This design comes from an exercise in tuning for small area, a short achievable clock period and few clock cycles on the open sky130 flow, not from production work.
Function was checked by simulation only, so behaviour that the tests miss may differ from the original.
No activity file was given, so power comes from the tool's default toggle rates.

**design/flow/config.mk**
```make
export PLATFORM = sky130hd
export DESIGN_NAME = riscv_cpu
export DESIGN_NICKNAME = riscv_cpu
export VERILOG_FILES = /design/flow/design.v
export SDC_FILE = /design/flow/constraint.sdc
export NUM_CORES = 4
export LEC_CHECK = 0
export CAP_MARGIN = 20
export CELL_PAD_IN_SITES_DETAIL_PLACEMENT = 1
export CELL_PAD_IN_SITES_GLOBAL_PLACEMENT = 2
export CORE_MARGIN = 2
export CORE_UTILIZATION = 35
export PLACE_DENSITY = 0.45
export SLEW_MARGIN = 20
```
**design/flow/design.v**
```verilog
module riscv_alu
(
     input  [  3:0]  alu_op_i
    ,input  [ 31:0]  alu_a_i
    ,input  [ 31:0]  alu_b_i
    ,output [ 31:0]  alu_p_o
);
reg [31:0]      result_r;
reg [31:16]     shift_right_fill_r;
reg [31:0]      shift_right_1_r;
reg [31:0]      shift_right_2_r;
reg [31:0]      shift_right_4_r;
reg [31:0]      shift_right_8_r;
reg [31:0]      shift_left_1_r;
reg [31:0]      shift_left_2_r;
reg [31:0]      shift_left_4_r;
reg [31:0]      shift_left_8_r;
wire [31:0]     sub_res_w = alu_a_i - alu_b_i;
always @ (alu_op_i or alu_a_i or alu_b_i or sub_res_w)
begin
    shift_right_fill_r = 16'b0;
    shift_right_1_r = 32'b0;
    shift_right_2_r = 32'b0;
    shift_right_4_r = 32'b0;
    shift_right_8_r = 32'b0;
    shift_left_1_r = 32'b0;
    shift_left_2_r = 32'b0;
    shift_left_4_r = 32'b0;
    shift_left_8_r = 32'b0;
    case (alu_op_i)
       4'b0001 :
       begin
            if (alu_b_i[0] == 1'b1)
                shift_left_1_r = {alu_a_i[30:0],1'b0};
            else
                shift_left_1_r = alu_a_i;
            if (alu_b_i[1] == 1'b1)
                shift_left_2_r = {shift_left_1_r[29:0],2'b00};
            else
                shift_left_2_r = shift_left_1_r;
            if (alu_b_i[2] == 1'b1)
                shift_left_4_r = {shift_left_2_r[27:0],4'b0000};
            else
                shift_left_4_r = shift_left_2_r;
            if (alu_b_i[3] == 1'b1)
                shift_left_8_r = {shift_left_4_r[23:0],8'b00000000};
            else
                shift_left_8_r = shift_left_4_r;
            if (alu_b_i[4] == 1'b1)
                result_r = {shift_left_8_r[15:0],16'b0000000000000000};
            else
                result_r = shift_left_8_r;
       end
       4'b0010, 4'b0011:
       begin
            if (alu_a_i[31] == 1'b1 && alu_op_i == 4'b0011)
                shift_right_fill_r = 16'b1111111111111111;
            else
                shift_right_fill_r = 16'b0000000000000000;
            if (alu_b_i[0] == 1'b1)
                shift_right_1_r = {shift_right_fill_r[31], alu_a_i[31:1]};
            else
                shift_right_1_r = alu_a_i;
            if (alu_b_i[1] == 1'b1)
                shift_right_2_r = {shift_right_fill_r[31:30], shift_right_1_r[31:2]};
            else
                shift_right_2_r = shift_right_1_r;
            if (alu_b_i[2] == 1'b1)
                shift_right_4_r = {shift_right_fill_r[31:28], shift_right_2_r[31:4]};
            else
                shift_right_4_r = shift_right_2_r;
            if (alu_b_i[3] == 1'b1)
                shift_right_8_r = {shift_right_fill_r[31:24], shift_right_4_r[31:8]};
            else
                shift_right_8_r = shift_right_4_r;
            if (alu_b_i[4] == 1'b1)
                result_r = {shift_right_fill_r[31:16], shift_right_8_r[31:16]};
            else
                result_r = shift_right_8_r;
       end       
       4'b0100 : 
       begin
            result_r      = (alu_a_i + alu_b_i);
       end
       4'b0110 : 
       begin
            result_r      = sub_res_w;
       end
       4'b0111 : 
       begin
            result_r      = (alu_a_i & alu_b_i);
       end
       4'b1000  : 
       begin
            result_r      = (alu_a_i | alu_b_i);
       end
       4'b1001 : 
       begin
            result_r      = (alu_a_i ^ alu_b_i);
       end
       4'b1010 : 
       begin
            result_r      = (alu_a_i < alu_b_i) ? 32'h1 : 32'h0;
       end
       4'b1011 : 
       begin
            if (alu_a_i[31] != alu_b_i[31])
                result_r  = alu_a_i[31] ? 32'h1 : 32'h0;
            else
                result_r  = sub_res_w[31] ? 32'h1 : 32'h0;            
       end       
       default  : 
       begin
            result_r      = alu_a_i;
       end
    endcase
end
assign alu_p_o    = result_r;
endmodule
module riscv_decoder
(
     input                        valid_i
    ,input                        fetch_fault_i
    ,input                        enable_muldiv_i
    ,input  [31:0]                opcode_i
    ,output                       invalid_o
    ,output                       exec_o
    ,output                       lsu_o
    ,output                       branch_o
    ,output                       mul_o
    ,output                       div_o
    ,output                       csr_o
    ,output                       rd_valid_o
);
wire invalid_w =    valid_i && 
                   ~(((opcode_i & 32'h707f) == 32'h7013)             ||
                    ((opcode_i & 32'h707f) == 32'h13)              ||
                    ((opcode_i & 32'h707f) == 32'h2013)              ||
                    ((opcode_i & 32'h707f) == 32'h3013)            ||
                    ((opcode_i & 32'h707f) == 32'h6013)                ||
                    ((opcode_i & 32'h707f) == 32'h4013)              ||
                    ((opcode_i & 32'hfc00707f) == 32'h1013)              ||
                    ((opcode_i & 32'hfc00707f) == 32'h5013)              ||
                    ((opcode_i & 32'hfc00707f) == 32'h40005013)              ||
                    ((opcode_i & 32'h7f) == 32'h37)                ||
                    ((opcode_i & 32'h7f) == 32'h17)            ||
                    ((opcode_i & 32'hfe00707f) == 32'h33)                ||
                    ((opcode_i & 32'hfe00707f) == 32'h40000033)                ||
                    ((opcode_i & 32'hfe00707f) == 32'h2033)                ||
                    ((opcode_i & 32'hfe00707f) == 32'h3033)              ||
                    ((opcode_i & 32'hfe00707f) == 32'h4033)                ||
                    ((opcode_i & 32'hfe00707f) == 32'h6033)                  ||
                    ((opcode_i & 32'hfe00707f) == 32'h7033)                ||
                    ((opcode_i & 32'hfe00707f) == 32'h1033)                ||
                    ((opcode_i & 32'hfe00707f) == 32'h5033)                ||
                    ((opcode_i & 32'hfe00707f) == 32'h40005033)                ||
                    ((opcode_i & 32'h7f) == 32'h6f)                ||
                    ((opcode_i & 32'h707f) == 32'h67)              ||
                    ((opcode_i & 32'h707f) == 32'h63)                ||
                    ((opcode_i & 32'h707f) == 32'h1063)                ||
                    ((opcode_i & 32'h707f) == 32'h4063)                ||
                    ((opcode_i & 32'h707f) == 32'h5063)                ||
                    ((opcode_i & 32'h707f) == 32'h6063)              ||
                    ((opcode_i & 32'h707f) == 32'h7063)              ||
                    ((opcode_i & 32'h707f) == 32'h3)                  ||
                    ((opcode_i & 32'h707f) == 32'h1003)                  ||
                    ((opcode_i & 32'h707f) == 32'h2003)                  ||
                    ((opcode_i & 32'h707f) == 32'h4003)                ||
                    ((opcode_i & 32'h707f) == 32'h5003)                ||
                    ((opcode_i & 32'h707f) == 32'h6003)                ||
                    ((opcode_i & 32'h707f) == 32'h23)                  ||
                    ((opcode_i & 32'h707f) == 32'h1023)                  ||
                    ((opcode_i & 32'h707f) == 32'h2023)                  ||
                    ((opcode_i & 32'hffffffff) == 32'h73)            ||
                    ((opcode_i & 32'hffffffff) == 32'h100073)          ||
                    ((opcode_i & 32'hdfffffff) == 32'h10200073)              ||
                    ((opcode_i & 32'h707f) == 32'h1073)            ||
                    ((opcode_i & 32'h707f) == 32'h2073)            ||
                    ((opcode_i & 32'h707f) == 32'h3073)            ||
                    ((opcode_i & 32'h707f) == 32'h5073)          ||
                    ((opcode_i & 32'h707f) == 32'h6073)          ||
                    ((opcode_i & 32'h707f) == 32'h7073)          ||
                    ((opcode_i & 32'hffff8fff) == 32'h10500073)                ||
                    ((opcode_i & 32'h707f) == 32'hf)            ||
                    ((opcode_i & 32'h707f) == 32'h100f)          ||
                    ((opcode_i & 32'hfe007fff) == 32'h12000073)          ||
                    (enable_muldiv_i && (opcode_i & 32'hfe00707f) == 32'h2000033)       ||
                    (enable_muldiv_i && (opcode_i & 32'hfe00707f) == 32'h2001033)     ||
                    (enable_muldiv_i && (opcode_i & 32'hfe00707f) == 32'h2002033) ||
                    (enable_muldiv_i && (opcode_i & 32'hfe00707f) == 32'h2003033)   ||
                    (enable_muldiv_i && (opcode_i & 32'hfe00707f) == 32'h2004033)       ||
                    (enable_muldiv_i && (opcode_i & 32'hfe00707f) == 32'h2005033)     ||
                    (enable_muldiv_i && (opcode_i & 32'hfe00707f) == 32'h2006033)       ||
                    (enable_muldiv_i && (opcode_i & 32'hfe00707f) == 32'h2007033));
assign invalid_o = invalid_w;
assign rd_valid_o = ((opcode_i & 32'h707f) == 32'h67)     ||
                    ((opcode_i & 32'h7f) == 32'h6f)       ||
                    ((opcode_i & 32'h7f) == 32'h37)       ||
                    ((opcode_i & 32'h7f) == 32'h17)   ||
                    ((opcode_i & 32'h707f) == 32'h13)     ||
                    ((opcode_i & 32'hfc00707f) == 32'h1013)     ||
                    ((opcode_i & 32'h707f) == 32'h2013)     ||
                    ((opcode_i & 32'h707f) == 32'h3013)   ||
                    ((opcode_i & 32'h707f) == 32'h4013)     ||
                    ((opcode_i & 32'hfc00707f) == 32'h5013)     ||
                    ((opcode_i & 32'hfc00707f) == 32'h40005013)     ||
                    ((opcode_i & 32'h707f) == 32'h6013)       ||
                    ((opcode_i & 32'h707f) == 32'h7013)     ||
                    ((opcode_i & 32'hfe00707f) == 32'h33)       ||
                    ((opcode_i & 32'hfe00707f) == 32'h40000033)       ||
                    ((opcode_i & 32'hfe00707f) == 32'h1033)       ||
                    ((opcode_i & 32'hfe00707f) == 32'h2033)       ||
                    ((opcode_i & 32'hfe00707f) == 32'h3033)     ||
                    ((opcode_i & 32'hfe00707f) == 32'h4033)       ||
                    ((opcode_i & 32'hfe00707f) == 32'h5033)       ||
                    ((opcode_i & 32'hfe00707f) == 32'h40005033)       ||
                    ((opcode_i & 32'hfe00707f) == 32'h6033)         ||
                    ((opcode_i & 32'hfe00707f) == 32'h7033)       ||
                    ((opcode_i & 32'h707f) == 32'h3)         ||
                    ((opcode_i & 32'h707f) == 32'h1003)         ||
                    ((opcode_i & 32'h707f) == 32'h2003)         ||
                    ((opcode_i & 32'h707f) == 32'h4003)       ||
                    ((opcode_i & 32'h707f) == 32'h5003)       ||
                    ((opcode_i & 32'h707f) == 32'h6003)       ||
                    ((opcode_i & 32'hfe00707f) == 32'h2000033)       ||
                    ((opcode_i & 32'hfe00707f) == 32'h2001033)     ||
                    ((opcode_i & 32'hfe00707f) == 32'h2002033) ||
                    ((opcode_i & 32'hfe00707f) == 32'h2003033)   ||
                    ((opcode_i & 32'hfe00707f) == 32'h2004033)       ||
                    ((opcode_i & 32'hfe00707f) == 32'h2005033)     ||
                    ((opcode_i & 32'hfe00707f) == 32'h2006033)       ||
                    ((opcode_i & 32'hfe00707f) == 32'h2007033)     ||
                    ((opcode_i & 32'h707f) == 32'h1073)   ||
                    ((opcode_i & 32'h707f) == 32'h2073)   ||
                    ((opcode_i & 32'h707f) == 32'h3073)   ||
                    ((opcode_i & 32'h707f) == 32'h5073) ||
                    ((opcode_i & 32'h707f) == 32'h6073) ||
                    ((opcode_i & 32'h707f) == 32'h7073);
assign exec_o =     ((opcode_i & 32'h707f) == 32'h7013)  ||
                    ((opcode_i & 32'h707f) == 32'h13)  ||
                    ((opcode_i & 32'h707f) == 32'h2013)  ||
                    ((opcode_i & 32'h707f) == 32'h3013)||
                    ((opcode_i & 32'h707f) == 32'h6013)    ||
                    ((opcode_i & 32'h707f) == 32'h4013)  ||
                    ((opcode_i & 32'hfc00707f) == 32'h1013)  ||
                    ((opcode_i & 32'hfc00707f) == 32'h5013)  ||
                    ((opcode_i & 32'hfc00707f) == 32'h40005013)  ||
                    ((opcode_i & 32'h7f) == 32'h37)    ||
                    ((opcode_i & 32'h7f) == 32'h17)||
                    ((opcode_i & 32'hfe00707f) == 32'h33)    ||
                    ((opcode_i & 32'hfe00707f) == 32'h40000033)    ||
                    ((opcode_i & 32'hfe00707f) == 32'h2033)    ||
                    ((opcode_i & 32'hfe00707f) == 32'h3033)  ||
                    ((opcode_i & 32'hfe00707f) == 32'h4033)    ||
                    ((opcode_i & 32'hfe00707f) == 32'h6033)      ||
                    ((opcode_i & 32'hfe00707f) == 32'h7033)    ||
                    ((opcode_i & 32'hfe00707f) == 32'h1033)    ||
                    ((opcode_i & 32'hfe00707f) == 32'h5033)    ||
                    ((opcode_i & 32'hfe00707f) == 32'h40005033);
assign lsu_o =      ((opcode_i & 32'h707f) == 32'h3)   ||
                    ((opcode_i & 32'h707f) == 32'h1003)   ||
                    ((opcode_i & 32'h707f) == 32'h2003)   ||
                    ((opcode_i & 32'h707f) == 32'h4003) ||
                    ((opcode_i & 32'h707f) == 32'h5003) ||
                    ((opcode_i & 32'h707f) == 32'h6003) ||
                    ((opcode_i & 32'h707f) == 32'h23)   ||
                    ((opcode_i & 32'h707f) == 32'h1023)   ||
                    ((opcode_i & 32'h707f) == 32'h2023);
assign branch_o =   ((opcode_i & 32'h7f) == 32'h6f)   ||
                    ((opcode_i & 32'h707f) == 32'h67) ||
                    ((opcode_i & 32'h707f) == 32'h63)   ||
                    ((opcode_i & 32'h707f) == 32'h1063)   ||
                    ((opcode_i & 32'h707f) == 32'h4063)   ||
                    ((opcode_i & 32'h707f) == 32'h5063)   ||
                    ((opcode_i & 32'h707f) == 32'h6063) ||
                    ((opcode_i & 32'h707f) == 32'h7063);
assign mul_o =      enable_muldiv_i &&
                    (((opcode_i & 32'hfe00707f) == 32'h2000033)    ||
                    ((opcode_i & 32'hfe00707f) == 32'h2001033)   ||
                    ((opcode_i & 32'hfe00707f) == 32'h2002033) ||
                    ((opcode_i & 32'hfe00707f) == 32'h2003033));
assign div_o =      enable_muldiv_i &&
                    (((opcode_i & 32'hfe00707f) == 32'h2004033) ||
                    ((opcode_i & 32'hfe00707f) == 32'h2005033) ||
                    ((opcode_i & 32'hfe00707f) == 32'h2006033) ||
                    ((opcode_i & 32'hfe00707f) == 32'h2007033));
assign csr_o =      ((opcode_i & 32'hffffffff) == 32'h73)            ||
                    ((opcode_i & 32'hffffffff) == 32'h100073)          ||
                    ((opcode_i & 32'hdfffffff) == 32'h10200073)              ||
                    ((opcode_i & 32'h707f) == 32'h1073)            ||
                    ((opcode_i & 32'h707f) == 32'h2073)            ||
                    ((opcode_i & 32'h707f) == 32'h3073)            ||
                    ((opcode_i & 32'h707f) == 32'h5073)          ||
                    ((opcode_i & 32'h707f) == 32'h6073)          ||
                    ((opcode_i & 32'h707f) == 32'h7073)          ||
                    ((opcode_i & 32'hffff8fff) == 32'h10500073)                ||
                    ((opcode_i & 32'h707f) == 32'hf)            ||
                    ((opcode_i & 32'h707f) == 32'h100f)          ||
                    ((opcode_i & 32'hfe007fff) == 32'h12000073)          ||
                    invalid_w || fetch_fault_i;
endmodule
module riscv_fetch
#(
     parameter SUPPORT_MMU      = 1
)
(
     input           clk_i
    ,input           rst_i
    ,input           fetch_accept_i
    ,input           icache_accept_i
    ,input           icache_valid_i
    ,input           icache_error_i
    ,input  [ 31:0]  icache_inst_i
    ,input           icache_page_fault_i
    ,input           fetch_invalidate_i
    ,input           branch_request_i
    ,input  [ 31:0]  branch_pc_i
    ,input  [  1:0]  branch_priv_i
    ,output          fetch_valid_o
    ,output [ 31:0]  fetch_instr_o
    ,output [ 31:0]  fetch_pc_o
    ,output          fetch_fault_fetch_o
    ,output          fetch_fault_page_o
    ,output          fetch_instr_exec_o
    ,output          fetch_instr_lsu_o
    ,output          fetch_instr_branch_o
    ,output          fetch_instr_mul_o
    ,output          fetch_instr_div_o
    ,output          fetch_instr_csr_o
    ,output          fetch_instr_rd_valid_o
    ,output          fetch_instr_invalid_o
    ,output          icache_rd_o
    ,output          icache_flush_o
    ,output          icache_invalidate_o
    ,output [ 31:0]  icache_pc_o
    ,output [  1:0]  icache_priv_o
    ,output          squash_decode_o
);
reg         active_q;
wire        icache_busy_w;
wire        stall_w       = !fetch_accept_i || icache_busy_w || !icache_accept_i;
reg         branch_q;
reg [31:0]  branch_pc_q;
reg [1:0]   branch_priv_q;
always @ (posedge clk_i or posedge rst_i)
if (rst_i)
begin
    branch_q       <= 1'b0;
    branch_pc_q    <= 32'b0;
    branch_priv_q  <= 2'd3;
end
else if (branch_request_i)
begin
    branch_q       <= 1'b1;
    branch_pc_q    <= branch_pc_i;
    branch_priv_q  <= branch_priv_i;
end
else if (icache_rd_o && icache_accept_i)
begin
    branch_q       <= 1'b0;
    branch_pc_q    <= 32'b0;
end
wire        branch_w      = branch_q;
wire [31:0] branch_pc_w   = branch_pc_q;
wire [1:0]  branch_priv_w = branch_priv_q;
assign squash_decode_o    = branch_request_i;
always @ (posedge clk_i or posedge rst_i)
if (rst_i)
    active_q    <= 1'b0;
else if (branch_w && ~stall_w)
    active_q    <= 1'b1;
reg stall_q;
always @ (posedge clk_i or posedge rst_i)
if (rst_i)
    stall_q    <= 1'b0;
else
    stall_q    <= stall_w;
reg icache_fetch_q;
reg icache_invalidate_q;
always @ (posedge clk_i or posedge rst_i)
if (rst_i)
    icache_fetch_q <= 1'b0;
else if (icache_rd_o && icache_accept_i)
    icache_fetch_q <= 1'b1;
else if (icache_valid_i)
    icache_fetch_q <= 1'b0;
always @ (posedge clk_i or posedge rst_i)
if (rst_i)
    icache_invalidate_q <= 1'b0;
else if (icache_invalidate_o && !icache_accept_i)
    icache_invalidate_q <= 1'b1;
else
    icache_invalidate_q <= 1'b0;
reg [31:0]  pc_f_q;
reg [31:0]  pc_d_q;
wire [31:0] icache_pc_w;
wire [1:0]  icache_priv_w;
wire        fetch_resp_drop_w;
always @ (posedge clk_i or posedge rst_i)
if (rst_i)
    pc_f_q  <= 32'b0;
else if (branch_w && ~stall_w)
    pc_f_q  <= branch_pc_w;
else if (!stall_w)
    pc_f_q  <= {icache_pc_w[31:2],2'b0} + 32'd4;
reg [1:0] priv_f_q;
reg       branch_d_q;
always @ (posedge clk_i or posedge rst_i)
if (rst_i)
    priv_f_q  <= 2'd3;
else if (branch_w && ~stall_w)
    priv_f_q  <= branch_priv_w;
always @ (posedge clk_i or posedge rst_i)
if (rst_i)
    branch_d_q  <= 1'b0;
else if (branch_w && ~stall_w)
    branch_d_q  <= 1'b1;
else if (!stall_w)
    branch_d_q  <= 1'b0;
assign icache_pc_w       = pc_f_q;
assign icache_priv_w     = priv_f_q;
assign fetch_resp_drop_w = branch_w | branch_d_q;
always @ (posedge clk_i or posedge rst_i)
if (rst_i)
    pc_d_q <= 32'b0;
else if (icache_rd_o && icache_accept_i)
    pc_d_q <= icache_pc_w;
assign icache_rd_o         = active_q & fetch_accept_i & !icache_busy_w;
assign icache_pc_o         = {icache_pc_w[31:2],2'b0};
assign icache_priv_o       = icache_priv_w;
assign icache_flush_o      = fetch_invalidate_i | icache_invalidate_q;
assign icache_invalidate_o = 1'b0;
assign icache_busy_w       =  icache_fetch_q && !icache_valid_i;
reg [65:0]  skid_buffer_q;
reg         skid_valid_q;
always @ (posedge clk_i or posedge rst_i)
if (rst_i)
begin
    skid_buffer_q  <= 66'b0;
    skid_valid_q   <= 1'b0;
end 
else if (fetch_valid_o && !fetch_accept_i)
begin
    skid_valid_q  <= 1'b1;
    skid_buffer_q <= {fetch_fault_page_o, fetch_fault_fetch_o, fetch_pc_o, fetch_instr_o};
end
else
begin
    skid_valid_q  <= 1'b0;
    skid_buffer_q <= 66'b0;
end
assign fetch_valid_o       = (icache_valid_i || skid_valid_q) & !fetch_resp_drop_w;
assign fetch_pc_o          = skid_valid_q ? skid_buffer_q[63:32] : {pc_d_q[31:2],2'b0};
assign fetch_instr_o       = skid_valid_q ? skid_buffer_q[31:0]  : icache_inst_i;
assign fetch_fault_fetch_o = skid_valid_q ? skid_buffer_q[64] : icache_error_i;
assign fetch_fault_page_o  = skid_valid_q ? skid_buffer_q[65] : icache_page_fault_i;
endmodule
module riscv_csr_regfile
#(
     parameter SUPPORT_MTIMECMP    = 1,
     parameter SUPPORT_SUPER       = 0
)
(
     input           clk_i
    ,input           rst_i
    ,input           ext_intr_i
    ,input           timer_intr_i
    ,input [31:0]    cpu_id_i
    ,input [31:0]    misa_i
    ,input [5:0]     exception_i
    ,input [31:0]    exception_pc_i
    ,input [31:0]    exception_addr_i
    ,input           csr_ren_i
    ,input  [11:0]   csr_raddr_i
    ,output [31:0]   csr_rdata_o
    ,input  [11:0]   csr_waddr_i
    ,input  [31:0]   csr_wdata_i
    ,output          csr_branch_o
    ,output [31:0]   csr_target_o
    ,output [1:0]    priv_o
    ,output [31:0]   status_o
    ,output [31:0]   satp_o
    ,output [31:0]   interrupt_o
);
reg [31:0]  csr_mepc_q;
reg [31:0]  csr_mcause_q;
reg [31:0]  csr_sr_q;
reg [31:0]  csr_mtvec_q;
reg [31:0]  csr_mip_q;
reg [31:0]  csr_mie_q;
reg [1:0]   csr_mpriv_q;
reg [31:0]  csr_mcycle_q;
reg [31:0]  csr_mscratch_q;
reg [31:0]  csr_mtval_q;
reg [31:0]  csr_mtimecmp_q;
reg         csr_mtime_ie_q;
reg [31:0]  csr_medeleg_q;
reg [31:0]  csr_mideleg_q;
reg [31:0]  csr_sepc_q;
reg [31:0]  csr_stvec_q;
reg [31:0]  csr_scause_q;
reg [31:0]  csr_stval_q;
reg [31:0]  csr_satp_q;
reg [31:0]  csr_sscratch_q;
reg [31:0] irq_pending_r;
reg [31:0] irq_masked_r;
reg [1:0]  irq_priv_r;
reg        m_enabled_r;
reg [31:0] m_interrupts_r;
reg        s_enabled_r;
reg [31:0] s_interrupts_r;
always @ *
begin
    if (SUPPORT_SUPER)
    begin
        irq_pending_r   = (csr_mip_q & csr_mie_q);
        m_enabled_r     = (csr_mpriv_q < 2'd3) || (csr_mpriv_q == 2'd3 && csr_sr_q[3]);
        s_enabled_r     = (csr_mpriv_q < 2'd1)   || (csr_mpriv_q == 2'd1   && csr_sr_q[1]);
        m_interrupts_r  = m_enabled_r    ? (irq_pending_r & ~csr_mideleg_q) : 32'b0;
        s_interrupts_r  = s_enabled_r    ? (irq_pending_r &  csr_mideleg_q) : 32'b0;
        irq_masked_r    = (|m_interrupts_r) ? m_interrupts_r : s_interrupts_r;
        irq_priv_r      = (|m_interrupts_r) ? 2'd3 : 2'd1;
    end
    else
    begin
        irq_pending_r   = (csr_mip_q & csr_mie_q);
        irq_masked_r    = csr_sr_q[3] ? irq_pending_r : 32'b0;
        irq_priv_r      = 2'd3;
    end
end
reg [1:0] irq_priv_q;
always @ (posedge clk_i or posedge rst_i)
if (rst_i)
    irq_priv_q <= 2'd3;
else if (|irq_masked_r)
    irq_priv_q <= irq_priv_r;
assign interrupt_o = irq_masked_r;
reg csr_mip_upd_q;
always @ (posedge clk_i or posedge rst_i)
if (rst_i)
    csr_mip_upd_q <= 1'b0;
else if ((csr_ren_i && csr_raddr_i == 12'h344) || (csr_ren_i && csr_raddr_i == 12'h144))
    csr_mip_upd_q <= 1'b1;
else if (csr_waddr_i == 12'h344 || csr_waddr_i == 12'h144 || (|exception_i))
    csr_mip_upd_q <= 1'b0;
wire buffer_mip_w = (csr_ren_i && csr_raddr_i == 12'h344) | (csr_ren_i && csr_raddr_i == 12'h144) | csr_mip_upd_q;
reg [31:0] rdata_r;
always @ *
begin
    rdata_r = 32'b0;
    case (csr_raddr_i)
    12'h340: rdata_r = csr_mscratch_q & 32'hFFFFFFFF;
    12'h341:     rdata_r = csr_mepc_q & 32'hFFFFFFFF;
    12'h305:    rdata_r = csr_mtvec_q & 32'hFFFFFFFF;
    12'h342:   rdata_r = csr_mcause_q & 32'h8000000F;
    12'h343:    rdata_r = csr_mtval_q & 32'hFFFFFFFF;
    12'h300:  rdata_r = csr_sr_q & 32'hFFFFFFFF;
    12'h344:      rdata_r = csr_mip_q & ((1 << 11)   | (1 << 9)   |                       (1 << 7) | (1 << 5) |                       (1 << 3)  | (1 << 1));
    12'h304:      rdata_r = csr_mie_q & ((1 << 11)   | (1 << 9)   |                       (1 << 7) | (1 << 5) |                       (1 << 3)  | (1 << 1));
    12'hc00,
    12'hc01:    rdata_r = csr_mcycle_q;
    12'hF14:  rdata_r = cpu_id_i;
    12'h301:     rdata_r = misa_i;
    12'h302:  rdata_r = SUPPORT_SUPER ? (csr_medeleg_q & 32'h0000FFFF) : 32'b0;
    12'h303:  rdata_r = SUPPORT_SUPER ? (csr_mideleg_q & 32'h0000FFFF) : 32'b0;
    12'h7c0: rdata_r = SUPPORT_MTIMECMP ? csr_mtimecmp_q : 32'b0;
    12'h100:  rdata_r = SUPPORT_SUPER ? (csr_sr_q       & ((1 << 0) | (1 << 1) | (1 << 4) | (1 << 5) | (1 << 8) | (1 << 18)))  : 32'b0;
    12'h144:      rdata_r = SUPPORT_SUPER ? (csr_mip_q      & ((1 << 9) | (1 << 5) | (1 << 1)))      : 32'b0;
    12'h104:      rdata_r = SUPPORT_SUPER ? (csr_mie_q      & ((1 << 9) | (1 << 5) | (1 << 1)))      : 32'b0;
    12'h141:     rdata_r = SUPPORT_SUPER ? (csr_sepc_q     & 32'hFFFFFFFF)     : 32'b0;
    12'h105:    rdata_r = SUPPORT_SUPER ? (csr_stvec_q    & 32'hFFFFFFFF)    : 32'b0;
    12'h142:   rdata_r = SUPPORT_SUPER ? (csr_scause_q   & 32'h8000000F)   : 32'b0;
    12'h143:    rdata_r = SUPPORT_SUPER ? (csr_stval_q    & 32'hFFFFFFFF)    : 32'b0;
    12'h180:     rdata_r = SUPPORT_SUPER ? (csr_satp_q     & 32'hFFFFFFFF)     : 32'b0;
    12'h140: rdata_r = SUPPORT_SUPER ? (csr_sscratch_q & 32'hFFFFFFFF) : 32'b0;
    default:       rdata_r = 32'b0;
    endcase
end
assign csr_rdata_o = rdata_r;
assign priv_o      = csr_mpriv_q;
assign status_o    = csr_sr_q;
assign satp_o      = csr_satp_q;
reg [31:0]  csr_mepc_r;
reg [31:0]  csr_mcause_r;
reg [31:0]  csr_mtval_r;
reg [31:0]  csr_sr_r;
reg [31:0]  csr_mtvec_r;
reg [31:0]  csr_mip_r;
reg [31:0]  csr_mie_r;
reg [1:0]   csr_mpriv_r;
reg [31:0]  csr_mcycle_r;
reg [31:0]  csr_mscratch_r;
reg [31:0]  csr_mtimecmp_r;
reg         csr_mtime_ie_r;
reg [31:0]  csr_medeleg_r;
reg [31:0]  csr_mideleg_r;
reg [31:0]  csr_mip_next_q;
reg [31:0]  csr_mip_next_r;
reg [31:0]  csr_sepc_r;
reg [31:0]  csr_stvec_r;
reg [31:0]  csr_scause_r;
reg [31:0]  csr_stval_r;
reg [31:0]  csr_satp_r;
reg [31:0]  csr_sscratch_r;
wire is_exception_w = ((exception_i & 6'h30) == 6'h10);
wire exception_s_w  = SUPPORT_SUPER ? ((csr_mpriv_q <= 2'd1) & is_exception_w & csr_medeleg_q[{1'b0, exception_i[3:0]}]) : 1'b0;
always @ *
begin
    csr_mip_next_r  = csr_mip_next_q;
    csr_mepc_r      = csr_mepc_q;
    csr_sr_r        = csr_sr_q;
    csr_mcause_r    = csr_mcause_q;
    csr_mtval_r     = csr_mtval_q;
    csr_mtvec_r     = csr_mtvec_q;
    csr_mip_r       = csr_mip_q;
    csr_mie_r       = csr_mie_q;
    csr_mpriv_r     = csr_mpriv_q;
    csr_mscratch_r  = csr_mscratch_q;
    csr_mcycle_r    = csr_mcycle_q + 32'd1;
    csr_mtimecmp_r  = csr_mtimecmp_q;
    csr_mtime_ie_r  = csr_mtime_ie_q;
    csr_medeleg_r   = csr_medeleg_q;
    csr_mideleg_r   = csr_mideleg_q;
    csr_sepc_r      = csr_sepc_q;
    csr_stvec_r     = csr_stvec_q;
    csr_scause_r    = csr_scause_q;
    csr_stval_r     = csr_stval_q;
    csr_satp_r      = csr_satp_q;
    csr_sscratch_r  = csr_sscratch_q;
    if ((exception_i & 6'h30) == 6'h20)
    begin
        if (irq_priv_q == 2'd3)
        begin
            csr_sr_r[7] = csr_sr_r[3];
            csr_sr_r[12:11]  = csr_mpriv_q;
            csr_sr_r[3]  = 1'b0;
            csr_mpriv_r          = 2'd3;
            csr_mepc_r           = exception_pc_i;
            csr_mtval_r          = 32'b0;
            if (interrupt_o[3])
                csr_mcause_r = (1 << 31) + 32'd3;
            else if (interrupt_o[7])
                csr_mcause_r = (1 << 31) + 32'd7;
            else if (interrupt_o[11])
                csr_mcause_r = (1 << 31) + 32'd11;
        end
        else
        begin
            csr_sr_r[5] = csr_sr_r[1];
            csr_sr_r[8]  = (csr_mpriv_q == 2'd1);
            csr_sr_r[1]  = 1'b0;
            csr_mpriv_r  = 2'd1;
            csr_sepc_r   = exception_pc_i;
            csr_stval_r  = 32'b0;
            if (interrupt_o[1])
                csr_scause_r = (1 << 31) + 32'd1;
            else if (interrupt_o[5])
                csr_scause_r = (1 << 31) + 32'd5;
            else if (interrupt_o[9])
                csr_scause_r = (1 << 31) + 32'd9;
        end
    end
    else if (exception_i == 6'h30)
    begin
        if (csr_mpriv_q == 2'd3)
        begin
            csr_mpriv_r          = csr_sr_r[12:11];
            csr_sr_r[3]  = csr_sr_r[7];
            csr_sr_r[7] = 1'b1;
            csr_sr_r[12:11] = 2'd0;
        end
        else
        begin
            csr_mpriv_r          = csr_sr_r[8] ? 2'd1 : 2'd0;
            csr_sr_r[1]  = csr_sr_r[5];
            csr_sr_r[5] = 1'b1;
            csr_sr_r[8] = 1'b0;
        end
    end
    else if (is_exception_w && exception_s_w)
    begin
        csr_sr_r[5] = csr_sr_r[1];
        csr_sr_r[8]  = (csr_mpriv_q == 2'd1);
        csr_sr_r[1]  = 1'b0;
        csr_mpriv_r  = 2'd1;
        csr_sepc_r   = exception_pc_i;
        case (exception_i)
        6'h10,
        6'h11,
        6'h1c:     csr_stval_r = exception_pc_i;
        6'h12,
        6'h14,
        6'h15,
        6'h16,
        6'h17,
        6'h1d,
        6'h1f:    csr_stval_r = exception_addr_i;
        default:                        csr_stval_r = 32'b0;
        endcase
        csr_scause_r = {28'b0, exception_i[3:0]};
    end
    else if (is_exception_w)
    begin
        csr_sr_r[7] = csr_sr_r[3];
        csr_sr_r[12:11]  = csr_mpriv_q;
        csr_sr_r[3]  = 1'b0;
        csr_mpriv_r  = 2'd3;
        csr_mepc_r   = exception_pc_i;
        case (exception_i)
        6'h10,
        6'h11,
        6'h1c:     csr_mtval_r = exception_pc_i;
        6'h12,
        6'h14,
        6'h15,
        6'h16,
        6'h17,
        6'h1d,
        6'h1f:    csr_mtval_r = exception_addr_i;
        default:                        csr_mtval_r = 32'b0;
        endcase        
        csr_mcause_r = {28'b0, exception_i[3:0]};
    end
    else
    begin
        case (csr_waddr_i)
        12'h340: csr_mscratch_r = csr_wdata_i & 32'hFFFFFFFF;
        12'h341:     csr_mepc_r     = csr_wdata_i & 32'hFFFFFFFF;
        12'h305:    csr_mtvec_r    = csr_wdata_i & 32'hFFFFFFFF;
        12'h342:   csr_mcause_r   = csr_wdata_i & 32'h8000000F;
        12'h343:    csr_mtval_r    = csr_wdata_i & 32'hFFFFFFFF;
        12'h300:  csr_sr_r       = csr_wdata_i & 32'hFFFFFFFF;
        12'h344:      csr_mip_r      = csr_wdata_i & ((1 << 11)   | (1 << 9)   |                       (1 << 7) | (1 << 5) |                       (1 << 3)  | (1 << 1));
        12'h304:      csr_mie_r      = csr_wdata_i & ((1 << 11)   | (1 << 9)   |                       (1 << 7) | (1 << 5) |                       (1 << 3)  | (1 << 1));
        12'h302:  csr_medeleg_r  = csr_wdata_i & 32'h0000FFFF;
        12'h303:  csr_mideleg_r  = csr_wdata_i & 32'h0000FFFF;
        12'h7c0:
        begin
            csr_mtimecmp_r = csr_wdata_i & 32'hFFFFFFFF;
            csr_mtime_ie_r = 1'b1;
        end
        12'h141:     csr_sepc_r     = csr_wdata_i & 32'hFFFFFFFF;
        12'h105:    csr_stvec_r    = csr_wdata_i & 32'hFFFFFFFF;
        12'h142:   csr_scause_r   = csr_wdata_i & 32'h8000000F;
        12'h143:    csr_stval_r    = csr_wdata_i & 32'hFFFFFFFF;
        12'h180:     csr_satp_r     = csr_wdata_i & 32'hFFFFFFFF;
        12'h140: csr_sscratch_r = csr_wdata_i & 32'hFFFFFFFF;
        12'h100:  csr_sr_r       = (csr_sr_r & ~((1 << 0) | (1 << 1) | (1 << 4) | (1 << 5) | (1 << 8) | (1 << 18))) | (csr_wdata_i & ((1 << 0) | (1 << 1) | (1 << 4) | (1 << 5) | (1 << 8) | (1 << 18)));
        12'h144:      csr_mip_r      = (csr_mip_r & ~((1 << 9) | (1 << 5) | (1 << 1))) | (csr_wdata_i & ((1 << 9) | (1 << 5) | (1 << 1)));
        12'h104:      csr_mie_r      = (csr_mie_r & ~((1 << 9) | (1 << 5) | (1 << 1))) | (csr_wdata_i & ((1 << 9) | (1 << 5) | (1 << 1)));
        default:
            ;
        endcase
    end
    if (ext_intr_i   &&  csr_mideleg_q[11]) csr_mip_next_r[9] = 1'b1;
    if (ext_intr_i   && ~csr_mideleg_q[11]) csr_mip_next_r[11] = 1'b1;
    if (timer_intr_i &&  csr_mideleg_q[7]) csr_mip_next_r[5] = 1'b1;
    if (timer_intr_i && ~csr_mideleg_q[7]) csr_mip_next_r[7] = 1'b1;
    if (SUPPORT_MTIMECMP && csr_mcycle_q == csr_mtimecmp_q)
    begin
        if (csr_mideleg_q[7])
            csr_mip_next_r[5] = csr_mtime_ie_q;
        else
            csr_mip_next_r[7] = csr_mtime_ie_q;
        csr_mtime_ie_r  = 1'b0;
    end
    csr_mip_r = csr_mip_r | csr_mip_next_r;
end
always @ (posedge clk_i or posedge rst_i)
if (rst_i)
begin
    csr_mepc_q         <= 32'b0;
    csr_sr_q           <= 32'b0;
    csr_mcause_q       <= 32'b0;
    csr_mtval_q        <= 32'b0;
    csr_mtvec_q        <= 32'b0;
    csr_mip_q          <= 32'b0;
    csr_mie_q          <= 32'b0;
    csr_mpriv_q        <= 2'd3;
    csr_mcycle_q       <= 32'b0;
    csr_mscratch_q     <= 32'b0;
    csr_mtimecmp_q     <= 32'b0;
    csr_mtime_ie_q     <= 1'b0;
    csr_medeleg_q      <= 32'b0;
    csr_mideleg_q      <= 32'b0;
    csr_sepc_q         <= 32'b0;
    csr_stvec_q        <= 32'b0;
    csr_scause_q       <= 32'b0;
    csr_stval_q        <= 32'b0;
    csr_satp_q         <= 32'b0;
    csr_sscratch_q     <= 32'b0;
    csr_mip_next_q     <= 32'b0;
end
else
begin
    csr_mepc_q         <= csr_mepc_r;
    csr_sr_q           <= csr_sr_r;
    csr_mcause_q       <= csr_mcause_r;
    csr_mtval_q        <= csr_mtval_r;
    csr_mtvec_q        <= csr_mtvec_r;
    csr_mip_q          <= csr_mip_r;
    csr_mie_q          <= csr_mie_r;
    csr_mpriv_q        <= SUPPORT_SUPER ? csr_mpriv_r : 2'd3;
    csr_mcycle_q       <= csr_mcycle_r;
    csr_mscratch_q     <= csr_mscratch_r;
    csr_mtimecmp_q     <= SUPPORT_MTIMECMP ? csr_mtimecmp_r : 32'b0;
    csr_mtime_ie_q     <= SUPPORT_MTIMECMP ? csr_mtime_ie_r : 1'b0;
    csr_medeleg_q      <= SUPPORT_SUPER ? (csr_medeleg_r   & 32'h0000FFFF) : 32'b0;
    csr_mideleg_q      <= SUPPORT_SUPER ? (csr_mideleg_r   & 32'h0000FFFF) : 32'b0;
    csr_sepc_q         <= SUPPORT_SUPER ? (csr_sepc_r     & 32'hFFFFFFFF)     : 32'b0;
    csr_stvec_q        <= SUPPORT_SUPER ? (csr_stvec_r    & 32'hFFFFFFFF)    : 32'b0;
    csr_scause_q       <= SUPPORT_SUPER ? (csr_scause_r   & 32'h8000000F)   : 32'b0;
    csr_stval_q        <= SUPPORT_SUPER ? (csr_stval_r    & 32'hFFFFFFFF)    : 32'b0;
    csr_satp_q         <= SUPPORT_SUPER ? (csr_satp_r     & 32'hFFFFFFFF)     : 32'b0;
    csr_sscratch_q     <= SUPPORT_SUPER ? (csr_sscratch_r & 32'hFFFFFFFF) : 32'b0;
    csr_mip_next_q     <= buffer_mip_w ? csr_mip_next_r : 32'b0;
end
reg        branch_r;
reg [31:0] branch_target_r;
always @ *
begin
    branch_r        = 1'b0;
    branch_target_r = 32'b0;
    if (exception_i == 6'h20)
    begin
        branch_r        = 1'b1;
        branch_target_r = (irq_priv_q == 2'd3) ? csr_mtvec_q : csr_stvec_q;
    end
    else if (exception_i == 6'h30)
    begin
        if (csr_mpriv_q == 2'd3)
        begin    
            branch_r        = 1'b1;
            branch_target_r = csr_mepc_q;
        end
        else
        begin
            branch_r        = 1'b1;
            branch_target_r = csr_sepc_q;
        end
    end
    else if (is_exception_w && exception_s_w)
    begin
        branch_r        = 1'b1;
        branch_target_r = csr_stvec_q;
    end
    else if (is_exception_w)
    begin
        branch_r        = 1'b1;
        branch_target_r = csr_mtvec_q;
    end
    else if (exception_i == 6'h31)
    begin
        branch_r        = 1'b1;
        branch_target_r = exception_pc_i + 32'd4;
    end
end
assign csr_branch_o = branch_r;
assign csr_target_o = branch_target_r;
endmodule
module riscv_pipe_ctrl
#(
     parameter SUPPORT_LOAD_BYPASS = 1
    ,parameter SUPPORT_MUL_BYPASS  = 1
)
(
     input           clk_i
    ,input           rst_i
    ,input           issue_valid_i
    ,input           issue_accept_i
    ,input           issue_stall_i
    ,input           issue_lsu_i
    ,input           issue_csr_i
    ,input           issue_div_i
    ,input           issue_mul_i
    ,input           issue_branch_i
    ,input           issue_rd_valid_i
    ,input  [4:0]    issue_rd_i
    ,input  [5:0]    issue_exception_i
    ,input           take_interrupt_i
    ,input           issue_branch_taken_i
    ,input [31:0]    issue_branch_target_i
    ,input [31:0]    issue_pc_i
    ,input [31:0]    issue_opcode_i
    ,input [31:0]    issue_operand_ra_i
    ,input [31:0]    issue_operand_rb_i
    ,input [31:0]    alu_result_e1_i
    ,input [ 31:0]   csr_result_value_e1_i
    ,input           csr_result_write_e1_i
    ,input [ 31:0]   csr_result_wdata_e1_i
    ,input [  5:0]   csr_result_exception_e1_i
    ,output          load_e1_o
    ,output          store_e1_o
    ,output          mul_e1_o
    ,output          branch_e1_o
    ,output [  4:0]  rd_e1_o
    ,output [31:0]   pc_e1_o
    ,output [31:0]   opcode_e1_o
    ,output [31:0]   operand_ra_e1_o
    ,output [31:0]   operand_rb_e1_o
    ,input           mem_complete_i
    ,input [31:0]    mem_result_e2_i
    ,input  [5:0]    mem_exception_e2_i
    ,input [31:0]    mul_result_e2_i
    ,output          load_e2_o
    ,output          mul_e2_o
    ,output [  4:0]  rd_e2_o
    ,output [31:0]   result_e2_o
    ,input           div_complete_i
    ,input  [31:0]   div_result_i
    ,output          valid_wb_o
    ,output          csr_wb_o
    ,output [  4:0]  rd_wb_o
    ,output [31:0]   result_wb_o
    ,output [31:0]   pc_wb_o
    ,output [31:0]   opcode_wb_o
    ,output [31:0]   operand_ra_wb_o
    ,output [31:0]   operand_rb_wb_o
    ,output [5:0]    exception_wb_o
    ,output          csr_write_wb_o
    ,output [11:0]   csr_waddr_wb_o
    ,output [31:0]   csr_wdata_wb_o
    ,output          stall_o
    ,output          squash_e1_e2_o
    ,input           squash_e1_e2_i
    ,input           squash_wb_i
);
wire squash_e1_e2_w;
wire branch_misaligned_w = (issue_branch_taken_i && issue_branch_target_i[1:0] != 2'b0);
reg                     valid_e1_q;
reg [10-1:0]     ctrl_e1_q;
reg [31:0]              pc_e1_q;
reg [31:0]              npc_e1_q;
reg [31:0]              opcode_e1_q;
reg [31:0]              operand_ra_e1_q;
reg [31:0]              operand_rb_e1_q;
reg [6-1:0]  exception_e1_q;
always @ (posedge clk_i or posedge rst_i)
if (rst_i)
begin
    valid_e1_q      <= 1'b0;
    ctrl_e1_q       <= 10'b0;
    pc_e1_q         <= 32'b0;
    npc_e1_q        <= 32'b0;
    opcode_e1_q     <= 32'b0;
    operand_ra_e1_q <= 32'b0;
    operand_rb_e1_q <= 32'b0;
    exception_e1_q  <= 6'b0;
end
else if (issue_stall_i)
    ;
else if ((issue_valid_i && issue_accept_i) && ~(squash_e1_e2_o || squash_e1_e2_i))
begin
    valid_e1_q                  <= 1'b1;
    ctrl_e1_q[0]      <= ~(issue_lsu_i | issue_csr_i | issue_div_i | issue_mul_i);
    ctrl_e1_q[1]     <= issue_lsu_i &  issue_rd_valid_i & ~take_interrupt_i;  
    ctrl_e1_q[2]    <= issue_lsu_i & ~issue_rd_valid_i & ~take_interrupt_i;
    ctrl_e1_q[3]      <= issue_csr_i & ~take_interrupt_i;
    ctrl_e1_q[4]      <= issue_div_i & ~take_interrupt_i;
    ctrl_e1_q[5]      <= issue_mul_i & ~take_interrupt_i;
    ctrl_e1_q[6]   <= issue_branch_i & ~take_interrupt_i;
    ctrl_e1_q[7] <= issue_rd_valid_i & ~take_interrupt_i;
    ctrl_e1_q[8]     <= take_interrupt_i;
    ctrl_e1_q[9] <= 1'b1;
    pc_e1_q         <= issue_pc_i;
    npc_e1_q        <= issue_branch_taken_i ? issue_branch_target_i : issue_pc_i + 32'd4;
    opcode_e1_q     <= issue_opcode_i;
    operand_ra_e1_q <= issue_operand_ra_i;
    operand_rb_e1_q <= issue_operand_rb_i;
    exception_e1_q  <= (|issue_exception_i) ? issue_exception_i : 
                       branch_misaligned_w  ? 6'h10 : 6'b0;
end
else
begin
    valid_e1_q      <= 1'b0;
    ctrl_e1_q       <= 10'b0;
    pc_e1_q         <= 32'b0;
    npc_e1_q        <= 32'b0;
    opcode_e1_q     <= 32'b0;
    operand_ra_e1_q <= 32'b0;
    operand_rb_e1_q <= 32'b0;
    exception_e1_q  <= 6'b0;
end
wire   alu_e1_w        = ctrl_e1_q[0];
assign load_e1_o       = ctrl_e1_q[1];
assign store_e1_o      = ctrl_e1_q[2];
wire   csr_e1_w        = ctrl_e1_q[3];
wire   div_e1_w        = ctrl_e1_q[4];
assign mul_e1_o        = ctrl_e1_q[5];
assign branch_e1_o     = ctrl_e1_q[6];
assign rd_e1_o         = {5{ctrl_e1_q[7]}} & opcode_e1_q[11:7];
assign pc_e1_o         = pc_e1_q;
assign opcode_e1_o     = opcode_e1_q;
assign operand_ra_e1_o = operand_ra_e1_q;
assign operand_rb_e1_o = operand_rb_e1_q;
reg                     valid_e2_q;
reg [10-1:0]     ctrl_e2_q;
reg                     csr_wr_e2_q;
reg [31:0]              csr_wdata_e2_q;
reg [31:0]              result_e2_q;
reg [31:0]              pc_e2_q;
reg [31:0]              npc_e2_q;
reg [31:0]              opcode_e2_q;
reg [31:0]              operand_ra_e2_q;
reg [31:0]              operand_rb_e2_q;
reg [6-1:0]  exception_e2_q;
always @ (posedge clk_i or posedge rst_i)
if (rst_i)
begin
    valid_e2_q      <= 1'b0;
    ctrl_e2_q       <= 10'b0;
    csr_wr_e2_q     <= 1'b0;
    csr_wdata_e2_q  <= 32'b0;
    pc_e2_q         <= 32'b0;
    npc_e2_q        <= 32'b0;
    opcode_e2_q     <= 32'b0;
    operand_ra_e2_q <= 32'b0;
    operand_rb_e2_q <= 32'b0;
    result_e2_q     <= 32'b0;
    exception_e2_q  <= 6'b0;
end
else if (issue_stall_i)
    ;
else if (squash_e1_e2_o || squash_e1_e2_i)
begin
    valid_e2_q      <= 1'b0;
    ctrl_e2_q       <= 10'b0;
    csr_wr_e2_q     <= 1'b0;
    csr_wdata_e2_q  <= 32'b0;
    pc_e2_q         <= 32'b0;
    npc_e2_q        <= 32'b0;
    opcode_e2_q     <= 32'b0;
    operand_ra_e2_q <= 32'b0;
    operand_rb_e2_q <= 32'b0;
    result_e2_q     <= 32'b0;
    exception_e2_q  <= 6'b0;
end
else
begin
    valid_e2_q      <= valid_e1_q;
    ctrl_e2_q       <= ctrl_e1_q;
    csr_wr_e2_q     <= csr_result_write_e1_i;
    csr_wdata_e2_q  <= csr_result_wdata_e1_i;
    pc_e2_q         <= pc_e1_q;
    npc_e2_q        <= npc_e1_q;
    opcode_e2_q     <= opcode_e1_q;
    operand_ra_e2_q <= operand_ra_e1_q;
    operand_rb_e2_q <= operand_rb_e1_q;
    if (ctrl_e1_q[8])
        exception_e2_q  <= 6'h20;
    else if (|exception_e1_q)
    begin
        valid_e2_q      <= 1'b0;
        exception_e2_q  <= exception_e1_q;
    end
    else
        exception_e2_q  <= csr_result_exception_e1_i;
    if (ctrl_e1_q[4])
        result_e2_q <= div_result_i; 
    else if (ctrl_e1_q[3])
        result_e2_q <= csr_result_value_e1_i;
    else
        result_e2_q <= alu_result_e1_i;
end
reg [31:0] result_e2_r;
wire valid_e2_w      = valid_e2_q & ~issue_stall_i;
always @ *
begin
    result_e2_r = result_e2_q;
    if (SUPPORT_LOAD_BYPASS && valid_e2_w && (ctrl_e2_q[1] || ctrl_e2_q[2]))
        result_e2_r = mem_result_e2_i;
    else if (SUPPORT_MUL_BYPASS && valid_e2_w && ctrl_e2_q[5])
        result_e2_r = mul_result_e2_i;
end
wire   load_store_e2_w = ctrl_e2_q[1] | ctrl_e2_q[2];
assign load_e2_o       = ctrl_e2_q[1];
assign mul_e2_o        = ctrl_e2_q[5];
assign rd_e2_o         = {5{(valid_e2_w && ctrl_e2_q[7] && ~stall_o)}} & opcode_e2_q[11:7];
assign result_e2_o     = result_e2_r;
assign stall_o         = (ctrl_e1_q[4] && ~div_complete_i) || ((ctrl_e2_q[1] | ctrl_e2_q[2]) & ~mem_complete_i);
reg [6-1:0] exception_e2_r;
always @ *
begin
    if (valid_e2_q && (ctrl_e2_q[1] || ctrl_e2_q[2]) && mem_complete_i)
        exception_e2_r = mem_exception_e2_i;
    else
        exception_e2_r = exception_e2_q;
end
assign squash_e1_e2_w = |exception_e2_r;
reg squash_e1_e2_q;
always @ (posedge clk_i or posedge rst_i)
if (rst_i)
    squash_e1_e2_q <= 1'b0;
else if (~issue_stall_i)
    squash_e1_e2_q <= squash_e1_e2_w;
assign squash_e1_e2_o = squash_e1_e2_w | squash_e1_e2_q;
reg                     valid_wb_q;
reg [10-1:0]     ctrl_wb_q;
reg                     csr_wr_wb_q;
reg [31:0]              csr_wdata_wb_q;
reg [31:0]              result_wb_q;
reg [31:0]              pc_wb_q;
reg [31:0]              npc_wb_q;
reg [31:0]              opcode_wb_q;
reg [31:0]              operand_ra_wb_q;
reg [31:0]              operand_rb_wb_q;
reg [6-1:0]  exception_wb_q;
always @ (posedge clk_i or posedge rst_i)
if (rst_i)
begin
    valid_wb_q      <= 1'b0;
    ctrl_wb_q       <= 10'b0;
    csr_wr_wb_q     <= 1'b0;
    csr_wdata_wb_q  <= 32'b0;
    pc_wb_q         <= 32'b0;
    npc_wb_q        <= 32'b0;
    opcode_wb_q     <= 32'b0;
    operand_ra_wb_q <= 32'b0;
    operand_rb_wb_q <= 32'b0;
    result_wb_q     <= 32'b0;
    exception_wb_q  <= 6'b0;
end
else if (issue_stall_i)
    ;
else if (squash_wb_i)
begin
    valid_wb_q      <= 1'b0;
    ctrl_wb_q       <= 10'b0;
    csr_wr_wb_q     <= 1'b0;
    csr_wdata_wb_q  <= 32'b0;
    pc_wb_q         <= 32'b0;
    npc_wb_q        <= 32'b0;
    opcode_wb_q     <= 32'b0;
    operand_ra_wb_q <= 32'b0;
    operand_rb_wb_q <= 32'b0;
    result_wb_q     <= 32'b0;
    exception_wb_q  <= 6'b0;
end
else
begin
    case (exception_e2_r)
    6'h14,
    6'h15,
    6'h16,
    6'h17,
    6'h1d,
    6'h1f:
        valid_wb_q      <= 1'b0;
    default:
        valid_wb_q      <= valid_e2_q;
    endcase
    csr_wr_wb_q     <= csr_wr_e2_q;   
    csr_wdata_wb_q  <= csr_wdata_e2_q;
    if (|exception_e2_r)
        ctrl_wb_q       <= ctrl_e2_q & ~(1 << 7);
    else
        ctrl_wb_q       <= ctrl_e2_q;
    pc_wb_q         <= pc_e2_q;
    npc_wb_q        <= npc_e2_q;
    opcode_wb_q     <= opcode_e2_q;
    operand_ra_wb_q <= operand_ra_e2_q;
    operand_rb_wb_q <= operand_rb_e2_q;
    exception_wb_q  <= exception_e2_r;
    if (valid_e2_w && (ctrl_e2_q[1] || ctrl_e2_q[2]))
        result_wb_q <= mem_result_e2_i;
    else if (valid_e2_w && ctrl_e2_q[5])
        result_wb_q <= mul_result_e2_i;
    else
        result_wb_q <= result_e2_q;
end
wire complete_wb_w     = ctrl_wb_q[9] & ~issue_stall_i;
assign valid_wb_o      = valid_wb_q & ~issue_stall_i;
assign csr_wb_o        = ctrl_wb_q[3] & ~issue_stall_i;  
assign rd_wb_o         = {5{(valid_wb_o && ctrl_wb_q[7] && ~stall_o)}} & opcode_wb_q[11:7];
assign result_wb_o     = result_wb_q;
assign pc_wb_o         = pc_wb_q;
assign opcode_wb_o     = opcode_wb_q;
assign operand_ra_wb_o = operand_ra_wb_q;
assign operand_rb_wb_o = operand_rb_wb_q;
assign exception_wb_o  = exception_wb_q;
assign csr_write_wb_o  = csr_wr_wb_q;
assign csr_waddr_wb_o  = opcode_wb_q[31:20];
assign csr_wdata_wb_o  = csr_wdata_wb_q;
endmodule
module riscv_divider
(
     input           clk_i
    ,input           rst_i
    ,input           opcode_valid_i
    ,input  [ 31:0]  opcode_opcode_i
    ,input  [ 31:0]  opcode_pc_i
    ,input           opcode_invalid_i
    ,input  [  4:0]  opcode_rd_idx_i
    ,input  [  4:0]  opcode_ra_idx_i
    ,input  [  4:0]  opcode_rb_idx_i
    ,input  [ 31:0]  opcode_ra_operand_i
    ,input  [ 31:0]  opcode_rb_operand_i
    ,output          writeback_valid_o
    ,output [ 31:0]  writeback_value_o
);
reg          valid_q;
reg  [31:0]  wb_result_q;
wire inst_div_w         = (opcode_opcode_i & 32'hfe00707f) == 32'h2004033;
wire inst_divu_w        = (opcode_opcode_i & 32'hfe00707f) == 32'h2005033;
wire inst_rem_w         = (opcode_opcode_i & 32'hfe00707f) == 32'h2006033;
wire inst_remu_w        = (opcode_opcode_i & 32'hfe00707f) == 32'h2007033;
wire div_rem_inst_w     = ((opcode_opcode_i & 32'hfe00707f) == 32'h2004033)  || 
                          ((opcode_opcode_i & 32'hfe00707f) == 32'h2005033) ||
                          ((opcode_opcode_i & 32'hfe00707f) == 32'h2006033)  ||
                          ((opcode_opcode_i & 32'hfe00707f) == 32'h2007033);
wire signed_operation_w = ((opcode_opcode_i & 32'hfe00707f) == 32'h2004033) || ((opcode_opcode_i & 32'hfe00707f) == 32'h2006033);
wire div_operation_w    = ((opcode_opcode_i & 32'hfe00707f) == 32'h2004033) || ((opcode_opcode_i & 32'hfe00707f) == 32'h2005033);
reg [31:0] dividend_q;
reg [62:0] divisor_q;
reg [31:0] quotient_q;
reg [31:0] q_mask_q;
reg        div_inst_q;
reg        div_busy_q;
reg        invert_res_q;
wire div_start_w    = opcode_valid_i & div_rem_inst_w;
wire div_complete_w = !(|q_mask_q) & div_busy_q;
always @(posedge clk_i or posedge rst_i)
if (rst_i)
begin
    div_busy_q     <= 1'b0;
    dividend_q     <= 32'b0;
    divisor_q      <= 63'b0;
    invert_res_q   <= 1'b0;
    quotient_q     <= 32'b0;
    q_mask_q       <= 32'b0;
    div_inst_q     <= 1'b0;
end
else if (div_start_w)
begin
    div_busy_q     <= 1'b1;
    div_inst_q     <= div_operation_w;
    if (signed_operation_w && opcode_ra_operand_i[31])
        dividend_q <= -opcode_ra_operand_i;
    else
        dividend_q <= opcode_ra_operand_i;
    if (signed_operation_w && opcode_rb_operand_i[31])
        divisor_q <= {-opcode_rb_operand_i, 31'b0};
    else
        divisor_q <= {opcode_rb_operand_i, 31'b0};
    invert_res_q  <= (((opcode_opcode_i & 32'hfe00707f) == 32'h2004033) && (opcode_ra_operand_i[31] != opcode_rb_operand_i[31]) && |opcode_rb_operand_i) || 
                     (((opcode_opcode_i & 32'hfe00707f) == 32'h2006033) && opcode_ra_operand_i[31]);
    quotient_q     <= 32'b0;
    q_mask_q       <= 32'h80000000;
end
else if (div_complete_w)
begin
    div_busy_q <= 1'b0;
end
else if (div_busy_q)
begin
    if (divisor_q <= {31'b0, dividend_q})
    begin
        dividend_q <= dividend_q - divisor_q[31:0];
        quotient_q <= quotient_q | q_mask_q;
    end
    divisor_q <= {1'b0, divisor_q[62:1]};
    q_mask_q  <= {1'b0, q_mask_q[31:1]};
end
reg [31:0] div_result_r;
always @ *
begin
    div_result_r = 32'b0;
    if (div_inst_q)
        div_result_r = invert_res_q ? -quotient_q : quotient_q;
    else
        div_result_r = invert_res_q ? -dividend_q : dividend_q;
end
always @(posedge clk_i or posedge rst_i)
if (rst_i)
    valid_q <= 1'b0;
else
    valid_q <= div_complete_w;
always @(posedge clk_i or posedge rst_i)
if (rst_i)
    wb_result_q <= 32'b0;
else if (div_complete_w)
    wb_result_q <= div_result_r;
assign writeback_valid_o = valid_q;
assign writeback_value_o  = wb_result_q;
endmodule
module riscv_decode
#(
     parameter SUPPORT_MULDIV   = 1
    ,parameter EXTRA_DECODE_STAGE = 0
)
(
     input           clk_i
    ,input           rst_i
    ,input           fetch_in_valid_i
    ,input  [ 31:0]  fetch_in_instr_i
    ,input  [ 31:0]  fetch_in_pc_i
    ,input           fetch_in_fault_fetch_i
    ,input           fetch_in_fault_page_i
    ,input           fetch_in_instr_exec_i
    ,input           fetch_in_instr_lsu_i
    ,input           fetch_in_instr_branch_i
    ,input           fetch_in_instr_mul_i
    ,input           fetch_in_instr_div_i
    ,input           fetch_in_instr_csr_i
    ,input           fetch_in_instr_rd_valid_i
    ,input           fetch_in_instr_invalid_i
    ,input           fetch_out_accept_i
    ,input           squash_decode_i
    ,output          fetch_in_accept_o
    ,output          fetch_out_valid_o
    ,output [ 31:0]  fetch_out_instr_o
    ,output [ 31:0]  fetch_out_pc_o
    ,output          fetch_out_fault_fetch_o
    ,output          fetch_out_fault_page_o
    ,output          fetch_out_instr_exec_o
    ,output          fetch_out_instr_lsu_o
    ,output          fetch_out_instr_branch_o
    ,output          fetch_out_instr_mul_o
    ,output          fetch_out_instr_div_o
    ,output          fetch_out_instr_csr_o
    ,output          fetch_out_instr_rd_valid_o
    ,output          fetch_out_instr_invalid_o
);
wire        enable_muldiv_w     = SUPPORT_MULDIV;
generate
if (EXTRA_DECODE_STAGE)
begin
    wire [31:0] fetch_in_instr_w = (fetch_in_fault_page_i | fetch_in_fault_fetch_i) ? 32'b0 : fetch_in_instr_i;
    reg [66:0]  buffer_q;
    always @(posedge clk_i or posedge rst_i)
    if (rst_i)
        buffer_q <= 67'b0;
    else if (squash_decode_i)
        buffer_q <= 67'b0;
    else if (fetch_out_accept_i || !fetch_out_valid_o)
        buffer_q <= {fetch_in_valid_i, fetch_in_fault_page_i, fetch_in_fault_fetch_i, fetch_in_instr_w, fetch_in_pc_i};
    assign {fetch_out_valid_o,
            fetch_out_fault_page_o,
            fetch_out_fault_fetch_o,
            fetch_out_instr_o,
            fetch_out_pc_o} = buffer_q;
    riscv_decoder
    u_dec
    (
         .valid_i(fetch_out_valid_o)
        ,.fetch_fault_i(fetch_out_fault_page_o | fetch_out_fault_fetch_o)
        ,.enable_muldiv_i(enable_muldiv_w)
        ,.opcode_i(fetch_out_instr_o)
        ,.invalid_o(fetch_out_instr_invalid_o)
        ,.exec_o(fetch_out_instr_exec_o)
        ,.lsu_o(fetch_out_instr_lsu_o)
        ,.branch_o(fetch_out_instr_branch_o)
        ,.mul_o(fetch_out_instr_mul_o)
        ,.div_o(fetch_out_instr_div_o)
        ,.csr_o(fetch_out_instr_csr_o)
        ,.rd_valid_o(fetch_out_instr_rd_valid_o)
    );
    assign fetch_in_accept_o        = fetch_out_accept_i;
end
else
begin
    wire [31:0] fetch_in_instr_w = (fetch_in_fault_page_i | fetch_in_fault_fetch_i) ? 32'b0 : fetch_in_instr_i;
    riscv_decoder
    u_dec
    (
         .valid_i(fetch_in_valid_i)
        ,.fetch_fault_i(fetch_in_fault_fetch_i | fetch_in_fault_page_i)
        ,.enable_muldiv_i(enable_muldiv_w)
        ,.opcode_i(fetch_out_instr_o)
        ,.invalid_o(fetch_out_instr_invalid_o)
        ,.exec_o(fetch_out_instr_exec_o)
        ,.lsu_o(fetch_out_instr_lsu_o)
        ,.branch_o(fetch_out_instr_branch_o)
        ,.mul_o(fetch_out_instr_mul_o)
        ,.div_o(fetch_out_instr_div_o)
        ,.csr_o(fetch_out_instr_csr_o)
        ,.rd_valid_o(fetch_out_instr_rd_valid_o)
    );
    assign fetch_out_valid_o        = fetch_in_valid_i;
    assign fetch_out_pc_o           = fetch_in_pc_i;
    assign fetch_out_instr_o        = fetch_in_instr_w;
    assign fetch_out_fault_page_o   = fetch_in_fault_page_i;
    assign fetch_out_fault_fetch_o  = fetch_in_fault_fetch_i;
    assign fetch_in_accept_o        = fetch_out_accept_i;
end
endgenerate
endmodule
module riscv_mmu
#(
     parameter MEM_CACHE_ADDR_MIN = 32'h80000000
    ,parameter MEM_CACHE_ADDR_MAX = 32'h8fffffff
    ,parameter SUPPORT_MMU      = 1
)
(
     input           clk_i
    ,input           rst_i
    ,input  [  1:0]  priv_d_i
    ,input           sum_i
    ,input           mxr_i
    ,input           flush_i
    ,input  [ 31:0]  satp_i
    ,input           fetch_in_rd_i
    ,input           fetch_in_flush_i
    ,input           fetch_in_invalidate_i
    ,input  [ 31:0]  fetch_in_pc_i
    ,input  [  1:0]  fetch_in_priv_i
    ,input           fetch_out_accept_i
    ,input           fetch_out_valid_i
    ,input           fetch_out_error_i
    ,input  [ 31:0]  fetch_out_inst_i
    ,input  [ 31:0]  lsu_in_addr_i
    ,input  [ 31:0]  lsu_in_data_wr_i
    ,input           lsu_in_rd_i
    ,input  [  3:0]  lsu_in_wr_i
    ,input           lsu_in_cacheable_i
    ,input  [ 10:0]  lsu_in_req_tag_i
    ,input           lsu_in_invalidate_i
    ,input           lsu_in_writeback_i
    ,input           lsu_in_flush_i
    ,input  [ 31:0]  lsu_out_data_rd_i
    ,input           lsu_out_accept_i
    ,input           lsu_out_ack_i
    ,input           lsu_out_error_i
    ,input  [ 10:0]  lsu_out_resp_tag_i
    ,output          fetch_in_accept_o
    ,output          fetch_in_valid_o
    ,output          fetch_in_error_o
    ,output [ 31:0]  fetch_in_inst_o
    ,output          fetch_out_rd_o
    ,output          fetch_out_flush_o
    ,output          fetch_out_invalidate_o
    ,output [ 31:0]  fetch_out_pc_o
    ,output          fetch_in_fault_o
    ,output [ 31:0]  lsu_in_data_rd_o
    ,output          lsu_in_accept_o
    ,output          lsu_in_ack_o
    ,output          lsu_in_error_o
    ,output [ 10:0]  lsu_in_resp_tag_o
    ,output [ 31:0]  lsu_out_addr_o
    ,output [ 31:0]  lsu_out_data_wr_o
    ,output          lsu_out_rd_o
    ,output [  3:0]  lsu_out_wr_o
    ,output          lsu_out_cacheable_o
    ,output [ 10:0]  lsu_out_req_tag_o
    ,output          lsu_out_invalidate_o
    ,output          lsu_out_writeback_o
    ,output          lsu_out_flush_o
    ,output          lsu_in_load_fault_o
    ,output          lsu_in_store_fault_o
);
localparam  STATE_W            = 2;
localparam  STATE_IDLE         = 0;
localparam  STATE_LEVEL_FIRST  = 1;
localparam  STATE_LEVEL_SECOND = 2;
localparam  STATE_UPDATE       = 3;
generate
if (SUPPORT_MMU)
begin
    reg [STATE_W-1:0] state_q;
    wire              idle_w = (state_q == STATE_IDLE);
    wire        resp_mmu_w   = (lsu_out_resp_tag_i[9:7] == 3'b111);
    wire        resp_valid_w = resp_mmu_w & lsu_out_ack_i;
    wire        resp_error_w = resp_mmu_w & lsu_out_error_i;
    wire [31:0] resp_data_w  = lsu_out_data_rd_i;
    wire        cpu_accept_w;
    reg       load_q;
    reg [3:0] store_q;
    always @ (posedge clk_i or posedge rst_i)
    if (rst_i)
        load_q <= 1'b0;
    else if (lsu_in_rd_i)
        load_q <= ~lsu_in_accept_o;
    always @ (posedge clk_i or posedge rst_i)
    if (rst_i)
        store_q <= 4'b0;
    else if (|lsu_in_wr_i)
        store_q <= lsu_in_accept_o ? 4'b0 : lsu_in_wr_i;
    wire       load_w  = lsu_in_rd_i | load_q;
    wire [3:0] store_w = lsu_in_wr_i | store_q;
    reg [31:0] lsu_in_addr_q;
    always @ (posedge clk_i or posedge rst_i)
    if (rst_i)
        lsu_in_addr_q <= 32'b0;
    else if (load_w || (|store_w))
        lsu_in_addr_q <= lsu_in_addr_i;
    wire [31:0] lsu_addr_w = (load_w || (|store_w)) ? lsu_in_addr_i : lsu_in_addr_q;
    wire        itlb_hit_w;
    wire        dtlb_hit_w;
    reg         dtlb_req_q;
    wire        vm_enable_w = satp_i[31];
    wire [31:0] ptbr_w      = {satp_i[19:0], 12'b0};
    wire        ifetch_vm_w = (fetch_in_priv_i != 2'd3);
    wire        dfetch_vm_w = (priv_d_i != 2'd3);
    wire        supervisor_i_w = (fetch_in_priv_i == 2'd1);
    wire        supervisor_d_w = (priv_d_i == 2'd1);
    wire        vm_i_enable_w = (ifetch_vm_w);
    wire        vm_d_enable_w = (vm_enable_w & dfetch_vm_w);
    wire        itlb_miss_w = fetch_in_rd_i & vm_i_enable_w & ~itlb_hit_w;
    wire        dtlb_miss_w = (load_w || (|store_w)) & vm_d_enable_w & ~dtlb_hit_w;
    wire [31:0] request_addr_w = idle_w ? 
                                (dtlb_miss_w ? lsu_addr_w : fetch_in_pc_i) :
                                 dtlb_req_q ? lsu_addr_w : fetch_in_pc_i;
    reg [31:0]  pte_addr_q;
    reg [31:0]  pte_entry_q;
    reg [31:0]  virt_addr_q;
    wire [31:0] pte_ppn_w   = {10'b0, resp_data_w[31:10]};
    wire [9:0]  pte_flags_w = resp_data_w[9:0];
    always @ (posedge clk_i or posedge rst_i)
    if (rst_i)
    begin
        pte_addr_q  <= 32'b0;
        pte_entry_q <= 32'b0;
        virt_addr_q <= 32'b0;
        dtlb_req_q  <= 1'b0;
        state_q     <= STATE_IDLE;
    end
    else
    begin
        if (state_q == STATE_IDLE && (itlb_miss_w || dtlb_miss_w))
        begin
            pte_addr_q  <= ptbr_w + {20'b0, request_addr_w[31:22], 2'b0};
            virt_addr_q <= request_addr_w;
            dtlb_req_q  <= dtlb_miss_w;
            state_q     <= STATE_LEVEL_FIRST;
        end
        else if (state_q == STATE_LEVEL_FIRST && resp_valid_w)
        begin
            if (resp_error_w || !resp_data_w[0])
            begin
                pte_entry_q <= 32'b0;
                state_q     <= STATE_UPDATE;
            end
            else if (!(resp_data_w[1] || resp_data_w[2] || resp_data_w[3]))
            begin
                pte_addr_q  <= {resp_data_w[29:10], 12'b0} + {20'b0, request_addr_w[21:12], 2'b0};
                state_q     <= STATE_LEVEL_SECOND;
            end
            else
            begin
                pte_entry_q <= ((pte_ppn_w | {22'b0, request_addr_w[21:12]}) << (10 + 2)) | {22'b0, pte_flags_w};
                state_q     <= STATE_UPDATE;
            end
        end
        else if (state_q == STATE_LEVEL_SECOND && resp_valid_w)
        begin
            if (resp_data_w[0])
            begin
                pte_entry_q <= (pte_ppn_w << (10 + 2)) | {22'b0, pte_flags_w};
                state_q     <= STATE_UPDATE;
            end
            else
            begin
                pte_entry_q <= 32'b0;
                state_q     <= STATE_UPDATE;
            end
        end
        else if (state_q == STATE_UPDATE)
        begin
            state_q    <= STATE_IDLE;
        end
    end
    reg         itlb_valid_q;
    reg [31:12] itlb_va_addr_q;
    reg [31:0]  itlb_entry_q;
    always @ (posedge clk_i or posedge rst_i)
    if (rst_i)
        itlb_valid_q <= 1'b0;
    else if (flush_i)
        itlb_valid_q <= 1'b0;
    else if (state_q == STATE_UPDATE && !dtlb_req_q)
        itlb_valid_q <= (itlb_va_addr_q == fetch_in_pc_i[31:12]);  
    else if (state_q != STATE_IDLE && !dtlb_req_q)
        itlb_valid_q <= 1'b0;
    always @ (posedge clk_i or posedge rst_i)
    if (rst_i)
    begin
        itlb_va_addr_q <= 20'b0;
        itlb_entry_q   <= 32'b0;
    end
    else if (state_q == STATE_UPDATE && !dtlb_req_q)
    begin
        itlb_va_addr_q <= virt_addr_q[31:12];
        itlb_entry_q   <= pte_entry_q;
    end
    assign itlb_hit_w   = fetch_in_rd_i & itlb_valid_q & (itlb_va_addr_q == fetch_in_pc_i[31:12]);
    reg pc_fault_r;
    always @ *
    begin
        pc_fault_r = 1'b0;
        if (vm_i_enable_w && itlb_hit_w)
        begin
            if (supervisor_i_w)
            begin
                if (itlb_entry_q[4])
                    pc_fault_r = 1'b1;
                else
                    pc_fault_r = ~itlb_entry_q[3];
            end
            else
                pc_fault_r = (~itlb_entry_q[3]) | (~itlb_entry_q[4]);
        end
    end
    reg pc_fault_q;
    always @ (posedge clk_i or posedge rst_i)
    if (rst_i)
        pc_fault_q <= 1'b0;
    else
        pc_fault_q <= pc_fault_r;
    assign fetch_out_rd_o         = (~vm_i_enable_w & fetch_in_rd_i) || (itlb_hit_w & ~pc_fault_r);
    assign fetch_out_pc_o         = vm_i_enable_w ? {itlb_entry_q[31:12], fetch_in_pc_i[11:0]} : fetch_in_pc_i;
    assign fetch_out_flush_o      = fetch_in_flush_i;
    assign fetch_out_invalidate_o = fetch_in_invalidate_i;  
    assign fetch_in_accept_o      = (~vm_i_enable_w & fetch_out_accept_i) | (vm_i_enable_w & itlb_hit_w & fetch_out_accept_i) | pc_fault_r;
    assign fetch_in_valid_o       = fetch_out_valid_i | pc_fault_q;
    assign fetch_in_error_o       = fetch_out_valid_i & fetch_out_error_i;
    assign fetch_in_fault_o       = pc_fault_q;
    assign fetch_in_inst_o        = fetch_out_inst_i;
    reg         dtlb_valid_q;
    reg [31:12] dtlb_va_addr_q;
    reg [31:0]  dtlb_entry_q;
    always @ (posedge clk_i or posedge rst_i)
    if (rst_i)
        dtlb_valid_q <= 1'b0;
    else if (flush_i)
        dtlb_valid_q <= 1'b0;
    else if (state_q == STATE_UPDATE && dtlb_req_q)
        dtlb_valid_q <= 1'b1;
    always @ (posedge clk_i or posedge rst_i)
    if (rst_i)
    begin
        dtlb_va_addr_q <= 20'b0;
        dtlb_entry_q   <= 32'b0;
    end
    else if (state_q == STATE_UPDATE && dtlb_req_q)
    begin
        dtlb_va_addr_q <= virt_addr_q[31:12];
        dtlb_entry_q   <= pte_entry_q;
    end
    assign dtlb_hit_w   = dtlb_valid_q & (dtlb_va_addr_q == lsu_addr_w[31:12]);
    reg load_fault_r;
    always @ *
    begin
        load_fault_r = 1'b0;
        if (vm_d_enable_w && load_w && dtlb_hit_w)
        begin
            if (supervisor_d_w)
            begin
                if (dtlb_entry_q[4] && !sum_i)
                    load_fault_r = 1'b1;
                else
                    load_fault_r = ~(dtlb_entry_q[1] | (mxr_i & dtlb_entry_q[3]));
            end
            else
                load_fault_r = (~dtlb_entry_q[1]) | (~dtlb_entry_q[4]);
        end
    end
    reg store_fault_r;
    always @ *
    begin
        store_fault_r = 1'b0;
        if (vm_d_enable_w && (|store_w) && dtlb_hit_w)
        begin
            if (supervisor_d_w)
            begin
                if (dtlb_entry_q[4] && !sum_i)
                    store_fault_r = 1'b1;
                else
                    store_fault_r = (~dtlb_entry_q[1]) | (~dtlb_entry_q[2]);
            end
            else
                store_fault_r = (~dtlb_entry_q[1]) | (~dtlb_entry_q[2]) | (~dtlb_entry_q[4]);
        end
    end
    reg store_fault_q;
    reg load_fault_q;
    always @ (posedge clk_i or posedge rst_i)
    if (rst_i)
        store_fault_q <= 1'b0;
    else
        store_fault_q <= store_fault_r;
    always @ (posedge clk_i or posedge rst_i)
    if (rst_i)
        load_fault_q <= 1'b0;
    else
        load_fault_q <= load_fault_r;   
    wire        lsu_out_rd_w         = vm_d_enable_w ? (load_w  & dtlb_hit_w & ~load_fault_r)       : lsu_in_rd_i;
    wire [3:0]  lsu_out_wr_w         = vm_d_enable_w ? (store_w & {4{dtlb_hit_w & ~store_fault_r}}) : lsu_in_wr_i;
    wire [31:0] lsu_out_addr_w       = vm_d_enable_w ? {dtlb_entry_q[31:12], lsu_addr_w[11:0]}      : lsu_addr_w;
    wire [31:0] lsu_out_data_wr_w    = lsu_in_data_wr_i;
    wire        lsu_out_invalidate_w = lsu_in_invalidate_i;
    wire        lsu_out_writeback_w  = lsu_in_writeback_i;
    reg         lsu_out_cacheable_r;
    always @ *
    begin
/*verilator lint_off UNSIGNED*/
/*verilator lint_off CMPCONST*/
        if (lsu_in_invalidate_i || lsu_in_writeback_i || lsu_in_flush_i)
            lsu_out_cacheable_r = 1'b1;
        else
            lsu_out_cacheable_r = (lsu_out_addr_w >= MEM_CACHE_ADDR_MIN && lsu_out_addr_w <= MEM_CACHE_ADDR_MAX);
/*verilator lint_on CMPCONST*/
/*verilator lint_on UNSIGNED*/
    end
    wire [10:0] lsu_out_req_tag_w    = lsu_in_req_tag_i;
    wire        lsu_out_flush_w      = lsu_in_flush_i;
    assign lsu_in_ack_o         = (lsu_out_ack_i & ~resp_mmu_w) | store_fault_q | load_fault_q;
    assign lsu_in_resp_tag_o    = lsu_out_resp_tag_i;
    assign lsu_in_error_o       = (lsu_out_error_i & ~resp_mmu_w) | store_fault_q | load_fault_q;
    assign lsu_in_data_rd_o     = lsu_out_data_rd_i;
    assign lsu_in_store_fault_o = store_fault_q;
    assign lsu_in_load_fault_o  = load_fault_q;
    assign lsu_in_accept_o      = (~vm_d_enable_w & cpu_accept_w) | (vm_d_enable_w & dtlb_hit_w & cpu_accept_w) | store_fault_r | load_fault_r;
    reg mem_req_q;
    wire mmu_accept_w;
    always @ (posedge clk_i or posedge rst_i)
    if (rst_i)
        mem_req_q <= 1'b0;
    else if (state_q == STATE_IDLE && (itlb_miss_w || dtlb_miss_w))
        mem_req_q <= 1'b1;
    else if (state_q == STATE_LEVEL_FIRST && resp_valid_w && !resp_error_w && resp_data_w[0] && (!(resp_data_w[1] || resp_data_w[2] || resp_data_w[3])))
        mem_req_q <= 1'b1;    
    else if (mmu_accept_w)
        mem_req_q <= 1'b0;
    reg  read_hold_q;
    reg  src_mmu_q;
    wire src_mmu_w = read_hold_q ? src_mmu_q : mem_req_q;
    always @ (posedge clk_i or posedge rst_i)
    if (rst_i)
    begin
        read_hold_q  <= 1'b0;
        src_mmu_q    <= 1'b0;
    end
    else if ((lsu_out_rd_o || (|lsu_out_wr_o)) && !lsu_out_accept_i)
    begin
        read_hold_q  <= 1'b1;
        src_mmu_q    <= src_mmu_w;
    end
    else if (lsu_out_accept_i)
        read_hold_q  <= 1'b0;
    assign mmu_accept_w         = src_mmu_w  & lsu_out_accept_i;
    assign cpu_accept_w         = ~src_mmu_w & lsu_out_accept_i;
    assign lsu_out_rd_o         = src_mmu_w ? mem_req_q  : lsu_out_rd_w;
    assign lsu_out_wr_o         = src_mmu_w ? 4'b0       : lsu_out_wr_w;
    assign lsu_out_addr_o       = src_mmu_w ? pte_addr_q : lsu_out_addr_w;
    assign lsu_out_data_wr_o    = lsu_out_data_wr_w;
    assign lsu_out_invalidate_o = src_mmu_w ? 1'b0 : lsu_out_invalidate_w;
    assign lsu_out_writeback_o  = src_mmu_w ? 1'b0 : lsu_out_writeback_w;
    assign lsu_out_cacheable_o  = src_mmu_w ? 1'b1 : lsu_out_cacheable_r;
    assign lsu_out_req_tag_o    = src_mmu_w ? {1'b0, 3'b111, 7'b0} : lsu_out_req_tag_w;
    assign lsu_out_flush_o      = src_mmu_w ? 1'b0 : lsu_out_flush_w;
end
else
begin
    assign fetch_out_rd_o         = fetch_in_rd_i;
    assign fetch_out_pc_o         = fetch_in_pc_i;
    assign fetch_out_flush_o      = fetch_in_flush_i;
    assign fetch_out_invalidate_o = fetch_in_invalidate_i;
    assign fetch_in_accept_o      = fetch_out_accept_i;
    assign fetch_in_valid_o       = fetch_out_valid_i;
    assign fetch_in_error_o       = fetch_out_error_i;
    assign fetch_in_fault_o       = 1'b0;
    assign fetch_in_inst_o        = fetch_out_inst_i;
    assign lsu_out_rd_o           = lsu_in_rd_i;
    assign lsu_out_wr_o           = lsu_in_wr_i;
    assign lsu_out_addr_o         = lsu_in_addr_i;
    assign lsu_out_data_wr_o      = lsu_in_data_wr_i;
    assign lsu_out_invalidate_o   = lsu_in_invalidate_i;
    assign lsu_out_writeback_o    = lsu_in_writeback_i;
    assign lsu_out_cacheable_o    = lsu_in_cacheable_i;
    assign lsu_out_req_tag_o      = lsu_in_req_tag_i;
    assign lsu_out_flush_o        = lsu_in_flush_i;
    assign lsu_in_ack_o           = lsu_out_ack_i;
    assign lsu_in_resp_tag_o      = lsu_out_resp_tag_i;
    assign lsu_in_error_o         = lsu_out_error_i;
    assign lsu_in_data_rd_o       = lsu_out_data_rd_i;
    assign lsu_in_store_fault_o   = 1'b0;
    assign lsu_in_load_fault_o    = 1'b0;
    assign lsu_in_accept_o        = lsu_out_accept_i;
end
endgenerate
endmodule
module riscv_issue
#(
     parameter SUPPORT_MULDIV   = 1
    ,parameter SUPPORT_DUAL_ISSUE = 1
    ,parameter SUPPORT_LOAD_BYPASS = 1
    ,parameter SUPPORT_MUL_BYPASS = 1
    ,parameter SUPPORT_REGFILE_XILINX = 0
)
(
     input           clk_i
    ,input           rst_i
    ,input           fetch_valid_i
    ,input  [ 31:0]  fetch_instr_i
    ,input  [ 31:0]  fetch_pc_i
    ,input           fetch_fault_fetch_i
    ,input           fetch_fault_page_i
    ,input           fetch_instr_exec_i
    ,input           fetch_instr_lsu_i
    ,input           fetch_instr_branch_i
    ,input           fetch_instr_mul_i
    ,input           fetch_instr_div_i
    ,input           fetch_instr_csr_i
    ,input           fetch_instr_rd_valid_i
    ,input           fetch_instr_invalid_i
    ,input           branch_exec_request_i
    ,input           branch_exec_is_taken_i
    ,input           branch_exec_is_not_taken_i
    ,input  [ 31:0]  branch_exec_source_i
    ,input           branch_exec_is_call_i
    ,input           branch_exec_is_ret_i
    ,input           branch_exec_is_jmp_i
    ,input  [ 31:0]  branch_exec_pc_i
    ,input           branch_d_exec_request_i
    ,input  [ 31:0]  branch_d_exec_pc_i
    ,input  [  1:0]  branch_d_exec_priv_i
    ,input           branch_csr_request_i
    ,input  [ 31:0]  branch_csr_pc_i
    ,input  [  1:0]  branch_csr_priv_i
    ,input  [ 31:0]  writeback_exec_value_i
    ,input           writeback_mem_valid_i
    ,input  [ 31:0]  writeback_mem_value_i
    ,input  [  5:0]  writeback_mem_exception_i
    ,input  [ 31:0]  writeback_mul_value_i
    ,input           writeback_div_valid_i
    ,input  [ 31:0]  writeback_div_value_i
    ,input  [ 31:0]  csr_result_e1_value_i
    ,input           csr_result_e1_write_i
    ,input  [ 31:0]  csr_result_e1_wdata_i
    ,input  [  5:0]  csr_result_e1_exception_i
    ,input           lsu_stall_i
    ,input           take_interrupt_i
    ,output          fetch_accept_o
    ,output          branch_request_o
    ,output [ 31:0]  branch_pc_o
    ,output [  1:0]  branch_priv_o
    ,output          exec_opcode_valid_o
    ,output          lsu_opcode_valid_o
    ,output          csr_opcode_valid_o
    ,output          mul_opcode_valid_o
    ,output          div_opcode_valid_o
    ,output [ 31:0]  opcode_opcode_o
    ,output [ 31:0]  opcode_pc_o
    ,output          opcode_invalid_o
    ,output [  4:0]  opcode_rd_idx_o
    ,output [  4:0]  opcode_ra_idx_o
    ,output [  4:0]  opcode_rb_idx_o
    ,output [ 31:0]  opcode_ra_operand_o
    ,output [ 31:0]  opcode_rb_operand_o
    ,output [ 31:0]  lsu_opcode_opcode_o
    ,output [ 31:0]  lsu_opcode_pc_o
    ,output          lsu_opcode_invalid_o
    ,output [  4:0]  lsu_opcode_rd_idx_o
    ,output [  4:0]  lsu_opcode_ra_idx_o
    ,output [  4:0]  lsu_opcode_rb_idx_o
    ,output [ 31:0]  lsu_opcode_ra_operand_o
    ,output [ 31:0]  lsu_opcode_rb_operand_o
    ,output [ 31:0]  mul_opcode_opcode_o
    ,output [ 31:0]  mul_opcode_pc_o
    ,output          mul_opcode_invalid_o
    ,output [  4:0]  mul_opcode_rd_idx_o
    ,output [  4:0]  mul_opcode_ra_idx_o
    ,output [  4:0]  mul_opcode_rb_idx_o
    ,output [ 31:0]  mul_opcode_ra_operand_o
    ,output [ 31:0]  mul_opcode_rb_operand_o
    ,output [ 31:0]  csr_opcode_opcode_o
    ,output [ 31:0]  csr_opcode_pc_o
    ,output          csr_opcode_invalid_o
    ,output [  4:0]  csr_opcode_rd_idx_o
    ,output [  4:0]  csr_opcode_ra_idx_o
    ,output [  4:0]  csr_opcode_rb_idx_o
    ,output [ 31:0]  csr_opcode_ra_operand_o
    ,output [ 31:0]  csr_opcode_rb_operand_o
    ,output          csr_writeback_write_o
    ,output [ 11:0]  csr_writeback_waddr_o
    ,output [ 31:0]  csr_writeback_wdata_o
    ,output [  5:0]  csr_writeback_exception_o
    ,output [ 31:0]  csr_writeback_exception_pc_o
    ,output [ 31:0]  csr_writeback_exception_addr_o
    ,output          exec_hold_o
    ,output          mul_hold_o
    ,output          interrupt_inhibit_o
);
wire enable_muldiv_w     = SUPPORT_MULDIV;
wire enable_mul_bypass_w = SUPPORT_MUL_BYPASS;
wire stall_w;
wire squash_w;
reg [1:0] priv_x_q;
always @ (posedge clk_i or posedge rst_i)
if (rst_i)
    priv_x_q <= 2'd3;
else if (branch_csr_request_i)
    priv_x_q <= branch_csr_priv_i;
wire opcode_valid_w = fetch_valid_i & ~squash_w & ~branch_csr_request_i;
assign branch_request_o     = branch_csr_request_i | branch_d_exec_request_i;
assign branch_pc_o          = branch_csr_request_i ? branch_csr_pc_i   : branch_d_exec_pc_i;
assign branch_priv_o        = branch_csr_request_i ? branch_csr_priv_i : priv_x_q;
wire [4:0] issue_ra_idx_w   = fetch_instr_i[19:15];
wire [4:0] issue_rb_idx_w   = fetch_instr_i[24:20];
wire [4:0] issue_rd_idx_w   = fetch_instr_i[11:7];
wire       issue_sb_alloc_w = fetch_instr_rd_valid_i;
wire       issue_exec_w     = fetch_instr_exec_i;
wire       issue_lsu_w      = fetch_instr_lsu_i;
wire       issue_branch_w   = fetch_instr_branch_i;
wire       issue_mul_w      = fetch_instr_mul_i;
wire       issue_div_w      = fetch_instr_div_i;
wire       issue_csr_w      = fetch_instr_csr_i;
wire       issue_invalid_w  = fetch_instr_invalid_i;
wire        pipe_squash_e1_e2_w;
reg         opcode_issue_r;
reg         opcode_accept_r;
wire        pipe_stall_raw_w;
wire        pipe_load_e1_w;
wire        pipe_store_e1_w;
wire        pipe_mul_e1_w;
wire        pipe_branch_e1_w;
wire [4:0]  pipe_rd_e1_w;
wire [31:0] pipe_pc_e1_w;
wire [31:0] pipe_opcode_e1_w;
wire [31:0] pipe_operand_ra_e1_w;
wire [31:0] pipe_operand_rb_e1_w;
wire        pipe_load_e2_w;
wire        pipe_mul_e2_w;
wire [4:0]  pipe_rd_e2_w;
wire [31:0] pipe_result_e2_w;
wire        pipe_valid_wb_w;
wire        pipe_csr_wb_w;
wire [4:0]  pipe_rd_wb_w;
wire [31:0] pipe_result_wb_w;
wire [31:0] pipe_pc_wb_w;
wire [31:0] pipe_opc_wb_w;
wire [31:0] pipe_ra_val_wb_w;
wire [31:0] pipe_rb_val_wb_w;
wire [6-1:0] pipe_exception_wb_w;
wire [6-1:0] issue_fault_w = fetch_fault_fetch_i ? 6'h11:
                                        fetch_fault_page_i  ? 6'h1c: 6'b0;
riscv_pipe_ctrl
#( 
     .SUPPORT_LOAD_BYPASS(SUPPORT_LOAD_BYPASS)
    ,.SUPPORT_MUL_BYPASS(SUPPORT_MUL_BYPASS)
)
u_pipe_ctrl
(
     .clk_i(clk_i)
    ,.rst_i(rst_i)    
    ,.issue_valid_i(opcode_issue_r)
    ,.issue_accept_i(opcode_accept_r)
    ,.issue_stall_i(stall_w)
    ,.issue_lsu_i(issue_lsu_w)
    ,.issue_csr_i(issue_csr_w)
    ,.issue_div_i(issue_div_w)
    ,.issue_mul_i(issue_mul_w)
    ,.issue_branch_i(issue_branch_w)
    ,.issue_rd_valid_i(issue_sb_alloc_w)
    ,.issue_rd_i(issue_rd_idx_w)
    ,.issue_exception_i(issue_fault_w)
    ,.issue_pc_i(opcode_pc_o)
    ,.issue_opcode_i(opcode_opcode_o)
    ,.issue_operand_ra_i(opcode_ra_operand_o)
    ,.issue_operand_rb_i(opcode_rb_operand_o)
    ,.issue_branch_taken_i(branch_d_exec_request_i)
    ,.issue_branch_target_i(branch_d_exec_pc_i)
    ,.take_interrupt_i(take_interrupt_i)
    ,.alu_result_e1_i(writeback_exec_value_i)
    ,.csr_result_value_e1_i(csr_result_e1_value_i)
    ,.csr_result_write_e1_i(csr_result_e1_write_i)
    ,.csr_result_wdata_e1_i(csr_result_e1_wdata_i)
    ,.csr_result_exception_e1_i(csr_result_e1_exception_i)
    ,.load_e1_o(pipe_load_e1_w)
    ,.store_e1_o(pipe_store_e1_w)
    ,.mul_e1_o(pipe_mul_e1_w)
    ,.branch_e1_o(pipe_branch_e1_w)
    ,.rd_e1_o(pipe_rd_e1_w)
    ,.pc_e1_o(pipe_pc_e1_w)
    ,.opcode_e1_o(pipe_opcode_e1_w)
    ,.operand_ra_e1_o(pipe_operand_ra_e1_w)
    ,.operand_rb_e1_o(pipe_operand_rb_e1_w)
    ,.mem_complete_i(writeback_mem_valid_i)
    ,.mem_result_e2_i(writeback_mem_value_i)
    ,.mem_exception_e2_i(writeback_mem_exception_i)
    ,.mul_result_e2_i(writeback_mul_value_i)
    ,.load_e2_o(pipe_load_e2_w)
    ,.mul_e2_o(pipe_mul_e2_w)
    ,.rd_e2_o(pipe_rd_e2_w)
    ,.result_e2_o(pipe_result_e2_w)
    ,.stall_o(pipe_stall_raw_w)
    ,.squash_e1_e2_o(pipe_squash_e1_e2_w)
    ,.squash_e1_e2_i(1'b0)
    ,.squash_wb_i(1'b0)
    ,.div_complete_i(writeback_div_valid_i)
    ,.div_result_i(writeback_div_value_i)
    ,.valid_wb_o(pipe_valid_wb_w)
    ,.csr_wb_o(pipe_csr_wb_w)
    ,.rd_wb_o(pipe_rd_wb_w)
    ,.result_wb_o(pipe_result_wb_w)
    ,.pc_wb_o(pipe_pc_wb_w)
    ,.opcode_wb_o(pipe_opc_wb_w)
    ,.operand_ra_wb_o(pipe_ra_val_wb_w)
    ,.operand_rb_wb_o(pipe_rb_val_wb_w)
    ,.exception_wb_o(pipe_exception_wb_w)
    ,.csr_write_wb_o(csr_writeback_write_o)
    ,.csr_waddr_wb_o(csr_writeback_waddr_o)
    ,.csr_wdata_wb_o(csr_writeback_wdata_o)   
);
assign exec_hold_o = stall_w;
assign mul_hold_o  = stall_w;
assign csr_writeback_exception_o      = pipe_exception_wb_w;
assign csr_writeback_exception_pc_o   = pipe_pc_wb_w;
assign csr_writeback_exception_addr_o = pipe_result_wb_w;
reg div_pending_q;
reg csr_pending_q;
always @ (posedge clk_i or posedge rst_i)
if (rst_i)
    div_pending_q <= 1'b0;
else if (pipe_squash_e1_e2_w)
    div_pending_q <= 1'b0;
else if (div_opcode_valid_o && issue_div_w)
    div_pending_q <= 1'b1;
else if (writeback_div_valid_i)
    div_pending_q <= 1'b0;
always @ (posedge clk_i or posedge rst_i)
if (rst_i)
    csr_pending_q <= 1'b0;
else if (pipe_squash_e1_e2_w)
    csr_pending_q <= 1'b0;
else if (csr_opcode_valid_o && issue_csr_w)
    csr_pending_q <= 1'b1;
else if (pipe_csr_wb_w)
    csr_pending_q <= 1'b0;
assign squash_w = pipe_squash_e1_e2_w;
reg [31:0] scoreboard_r;
always @ *
begin
    opcode_issue_r     = 1'b0;
    opcode_accept_r    = 1'b0;
    scoreboard_r       = 32'b0;
    if (SUPPORT_LOAD_BYPASS == 0)
    begin
        if (pipe_load_e2_w)
            scoreboard_r[pipe_rd_e2_w] = 1'b1;
    end
    if (SUPPORT_MUL_BYPASS == 0)
    begin
        if (pipe_mul_e2_w)
            scoreboard_r[pipe_rd_e2_w] = 1'b1;
    end
    if (pipe_load_e1_w || pipe_mul_e1_w)
        scoreboard_r[pipe_rd_e1_w] = 1'b1;
    if ((pipe_load_e1_w || pipe_store_e1_w) && (issue_mul_w || issue_div_w || issue_csr_w))
        scoreboard_r = 32'hFFFFFFFF;
    if (lsu_stall_i || stall_w || div_pending_q || csr_pending_q)
        ;
    else if (opcode_valid_w &&
        !(scoreboard_r[issue_ra_idx_w] || 
          scoreboard_r[issue_rb_idx_w] ||
          scoreboard_r[issue_rd_idx_w]))
    begin
        opcode_issue_r  = 1'b1;
        opcode_accept_r = 1'b1;
        if (opcode_accept_r && issue_sb_alloc_w && (|issue_rd_idx_w))
            scoreboard_r[issue_rd_idx_w] = 1'b1;
    end 
end
assign lsu_opcode_valid_o   = opcode_issue_r & ~take_interrupt_i;
assign exec_opcode_valid_o  = opcode_issue_r;
assign mul_opcode_valid_o   = enable_muldiv_w & opcode_issue_r;
assign div_opcode_valid_o   = enable_muldiv_w & opcode_issue_r;
assign interrupt_inhibit_o  = csr_pending_q || issue_csr_w;
assign fetch_accept_o       = opcode_valid_w ? (opcode_accept_r & ~take_interrupt_i) : 1'b1;
assign stall_w              = pipe_stall_raw_w;
wire [31:0] issue_ra_value_w;
wire [31:0] issue_rb_value_w;
wire [31:0] issue_b_ra_value_w;
wire [31:0] issue_b_rb_value_w;
riscv_regfile
#(
     .SUPPORT_REGFILE_XILINX(SUPPORT_REGFILE_XILINX)
)
u_regfile
(
    .clk_i(clk_i),
    .rst_i(rst_i),
    .rd0_i(pipe_rd_wb_w),
    .rd0_value_i(pipe_result_wb_w),
    .ra0_i(issue_ra_idx_w),
    .rb0_i(issue_rb_idx_w),
    .ra0_value_o(issue_ra_value_w),
    .rb0_value_o(issue_rb_value_w)
);
assign opcode_opcode_o = fetch_instr_i;
assign opcode_pc_o     = fetch_pc_i;
assign opcode_rd_idx_o = issue_rd_idx_w;
assign opcode_ra_idx_o = issue_ra_idx_w;
assign opcode_rb_idx_o = issue_rb_idx_w;
assign opcode_invalid_o= 1'b0; 
reg [31:0] issue_ra_value_r;
reg [31:0] issue_rb_value_r;
always @ *
begin
    issue_ra_value_r = issue_ra_value_w;
    issue_rb_value_r = issue_rb_value_w;
    if (pipe_rd_wb_w == issue_ra_idx_w)
        issue_ra_value_r = pipe_result_wb_w;
    if (pipe_rd_wb_w == issue_rb_idx_w)
        issue_rb_value_r = pipe_result_wb_w;
    if (pipe_rd_e2_w == issue_ra_idx_w)
        issue_ra_value_r = pipe_result_e2_w;
    if (pipe_rd_e2_w == issue_rb_idx_w)
        issue_rb_value_r = pipe_result_e2_w;
    if (pipe_rd_e1_w == issue_ra_idx_w)
        issue_ra_value_r = writeback_exec_value_i;
    if (pipe_rd_e1_w == issue_rb_idx_w)
        issue_rb_value_r = writeback_exec_value_i;
    if (issue_ra_idx_w == 5'b0)
        issue_ra_value_r = 32'b0;
    if (issue_rb_idx_w == 5'b0)
        issue_rb_value_r = 32'b0;
end
assign opcode_ra_operand_o = issue_ra_value_r;
assign opcode_rb_operand_o = issue_rb_value_r;
assign lsu_opcode_opcode_o      = opcode_opcode_o;
assign lsu_opcode_pc_o          = opcode_pc_o;
assign lsu_opcode_rd_idx_o      = opcode_rd_idx_o;
assign lsu_opcode_ra_idx_o      = opcode_ra_idx_o;
assign lsu_opcode_rb_idx_o      = opcode_rb_idx_o;
assign lsu_opcode_ra_operand_o  = opcode_ra_operand_o;
assign lsu_opcode_rb_operand_o  = opcode_rb_operand_o;
assign lsu_opcode_invalid_o     = 1'b0;
assign mul_opcode_opcode_o      = opcode_opcode_o;
assign mul_opcode_pc_o          = opcode_pc_o;
assign mul_opcode_rd_idx_o      = opcode_rd_idx_o;
assign mul_opcode_ra_idx_o      = opcode_ra_idx_o;
assign mul_opcode_rb_idx_o      = opcode_rb_idx_o;
assign mul_opcode_ra_operand_o  = opcode_ra_operand_o;
assign mul_opcode_rb_operand_o  = opcode_rb_operand_o;
assign mul_opcode_invalid_o     = 1'b0;
assign csr_opcode_valid_o       = opcode_issue_r & ~take_interrupt_i;
assign csr_opcode_opcode_o      = opcode_opcode_o;
assign csr_opcode_pc_o          = opcode_pc_o;
assign csr_opcode_rd_idx_o      = opcode_rd_idx_o;
assign csr_opcode_ra_idx_o      = opcode_ra_idx_o;
assign csr_opcode_rb_idx_o      = opcode_rb_idx_o;
assign csr_opcode_ra_operand_o  = opcode_ra_operand_o;
assign csr_opcode_rb_operand_o  = opcode_rb_operand_o;
assign csr_opcode_invalid_o     = opcode_issue_r && issue_invalid_w;
endmodule
module riscv_lsu
#(
     parameter MEM_CACHE_ADDR_MIN = 32'h80000000
    ,parameter MEM_CACHE_ADDR_MAX = 32'h8fffffff
)
(
     input           clk_i
    ,input           rst_i
    ,input           opcode_valid_i
    ,input  [ 31:0]  opcode_opcode_i
    ,input  [ 31:0]  opcode_pc_i
    ,input           opcode_invalid_i
    ,input  [  4:0]  opcode_rd_idx_i
    ,input  [  4:0]  opcode_ra_idx_i
    ,input  [  4:0]  opcode_rb_idx_i
    ,input  [ 31:0]  opcode_ra_operand_i
    ,input  [ 31:0]  opcode_rb_operand_i
    ,input  [ 31:0]  mem_data_rd_i
    ,input           mem_accept_i
    ,input           mem_ack_i
    ,input           mem_error_i
    ,input  [ 10:0]  mem_resp_tag_i
    ,input           mem_load_fault_i
    ,input           mem_store_fault_i
    ,output [ 31:0]  mem_addr_o
    ,output [ 31:0]  mem_data_wr_o
    ,output          mem_rd_o
    ,output [  3:0]  mem_wr_o
    ,output          mem_cacheable_o
    ,output [ 10:0]  mem_req_tag_o
    ,output          mem_invalidate_o
    ,output          mem_writeback_o
    ,output          mem_flush_o
    ,output          writeback_valid_o
    ,output [ 31:0]  writeback_value_o
    ,output [  5:0]  writeback_exception_o
    ,output          stall_o
);
reg [ 31:0]  mem_addr_q;
reg [ 31:0]  mem_data_wr_q;
reg          mem_rd_q;
reg [  3:0]  mem_wr_q;
reg          mem_cacheable_q;
reg          mem_invalidate_q;
reg          mem_writeback_q;
reg          mem_flush_q;
reg          mem_unaligned_e1_q;
reg          mem_unaligned_e2_q;
reg          mem_load_q;
reg          mem_xb_q;
reg          mem_xh_q;
reg          mem_ls_q;
reg pending_lsu_e2_q;
wire issue_lsu_e1_w    = (mem_rd_o || (|mem_wr_o) || mem_writeback_o || mem_invalidate_o || mem_flush_o) && mem_accept_i;
wire complete_ok_e2_w  = mem_ack_i & ~mem_error_i;
wire complete_err_e2_w = mem_ack_i & mem_error_i;
always @ (posedge clk_i or posedge rst_i)
if (rst_i)
    pending_lsu_e2_q <= 1'b0;
else if (issue_lsu_e1_w)
    pending_lsu_e2_q <= 1'b1;
else if (complete_ok_e2_w || complete_err_e2_w)
    pending_lsu_e2_q <= 1'b0;
wire delay_lsu_e2_w = pending_lsu_e2_q && !complete_ok_e2_w;
always @ (posedge clk_i or posedge rst_i)
if (rst_i)
    mem_unaligned_e2_q <= 1'b0;
else
    mem_unaligned_e2_q <= mem_unaligned_e1_q & ~delay_lsu_e2_w;
wire load_inst_w = (((opcode_opcode_i & 32'h707f) == 32'h3)  || 
                    ((opcode_opcode_i & 32'h707f) == 32'h1003)  || 
                    ((opcode_opcode_i & 32'h707f) == 32'h2003)  || 
                    ((opcode_opcode_i & 32'h707f) == 32'h4003) || 
                    ((opcode_opcode_i & 32'h707f) == 32'h5003) || 
                    ((opcode_opcode_i & 32'h707f) == 32'h6003));
wire load_signed_inst_w = (((opcode_opcode_i & 32'h707f) == 32'h3)  || 
                           ((opcode_opcode_i & 32'h707f) == 32'h1003)  || 
                           ((opcode_opcode_i & 32'h707f) == 32'h2003));
wire store_inst_w = (((opcode_opcode_i & 32'h707f) == 32'h23)  || 
                     ((opcode_opcode_i & 32'h707f) == 32'h1023)  || 
                     ((opcode_opcode_i & 32'h707f) == 32'h2023));
wire req_lb_w = ((opcode_opcode_i & 32'h707f) == 32'h3) || ((opcode_opcode_i & 32'h707f) == 32'h4003);
wire req_lh_w = ((opcode_opcode_i & 32'h707f) == 32'h1003) || ((opcode_opcode_i & 32'h707f) == 32'h5003);
wire req_lw_w = ((opcode_opcode_i & 32'h707f) == 32'h2003) || ((opcode_opcode_i & 32'h707f) == 32'h6003);
wire req_sb_w = ((opcode_opcode_i & 32'h707f) == 32'h23);
wire req_sh_w = ((opcode_opcode_i & 32'h707f) == 32'h1023);
wire req_sw_w = ((opcode_opcode_i & 32'h707f) == 32'h2023);
wire req_sw_lw_w = ((opcode_opcode_i & 32'h707f) == 32'h2023) || ((opcode_opcode_i & 32'h707f) == 32'h2003) || ((opcode_opcode_i & 32'h707f) == 32'h6003);
wire req_sh_lh_w = ((opcode_opcode_i & 32'h707f) == 32'h1023) || ((opcode_opcode_i & 32'h707f) == 32'h1003) || ((opcode_opcode_i & 32'h707f) == 32'h5003);
reg [31:0]  mem_addr_r;
reg         mem_unaligned_r;
reg [31:0]  mem_data_r;
reg         mem_rd_r;
reg [3:0]   mem_wr_r;
always @ *
begin
    mem_addr_r      = 32'b0;
    mem_data_r      = 32'b0;
    mem_unaligned_r = 1'b0;
    mem_wr_r        = 4'b0;
    mem_rd_r        = 1'b0;
    if (opcode_valid_i && ((opcode_opcode_i & 32'h707f) == 32'h1073))
        mem_addr_r = opcode_ra_operand_i;
    else if (opcode_valid_i && load_inst_w)
        mem_addr_r = opcode_ra_operand_i + {{20{opcode_opcode_i[31]}}, opcode_opcode_i[31:20]};
    else
        mem_addr_r = opcode_ra_operand_i + {{20{opcode_opcode_i[31]}}, opcode_opcode_i[31:25], opcode_opcode_i[11:7]};
    if (opcode_valid_i && req_sw_lw_w)
        mem_unaligned_r = (mem_addr_r[1:0] != 2'b0);
    else if (opcode_valid_i && req_sh_lh_w)
        mem_unaligned_r = mem_addr_r[0];
    mem_rd_r = (opcode_valid_i && load_inst_w && !mem_unaligned_r);
    if (opcode_valid_i && ((opcode_opcode_i & 32'h707f) == 32'h2023) && !mem_unaligned_r)
    begin
        mem_data_r  = opcode_rb_operand_i;
        mem_wr_r    = 4'hF;
    end
    else if (opcode_valid_i && ((opcode_opcode_i & 32'h707f) == 32'h1023) && !mem_unaligned_r)
    begin
        case (mem_addr_r[1:0])
        2'h2 :
        begin
            mem_data_r  = {opcode_rb_operand_i[15:0],16'h0000};
            mem_wr_r    = 4'b1100;
        end
        default :
        begin
            mem_data_r  = {16'h0000,opcode_rb_operand_i[15:0]};
            mem_wr_r    = 4'b0011;
        end
        endcase
    end
    else if (opcode_valid_i && ((opcode_opcode_i & 32'h707f) == 32'h23))
    begin
        case (mem_addr_r[1:0])
        2'h3 :
        begin
            mem_data_r  = {opcode_rb_operand_i[7:0],24'h000000};
            mem_wr_r    = 4'b1000;
        end
        2'h2 :
        begin
            mem_data_r  = {{8'h00,opcode_rb_operand_i[7:0]},16'h0000};
            mem_wr_r    = 4'b0100;
        end
        2'h1 :
        begin
            mem_data_r  = {{16'h0000,opcode_rb_operand_i[7:0]},8'h00};
            mem_wr_r    = 4'b0010;
        end
        2'h0 :
        begin
            mem_data_r  = {24'h000000,opcode_rb_operand_i[7:0]};
            mem_wr_r    = 4'b0001;
        end
        default :
        ;
        endcase
    end
    else
        mem_wr_r    = 4'b0;
end
wire dcache_flush_w      = ((opcode_opcode_i & 32'h707f) == 32'h1073) && (opcode_opcode_i[31:20] == 12'h3a0);
wire dcache_writeback_w  = ((opcode_opcode_i & 32'h707f) == 32'h1073) && (opcode_opcode_i[31:20] == 12'h3a1);
wire dcache_invalidate_w = ((opcode_opcode_i & 32'h707f) == 32'h1073) && (opcode_opcode_i[31:20] == 12'h3a2);
always @ (posedge clk_i or posedge rst_i)
if (rst_i)
begin
    mem_addr_q         <= 32'b0;
    mem_data_wr_q      <= 32'b0;
    mem_rd_q           <= 1'b0;
    mem_wr_q           <= 4'b0;
    mem_cacheable_q    <= 1'b0;
    mem_invalidate_q   <= 1'b0;
    mem_writeback_q    <= 1'b0;
    mem_flush_q        <= 1'b0;
    mem_unaligned_e1_q <= 1'b0;
    mem_load_q         <= 1'b0;
    mem_xb_q           <= 1'b0;
    mem_xh_q           <= 1'b0;
    mem_ls_q           <= 1'b0;
end
else if (complete_err_e2_w || mem_unaligned_e2_q)
begin
    mem_addr_q         <= 32'b0;
    mem_data_wr_q      <= 32'b0;
    mem_rd_q           <= 1'b0;
    mem_wr_q           <= 4'b0;
    mem_cacheable_q    <= 1'b0;
    mem_invalidate_q   <= 1'b0;
    mem_writeback_q    <= 1'b0;
    mem_flush_q        <= 1'b0;
    mem_unaligned_e1_q <= 1'b0;
    mem_load_q         <= 1'b0;
    mem_xb_q           <= 1'b0;
    mem_xh_q           <= 1'b0;
    mem_ls_q           <= 1'b0;
end
else if ((mem_rd_q || (|mem_wr_q) || mem_unaligned_e1_q) && delay_lsu_e2_w)
    ;
else if (!((mem_writeback_o || mem_invalidate_o || mem_flush_o || mem_rd_o || mem_wr_o != 4'b0) && !mem_accept_i))
begin
    mem_addr_q         <= 32'b0;
    mem_data_wr_q      <= mem_data_r;
    mem_rd_q           <= mem_rd_r;
    mem_wr_q           <= mem_wr_r;
    mem_cacheable_q    <= 1'b0;
    mem_invalidate_q   <= 1'b0;
    mem_writeback_q    <= 1'b0;
    mem_flush_q        <= 1'b0;
    mem_unaligned_e1_q <= mem_unaligned_r;
    mem_load_q         <= opcode_valid_i && load_inst_w;
    mem_xb_q           <= req_lb_w | req_sb_w;
    mem_xh_q           <= req_lh_w | req_sh_w;
    mem_ls_q           <= load_signed_inst_w;
/*verilator lint_off UNSIGNED*/
/*verilator lint_off CMPCONST*/
    mem_cacheable_q  <= (mem_addr_r >= MEM_CACHE_ADDR_MIN && mem_addr_r <= MEM_CACHE_ADDR_MAX) ||
                        (opcode_valid_i && (dcache_invalidate_w || dcache_writeback_w || dcache_flush_w));
/*verilator lint_on CMPCONST*/
/*verilator lint_on UNSIGNED*/
    mem_invalidate_q <= opcode_valid_i & dcache_invalidate_w;
    mem_writeback_q  <= opcode_valid_i & dcache_writeback_w;
    mem_flush_q      <= opcode_valid_i & dcache_flush_w;
    mem_addr_q       <= mem_addr_r;
end
assign mem_addr_o       = {mem_addr_q[31:2], 2'b0};
assign mem_data_wr_o    = mem_data_wr_q;
assign mem_rd_o         = mem_rd_q & ~delay_lsu_e2_w;
assign mem_wr_o         = mem_wr_q & ~{4{delay_lsu_e2_w}};
assign mem_cacheable_o  = mem_cacheable_q;
assign mem_req_tag_o    = 11'b0;
assign mem_invalidate_o = mem_invalidate_q;
assign mem_writeback_o  = mem_writeback_q;
assign mem_flush_o      = mem_flush_q;
assign stall_o          = ((mem_writeback_o || mem_invalidate_o || mem_flush_o || mem_rd_o || mem_wr_o != 4'b0) && !mem_accept_i) || delay_lsu_e2_w || mem_unaligned_e1_q;
wire        resp_load_w;
wire [31:0] resp_addr_w;
wire        resp_byte_w;
wire        resp_half_w;
wire        resp_signed_w;
riscv_lsu_fifo
#(
     .WIDTH(36)
    ,.DEPTH(2)
    ,.ADDR_W(1)
)
u_lsu_request
(
     .clk_i(clk_i)
    ,.rst_i(rst_i)
    ,.push_i(((mem_rd_o || (|mem_wr_o) || mem_writeback_o || mem_invalidate_o || mem_flush_o) && mem_accept_i) || (mem_unaligned_e1_q && ~delay_lsu_e2_w))
    ,.data_in_i({mem_addr_q, mem_ls_q, mem_xh_q, mem_xb_q, mem_load_q})
    ,.accept_o()
    ,.valid_o()
    ,.data_out_o({resp_addr_w, resp_signed_w, resp_half_w, resp_byte_w, resp_load_w})
    ,.pop_i(mem_ack_i || mem_unaligned_e2_q)
);
reg [1:0]  addr_lsb_r;
reg        load_byte_r;
reg        load_half_r;
reg        load_signed_r;
reg [31:0] wb_result_r;
always @ *
begin
    wb_result_r   = 32'b0;
    addr_lsb_r    = resp_addr_w[1:0];
    load_byte_r   = resp_byte_w;
    load_half_r   = resp_half_w;
    load_signed_r = resp_signed_w;
    if ((mem_ack_i && mem_error_i) || mem_unaligned_e2_q)
        wb_result_r = resp_addr_w;
    else if (mem_ack_i && resp_load_w)
    begin
        if (load_byte_r)
        begin
            case (addr_lsb_r[1:0])
            2'h3: wb_result_r = {24'b0, mem_data_rd_i[31:24]};
            2'h2: wb_result_r = {24'b0, mem_data_rd_i[23:16]};
            2'h1: wb_result_r = {24'b0, mem_data_rd_i[15:8]};
            2'h0: wb_result_r = {24'b0, mem_data_rd_i[7:0]};
            endcase
            if (load_signed_r && wb_result_r[7])
                wb_result_r = {24'hFFFFFF, wb_result_r[7:0]};
        end
        else if (load_half_r)
        begin
            if (addr_lsb_r[1])
                wb_result_r = {16'b0, mem_data_rd_i[31:16]};
            else
                wb_result_r = {16'b0, mem_data_rd_i[15:0]};
            if (load_signed_r && wb_result_r[15])
                wb_result_r = {16'hFFFF, wb_result_r[15:0]};
        end
        else
            wb_result_r = mem_data_rd_i;
    end
end
assign writeback_valid_o    = mem_ack_i | mem_unaligned_e2_q;
assign writeback_value_o    = wb_result_r;
wire fault_load_align_w     = mem_unaligned_e2_q & resp_load_w;
wire fault_store_align_w    = mem_unaligned_e2_q & ~resp_load_w;
wire fault_load_bus_w       = mem_error_i &&  resp_load_w;
wire fault_store_bus_w      = mem_error_i && ~resp_load_w;
wire fault_load_page_w      = mem_error_i && mem_load_fault_i;
wire fault_store_page_w     = mem_error_i && mem_store_fault_i;
assign writeback_exception_o         = fault_load_align_w  ? 6'h14:
                                       fault_store_align_w ? 6'h16:
                                       fault_load_page_w   ? 6'h1d:
                                       fault_store_page_w  ? 6'h1f:
                                       fault_load_bus_w    ? 6'h15:
                                       fault_store_bus_w   ? 6'h17:
                                       6'b0;
endmodule 
module riscv_lsu_fifo
#(
    parameter WIDTH   = 8,
    parameter DEPTH   = 4,
    parameter ADDR_W  = 2
)
(
     input               clk_i
    ,input               rst_i
    ,input  [WIDTH-1:0]  data_in_i
    ,input               push_i
    ,input               pop_i
    ,output [WIDTH-1:0]  data_out_o
    ,output              accept_o
    ,output              valid_o
);
localparam COUNT_W = ADDR_W + 1;
reg [WIDTH-1:0]   ram_q[DEPTH-1:0];
reg [ADDR_W-1:0]  rd_ptr_q;
reg [ADDR_W-1:0]  wr_ptr_q;
reg [COUNT_W-1:0] count_q;
integer i;
always @ (posedge clk_i or posedge rst_i)
if (rst_i)
begin
    count_q   <= {(COUNT_W) {1'b0}};
    rd_ptr_q  <= {(ADDR_W) {1'b0}};
    wr_ptr_q  <= {(ADDR_W) {1'b0}};
    for (i=0;i<DEPTH;i=i+1)
    begin
        ram_q[i] <= {(WIDTH) {1'b0}};
    end
end
else
begin
    if (push_i & accept_o)
    begin
        ram_q[wr_ptr_q] <= data_in_i;
        wr_ptr_q        <= wr_ptr_q + 1;
    end
    if (pop_i & valid_o)
        rd_ptr_q      <= rd_ptr_q + 1;
    if ((push_i & accept_o) & ~(pop_i & valid_o))
        count_q <= count_q + 1;
    else if (~(push_i & accept_o) & (pop_i & valid_o))
        count_q <= count_q - 1;
end
/*verilator lint_off WIDTH*/
assign valid_o       = (count_q != 0);
assign accept_o      = (count_q != DEPTH);
/*verilator lint_on WIDTH*/
assign data_out_o    = ram_q[rd_ptr_q];
endmodule
module riscv_exec
(
     input           clk_i
    ,input           rst_i
    ,input           opcode_valid_i
    ,input  [ 31:0]  opcode_opcode_i
    ,input  [ 31:0]  opcode_pc_i
    ,input           opcode_invalid_i
    ,input  [  4:0]  opcode_rd_idx_i
    ,input  [  4:0]  opcode_ra_idx_i
    ,input  [  4:0]  opcode_rb_idx_i
    ,input  [ 31:0]  opcode_ra_operand_i
    ,input  [ 31:0]  opcode_rb_operand_i
    ,input           hold_i
    ,output          branch_request_o
    ,output          branch_is_taken_o
    ,output          branch_is_not_taken_o
    ,output [ 31:0]  branch_source_o
    ,output          branch_is_call_o
    ,output          branch_is_ret_o
    ,output          branch_is_jmp_o
    ,output [ 31:0]  branch_pc_o
    ,output          branch_d_request_o
    ,output [ 31:0]  branch_d_pc_o
    ,output [  1:0]  branch_d_priv_o
    ,output [ 31:0]  writeback_value_o
);
reg [31:0]  imm20_r;
reg [31:0]  imm12_r;
reg [31:0]  bimm_r;
reg [31:0]  jimm20_r;
reg [4:0]   shamt_r;
always @ *
begin
    imm20_r     = {opcode_opcode_i[31:12], 12'b0};
    imm12_r     = {{20{opcode_opcode_i[31]}}, opcode_opcode_i[31:20]};
    bimm_r      = {{19{opcode_opcode_i[31]}}, opcode_opcode_i[31], opcode_opcode_i[7], opcode_opcode_i[30:25], opcode_opcode_i[11:8], 1'b0};
    jimm20_r    = {{12{opcode_opcode_i[31]}}, opcode_opcode_i[19:12], opcode_opcode_i[20], opcode_opcode_i[30:25], opcode_opcode_i[24:21], 1'b0};
    shamt_r     = opcode_opcode_i[24:20];
end
reg [3:0]  alu_func_r;
reg [31:0] alu_input_a_r;
reg [31:0] alu_input_b_r;
always @ *
begin
    alu_func_r     = 4'b0000;
    alu_input_a_r  = 32'b0;
    alu_input_b_r  = 32'b0;
    if ((opcode_opcode_i & 32'hfe00707f) == 32'h33)  
    begin
        alu_func_r     = 4'b0100;
        alu_input_a_r  = opcode_ra_operand_i;
        alu_input_b_r  = opcode_rb_operand_i;
    end
    else if ((opcode_opcode_i & 32'hfe00707f) == 32'h7033)  
    begin
        alu_func_r     = 4'b0111;
        alu_input_a_r  = opcode_ra_operand_i;
        alu_input_b_r  = opcode_rb_operand_i;
    end
    else if ((opcode_opcode_i & 32'hfe00707f) == 32'h6033)  
    begin
        alu_func_r     = 4'b1000;
        alu_input_a_r  = opcode_ra_operand_i;
        alu_input_b_r  = opcode_rb_operand_i;
    end
    else if ((opcode_opcode_i & 32'hfe00707f) == 32'h1033)  
    begin
        alu_func_r     = 4'b0001;
        alu_input_a_r  = opcode_ra_operand_i;
        alu_input_b_r  = opcode_rb_operand_i;
    end
    else if ((opcode_opcode_i & 32'hfe00707f) == 32'h40005033)  
    begin
        alu_func_r     = 4'b0011;
        alu_input_a_r  = opcode_ra_operand_i;
        alu_input_b_r  = opcode_rb_operand_i;
    end
    else if ((opcode_opcode_i & 32'hfe00707f) == 32'h5033)  
    begin
        alu_func_r     = 4'b0010;
        alu_input_a_r  = opcode_ra_operand_i;
        alu_input_b_r  = opcode_rb_operand_i;
    end
    else if ((opcode_opcode_i & 32'hfe00707f) == 32'h40000033)  
    begin
        alu_func_r     = 4'b0110;
        alu_input_a_r  = opcode_ra_operand_i;
        alu_input_b_r  = opcode_rb_operand_i;
    end
    else if ((opcode_opcode_i & 32'hfe00707f) == 32'h4033)  
    begin
        alu_func_r     = 4'b1001;
        alu_input_a_r  = opcode_ra_operand_i;
        alu_input_b_r  = opcode_rb_operand_i;
    end
    else if ((opcode_opcode_i & 32'hfe00707f) == 32'h2033)  
    begin
        alu_func_r     = 4'b1011;
        alu_input_a_r  = opcode_ra_operand_i;
        alu_input_b_r  = opcode_rb_operand_i;
    end
    else if ((opcode_opcode_i & 32'hfe00707f) == 32'h3033)  
    begin
        alu_func_r     = 4'b1010;
        alu_input_a_r  = opcode_ra_operand_i;
        alu_input_b_r  = opcode_rb_operand_i;
    end
    else if ((opcode_opcode_i & 32'h707f) == 32'h13)  
    begin
        alu_func_r     = 4'b0100;
        alu_input_a_r  = opcode_ra_operand_i;
        alu_input_b_r  = imm12_r;
    end
    else if ((opcode_opcode_i & 32'h707f) == 32'h7013)  
    begin
        alu_func_r     = 4'b0111;
        alu_input_a_r  = opcode_ra_operand_i;
        alu_input_b_r  = imm12_r;
    end
    else if ((opcode_opcode_i & 32'h707f) == 32'h2013)  
    begin
        alu_func_r     = 4'b1011;
        alu_input_a_r  = opcode_ra_operand_i;
        alu_input_b_r  = imm12_r;
    end
    else if ((opcode_opcode_i & 32'h707f) == 32'h3013)  
    begin
        alu_func_r     = 4'b1010;
        alu_input_a_r  = opcode_ra_operand_i;
        alu_input_b_r  = imm12_r;
    end
    else if ((opcode_opcode_i & 32'h707f) == 32'h6013)  
    begin
        alu_func_r     = 4'b1000;
        alu_input_a_r  = opcode_ra_operand_i;
        alu_input_b_r  = imm12_r;
    end
    else if ((opcode_opcode_i & 32'h707f) == 32'h4013)  
    begin
        alu_func_r     = 4'b1001;
        alu_input_a_r  = opcode_ra_operand_i;
        alu_input_b_r  = imm12_r;
    end
    else if ((opcode_opcode_i & 32'hfc00707f) == 32'h1013)  
    begin
        alu_func_r     = 4'b0001;
        alu_input_a_r  = opcode_ra_operand_i;
        alu_input_b_r  = {27'b0, shamt_r};
    end
    else if ((opcode_opcode_i & 32'hfc00707f) == 32'h5013)  
    begin
        alu_func_r     = 4'b0010;
        alu_input_a_r  = opcode_ra_operand_i;
        alu_input_b_r  = {27'b0, shamt_r};
    end
    else if ((opcode_opcode_i & 32'hfc00707f) == 32'h40005013)  
    begin
        alu_func_r     = 4'b0011;
        alu_input_a_r  = opcode_ra_operand_i;
        alu_input_b_r  = {27'b0, shamt_r};
    end
    else if ((opcode_opcode_i & 32'h7f) == 32'h37)  
    begin
        alu_input_a_r  = imm20_r;
    end
    else if ((opcode_opcode_i & 32'h7f) == 32'h17)  
    begin
        alu_func_r     = 4'b0100;
        alu_input_a_r  = opcode_pc_i;
        alu_input_b_r  = imm20_r;
    end     
    else if (((opcode_opcode_i & 32'h7f) == 32'h6f) || ((opcode_opcode_i & 32'h707f) == 32'h67))  
    begin
        alu_func_r     = 4'b0100;
        alu_input_a_r  = opcode_pc_i;
        alu_input_b_r  = 32'd4;
    end
end
wire [31:0]  alu_p_w;
riscv_alu
u_alu
(
    .alu_op_i(alu_func_r),
    .alu_a_i(alu_input_a_r),
    .alu_b_i(alu_input_b_r),
    .alu_p_o(alu_p_w)
);
reg [31:0] result_q;
always @ (posedge clk_i or posedge rst_i)
if (rst_i)
    result_q  <= 32'b0;
else if (~hold_i)
    result_q <= alu_p_w;
assign writeback_value_o  = result_q;
function [0:0] less_than_signed;
    input  [31:0] x;
    input  [31:0] y;
    reg [31:0] v;
begin
    v = (x - y);
    if (x[31] != y[31])
        less_than_signed = x[31];
    else
        less_than_signed = v[31];
end
endfunction
function [0:0] greater_than_signed;
    input  [31:0] x;
    input  [31:0] y;
    reg [31:0] v;
begin
    v = (y - x);
    if (x[31] != y[31])
        greater_than_signed = y[31];
    else
        greater_than_signed = v[31];
end
endfunction
reg        branch_r;
reg        branch_taken_r;
reg [31:0] branch_target_r;
reg        branch_call_r;
reg        branch_ret_r;
reg        branch_jmp_r;
always @ *
begin
    branch_r        = 1'b0;
    branch_taken_r  = 1'b0;
    branch_call_r   = 1'b0;
    branch_ret_r    = 1'b0;
    branch_jmp_r    = 1'b0;
    branch_target_r = opcode_pc_i + bimm_r;
    if ((opcode_opcode_i & 32'h7f) == 32'h6f)  
    begin
        branch_r        = 1'b1;
        branch_taken_r  = 1'b1;
        branch_target_r = opcode_pc_i + jimm20_r;
        branch_call_r   = (opcode_rd_idx_i == 5'd1);  
        branch_jmp_r    = 1'b1;
    end
    else if ((opcode_opcode_i & 32'h707f) == 32'h67)  
    begin
        branch_r            = 1'b1;
        branch_taken_r      = 1'b1;
        branch_target_r     = opcode_ra_operand_i + imm12_r;
        branch_target_r[0]  = 1'b0;
        branch_ret_r        = (opcode_ra_idx_i == 5'd1 && imm12_r[11:0] == 12'b0);  
        branch_call_r       = ~branch_ret_r && (opcode_rd_idx_i == 5'd1);  
        branch_jmp_r        = ~(branch_call_r | branch_ret_r);
    end
    else if ((opcode_opcode_i & 32'h707f) == 32'h63)  
    begin
        branch_r      = 1'b1;
        branch_taken_r= (opcode_ra_operand_i == opcode_rb_operand_i);
    end
    else if ((opcode_opcode_i & 32'h707f) == 32'h1063)  
    begin
        branch_r      = 1'b1;    
        branch_taken_r= (opcode_ra_operand_i != opcode_rb_operand_i);
    end
    else if ((opcode_opcode_i & 32'h707f) == 32'h4063)  
    begin
        branch_r      = 1'b1;
        branch_taken_r= less_than_signed(opcode_ra_operand_i, opcode_rb_operand_i);
    end
    else if ((opcode_opcode_i & 32'h707f) == 32'h5063)  
    begin
        branch_r      = 1'b1;    
        branch_taken_r= greater_than_signed(opcode_ra_operand_i,opcode_rb_operand_i) | (opcode_ra_operand_i == opcode_rb_operand_i);
    end
    else if ((opcode_opcode_i & 32'h707f) == 32'h6063)  
    begin
        branch_r      = 1'b1;    
        branch_taken_r= (opcode_ra_operand_i < opcode_rb_operand_i);
    end
    else if ((opcode_opcode_i & 32'h707f) == 32'h7063)  
    begin
        branch_r      = 1'b1;
        branch_taken_r= (opcode_ra_operand_i >= opcode_rb_operand_i);
    end
end
reg        branch_taken_q;
reg        branch_ntaken_q;
reg [31:0] pc_x_q;
reg [31:0] pc_m_q;
reg        branch_call_q;
reg        branch_ret_q;
reg        branch_jmp_q;
always @ (posedge clk_i or posedge rst_i)
if (rst_i)
begin
    branch_taken_q   <= 1'b0;
    branch_ntaken_q  <= 1'b0;
    pc_x_q           <= 32'b0;
    pc_m_q           <= 32'b0;
    branch_call_q    <= 1'b0;
    branch_ret_q     <= 1'b0;
    branch_jmp_q     <= 1'b0;
end
else if (opcode_valid_i)
begin
    branch_taken_q   <= branch_r && opcode_valid_i & branch_taken_r;
    branch_ntaken_q  <= branch_r && opcode_valid_i & ~branch_taken_r;
    pc_x_q           <= branch_taken_r ? branch_target_r : opcode_pc_i + 32'd4;
    branch_call_q    <= branch_r && opcode_valid_i && branch_call_r;
    branch_ret_q     <= branch_r && opcode_valid_i && branch_ret_r;
    branch_jmp_q     <= branch_r && opcode_valid_i && branch_jmp_r;
    pc_m_q           <= opcode_pc_i;
end
assign branch_request_o   = branch_taken_q | branch_ntaken_q;
assign branch_is_taken_o  = branch_taken_q;
assign branch_is_not_taken_o = branch_ntaken_q;
assign branch_source_o    = pc_m_q;
assign branch_pc_o        = pc_x_q;
assign branch_is_call_o   = branch_call_q;
assign branch_is_ret_o    = branch_ret_q;
assign branch_is_jmp_o    = branch_jmp_q;
assign branch_d_request_o = (branch_r && opcode_valid_i && branch_taken_r);
assign branch_d_pc_o      = branch_target_r;
assign branch_d_priv_o    = 2'b0;  
endmodule
module riscv_csr
#(
     parameter SUPPORT_MULDIV   = 1
    ,parameter SUPPORT_SUPER    = 1
)
(
     input           clk_i
    ,input           rst_i
    ,input           intr_i
    ,input           opcode_valid_i
    ,input  [ 31:0]  opcode_opcode_i
    ,input  [ 31:0]  opcode_pc_i
    ,input           opcode_invalid_i
    ,input  [  4:0]  opcode_rd_idx_i
    ,input  [  4:0]  opcode_ra_idx_i
    ,input  [  4:0]  opcode_rb_idx_i
    ,input  [ 31:0]  opcode_ra_operand_i
    ,input  [ 31:0]  opcode_rb_operand_i
    ,input           csr_writeback_write_i
    ,input  [ 11:0]  csr_writeback_waddr_i
    ,input  [ 31:0]  csr_writeback_wdata_i
    ,input  [  5:0]  csr_writeback_exception_i
    ,input  [ 31:0]  csr_writeback_exception_pc_i
    ,input  [ 31:0]  csr_writeback_exception_addr_i
    ,input  [ 31:0]  cpu_id_i
    ,input  [ 31:0]  reset_vector_i
    ,input           interrupt_inhibit_i
    ,output [ 31:0]  csr_result_e1_value_o
    ,output          csr_result_e1_write_o
    ,output [ 31:0]  csr_result_e1_wdata_o
    ,output [  5:0]  csr_result_e1_exception_o
    ,output          branch_csr_request_o
    ,output [ 31:0]  branch_csr_pc_o
    ,output [  1:0]  branch_csr_priv_o
    ,output          take_interrupt_o
    ,output          ifence_o
    ,output [  1:0]  mmu_priv_d_o
    ,output          mmu_sum_o
    ,output          mmu_mxr_o
    ,output          mmu_flush_o
    ,output [ 31:0]  mmu_satp_o
);
wire ecall_w             = opcode_valid_i && ((opcode_opcode_i & 32'hffffffff)      == 32'h73);
wire ebreak_w            = opcode_valid_i && ((opcode_opcode_i & 32'hffffffff)     == 32'h100073);
wire eret_w              = opcode_valid_i && ((opcode_opcode_i & 32'hdfffffff)       == 32'h10200073);
wire csrrw_w             = opcode_valid_i && ((opcode_opcode_i & 32'h707f)      == 32'h1073);
wire csrrs_w             = opcode_valid_i && ((opcode_opcode_i & 32'h707f)      == 32'h2073);
wire csrrc_w             = opcode_valid_i && ((opcode_opcode_i & 32'h707f)      == 32'h3073);
wire csrrwi_w            = opcode_valid_i && ((opcode_opcode_i & 32'h707f)     == 32'h5073);
wire csrrsi_w            = opcode_valid_i && ((opcode_opcode_i & 32'h707f)     == 32'h6073);
wire csrrci_w            = opcode_valid_i && ((opcode_opcode_i & 32'h707f)     == 32'h7073);
wire wfi_w               = opcode_valid_i && ((opcode_opcode_i & 32'hffff8fff)        == 32'h10500073);
wire fence_w             = opcode_valid_i && ((opcode_opcode_i & 32'h707f)      == 32'hf);
wire sfence_w            = opcode_valid_i && ((opcode_opcode_i & 32'hfe007fff)     == 32'h12000073);
wire ifence_w            = opcode_valid_i && ((opcode_opcode_i & 32'h707f)     == 32'h100f);
wire [1:0]  current_priv_w;
reg [1:0]   csr_priv_r;
reg         csr_readonly_r;
reg         csr_write_r;
reg         set_r;
reg         clr_r;
reg         csr_fault_r;
reg [31:0]  data_r;
always @ *
begin
    set_r           = csrrw_w | csrrs_w | csrrwi_w | csrrsi_w;
    clr_r           = csrrw_w | csrrc_w | csrrwi_w | csrrci_w;
    csr_priv_r      = opcode_opcode_i[29:28];
    csr_readonly_r  = (opcode_opcode_i[31:30] == 2'd3);
    csr_write_r     = (opcode_ra_idx_i != 5'b0) | csrrw_w | csrrwi_w;
    data_r          = (csrrwi_w | 
                       csrrsi_w | 
                       csrrci_w) ?
                            {27'b0, opcode_ra_idx_i} : opcode_ra_operand_i;
    csr_fault_r     = SUPPORT_SUPER ? (opcode_valid_i && (set_r | clr_r) && ((csr_write_r && csr_readonly_r) || (current_priv_w < csr_priv_r))) : 1'b0;
end
wire satp_update_w = (opcode_valid_i && (set_r || clr_r) && csr_write_r && (opcode_opcode_i[31:20] == 12'h180));
wire timer_irq_w = 1'b0;
wire [31:0] misa_w = SUPPORT_MULDIV ? (32'h40000000 | 32'h00000100 | 32'h00001000): (32'h40000000 | 32'h00000100);
wire [31:0] csr_rdata_w;
wire        csr_branch_w;
wire [31:0] csr_target_w;
wire [31:0] interrupt_w;
wire [31:0] status_reg_w;
wire [31:0] satp_reg_w;
riscv_csr_regfile
#( .SUPPORT_MTIMECMP(1)
  ,.SUPPORT_SUPER(SUPPORT_SUPER) )
u_csrfile
(
     .clk_i(clk_i)
    ,.rst_i(rst_i)
    ,.ext_intr_i(intr_i)
    ,.timer_intr_i(timer_irq_w)
    ,.cpu_id_i(cpu_id_i)
    ,.misa_i(misa_w)
    ,.csr_ren_i(opcode_valid_i)
    ,.csr_raddr_i(opcode_opcode_i[31:20])
    ,.csr_rdata_o(csr_rdata_w)
    ,.exception_i(csr_writeback_exception_i)
    ,.exception_pc_i(csr_writeback_exception_pc_i)
    ,.exception_addr_i(csr_writeback_exception_addr_i)
    ,.csr_waddr_i(csr_writeback_write_i ? csr_writeback_waddr_i : 12'b0)
    ,.csr_wdata_i(csr_writeback_wdata_i)
    ,.csr_branch_o(csr_branch_w)
    ,.csr_target_o(csr_target_w)
    ,.priv_o(current_priv_w)
    ,.status_o(status_reg_w)
    ,.satp_o(satp_reg_w)
    ,.interrupt_o(interrupt_w)
);
reg                     rd_valid_e1_q;
reg [ 31:0]             rd_result_e1_q;
reg [ 31:0]             csr_wdata_e1_q;
reg [6-1:0]  exception_e1_q;
always @ (posedge clk_i or posedge rst_i)
if (rst_i)
begin
    rd_valid_e1_q   <= 1'b0;
    rd_result_e1_q  <= 32'b0;
    csr_wdata_e1_q  <= 32'b0;
    exception_e1_q  <= 6'b0;
end
else if (opcode_valid_i)
begin
    rd_valid_e1_q   <= (set_r || clr_r) && ~csr_fault_r;
    if (opcode_invalid_i || csr_fault_r)
        rd_result_e1_q  <= opcode_opcode_i;
    else    
        rd_result_e1_q  <= csr_rdata_w;
    if ((opcode_opcode_i & 32'hffffffff) == 32'h73)
        exception_e1_q  <= 6'h18 + {4'b0, current_priv_w};
    else if ((opcode_opcode_i & 32'hdfffffff) == 32'h10200073)
        exception_e1_q  <= 6'h30;  
    else if ((opcode_opcode_i & 32'hffffffff) == 32'h100073)
        exception_e1_q  <= 6'h13;
    else if (opcode_invalid_i || csr_fault_r)
        exception_e1_q  <= 6'h12;
    else if (satp_update_w || ifence_w || sfence_w)
        exception_e1_q  <= 6'h31;
    else
        exception_e1_q  <= 6'b0;
    if (set_r && clr_r)
        csr_wdata_e1_q <= data_r;
    else if (set_r)
        csr_wdata_e1_q <= csr_rdata_w | data_r;
    else if (clr_r)
        csr_wdata_e1_q <= csr_rdata_w & ~data_r;
end
else
begin
    rd_valid_e1_q   <= 1'b0;
    rd_result_e1_q  <= 32'b0;
    csr_wdata_e1_q  <= 32'b0;
    exception_e1_q  <= 6'b0;
end
assign csr_result_e1_value_o     = rd_result_e1_q;
assign csr_result_e1_write_o     = rd_valid_e1_q;
assign csr_result_e1_wdata_o     = csr_wdata_e1_q;
assign csr_result_e1_exception_o = exception_e1_q;
reg take_interrupt_q;
always @ (posedge clk_i or posedge rst_i)
if (rst_i)
    take_interrupt_q    <= 1'b0;
else
    take_interrupt_q    <= (|interrupt_w) & ~interrupt_inhibit_i;
assign take_interrupt_o = take_interrupt_q;
reg tlb_flush_q;
always @ (posedge clk_i or posedge rst_i)
if (rst_i)
    tlb_flush_q <= 1'b0;
else
    tlb_flush_q <= satp_update_w || sfence_w;
reg ifence_q;
always @ (posedge clk_i or posedge rst_i)
if (rst_i)
    ifence_q    <= 1'b0;
else
    ifence_q    <= ifence_w;
assign ifence_o = ifence_q;
reg        branch_q;
reg [31:0] branch_target_q;
reg        reset_q;
always @ (posedge clk_i or posedge rst_i)
if (rst_i)
begin
    branch_target_q <= 32'b0;
    branch_q        <= 1'b0;
    reset_q         <= 1'b1;
end
else if (reset_q)
begin
    branch_target_q <= reset_vector_i;
    branch_q        <= 1'b1;
    reset_q         <= 1'b0;
end
else
begin
    branch_q        <= csr_branch_w;
    branch_target_q <= csr_target_w;
end
assign branch_csr_request_o = branch_q;
assign branch_csr_pc_o      = branch_target_q;
assign branch_csr_priv_o    = satp_reg_w[31] ? current_priv_w : 2'd3;
assign mmu_priv_d_o     = status_reg_w[17] ? status_reg_w[12:11] : current_priv_w;
assign mmu_satp_o       = satp_reg_w;
assign mmu_flush_o      = tlb_flush_q;
assign mmu_sum_o        = status_reg_w[18];
assign mmu_mxr_o        = status_reg_w[19];
endmodule
module riscv_multiplier
(
     input           clk_i
    ,input           rst_i
    ,input           opcode_valid_i
    ,input  [ 31:0]  opcode_opcode_i
    ,input  [ 31:0]  opcode_pc_i
    ,input           opcode_invalid_i
    ,input  [  4:0]  opcode_rd_idx_i
    ,input  [  4:0]  opcode_ra_idx_i
    ,input  [  4:0]  opcode_rb_idx_i
    ,input  [ 31:0]  opcode_ra_operand_i
    ,input  [ 31:0]  opcode_rb_operand_i
    ,input           hold_i
    ,output [ 31:0]  writeback_value_o
);
localparam MULT_STAGES = 2;  
reg  [31:0]  result_e2_q;
reg  [31:0]  result_e3_q;
reg [32:0]   operand_a_e1_q;
reg [32:0]   operand_b_e1_q;
reg          mulhi_sel_e1_q;
wire [64:0]  mult_result_w;
reg  [32:0]  operand_b_r;
reg  [32:0]  operand_a_r;
reg  [31:0]  result_r;
wire mult_inst_w    = ((opcode_opcode_i & 32'hfe00707f) == 32'h2000033)        || 
                      ((opcode_opcode_i & 32'hfe00707f) == 32'h2001033)      ||
                      ((opcode_opcode_i & 32'hfe00707f) == 32'h2002033)  ||
                      ((opcode_opcode_i & 32'hfe00707f) == 32'h2003033);
always @ *
begin
    if ((opcode_opcode_i & 32'hfe00707f) == 32'h2002033)
        operand_a_r = {opcode_ra_operand_i[31], opcode_ra_operand_i[31:0]};
    else if ((opcode_opcode_i & 32'hfe00707f) == 32'h2001033)
        operand_a_r = {opcode_ra_operand_i[31], opcode_ra_operand_i[31:0]};
    else  
        operand_a_r = {1'b0, opcode_ra_operand_i[31:0]};
end
always @ *
begin
    if ((opcode_opcode_i & 32'hfe00707f) == 32'h2002033)
        operand_b_r = {1'b0, opcode_rb_operand_i[31:0]};
    else if ((opcode_opcode_i & 32'hfe00707f) == 32'h2001033)
        operand_b_r = {opcode_rb_operand_i[31], opcode_rb_operand_i[31:0]};
    else  
        operand_b_r = {1'b0, opcode_rb_operand_i[31:0]};
end
always @(posedge clk_i or posedge rst_i)
if (rst_i)
begin
    operand_a_e1_q <= 33'b0;
    operand_b_e1_q <= 33'b0;
    mulhi_sel_e1_q <= 1'b0;
end
else if (hold_i)
    ;
else if (opcode_valid_i && mult_inst_w)
begin
    operand_a_e1_q <= operand_a_r;
    operand_b_e1_q <= operand_b_r;
    mulhi_sel_e1_q <= ~((opcode_opcode_i & 32'hfe00707f) == 32'h2000033);
end
else
begin
    operand_a_e1_q <= 33'b0;
    operand_b_e1_q <= 33'b0;
    mulhi_sel_e1_q <= 1'b0;
end
assign mult_result_w = {{ 32 {operand_a_e1_q[32]}}, operand_a_e1_q}*{{ 32 {operand_b_e1_q[32]}}, operand_b_e1_q};
always @ *
begin
    result_r = mulhi_sel_e1_q ? mult_result_w[63:32] : mult_result_w[31:0];
end
always @(posedge clk_i or posedge rst_i)
if (rst_i)
    result_e2_q <= 32'b0;
else if (~hold_i)
    result_e2_q <= result_r;
always @(posedge clk_i or posedge rst_i)
if (rst_i)
    result_e3_q <= 32'b0;
else if (~hold_i)
    result_e3_q <= result_e2_q;
assign writeback_value_o  = (MULT_STAGES == 3) ? result_e3_q : result_e2_q;
endmodule
module riscv_regfile
#(
     parameter SUPPORT_REGFILE_XILINX = 0
)
(
     input           clk_i
    ,input           rst_i
    ,input  [  4:0]  rd0_i
    ,input  [ 31:0]  rd0_value_i
    ,input  [  4:0]  ra0_i
    ,input  [  4:0]  rb0_i
    ,output [ 31:0]  ra0_value_o
    ,output [ 31:0]  rb0_value_o
);
generate
if (1)
begin: REGFILE
    reg [31:0] reg_r1_q;
    reg [31:0] reg_r2_q;
    reg [31:0] reg_r3_q;
    reg [31:0] reg_r4_q;
    reg [31:0] reg_r5_q;
    reg [31:0] reg_r6_q;
    reg [31:0] reg_r7_q;
    reg [31:0] reg_r8_q;
    reg [31:0] reg_r9_q;
    reg [31:0] reg_r10_q;
    reg [31:0] reg_r11_q;
    reg [31:0] reg_r12_q;
    reg [31:0] reg_r13_q;
    reg [31:0] reg_r14_q;
    reg [31:0] reg_r15_q;
    reg [31:0] reg_r16_q;
    reg [31:0] reg_r17_q;
    reg [31:0] reg_r18_q;
    reg [31:0] reg_r19_q;
    reg [31:0] reg_r20_q;
    reg [31:0] reg_r21_q;
    reg [31:0] reg_r22_q;
    reg [31:0] reg_r23_q;
    reg [31:0] reg_r24_q;
    reg [31:0] reg_r25_q;
    reg [31:0] reg_r26_q;
    reg [31:0] reg_r27_q;
    reg [31:0] reg_r28_q;
    reg [31:0] reg_r29_q;
    reg [31:0] reg_r30_q;
    reg [31:0] reg_r31_q;
    wire [31:0] x0_zero_w = 32'b0;
    wire [31:0] x1_ra_w   = reg_r1_q;
    wire [31:0] x2_sp_w   = reg_r2_q;
    wire [31:0] x3_gp_w   = reg_r3_q;
    wire [31:0] x4_tp_w   = reg_r4_q;
    wire [31:0] x5_t0_w   = reg_r5_q;
    wire [31:0] x6_t1_w   = reg_r6_q;
    wire [31:0] x7_t2_w   = reg_r7_q;
    wire [31:0] x8_s0_w   = reg_r8_q;
    wire [31:0] x9_s1_w   = reg_r9_q;
    wire [31:0] x10_a0_w  = reg_r10_q;
    wire [31:0] x11_a1_w  = reg_r11_q;
    wire [31:0] x12_a2_w  = reg_r12_q;
    wire [31:0] x13_a3_w  = reg_r13_q;
    wire [31:0] x14_a4_w  = reg_r14_q;
    wire [31:0] x15_a5_w  = reg_r15_q;
    wire [31:0] x16_a6_w  = reg_r16_q;
    wire [31:0] x17_a7_w  = reg_r17_q;
    wire [31:0] x18_s2_w  = reg_r18_q;
    wire [31:0] x19_s3_w  = reg_r19_q;
    wire [31:0] x20_s4_w  = reg_r20_q;
    wire [31:0] x21_s5_w  = reg_r21_q;
    wire [31:0] x22_s6_w  = reg_r22_q;
    wire [31:0] x23_s7_w  = reg_r23_q;
    wire [31:0] x24_s8_w  = reg_r24_q;
    wire [31:0] x25_s9_w  = reg_r25_q;
    wire [31:0] x26_s10_w = reg_r26_q;
    wire [31:0] x27_s11_w = reg_r27_q;
    wire [31:0] x28_t3_w  = reg_r28_q;
    wire [31:0] x29_t4_w  = reg_r29_q;
    wire [31:0] x30_t5_w  = reg_r30_q;
    wire [31:0] x31_t6_w  = reg_r31_q;
    always @ (posedge clk_i )
    if (rst_i)
    begin
        reg_r1_q       <= 32'h00000000;
        reg_r2_q       <= 32'h00000000;
        reg_r3_q       <= 32'h00000000;
        reg_r4_q       <= 32'h00000000;
        reg_r5_q       <= 32'h00000000;
        reg_r6_q       <= 32'h00000000;
        reg_r7_q       <= 32'h00000000;
        reg_r8_q       <= 32'h00000000;
        reg_r9_q       <= 32'h00000000;
        reg_r10_q      <= 32'h00000000;
        reg_r11_q      <= 32'h00000000;
        reg_r12_q      <= 32'h00000000;
        reg_r13_q      <= 32'h00000000;
        reg_r14_q      <= 32'h00000000;
        reg_r15_q      <= 32'h00000000;
        reg_r16_q      <= 32'h00000000;
        reg_r17_q      <= 32'h00000000;
        reg_r18_q      <= 32'h00000000;
        reg_r19_q      <= 32'h00000000;
        reg_r20_q      <= 32'h00000000;
        reg_r21_q      <= 32'h00000000;
        reg_r22_q      <= 32'h00000000;
        reg_r23_q      <= 32'h00000000;
        reg_r24_q      <= 32'h00000000;
        reg_r25_q      <= 32'h00000000;
        reg_r26_q      <= 32'h00000000;
        reg_r27_q      <= 32'h00000000;
        reg_r28_q      <= 32'h00000000;
        reg_r29_q      <= 32'h00000000;
        reg_r30_q      <= 32'h00000000;
        reg_r31_q      <= 32'h00000000;
    end
    else
    begin
        if      (rd0_i == 5'd1) reg_r1_q <= rd0_value_i;
        if      (rd0_i == 5'd2) reg_r2_q <= rd0_value_i;
        if      (rd0_i == 5'd3) reg_r3_q <= rd0_value_i;
        if      (rd0_i == 5'd4) reg_r4_q <= rd0_value_i;
        if      (rd0_i == 5'd5) reg_r5_q <= rd0_value_i;
        if      (rd0_i == 5'd6) reg_r6_q <= rd0_value_i;
        if      (rd0_i == 5'd7) reg_r7_q <= rd0_value_i;
        if      (rd0_i == 5'd8) reg_r8_q <= rd0_value_i;
        if      (rd0_i == 5'd9) reg_r9_q <= rd0_value_i;
        if      (rd0_i == 5'd10) reg_r10_q <= rd0_value_i;
        if      (rd0_i == 5'd11) reg_r11_q <= rd0_value_i;
        if      (rd0_i == 5'd12) reg_r12_q <= rd0_value_i;
        if      (rd0_i == 5'd13) reg_r13_q <= rd0_value_i;
        if      (rd0_i == 5'd14) reg_r14_q <= rd0_value_i;
        if      (rd0_i == 5'd15) reg_r15_q <= rd0_value_i;
        if      (rd0_i == 5'd16) reg_r16_q <= rd0_value_i;
        if      (rd0_i == 5'd17) reg_r17_q <= rd0_value_i;
        if      (rd0_i == 5'd18) reg_r18_q <= rd0_value_i;
        if      (rd0_i == 5'd19) reg_r19_q <= rd0_value_i;
        if      (rd0_i == 5'd20) reg_r20_q <= rd0_value_i;
        if      (rd0_i == 5'd21) reg_r21_q <= rd0_value_i;
        if      (rd0_i == 5'd22) reg_r22_q <= rd0_value_i;
        if      (rd0_i == 5'd23) reg_r23_q <= rd0_value_i;
        if      (rd0_i == 5'd24) reg_r24_q <= rd0_value_i;
        if      (rd0_i == 5'd25) reg_r25_q <= rd0_value_i;
        if      (rd0_i == 5'd26) reg_r26_q <= rd0_value_i;
        if      (rd0_i == 5'd27) reg_r27_q <= rd0_value_i;
        if      (rd0_i == 5'd28) reg_r28_q <= rd0_value_i;
        if      (rd0_i == 5'd29) reg_r29_q <= rd0_value_i;
        if      (rd0_i == 5'd30) reg_r30_q <= rd0_value_i;
        if      (rd0_i == 5'd31) reg_r31_q <= rd0_value_i;
    end
    reg [31:0] ra0_value_r;
    reg [31:0] rb0_value_r;
    always @ *
    begin
        case (ra0_i)
        5'd1: ra0_value_r = reg_r1_q;
        5'd2: ra0_value_r = reg_r2_q;
        5'd3: ra0_value_r = reg_r3_q;
        5'd4: ra0_value_r = reg_r4_q;
        5'd5: ra0_value_r = reg_r5_q;
        5'd6: ra0_value_r = reg_r6_q;
        5'd7: ra0_value_r = reg_r7_q;
        5'd8: ra0_value_r = reg_r8_q;
        5'd9: ra0_value_r = reg_r9_q;
        5'd10: ra0_value_r = reg_r10_q;
        5'd11: ra0_value_r = reg_r11_q;
        5'd12: ra0_value_r = reg_r12_q;
        5'd13: ra0_value_r = reg_r13_q;
        5'd14: ra0_value_r = reg_r14_q;
        5'd15: ra0_value_r = reg_r15_q;
        5'd16: ra0_value_r = reg_r16_q;
        5'd17: ra0_value_r = reg_r17_q;
        5'd18: ra0_value_r = reg_r18_q;
        5'd19: ra0_value_r = reg_r19_q;
        5'd20: ra0_value_r = reg_r20_q;
        5'd21: ra0_value_r = reg_r21_q;
        5'd22: ra0_value_r = reg_r22_q;
        5'd23: ra0_value_r = reg_r23_q;
        5'd24: ra0_value_r = reg_r24_q;
        5'd25: ra0_value_r = reg_r25_q;
        5'd26: ra0_value_r = reg_r26_q;
        5'd27: ra0_value_r = reg_r27_q;
        5'd28: ra0_value_r = reg_r28_q;
        5'd29: ra0_value_r = reg_r29_q;
        5'd30: ra0_value_r = reg_r30_q;
        5'd31: ra0_value_r = reg_r31_q;
        default : ra0_value_r = 32'h00000000;
        endcase
        case (rb0_i)
        5'd1: rb0_value_r = reg_r1_q;
        5'd2: rb0_value_r = reg_r2_q;
        5'd3: rb0_value_r = reg_r3_q;
        5'd4: rb0_value_r = reg_r4_q;
        5'd5: rb0_value_r = reg_r5_q;
        5'd6: rb0_value_r = reg_r6_q;
        5'd7: rb0_value_r = reg_r7_q;
        5'd8: rb0_value_r = reg_r8_q;
        5'd9: rb0_value_r = reg_r9_q;
        5'd10: rb0_value_r = reg_r10_q;
        5'd11: rb0_value_r = reg_r11_q;
        5'd12: rb0_value_r = reg_r12_q;
        5'd13: rb0_value_r = reg_r13_q;
        5'd14: rb0_value_r = reg_r14_q;
        5'd15: rb0_value_r = reg_r15_q;
        5'd16: rb0_value_r = reg_r16_q;
        5'd17: rb0_value_r = reg_r17_q;
        5'd18: rb0_value_r = reg_r18_q;
        5'd19: rb0_value_r = reg_r19_q;
        5'd20: rb0_value_r = reg_r20_q;
        5'd21: rb0_value_r = reg_r21_q;
        5'd22: rb0_value_r = reg_r22_q;
        5'd23: rb0_value_r = reg_r23_q;
        5'd24: rb0_value_r = reg_r24_q;
        5'd25: rb0_value_r = reg_r25_q;
        5'd26: rb0_value_r = reg_r26_q;
        5'd27: rb0_value_r = reg_r27_q;
        5'd28: rb0_value_r = reg_r28_q;
        5'd29: rb0_value_r = reg_r29_q;
        5'd30: rb0_value_r = reg_r30_q;
        5'd31: rb0_value_r = reg_r31_q;
        default : rb0_value_r = 32'h00000000;
        endcase
    end
    assign ra0_value_o = ra0_value_r;
    assign rb0_value_o = rb0_value_r;
end
endgenerate
endmodule
module riscv_core
#(
     parameter SUPPORT_MULDIV   = 1
    ,parameter SUPPORT_SUPER    = 0
    ,parameter SUPPORT_MMU      = 0
    ,parameter SUPPORT_LOAD_BYPASS = 1
    ,parameter SUPPORT_MUL_BYPASS = 1
    ,parameter SUPPORT_REGFILE_XILINX = 0
    ,parameter EXTRA_DECODE_STAGE = 0
    ,parameter MEM_CACHE_ADDR_MIN = 32'h80000000
    ,parameter MEM_CACHE_ADDR_MAX = 32'h8fffffff
)
(
     input           clk_i
    ,input           rst_i
    ,input  [ 31:0]  mem_d_data_rd_i
    ,input           mem_d_accept_i
    ,input           mem_d_ack_i
    ,input           mem_d_error_i
    ,input  [ 10:0]  mem_d_resp_tag_i
    ,input           mem_i_accept_i
    ,input           mem_i_valid_i
    ,input           mem_i_error_i
    ,input  [ 31:0]  mem_i_inst_i
    ,input           intr_i
    ,input  [ 31:0]  reset_vector_i
    ,input  [ 31:0]  cpu_id_i
    ,output [ 31:0]  mem_d_addr_o
    ,output [ 31:0]  mem_d_data_wr_o
    ,output          mem_d_rd_o
    ,output [  3:0]  mem_d_wr_o
    ,output          mem_d_cacheable_o
    ,output [ 10:0]  mem_d_req_tag_o
    ,output          mem_d_invalidate_o
    ,output          mem_d_writeback_o
    ,output          mem_d_flush_o
    ,output          mem_i_rd_o
    ,output          mem_i_flush_o
    ,output          mem_i_invalidate_o
    ,output [ 31:0]  mem_i_pc_o
);
wire           mmu_lsu_writeback_w;
wire  [  1:0]  fetch_in_priv_w;
wire  [  4:0]  mul_opcode_rd_idx_w;
wire           fetch_dec_instr_csr_w;
wire           mmu_flush_w;
wire  [ 31:0]  lsu_opcode_pc_w;
wire           fetch_accept_w;
wire  [  4:0]  csr_opcode_rd_idx_w;
wire  [ 31:0]  branch_exec_source_w;
wire  [ 31:0]  csr_opcode_rb_operand_w;
wire  [ 31:0]  writeback_div_value_w;
wire           csr_opcode_valid_w;
wire           branch_csr_request_w;
wire  [ 31:0]  mmu_ifetch_inst_w;
wire  [ 31:0]  opcode_pc_w;
wire  [  4:0]  opcode_rb_idx_w;
wire           mmu_lsu_error_w;
wire           mul_opcode_valid_w;
wire           mmu_mxr_w;
wire  [  1:0]  branch_d_exec_priv_w;
wire           mmu_ifetch_valid_w;
wire           csr_opcode_invalid_w;
wire  [  5:0]  csr_writeback_exception_w;
wire           fetch_instr_mul_w;
wire           fetch_dec_instr_exec_w;
wire           branch_exec_is_ret_w;
wire  [ 31:0]  csr_writeback_exception_addr_w;
wire  [  3:0]  mmu_lsu_wr_w;
wire           fetch_in_fault_w;
wire           branch_request_w;
wire  [ 31:0]  csr_opcode_pc_w;
wire           writeback_mem_valid_w;
wire  [  5:0]  csr_result_e1_exception_w;
wire  [ 31:0]  branch_csr_pc_w;
wire  [ 31:0]  mmu_lsu_data_wr_w;
wire           fetch_fault_page_w;
wire  [ 10:0]  mmu_lsu_resp_tag_w;
wire  [ 10:0]  mmu_lsu_req_tag_w;
wire  [ 31:0]  opcode_ra_operand_w;
wire           squash_decode_w;
wire           fetch_dec_fault_page_w;
wire  [ 31:0]  mul_opcode_opcode_w;
wire           exec_hold_w;
wire           fetch_instr_invalid_w;
wire  [ 31:0]  branch_pc_w;
wire  [  4:0]  mul_opcode_ra_idx_w;
wire  [  4:0]  csr_opcode_rb_idx_w;
wire           lsu_stall_w;
wire           branch_exec_is_not_taken_w;
wire           fetch_dec_instr_mul_w;
wire  [ 31:0]  branch_exec_pc_w;
wire  [ 31:0]  opcode_opcode_w;
wire  [ 31:0]  mul_opcode_pc_w;
wire           branch_d_exec_request_w;
wire  [ 31:0]  mul_opcode_ra_operand_w;
wire           branch_exec_is_taken_w;
wire           fetch_dec_fault_fetch_w;
wire           fetch_dec_valid_w;
wire           fetch_dec_instr_lsu_w;
wire           fetch_fault_fetch_w;
wire           lsu_opcode_invalid_w;
wire  [ 31:0]  mmu_lsu_addr_w;
wire           mul_hold_w;
wire           mmu_ifetch_accept_w;
wire           mmu_lsu_ack_w;
wire  [ 31:0]  fetch_pc_w;
wire           fetch_dec_instr_div_w;
wire           mmu_ifetch_invalidate_w;
wire  [ 31:0]  mul_opcode_rb_operand_w;
wire  [  1:0]  branch_csr_priv_w;
wire           fetch_dec_instr_invalid_w;
wire           branch_exec_request_w;
wire  [ 31:0]  lsu_opcode_ra_operand_w;
wire           div_opcode_valid_w;
wire  [  1:0]  branch_priv_w;
wire           mmu_lsu_rd_w;
wire  [ 31:0]  fetch_dec_pc_w;
wire           interrupt_inhibit_w;
wire           mmu_ifetch_error_w;
wire           fetch_dec_instr_branch_w;
wire  [  5:0]  writeback_mem_exception_w;
wire           fetch_instr_lsu_w;
wire           csr_result_e1_write_w;
wire  [  4:0]  opcode_ra_idx_w;
wire  [ 31:0]  csr_opcode_ra_operand_w;
wire  [ 31:0]  writeback_mem_value_w;
wire           writeback_div_valid_w;
wire  [  4:0]  mul_opcode_rb_idx_w;
wire           opcode_invalid_w;
wire           fetch_instr_branch_w;
wire  [ 31:0]  mmu_ifetch_pc_w;
wire           mmu_ifetch_rd_w;
wire           mmu_ifetch_flush_w;
wire  [  4:0]  lsu_opcode_rd_idx_w;
wire  [ 31:0]  lsu_opcode_opcode_w;
wire           mmu_load_fault_w;
wire  [ 31:0]  mmu_satp_w;
wire  [ 31:0]  csr_result_e1_wdata_w;
wire  [ 31:0]  opcode_rb_operand_w;
wire           mmu_lsu_invalidate_w;
wire           fetch_dec_accept_w;
wire  [  4:0]  csr_opcode_ra_idx_w;
wire           ifence_w;
wire           fetch_instr_exec_w;
wire  [  4:0]  opcode_rd_idx_w;
wire  [ 31:0]  csr_writeback_wdata_w;
wire           csr_writeback_write_w;
wire           take_interrupt_w;
wire  [ 31:0]  csr_result_e1_value_w;
wire  [ 31:0]  branch_d_exec_pc_w;
wire           fetch_valid_w;
wire  [ 11:0]  csr_writeback_waddr_w;
wire           branch_exec_is_jmp_w;
wire           mmu_lsu_cacheable_w;
wire           fetch_instr_csr_w;
wire           lsu_opcode_valid_w;
wire  [ 31:0]  fetch_dec_instr_w;
wire  [  1:0]  mmu_priv_d_w;
wire  [ 31:0]  csr_opcode_opcode_w;
wire           fetch_instr_div_w;
wire  [ 31:0]  fetch_instr_w;
wire           mul_opcode_invalid_w;
wire           fetch_instr_rd_valid_w;
wire  [ 31:0]  mmu_lsu_data_rd_w;
wire           exec_opcode_valid_w;
wire  [ 31:0]  writeback_mul_value_w;
wire           mmu_lsu_flush_w;
wire  [  4:0]  lsu_opcode_rb_idx_w;
wire           mmu_lsu_accept_w;
wire  [ 31:0]  lsu_opcode_rb_operand_w;
wire           fetch_dec_instr_rd_valid_w;
wire           mmu_sum_w;
wire  [ 31:0]  writeback_exec_value_w;
wire  [  4:0]  lsu_opcode_ra_idx_w;
wire  [ 31:0]  csr_writeback_exception_pc_w;
wire           mmu_store_fault_w;
wire           branch_exec_is_call_w;
riscv_exec
u_exec
(
     .clk_i(clk_i)
    ,.rst_i(rst_i)
    ,.opcode_valid_i(exec_opcode_valid_w)
    ,.opcode_opcode_i(opcode_opcode_w)
    ,.opcode_pc_i(opcode_pc_w)
    ,.opcode_invalid_i(opcode_invalid_w)
    ,.opcode_rd_idx_i(opcode_rd_idx_w)
    ,.opcode_ra_idx_i(opcode_ra_idx_w)
    ,.opcode_rb_idx_i(opcode_rb_idx_w)
    ,.opcode_ra_operand_i(opcode_ra_operand_w)
    ,.opcode_rb_operand_i(opcode_rb_operand_w)
    ,.hold_i(exec_hold_w)
    ,.branch_request_o(branch_exec_request_w)
    ,.branch_is_taken_o(branch_exec_is_taken_w)
    ,.branch_is_not_taken_o(branch_exec_is_not_taken_w)
    ,.branch_source_o(branch_exec_source_w)
    ,.branch_is_call_o(branch_exec_is_call_w)
    ,.branch_is_ret_o(branch_exec_is_ret_w)
    ,.branch_is_jmp_o(branch_exec_is_jmp_w)
    ,.branch_pc_o(branch_exec_pc_w)
    ,.branch_d_request_o(branch_d_exec_request_w)
    ,.branch_d_pc_o(branch_d_exec_pc_w)
    ,.branch_d_priv_o(branch_d_exec_priv_w)
    ,.writeback_value_o(writeback_exec_value_w)
);
riscv_decode
#(
     .SUPPORT_MULDIV(SUPPORT_MULDIV)
    ,.EXTRA_DECODE_STAGE(EXTRA_DECODE_STAGE)
)
u_decode
(
     .clk_i(clk_i)
    ,.rst_i(rst_i)
    ,.fetch_in_valid_i(fetch_dec_valid_w)
    ,.fetch_in_instr_i(fetch_dec_instr_w)
    ,.fetch_in_pc_i(fetch_dec_pc_w)
    ,.fetch_in_fault_fetch_i(fetch_dec_fault_fetch_w)
    ,.fetch_in_fault_page_i(fetch_dec_fault_page_w)
    ,.fetch_in_instr_exec_i(fetch_dec_instr_exec_w)
    ,.fetch_in_instr_lsu_i(fetch_dec_instr_lsu_w)
    ,.fetch_in_instr_branch_i(fetch_dec_instr_branch_w)
    ,.fetch_in_instr_mul_i(fetch_dec_instr_mul_w)
    ,.fetch_in_instr_div_i(fetch_dec_instr_div_w)
    ,.fetch_in_instr_csr_i(fetch_dec_instr_csr_w)
    ,.fetch_in_instr_rd_valid_i(fetch_dec_instr_rd_valid_w)
    ,.fetch_in_instr_invalid_i(fetch_dec_instr_invalid_w)
    ,.fetch_out_accept_i(fetch_accept_w)
    ,.squash_decode_i(squash_decode_w)
    ,.fetch_in_accept_o(fetch_dec_accept_w)
    ,.fetch_out_valid_o(fetch_valid_w)
    ,.fetch_out_instr_o(fetch_instr_w)
    ,.fetch_out_pc_o(fetch_pc_w)
    ,.fetch_out_fault_fetch_o(fetch_fault_fetch_w)
    ,.fetch_out_fault_page_o(fetch_fault_page_w)
    ,.fetch_out_instr_exec_o(fetch_instr_exec_w)
    ,.fetch_out_instr_lsu_o(fetch_instr_lsu_w)
    ,.fetch_out_instr_branch_o(fetch_instr_branch_w)
    ,.fetch_out_instr_mul_o(fetch_instr_mul_w)
    ,.fetch_out_instr_div_o(fetch_instr_div_w)
    ,.fetch_out_instr_csr_o(fetch_instr_csr_w)
    ,.fetch_out_instr_rd_valid_o(fetch_instr_rd_valid_w)
    ,.fetch_out_instr_invalid_o(fetch_instr_invalid_w)
);
riscv_mmu
#(
     .SUPPORT_MMU(SUPPORT_MMU)
    ,.MEM_CACHE_ADDR_MIN(MEM_CACHE_ADDR_MIN)
    ,.MEM_CACHE_ADDR_MAX(MEM_CACHE_ADDR_MAX)
)
u_mmu
(
     .clk_i(clk_i)
    ,.rst_i(rst_i)
    ,.priv_d_i(mmu_priv_d_w)
    ,.sum_i(mmu_sum_w)
    ,.mxr_i(mmu_mxr_w)
    ,.flush_i(mmu_flush_w)
    ,.satp_i(mmu_satp_w)
    ,.fetch_in_rd_i(mmu_ifetch_rd_w)
    ,.fetch_in_flush_i(mmu_ifetch_flush_w)
    ,.fetch_in_invalidate_i(mmu_ifetch_invalidate_w)
    ,.fetch_in_pc_i(mmu_ifetch_pc_w)
    ,.fetch_in_priv_i(fetch_in_priv_w)
    ,.fetch_out_accept_i(mem_i_accept_i)
    ,.fetch_out_valid_i(mem_i_valid_i)
    ,.fetch_out_error_i(mem_i_error_i)
    ,.fetch_out_inst_i(mem_i_inst_i)
    ,.lsu_in_addr_i(mmu_lsu_addr_w)
    ,.lsu_in_data_wr_i(mmu_lsu_data_wr_w)
    ,.lsu_in_rd_i(mmu_lsu_rd_w)
    ,.lsu_in_wr_i(mmu_lsu_wr_w)
    ,.lsu_in_cacheable_i(mmu_lsu_cacheable_w)
    ,.lsu_in_req_tag_i(mmu_lsu_req_tag_w)
    ,.lsu_in_invalidate_i(mmu_lsu_invalidate_w)
    ,.lsu_in_writeback_i(mmu_lsu_writeback_w)
    ,.lsu_in_flush_i(mmu_lsu_flush_w)
    ,.lsu_out_data_rd_i(mem_d_data_rd_i)
    ,.lsu_out_accept_i(mem_d_accept_i)
    ,.lsu_out_ack_i(mem_d_ack_i)
    ,.lsu_out_error_i(mem_d_error_i)
    ,.lsu_out_resp_tag_i(mem_d_resp_tag_i)
    ,.fetch_in_accept_o(mmu_ifetch_accept_w)
    ,.fetch_in_valid_o(mmu_ifetch_valid_w)
    ,.fetch_in_error_o(mmu_ifetch_error_w)
    ,.fetch_in_inst_o(mmu_ifetch_inst_w)
    ,.fetch_out_rd_o(mem_i_rd_o)
    ,.fetch_out_flush_o(mem_i_flush_o)
    ,.fetch_out_invalidate_o(mem_i_invalidate_o)
    ,.fetch_out_pc_o(mem_i_pc_o)
    ,.fetch_in_fault_o(fetch_in_fault_w)
    ,.lsu_in_data_rd_o(mmu_lsu_data_rd_w)
    ,.lsu_in_accept_o(mmu_lsu_accept_w)
    ,.lsu_in_ack_o(mmu_lsu_ack_w)
    ,.lsu_in_error_o(mmu_lsu_error_w)
    ,.lsu_in_resp_tag_o(mmu_lsu_resp_tag_w)
    ,.lsu_out_addr_o(mem_d_addr_o)
    ,.lsu_out_data_wr_o(mem_d_data_wr_o)
    ,.lsu_out_rd_o(mem_d_rd_o)
    ,.lsu_out_wr_o(mem_d_wr_o)
    ,.lsu_out_cacheable_o(mem_d_cacheable_o)
    ,.lsu_out_req_tag_o(mem_d_req_tag_o)
    ,.lsu_out_invalidate_o(mem_d_invalidate_o)
    ,.lsu_out_writeback_o(mem_d_writeback_o)
    ,.lsu_out_flush_o(mem_d_flush_o)
    ,.lsu_in_load_fault_o(mmu_load_fault_w)
    ,.lsu_in_store_fault_o(mmu_store_fault_w)
);
riscv_lsu
#(
     .MEM_CACHE_ADDR_MIN(MEM_CACHE_ADDR_MIN)
    ,.MEM_CACHE_ADDR_MAX(MEM_CACHE_ADDR_MAX)
)
u_lsu
(
     .clk_i(clk_i)
    ,.rst_i(rst_i)
    ,.opcode_valid_i(lsu_opcode_valid_w)
    ,.opcode_opcode_i(lsu_opcode_opcode_w)
    ,.opcode_pc_i(lsu_opcode_pc_w)
    ,.opcode_invalid_i(lsu_opcode_invalid_w)
    ,.opcode_rd_idx_i(lsu_opcode_rd_idx_w)
    ,.opcode_ra_idx_i(lsu_opcode_ra_idx_w)
    ,.opcode_rb_idx_i(lsu_opcode_rb_idx_w)
    ,.opcode_ra_operand_i(lsu_opcode_ra_operand_w)
    ,.opcode_rb_operand_i(lsu_opcode_rb_operand_w)
    ,.mem_data_rd_i(mmu_lsu_data_rd_w)
    ,.mem_accept_i(mmu_lsu_accept_w)
    ,.mem_ack_i(mmu_lsu_ack_w)
    ,.mem_error_i(mmu_lsu_error_w)
    ,.mem_resp_tag_i(mmu_lsu_resp_tag_w)
    ,.mem_load_fault_i(mmu_load_fault_w)
    ,.mem_store_fault_i(mmu_store_fault_w)
    ,.mem_addr_o(mmu_lsu_addr_w)
    ,.mem_data_wr_o(mmu_lsu_data_wr_w)
    ,.mem_rd_o(mmu_lsu_rd_w)
    ,.mem_wr_o(mmu_lsu_wr_w)
    ,.mem_cacheable_o(mmu_lsu_cacheable_w)
    ,.mem_req_tag_o(mmu_lsu_req_tag_w)
    ,.mem_invalidate_o(mmu_lsu_invalidate_w)
    ,.mem_writeback_o(mmu_lsu_writeback_w)
    ,.mem_flush_o(mmu_lsu_flush_w)
    ,.writeback_valid_o(writeback_mem_valid_w)
    ,.writeback_value_o(writeback_mem_value_w)
    ,.writeback_exception_o(writeback_mem_exception_w)
    ,.stall_o(lsu_stall_w)
);
riscv_csr
#(
     .SUPPORT_MULDIV(SUPPORT_MULDIV)
    ,.SUPPORT_SUPER(SUPPORT_SUPER)
)
u_csr
(
     .clk_i(clk_i)
    ,.rst_i(rst_i)
    ,.intr_i(intr_i)
    ,.opcode_valid_i(csr_opcode_valid_w)
    ,.opcode_opcode_i(csr_opcode_opcode_w)
    ,.opcode_pc_i(csr_opcode_pc_w)
    ,.opcode_invalid_i(csr_opcode_invalid_w)
    ,.opcode_rd_idx_i(csr_opcode_rd_idx_w)
    ,.opcode_ra_idx_i(csr_opcode_ra_idx_w)
    ,.opcode_rb_idx_i(csr_opcode_rb_idx_w)
    ,.opcode_ra_operand_i(csr_opcode_ra_operand_w)
    ,.opcode_rb_operand_i(csr_opcode_rb_operand_w)
    ,.csr_writeback_write_i(csr_writeback_write_w)
    ,.csr_writeback_waddr_i(csr_writeback_waddr_w)
    ,.csr_writeback_wdata_i(csr_writeback_wdata_w)
    ,.csr_writeback_exception_i(csr_writeback_exception_w)
    ,.csr_writeback_exception_pc_i(csr_writeback_exception_pc_w)
    ,.csr_writeback_exception_addr_i(csr_writeback_exception_addr_w)
    ,.cpu_id_i(cpu_id_i)
    ,.reset_vector_i(reset_vector_i)
    ,.interrupt_inhibit_i(interrupt_inhibit_w)
    ,.csr_result_e1_value_o(csr_result_e1_value_w)
    ,.csr_result_e1_write_o(csr_result_e1_write_w)
    ,.csr_result_e1_wdata_o(csr_result_e1_wdata_w)
    ,.csr_result_e1_exception_o(csr_result_e1_exception_w)
    ,.branch_csr_request_o(branch_csr_request_w)
    ,.branch_csr_pc_o(branch_csr_pc_w)
    ,.branch_csr_priv_o(branch_csr_priv_w)
    ,.take_interrupt_o(take_interrupt_w)
    ,.ifence_o(ifence_w)
    ,.mmu_priv_d_o(mmu_priv_d_w)
    ,.mmu_sum_o(mmu_sum_w)
    ,.mmu_mxr_o(mmu_mxr_w)
    ,.mmu_flush_o(mmu_flush_w)
    ,.mmu_satp_o(mmu_satp_w)
);
riscv_multiplier
u_mul
(
     .clk_i(clk_i)
    ,.rst_i(rst_i)
    ,.opcode_valid_i(mul_opcode_valid_w)
    ,.opcode_opcode_i(mul_opcode_opcode_w)
    ,.opcode_pc_i(mul_opcode_pc_w)
    ,.opcode_invalid_i(mul_opcode_invalid_w)
    ,.opcode_rd_idx_i(mul_opcode_rd_idx_w)
    ,.opcode_ra_idx_i(mul_opcode_ra_idx_w)
    ,.opcode_rb_idx_i(mul_opcode_rb_idx_w)
    ,.opcode_ra_operand_i(mul_opcode_ra_operand_w)
    ,.opcode_rb_operand_i(mul_opcode_rb_operand_w)
    ,.hold_i(mul_hold_w)
    ,.writeback_value_o(writeback_mul_value_w)
);
riscv_divider
u_div
(
     .clk_i(clk_i)
    ,.rst_i(rst_i)
    ,.opcode_valid_i(div_opcode_valid_w)
    ,.opcode_opcode_i(opcode_opcode_w)
    ,.opcode_pc_i(opcode_pc_w)
    ,.opcode_invalid_i(opcode_invalid_w)
    ,.opcode_rd_idx_i(opcode_rd_idx_w)
    ,.opcode_ra_idx_i(opcode_ra_idx_w)
    ,.opcode_rb_idx_i(opcode_rb_idx_w)
    ,.opcode_ra_operand_i(opcode_ra_operand_w)
    ,.opcode_rb_operand_i(opcode_rb_operand_w)
    ,.writeback_valid_o(writeback_div_valid_w)
    ,.writeback_value_o(writeback_div_value_w)
);
riscv_issue
#(
     .SUPPORT_MULDIV(SUPPORT_MULDIV)
    ,.SUPPORT_LOAD_BYPASS(SUPPORT_LOAD_BYPASS)
    ,.SUPPORT_MUL_BYPASS(SUPPORT_MUL_BYPASS)
    ,.SUPPORT_REGFILE_XILINX(SUPPORT_REGFILE_XILINX)
)
u_issue
(
     .clk_i(clk_i)
    ,.rst_i(rst_i)
    ,.fetch_valid_i(fetch_valid_w)
    ,.fetch_instr_i(fetch_instr_w)
    ,.fetch_pc_i(fetch_pc_w)
    ,.fetch_fault_fetch_i(fetch_fault_fetch_w)
    ,.fetch_fault_page_i(fetch_fault_page_w)
    ,.fetch_instr_exec_i(fetch_instr_exec_w)
    ,.fetch_instr_lsu_i(fetch_instr_lsu_w)
    ,.fetch_instr_branch_i(fetch_instr_branch_w)
    ,.fetch_instr_mul_i(fetch_instr_mul_w)
    ,.fetch_instr_div_i(fetch_instr_div_w)
    ,.fetch_instr_csr_i(fetch_instr_csr_w)
    ,.fetch_instr_rd_valid_i(fetch_instr_rd_valid_w)
    ,.fetch_instr_invalid_i(fetch_instr_invalid_w)
    ,.branch_exec_request_i(branch_exec_request_w)
    ,.branch_exec_is_taken_i(branch_exec_is_taken_w)
    ,.branch_exec_is_not_taken_i(branch_exec_is_not_taken_w)
    ,.branch_exec_source_i(branch_exec_source_w)
    ,.branch_exec_is_call_i(branch_exec_is_call_w)
    ,.branch_exec_is_ret_i(branch_exec_is_ret_w)
    ,.branch_exec_is_jmp_i(branch_exec_is_jmp_w)
    ,.branch_exec_pc_i(branch_exec_pc_w)
    ,.branch_d_exec_request_i(branch_d_exec_request_w)
    ,.branch_d_exec_pc_i(branch_d_exec_pc_w)
    ,.branch_d_exec_priv_i(branch_d_exec_priv_w)
    ,.branch_csr_request_i(branch_csr_request_w)
    ,.branch_csr_pc_i(branch_csr_pc_w)
    ,.branch_csr_priv_i(branch_csr_priv_w)
    ,.writeback_exec_value_i(writeback_exec_value_w)
    ,.writeback_mem_valid_i(writeback_mem_valid_w)
    ,.writeback_mem_value_i(writeback_mem_value_w)
    ,.writeback_mem_exception_i(writeback_mem_exception_w)
    ,.writeback_mul_value_i(writeback_mul_value_w)
    ,.writeback_div_valid_i(writeback_div_valid_w)
    ,.writeback_div_value_i(writeback_div_value_w)
    ,.csr_result_e1_value_i(csr_result_e1_value_w)
    ,.csr_result_e1_write_i(csr_result_e1_write_w)
    ,.csr_result_e1_wdata_i(csr_result_e1_wdata_w)
    ,.csr_result_e1_exception_i(csr_result_e1_exception_w)
    ,.lsu_stall_i(lsu_stall_w)
    ,.take_interrupt_i(take_interrupt_w)
    ,.fetch_accept_o(fetch_accept_w)
    ,.branch_request_o(branch_request_w)
    ,.branch_pc_o(branch_pc_w)
    ,.branch_priv_o(branch_priv_w)
    ,.exec_opcode_valid_o(exec_opcode_valid_w)
    ,.lsu_opcode_valid_o(lsu_opcode_valid_w)
    ,.csr_opcode_valid_o(csr_opcode_valid_w)
    ,.mul_opcode_valid_o(mul_opcode_valid_w)
    ,.div_opcode_valid_o(div_opcode_valid_w)
    ,.opcode_opcode_o(opcode_opcode_w)
    ,.opcode_pc_o(opcode_pc_w)
    ,.opcode_invalid_o(opcode_invalid_w)
    ,.opcode_rd_idx_o(opcode_rd_idx_w)
    ,.opcode_ra_idx_o(opcode_ra_idx_w)
    ,.opcode_rb_idx_o(opcode_rb_idx_w)
    ,.opcode_ra_operand_o(opcode_ra_operand_w)
    ,.opcode_rb_operand_o(opcode_rb_operand_w)
    ,.lsu_opcode_opcode_o(lsu_opcode_opcode_w)
    ,.lsu_opcode_pc_o(lsu_opcode_pc_w)
    ,.lsu_opcode_invalid_o(lsu_opcode_invalid_w)
    ,.lsu_opcode_rd_idx_o(lsu_opcode_rd_idx_w)
    ,.lsu_opcode_ra_idx_o(lsu_opcode_ra_idx_w)
    ,.lsu_opcode_rb_idx_o(lsu_opcode_rb_idx_w)
    ,.lsu_opcode_ra_operand_o(lsu_opcode_ra_operand_w)
    ,.lsu_opcode_rb_operand_o(lsu_opcode_rb_operand_w)
    ,.mul_opcode_opcode_o(mul_opcode_opcode_w)
    ,.mul_opcode_pc_o(mul_opcode_pc_w)
    ,.mul_opcode_invalid_o(mul_opcode_invalid_w)
    ,.mul_opcode_rd_idx_o(mul_opcode_rd_idx_w)
    ,.mul_opcode_ra_idx_o(mul_opcode_ra_idx_w)
    ,.mul_opcode_rb_idx_o(mul_opcode_rb_idx_w)
    ,.mul_opcode_ra_operand_o(mul_opcode_ra_operand_w)
    ,.mul_opcode_rb_operand_o(mul_opcode_rb_operand_w)
    ,.csr_opcode_opcode_o(csr_opcode_opcode_w)
    ,.csr_opcode_pc_o(csr_opcode_pc_w)
    ,.csr_opcode_invalid_o(csr_opcode_invalid_w)
    ,.csr_opcode_rd_idx_o(csr_opcode_rd_idx_w)
    ,.csr_opcode_ra_idx_o(csr_opcode_ra_idx_w)
    ,.csr_opcode_rb_idx_o(csr_opcode_rb_idx_w)
    ,.csr_opcode_ra_operand_o(csr_opcode_ra_operand_w)
    ,.csr_opcode_rb_operand_o(csr_opcode_rb_operand_w)
    ,.csr_writeback_write_o(csr_writeback_write_w)
    ,.csr_writeback_waddr_o(csr_writeback_waddr_w)
    ,.csr_writeback_wdata_o(csr_writeback_wdata_w)
    ,.csr_writeback_exception_o(csr_writeback_exception_w)
    ,.csr_writeback_exception_pc_o(csr_writeback_exception_pc_w)
    ,.csr_writeback_exception_addr_o(csr_writeback_exception_addr_w)
    ,.exec_hold_o(exec_hold_w)
    ,.mul_hold_o(mul_hold_w)
    ,.interrupt_inhibit_o(interrupt_inhibit_w)
);
riscv_fetch
#(
     .SUPPORT_MMU(SUPPORT_MMU)
)
u_fetch
(
     .clk_i(clk_i)
    ,.rst_i(rst_i)
    ,.fetch_accept_i(fetch_dec_accept_w)
    ,.icache_accept_i(mmu_ifetch_accept_w)
    ,.icache_valid_i(mmu_ifetch_valid_w)
    ,.icache_error_i(mmu_ifetch_error_w)
    ,.icache_inst_i(mmu_ifetch_inst_w)
    ,.icache_page_fault_i(fetch_in_fault_w)
    ,.fetch_invalidate_i(ifence_w)
    ,.branch_request_i(branch_request_w)
    ,.branch_pc_i(branch_pc_w)
    ,.branch_priv_i(branch_priv_w)
    ,.fetch_valid_o(fetch_dec_valid_w)
    ,.fetch_instr_o(fetch_dec_instr_w)
    ,.fetch_pc_o(fetch_dec_pc_w)
    ,.fetch_fault_fetch_o(fetch_dec_fault_fetch_w)
    ,.fetch_fault_page_o(fetch_dec_fault_page_w)
    ,.fetch_instr_exec_o(fetch_dec_instr_exec_w)
    ,.fetch_instr_lsu_o(fetch_dec_instr_lsu_w)
    ,.fetch_instr_branch_o(fetch_dec_instr_branch_w)
    ,.fetch_instr_mul_o(fetch_dec_instr_mul_w)
    ,.fetch_instr_div_o(fetch_dec_instr_div_w)
    ,.fetch_instr_csr_o(fetch_dec_instr_csr_w)
    ,.fetch_instr_rd_valid_o(fetch_dec_instr_rd_valid_w)
    ,.fetch_instr_invalid_o(fetch_dec_instr_invalid_w)
    ,.icache_rd_o(mmu_ifetch_rd_w)
    ,.icache_flush_o(mmu_ifetch_flush_w)
    ,.icache_invalidate_o(mmu_ifetch_invalidate_w)
    ,.icache_pc_o(mmu_ifetch_pc_w)
    ,.icache_priv_o(fetch_in_priv_w)
    ,.squash_decode_o(squash_decode_w)
);
endmodule
module riscv_cpu
(
     input           clk_i
    ,input           rst_i
    ,input  [ 31:0]  mem_d_data_rd_i
    ,input           mem_d_accept_i
    ,input           mem_d_ack_i
    ,input           mem_d_error_i
    ,input  [ 10:0]  mem_d_resp_tag_i
    ,input           mem_i_accept_i
    ,input           mem_i_valid_i
    ,input           mem_i_error_i
    ,input  [ 31:0]  mem_i_inst_i
    ,output [ 31:0]  mem_d_addr_o
    ,output [ 31:0]  mem_d_data_wr_o
    ,output          mem_d_rd_o
    ,output [  3:0]  mem_d_wr_o
    ,output          mem_d_cacheable_o
    ,output [ 10:0]  mem_d_req_tag_o
    ,output          mem_d_invalidate_o
    ,output          mem_d_writeback_o
    ,output          mem_d_flush_o
    ,output          mem_i_rd_o
    ,output          mem_i_flush_o
    ,output          mem_i_invalidate_o
    ,output [ 31:0]  mem_i_pc_o
);
riscv_core
u_core
(
     .clk_i(clk_i)
    ,.rst_i(rst_i)
    ,.mem_d_data_rd_i(mem_d_data_rd_i)
    ,.mem_d_accept_i(mem_d_accept_i)
    ,.mem_d_ack_i(mem_d_ack_i)
    ,.mem_d_error_i(mem_d_error_i)
    ,.mem_d_resp_tag_i(mem_d_resp_tag_i)
    ,.mem_i_accept_i(mem_i_accept_i)
    ,.mem_i_valid_i(mem_i_valid_i)
    ,.mem_i_error_i(mem_i_error_i)
    ,.mem_i_inst_i(mem_i_inst_i)
    ,.intr_i(1'b0)
    ,.reset_vector_i(32'h80000000)
    ,.cpu_id_i(32'h00000000)
    ,.mem_d_addr_o(mem_d_addr_o)
    ,.mem_d_data_wr_o(mem_d_data_wr_o)
    ,.mem_d_rd_o(mem_d_rd_o)
    ,.mem_d_wr_o(mem_d_wr_o)
    ,.mem_d_cacheable_o(mem_d_cacheable_o)
    ,.mem_d_req_tag_o(mem_d_req_tag_o)
    ,.mem_d_invalidate_o(mem_d_invalidate_o)
    ,.mem_d_writeback_o(mem_d_writeback_o)
    ,.mem_d_flush_o(mem_d_flush_o)
    ,.mem_i_rd_o(mem_i_rd_o)
    ,.mem_i_flush_o(mem_i_flush_o)
    ,.mem_i_invalidate_o(mem_i_invalidate_o)
    ,.mem_i_pc_o(mem_i_pc_o)
);
endmodule
```
**design/flow/constraint.sdc**
```tcl
create_clock -name core_clock -period 20.0 [get_ports {clk_i}]
set_input_delay 4.0000 -clock core_clock [delete_from_list [all_inputs] [get_ports {clk_i}]]
set_output_delay 4.0000 -clock core_clock [all_outputs]
set_load 0.01 [all_outputs]
```
**design/flow/run.sh**
```bash
#!/bin/bash
# synth_recipe.tcl (not shown) runs the flow's synth.tcl, then flattens the netlist and writes it again
# the make line also repeats each setting of config.mk as NAME=value (left out here)
make -C /OpenROAD-flow-scripts/flow DESIGN_CONFIG=/design/flow/config.mk WORK_HOME=/design/flow/orfs CLKGATE_MAP_FILE= SYNTH_SCRIPT=/design/flow/synth_recipe.tcl finish
```
==> images/met1.png <==
Supply wires on this layer in gray. Cells faint in the background.
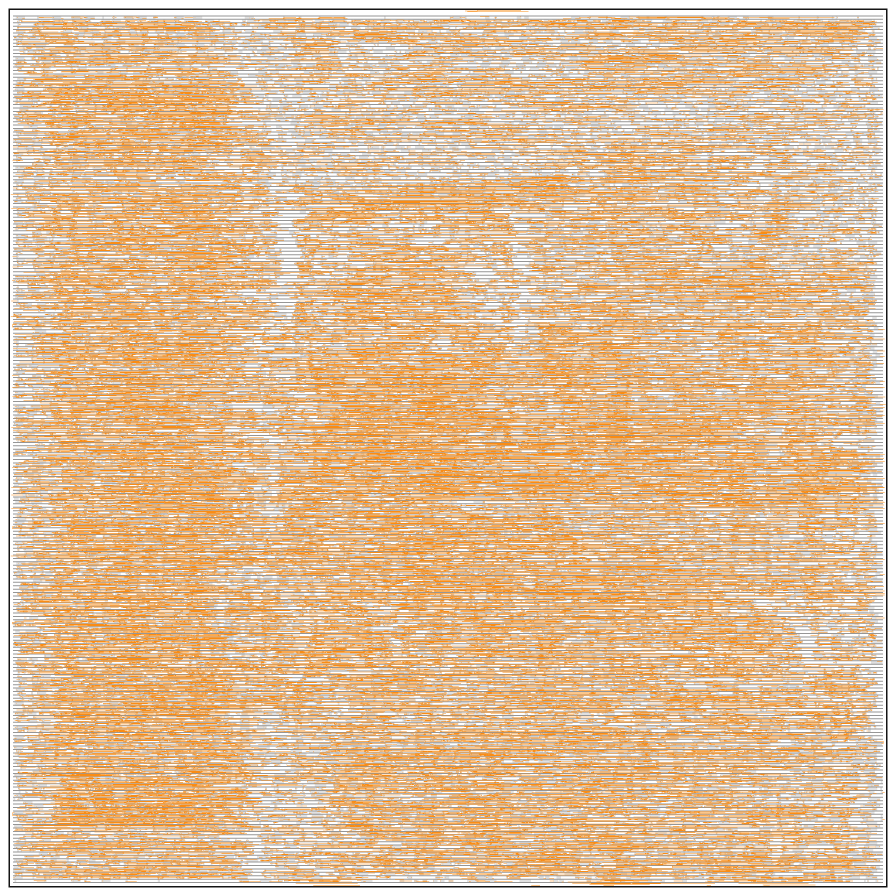
longest straight run: 195 um
nets with wire on the layer: 19941
main direction: horizontal

==> images/met2.png <==
Cells faint in the background.
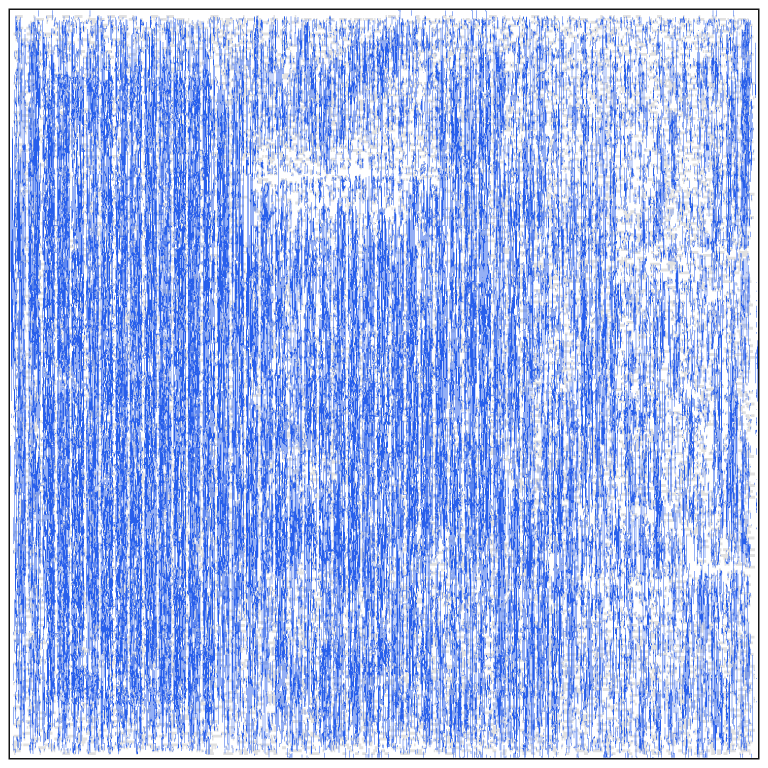
nets with wire on the layer: 18018
longest straight run: 214 um
share of all routed wire: 43%

==> run_results.csv <==
group,metric,value,unit
status,outcome,"no timing/DRC/antenna violations",
critical_path,reg2reg_depth,38,
yosys,syn_area,169000,sq um
floorplan,io_pins,202,
critical_path,ff2ff_setup_slack,6.95,ns
yosys,synth-compound-area-share,19.9,%
sta,min_period,15.92,ns
global_routing,grt_max_degree,189,
clock_tree,tritoncts,"yes",
global_routing,antenna_found_initial,118,
final_layout,final_cells,26500,
critical_path,crit_top_cell,"a21oi_1",
min_path,min_to,"u_core.u_issue.u_pipe_ctrl.opcode_wb_q[24]$_DFFE_PP0N_",
route,ant_nets,0,
sta,finalHoldViolCount,0,
critical_path,end_kind,"flip-flop",
yosys,syn_avg_cell_area,8.34,sq um
place,placed_cell_area,178000,sq um
critical_path,crit_required,20.87,ns
yosys,synth_xor_area_share,2.03,%
critical_path,cp_slowest_cell,"a31oi_1",
sta,relSlewSlack,12.0,%
final_layout,fillers,56100,
critical_path,r2r_start,"u_core.u_fetch.skid_valid_q$_DFF_PP0_",
yosys,synth.ff_latch_count,2295,
critical_path,timing.rr.end,"u_core.u_exec.result_q[31]$_DFFE_PP0N_",
power,peakVddDrop,80.0,uV
clock_tree,clock_latency,1.04,ns
clock_tree,cts_resized,0,
power,p_leak,75.5,nW
min_path,min_path_type,"reg2reg",
critical_path,cpPeakStageDelay,0.93,ns
route,wire_per_inst,38.7,um
floorplan,core,479000,sq um
sta,setup_violations,0,
critical_path,path_class,"in2reg",
clock_tree,htree_num_levels,5,
yosys,synth.top_cell.area_share,19.3,%
yosys,synth_edf_count,0,
clock_tree,path_clk_slew,0.06,ns
clock_tree,hold_buffers,0,
Testbench counts, summed over its fixed seeds: cycles 47,866.
==> images/met3.png <==
The bar under the picture is 200 um long.
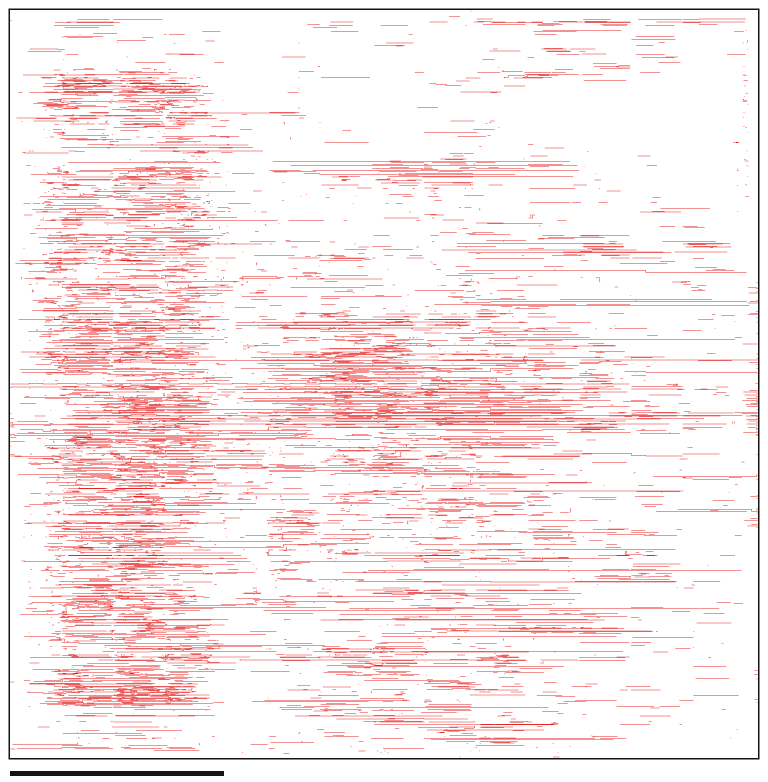
nets with wire on the layer: 1913
share of all routed wire: 9.4%
wire length on this layer: 96.7 mm

==> images/met4.png <==
Supply wires on this layer in gray. Cells faint in the background.
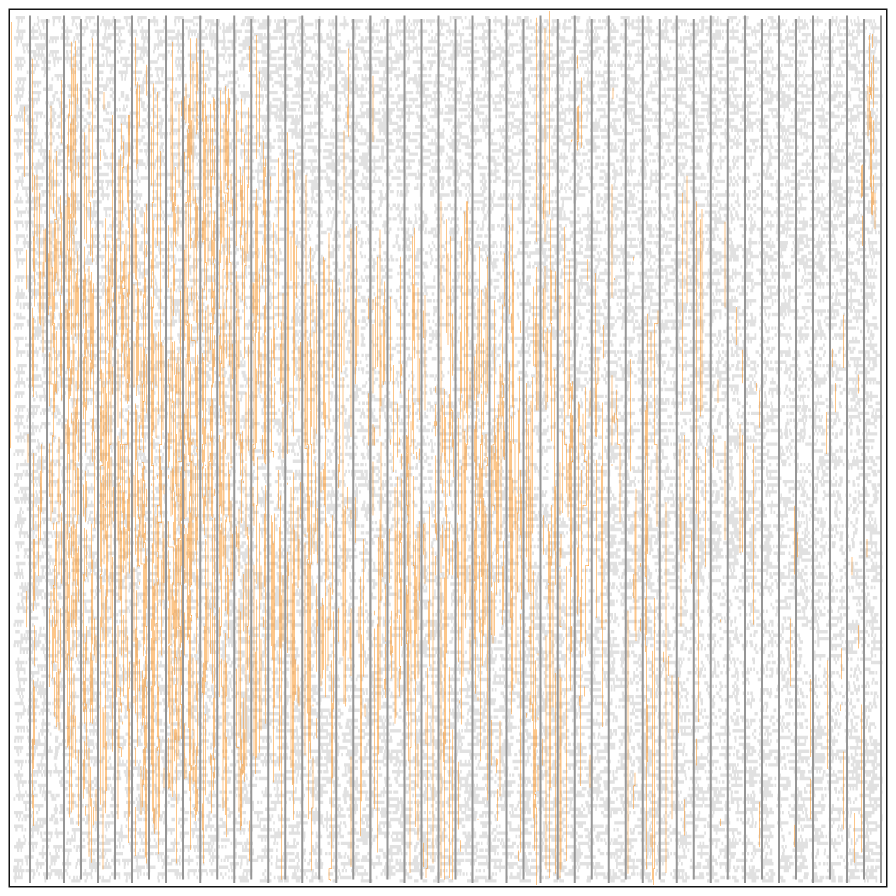
wire length on this layer: 77.5 mm
nets with wire on the layer: 590
main direction: vertical
longest straight run: 295 um

==> cell type report <==
type                            instances  area share, %
Multi-Input combinational cell      15000           56.1
Sequential cell                      2295           27.9
Clock buffer                          447           4.60
Tap cell                             6400           4.25
Timing Repair Buffer                  818           3.74
Inverter                             1375           2.75
Clock inverter                         86          0.601
Antenna cell                           77          0.102
==> logic make-up (layout without fill, tap and decap cells) <==
| family | count (synthesis) | after routing |
|---|---|---|
| AND/OR/NAND/NOR | 7072 | 7072 |
| AO/OA/AOI/OAI | 5199 | 5199 |
| buffers and inverters | 2984 | 2726 |
| flip-flops | 2295 | 2295 |
| adder cells (fa/ha/maj) | 1664 | 1664 |
| multiplexers | 614 | 614 |
| XOR/XNOR | 391 | 391 |
| other | 1 | 94 |
==> Yosys cell counts, types with 233 or more instances <==
cell type,number
nand2_1,4296
a21oi_1,1959
inv_1,1332
dfrtp_1,1302
clkbuf_1,1235
fa_1,1135
nor2_1,1010
dfxtp_1,992
o21ai_0,869
a22oi_1,596
ha_1,529
mux2i_1,317
and2_1,315
nand3_1,293
xnor2_1,289
mux2_2,277
a221oi_1,233
==> flip-flops by register name, indices dropped and copies added (netlist names), 33 cells and up <==
register / cells
u_core.u_fetch.skid_buffer_q: 66
u_core.u_mul.operand_a_e1_q: 33
u_core.u_div.divisor_q: 63
u_core.u_mul.operand_b_e1_q: 33
u_core.u_lsu.u_lsu_request.ram_q: 72
==> layout by cell type (no fill, tap or decap), drive strengths merged, types with 325 or more instances in the layout <==
cell type,n
dfrtp,1302
clkbuf,448
dfxtp,992
a21oi,1963
inv,1381
mux2i,325
nand2,4301
buf,645
nor2,1026
o21ai,927
ha,529
fa,1135
a22oi,596
==> worst max-delay path: cells and delay by family <==
family                   cells  cell delay, ns
adder cells (fa/ha/maj)      2            0.95
AND/OR/NAND/NOR              8            2.64
AO/OA/AOI/OAI               24            6.78
buffers and inverters        5            2.29
==> routing by layer <==
layer | track usage (%) | share of wire [%] | up-vias
met5 | 0 | 0.042 | -
li1 | - | - | 68400
met4 | 26.0 | 7.6 | 56
met2 | 60.7 | 43 | 8504
met1 | 52.1 | 40 | 85900
met3 | 11.3 | 9.4 | 2783
==> power by group <==
group	total (mW)	internal (mW)	switching, mW
clock	5.60	3.17	2.43
sequential	5.06	4.78	0.282
combinational	2.64	0.750	1.89

[static timing again, ports no longer ideal]
How much do the figures lean on ideal ports? The routed layout below was timed once more, with nothing changed but the port constraints. Step 1, drivers: a clkbuf_16 drives clk_i and a buf_2 each remaining input, both assumed. Step 2 adds t to the input delays and takes it off the output delays; t is the mean of the earliest and latest rising clock arrival at the registers after step 1. Input paths then give back, and output paths get back, about the clock's delay inside the block. a / b / c = ideal ports / drivers / drivers and shift; a / b = the first two.
t, ns: 1.127
slack for setup (ns): 4.076 / 4.166 / 3.039
worst register clock-pin slew, ns: 0.07 / 0.07
worst slew at a driven data input, ns: 0.32
cell pins on the clock port's net: 1
After both steps this run still meets setup and hold. The setup slack of this run moves by +0.090 ns with the drivers and by -1.037 ns with both steps.
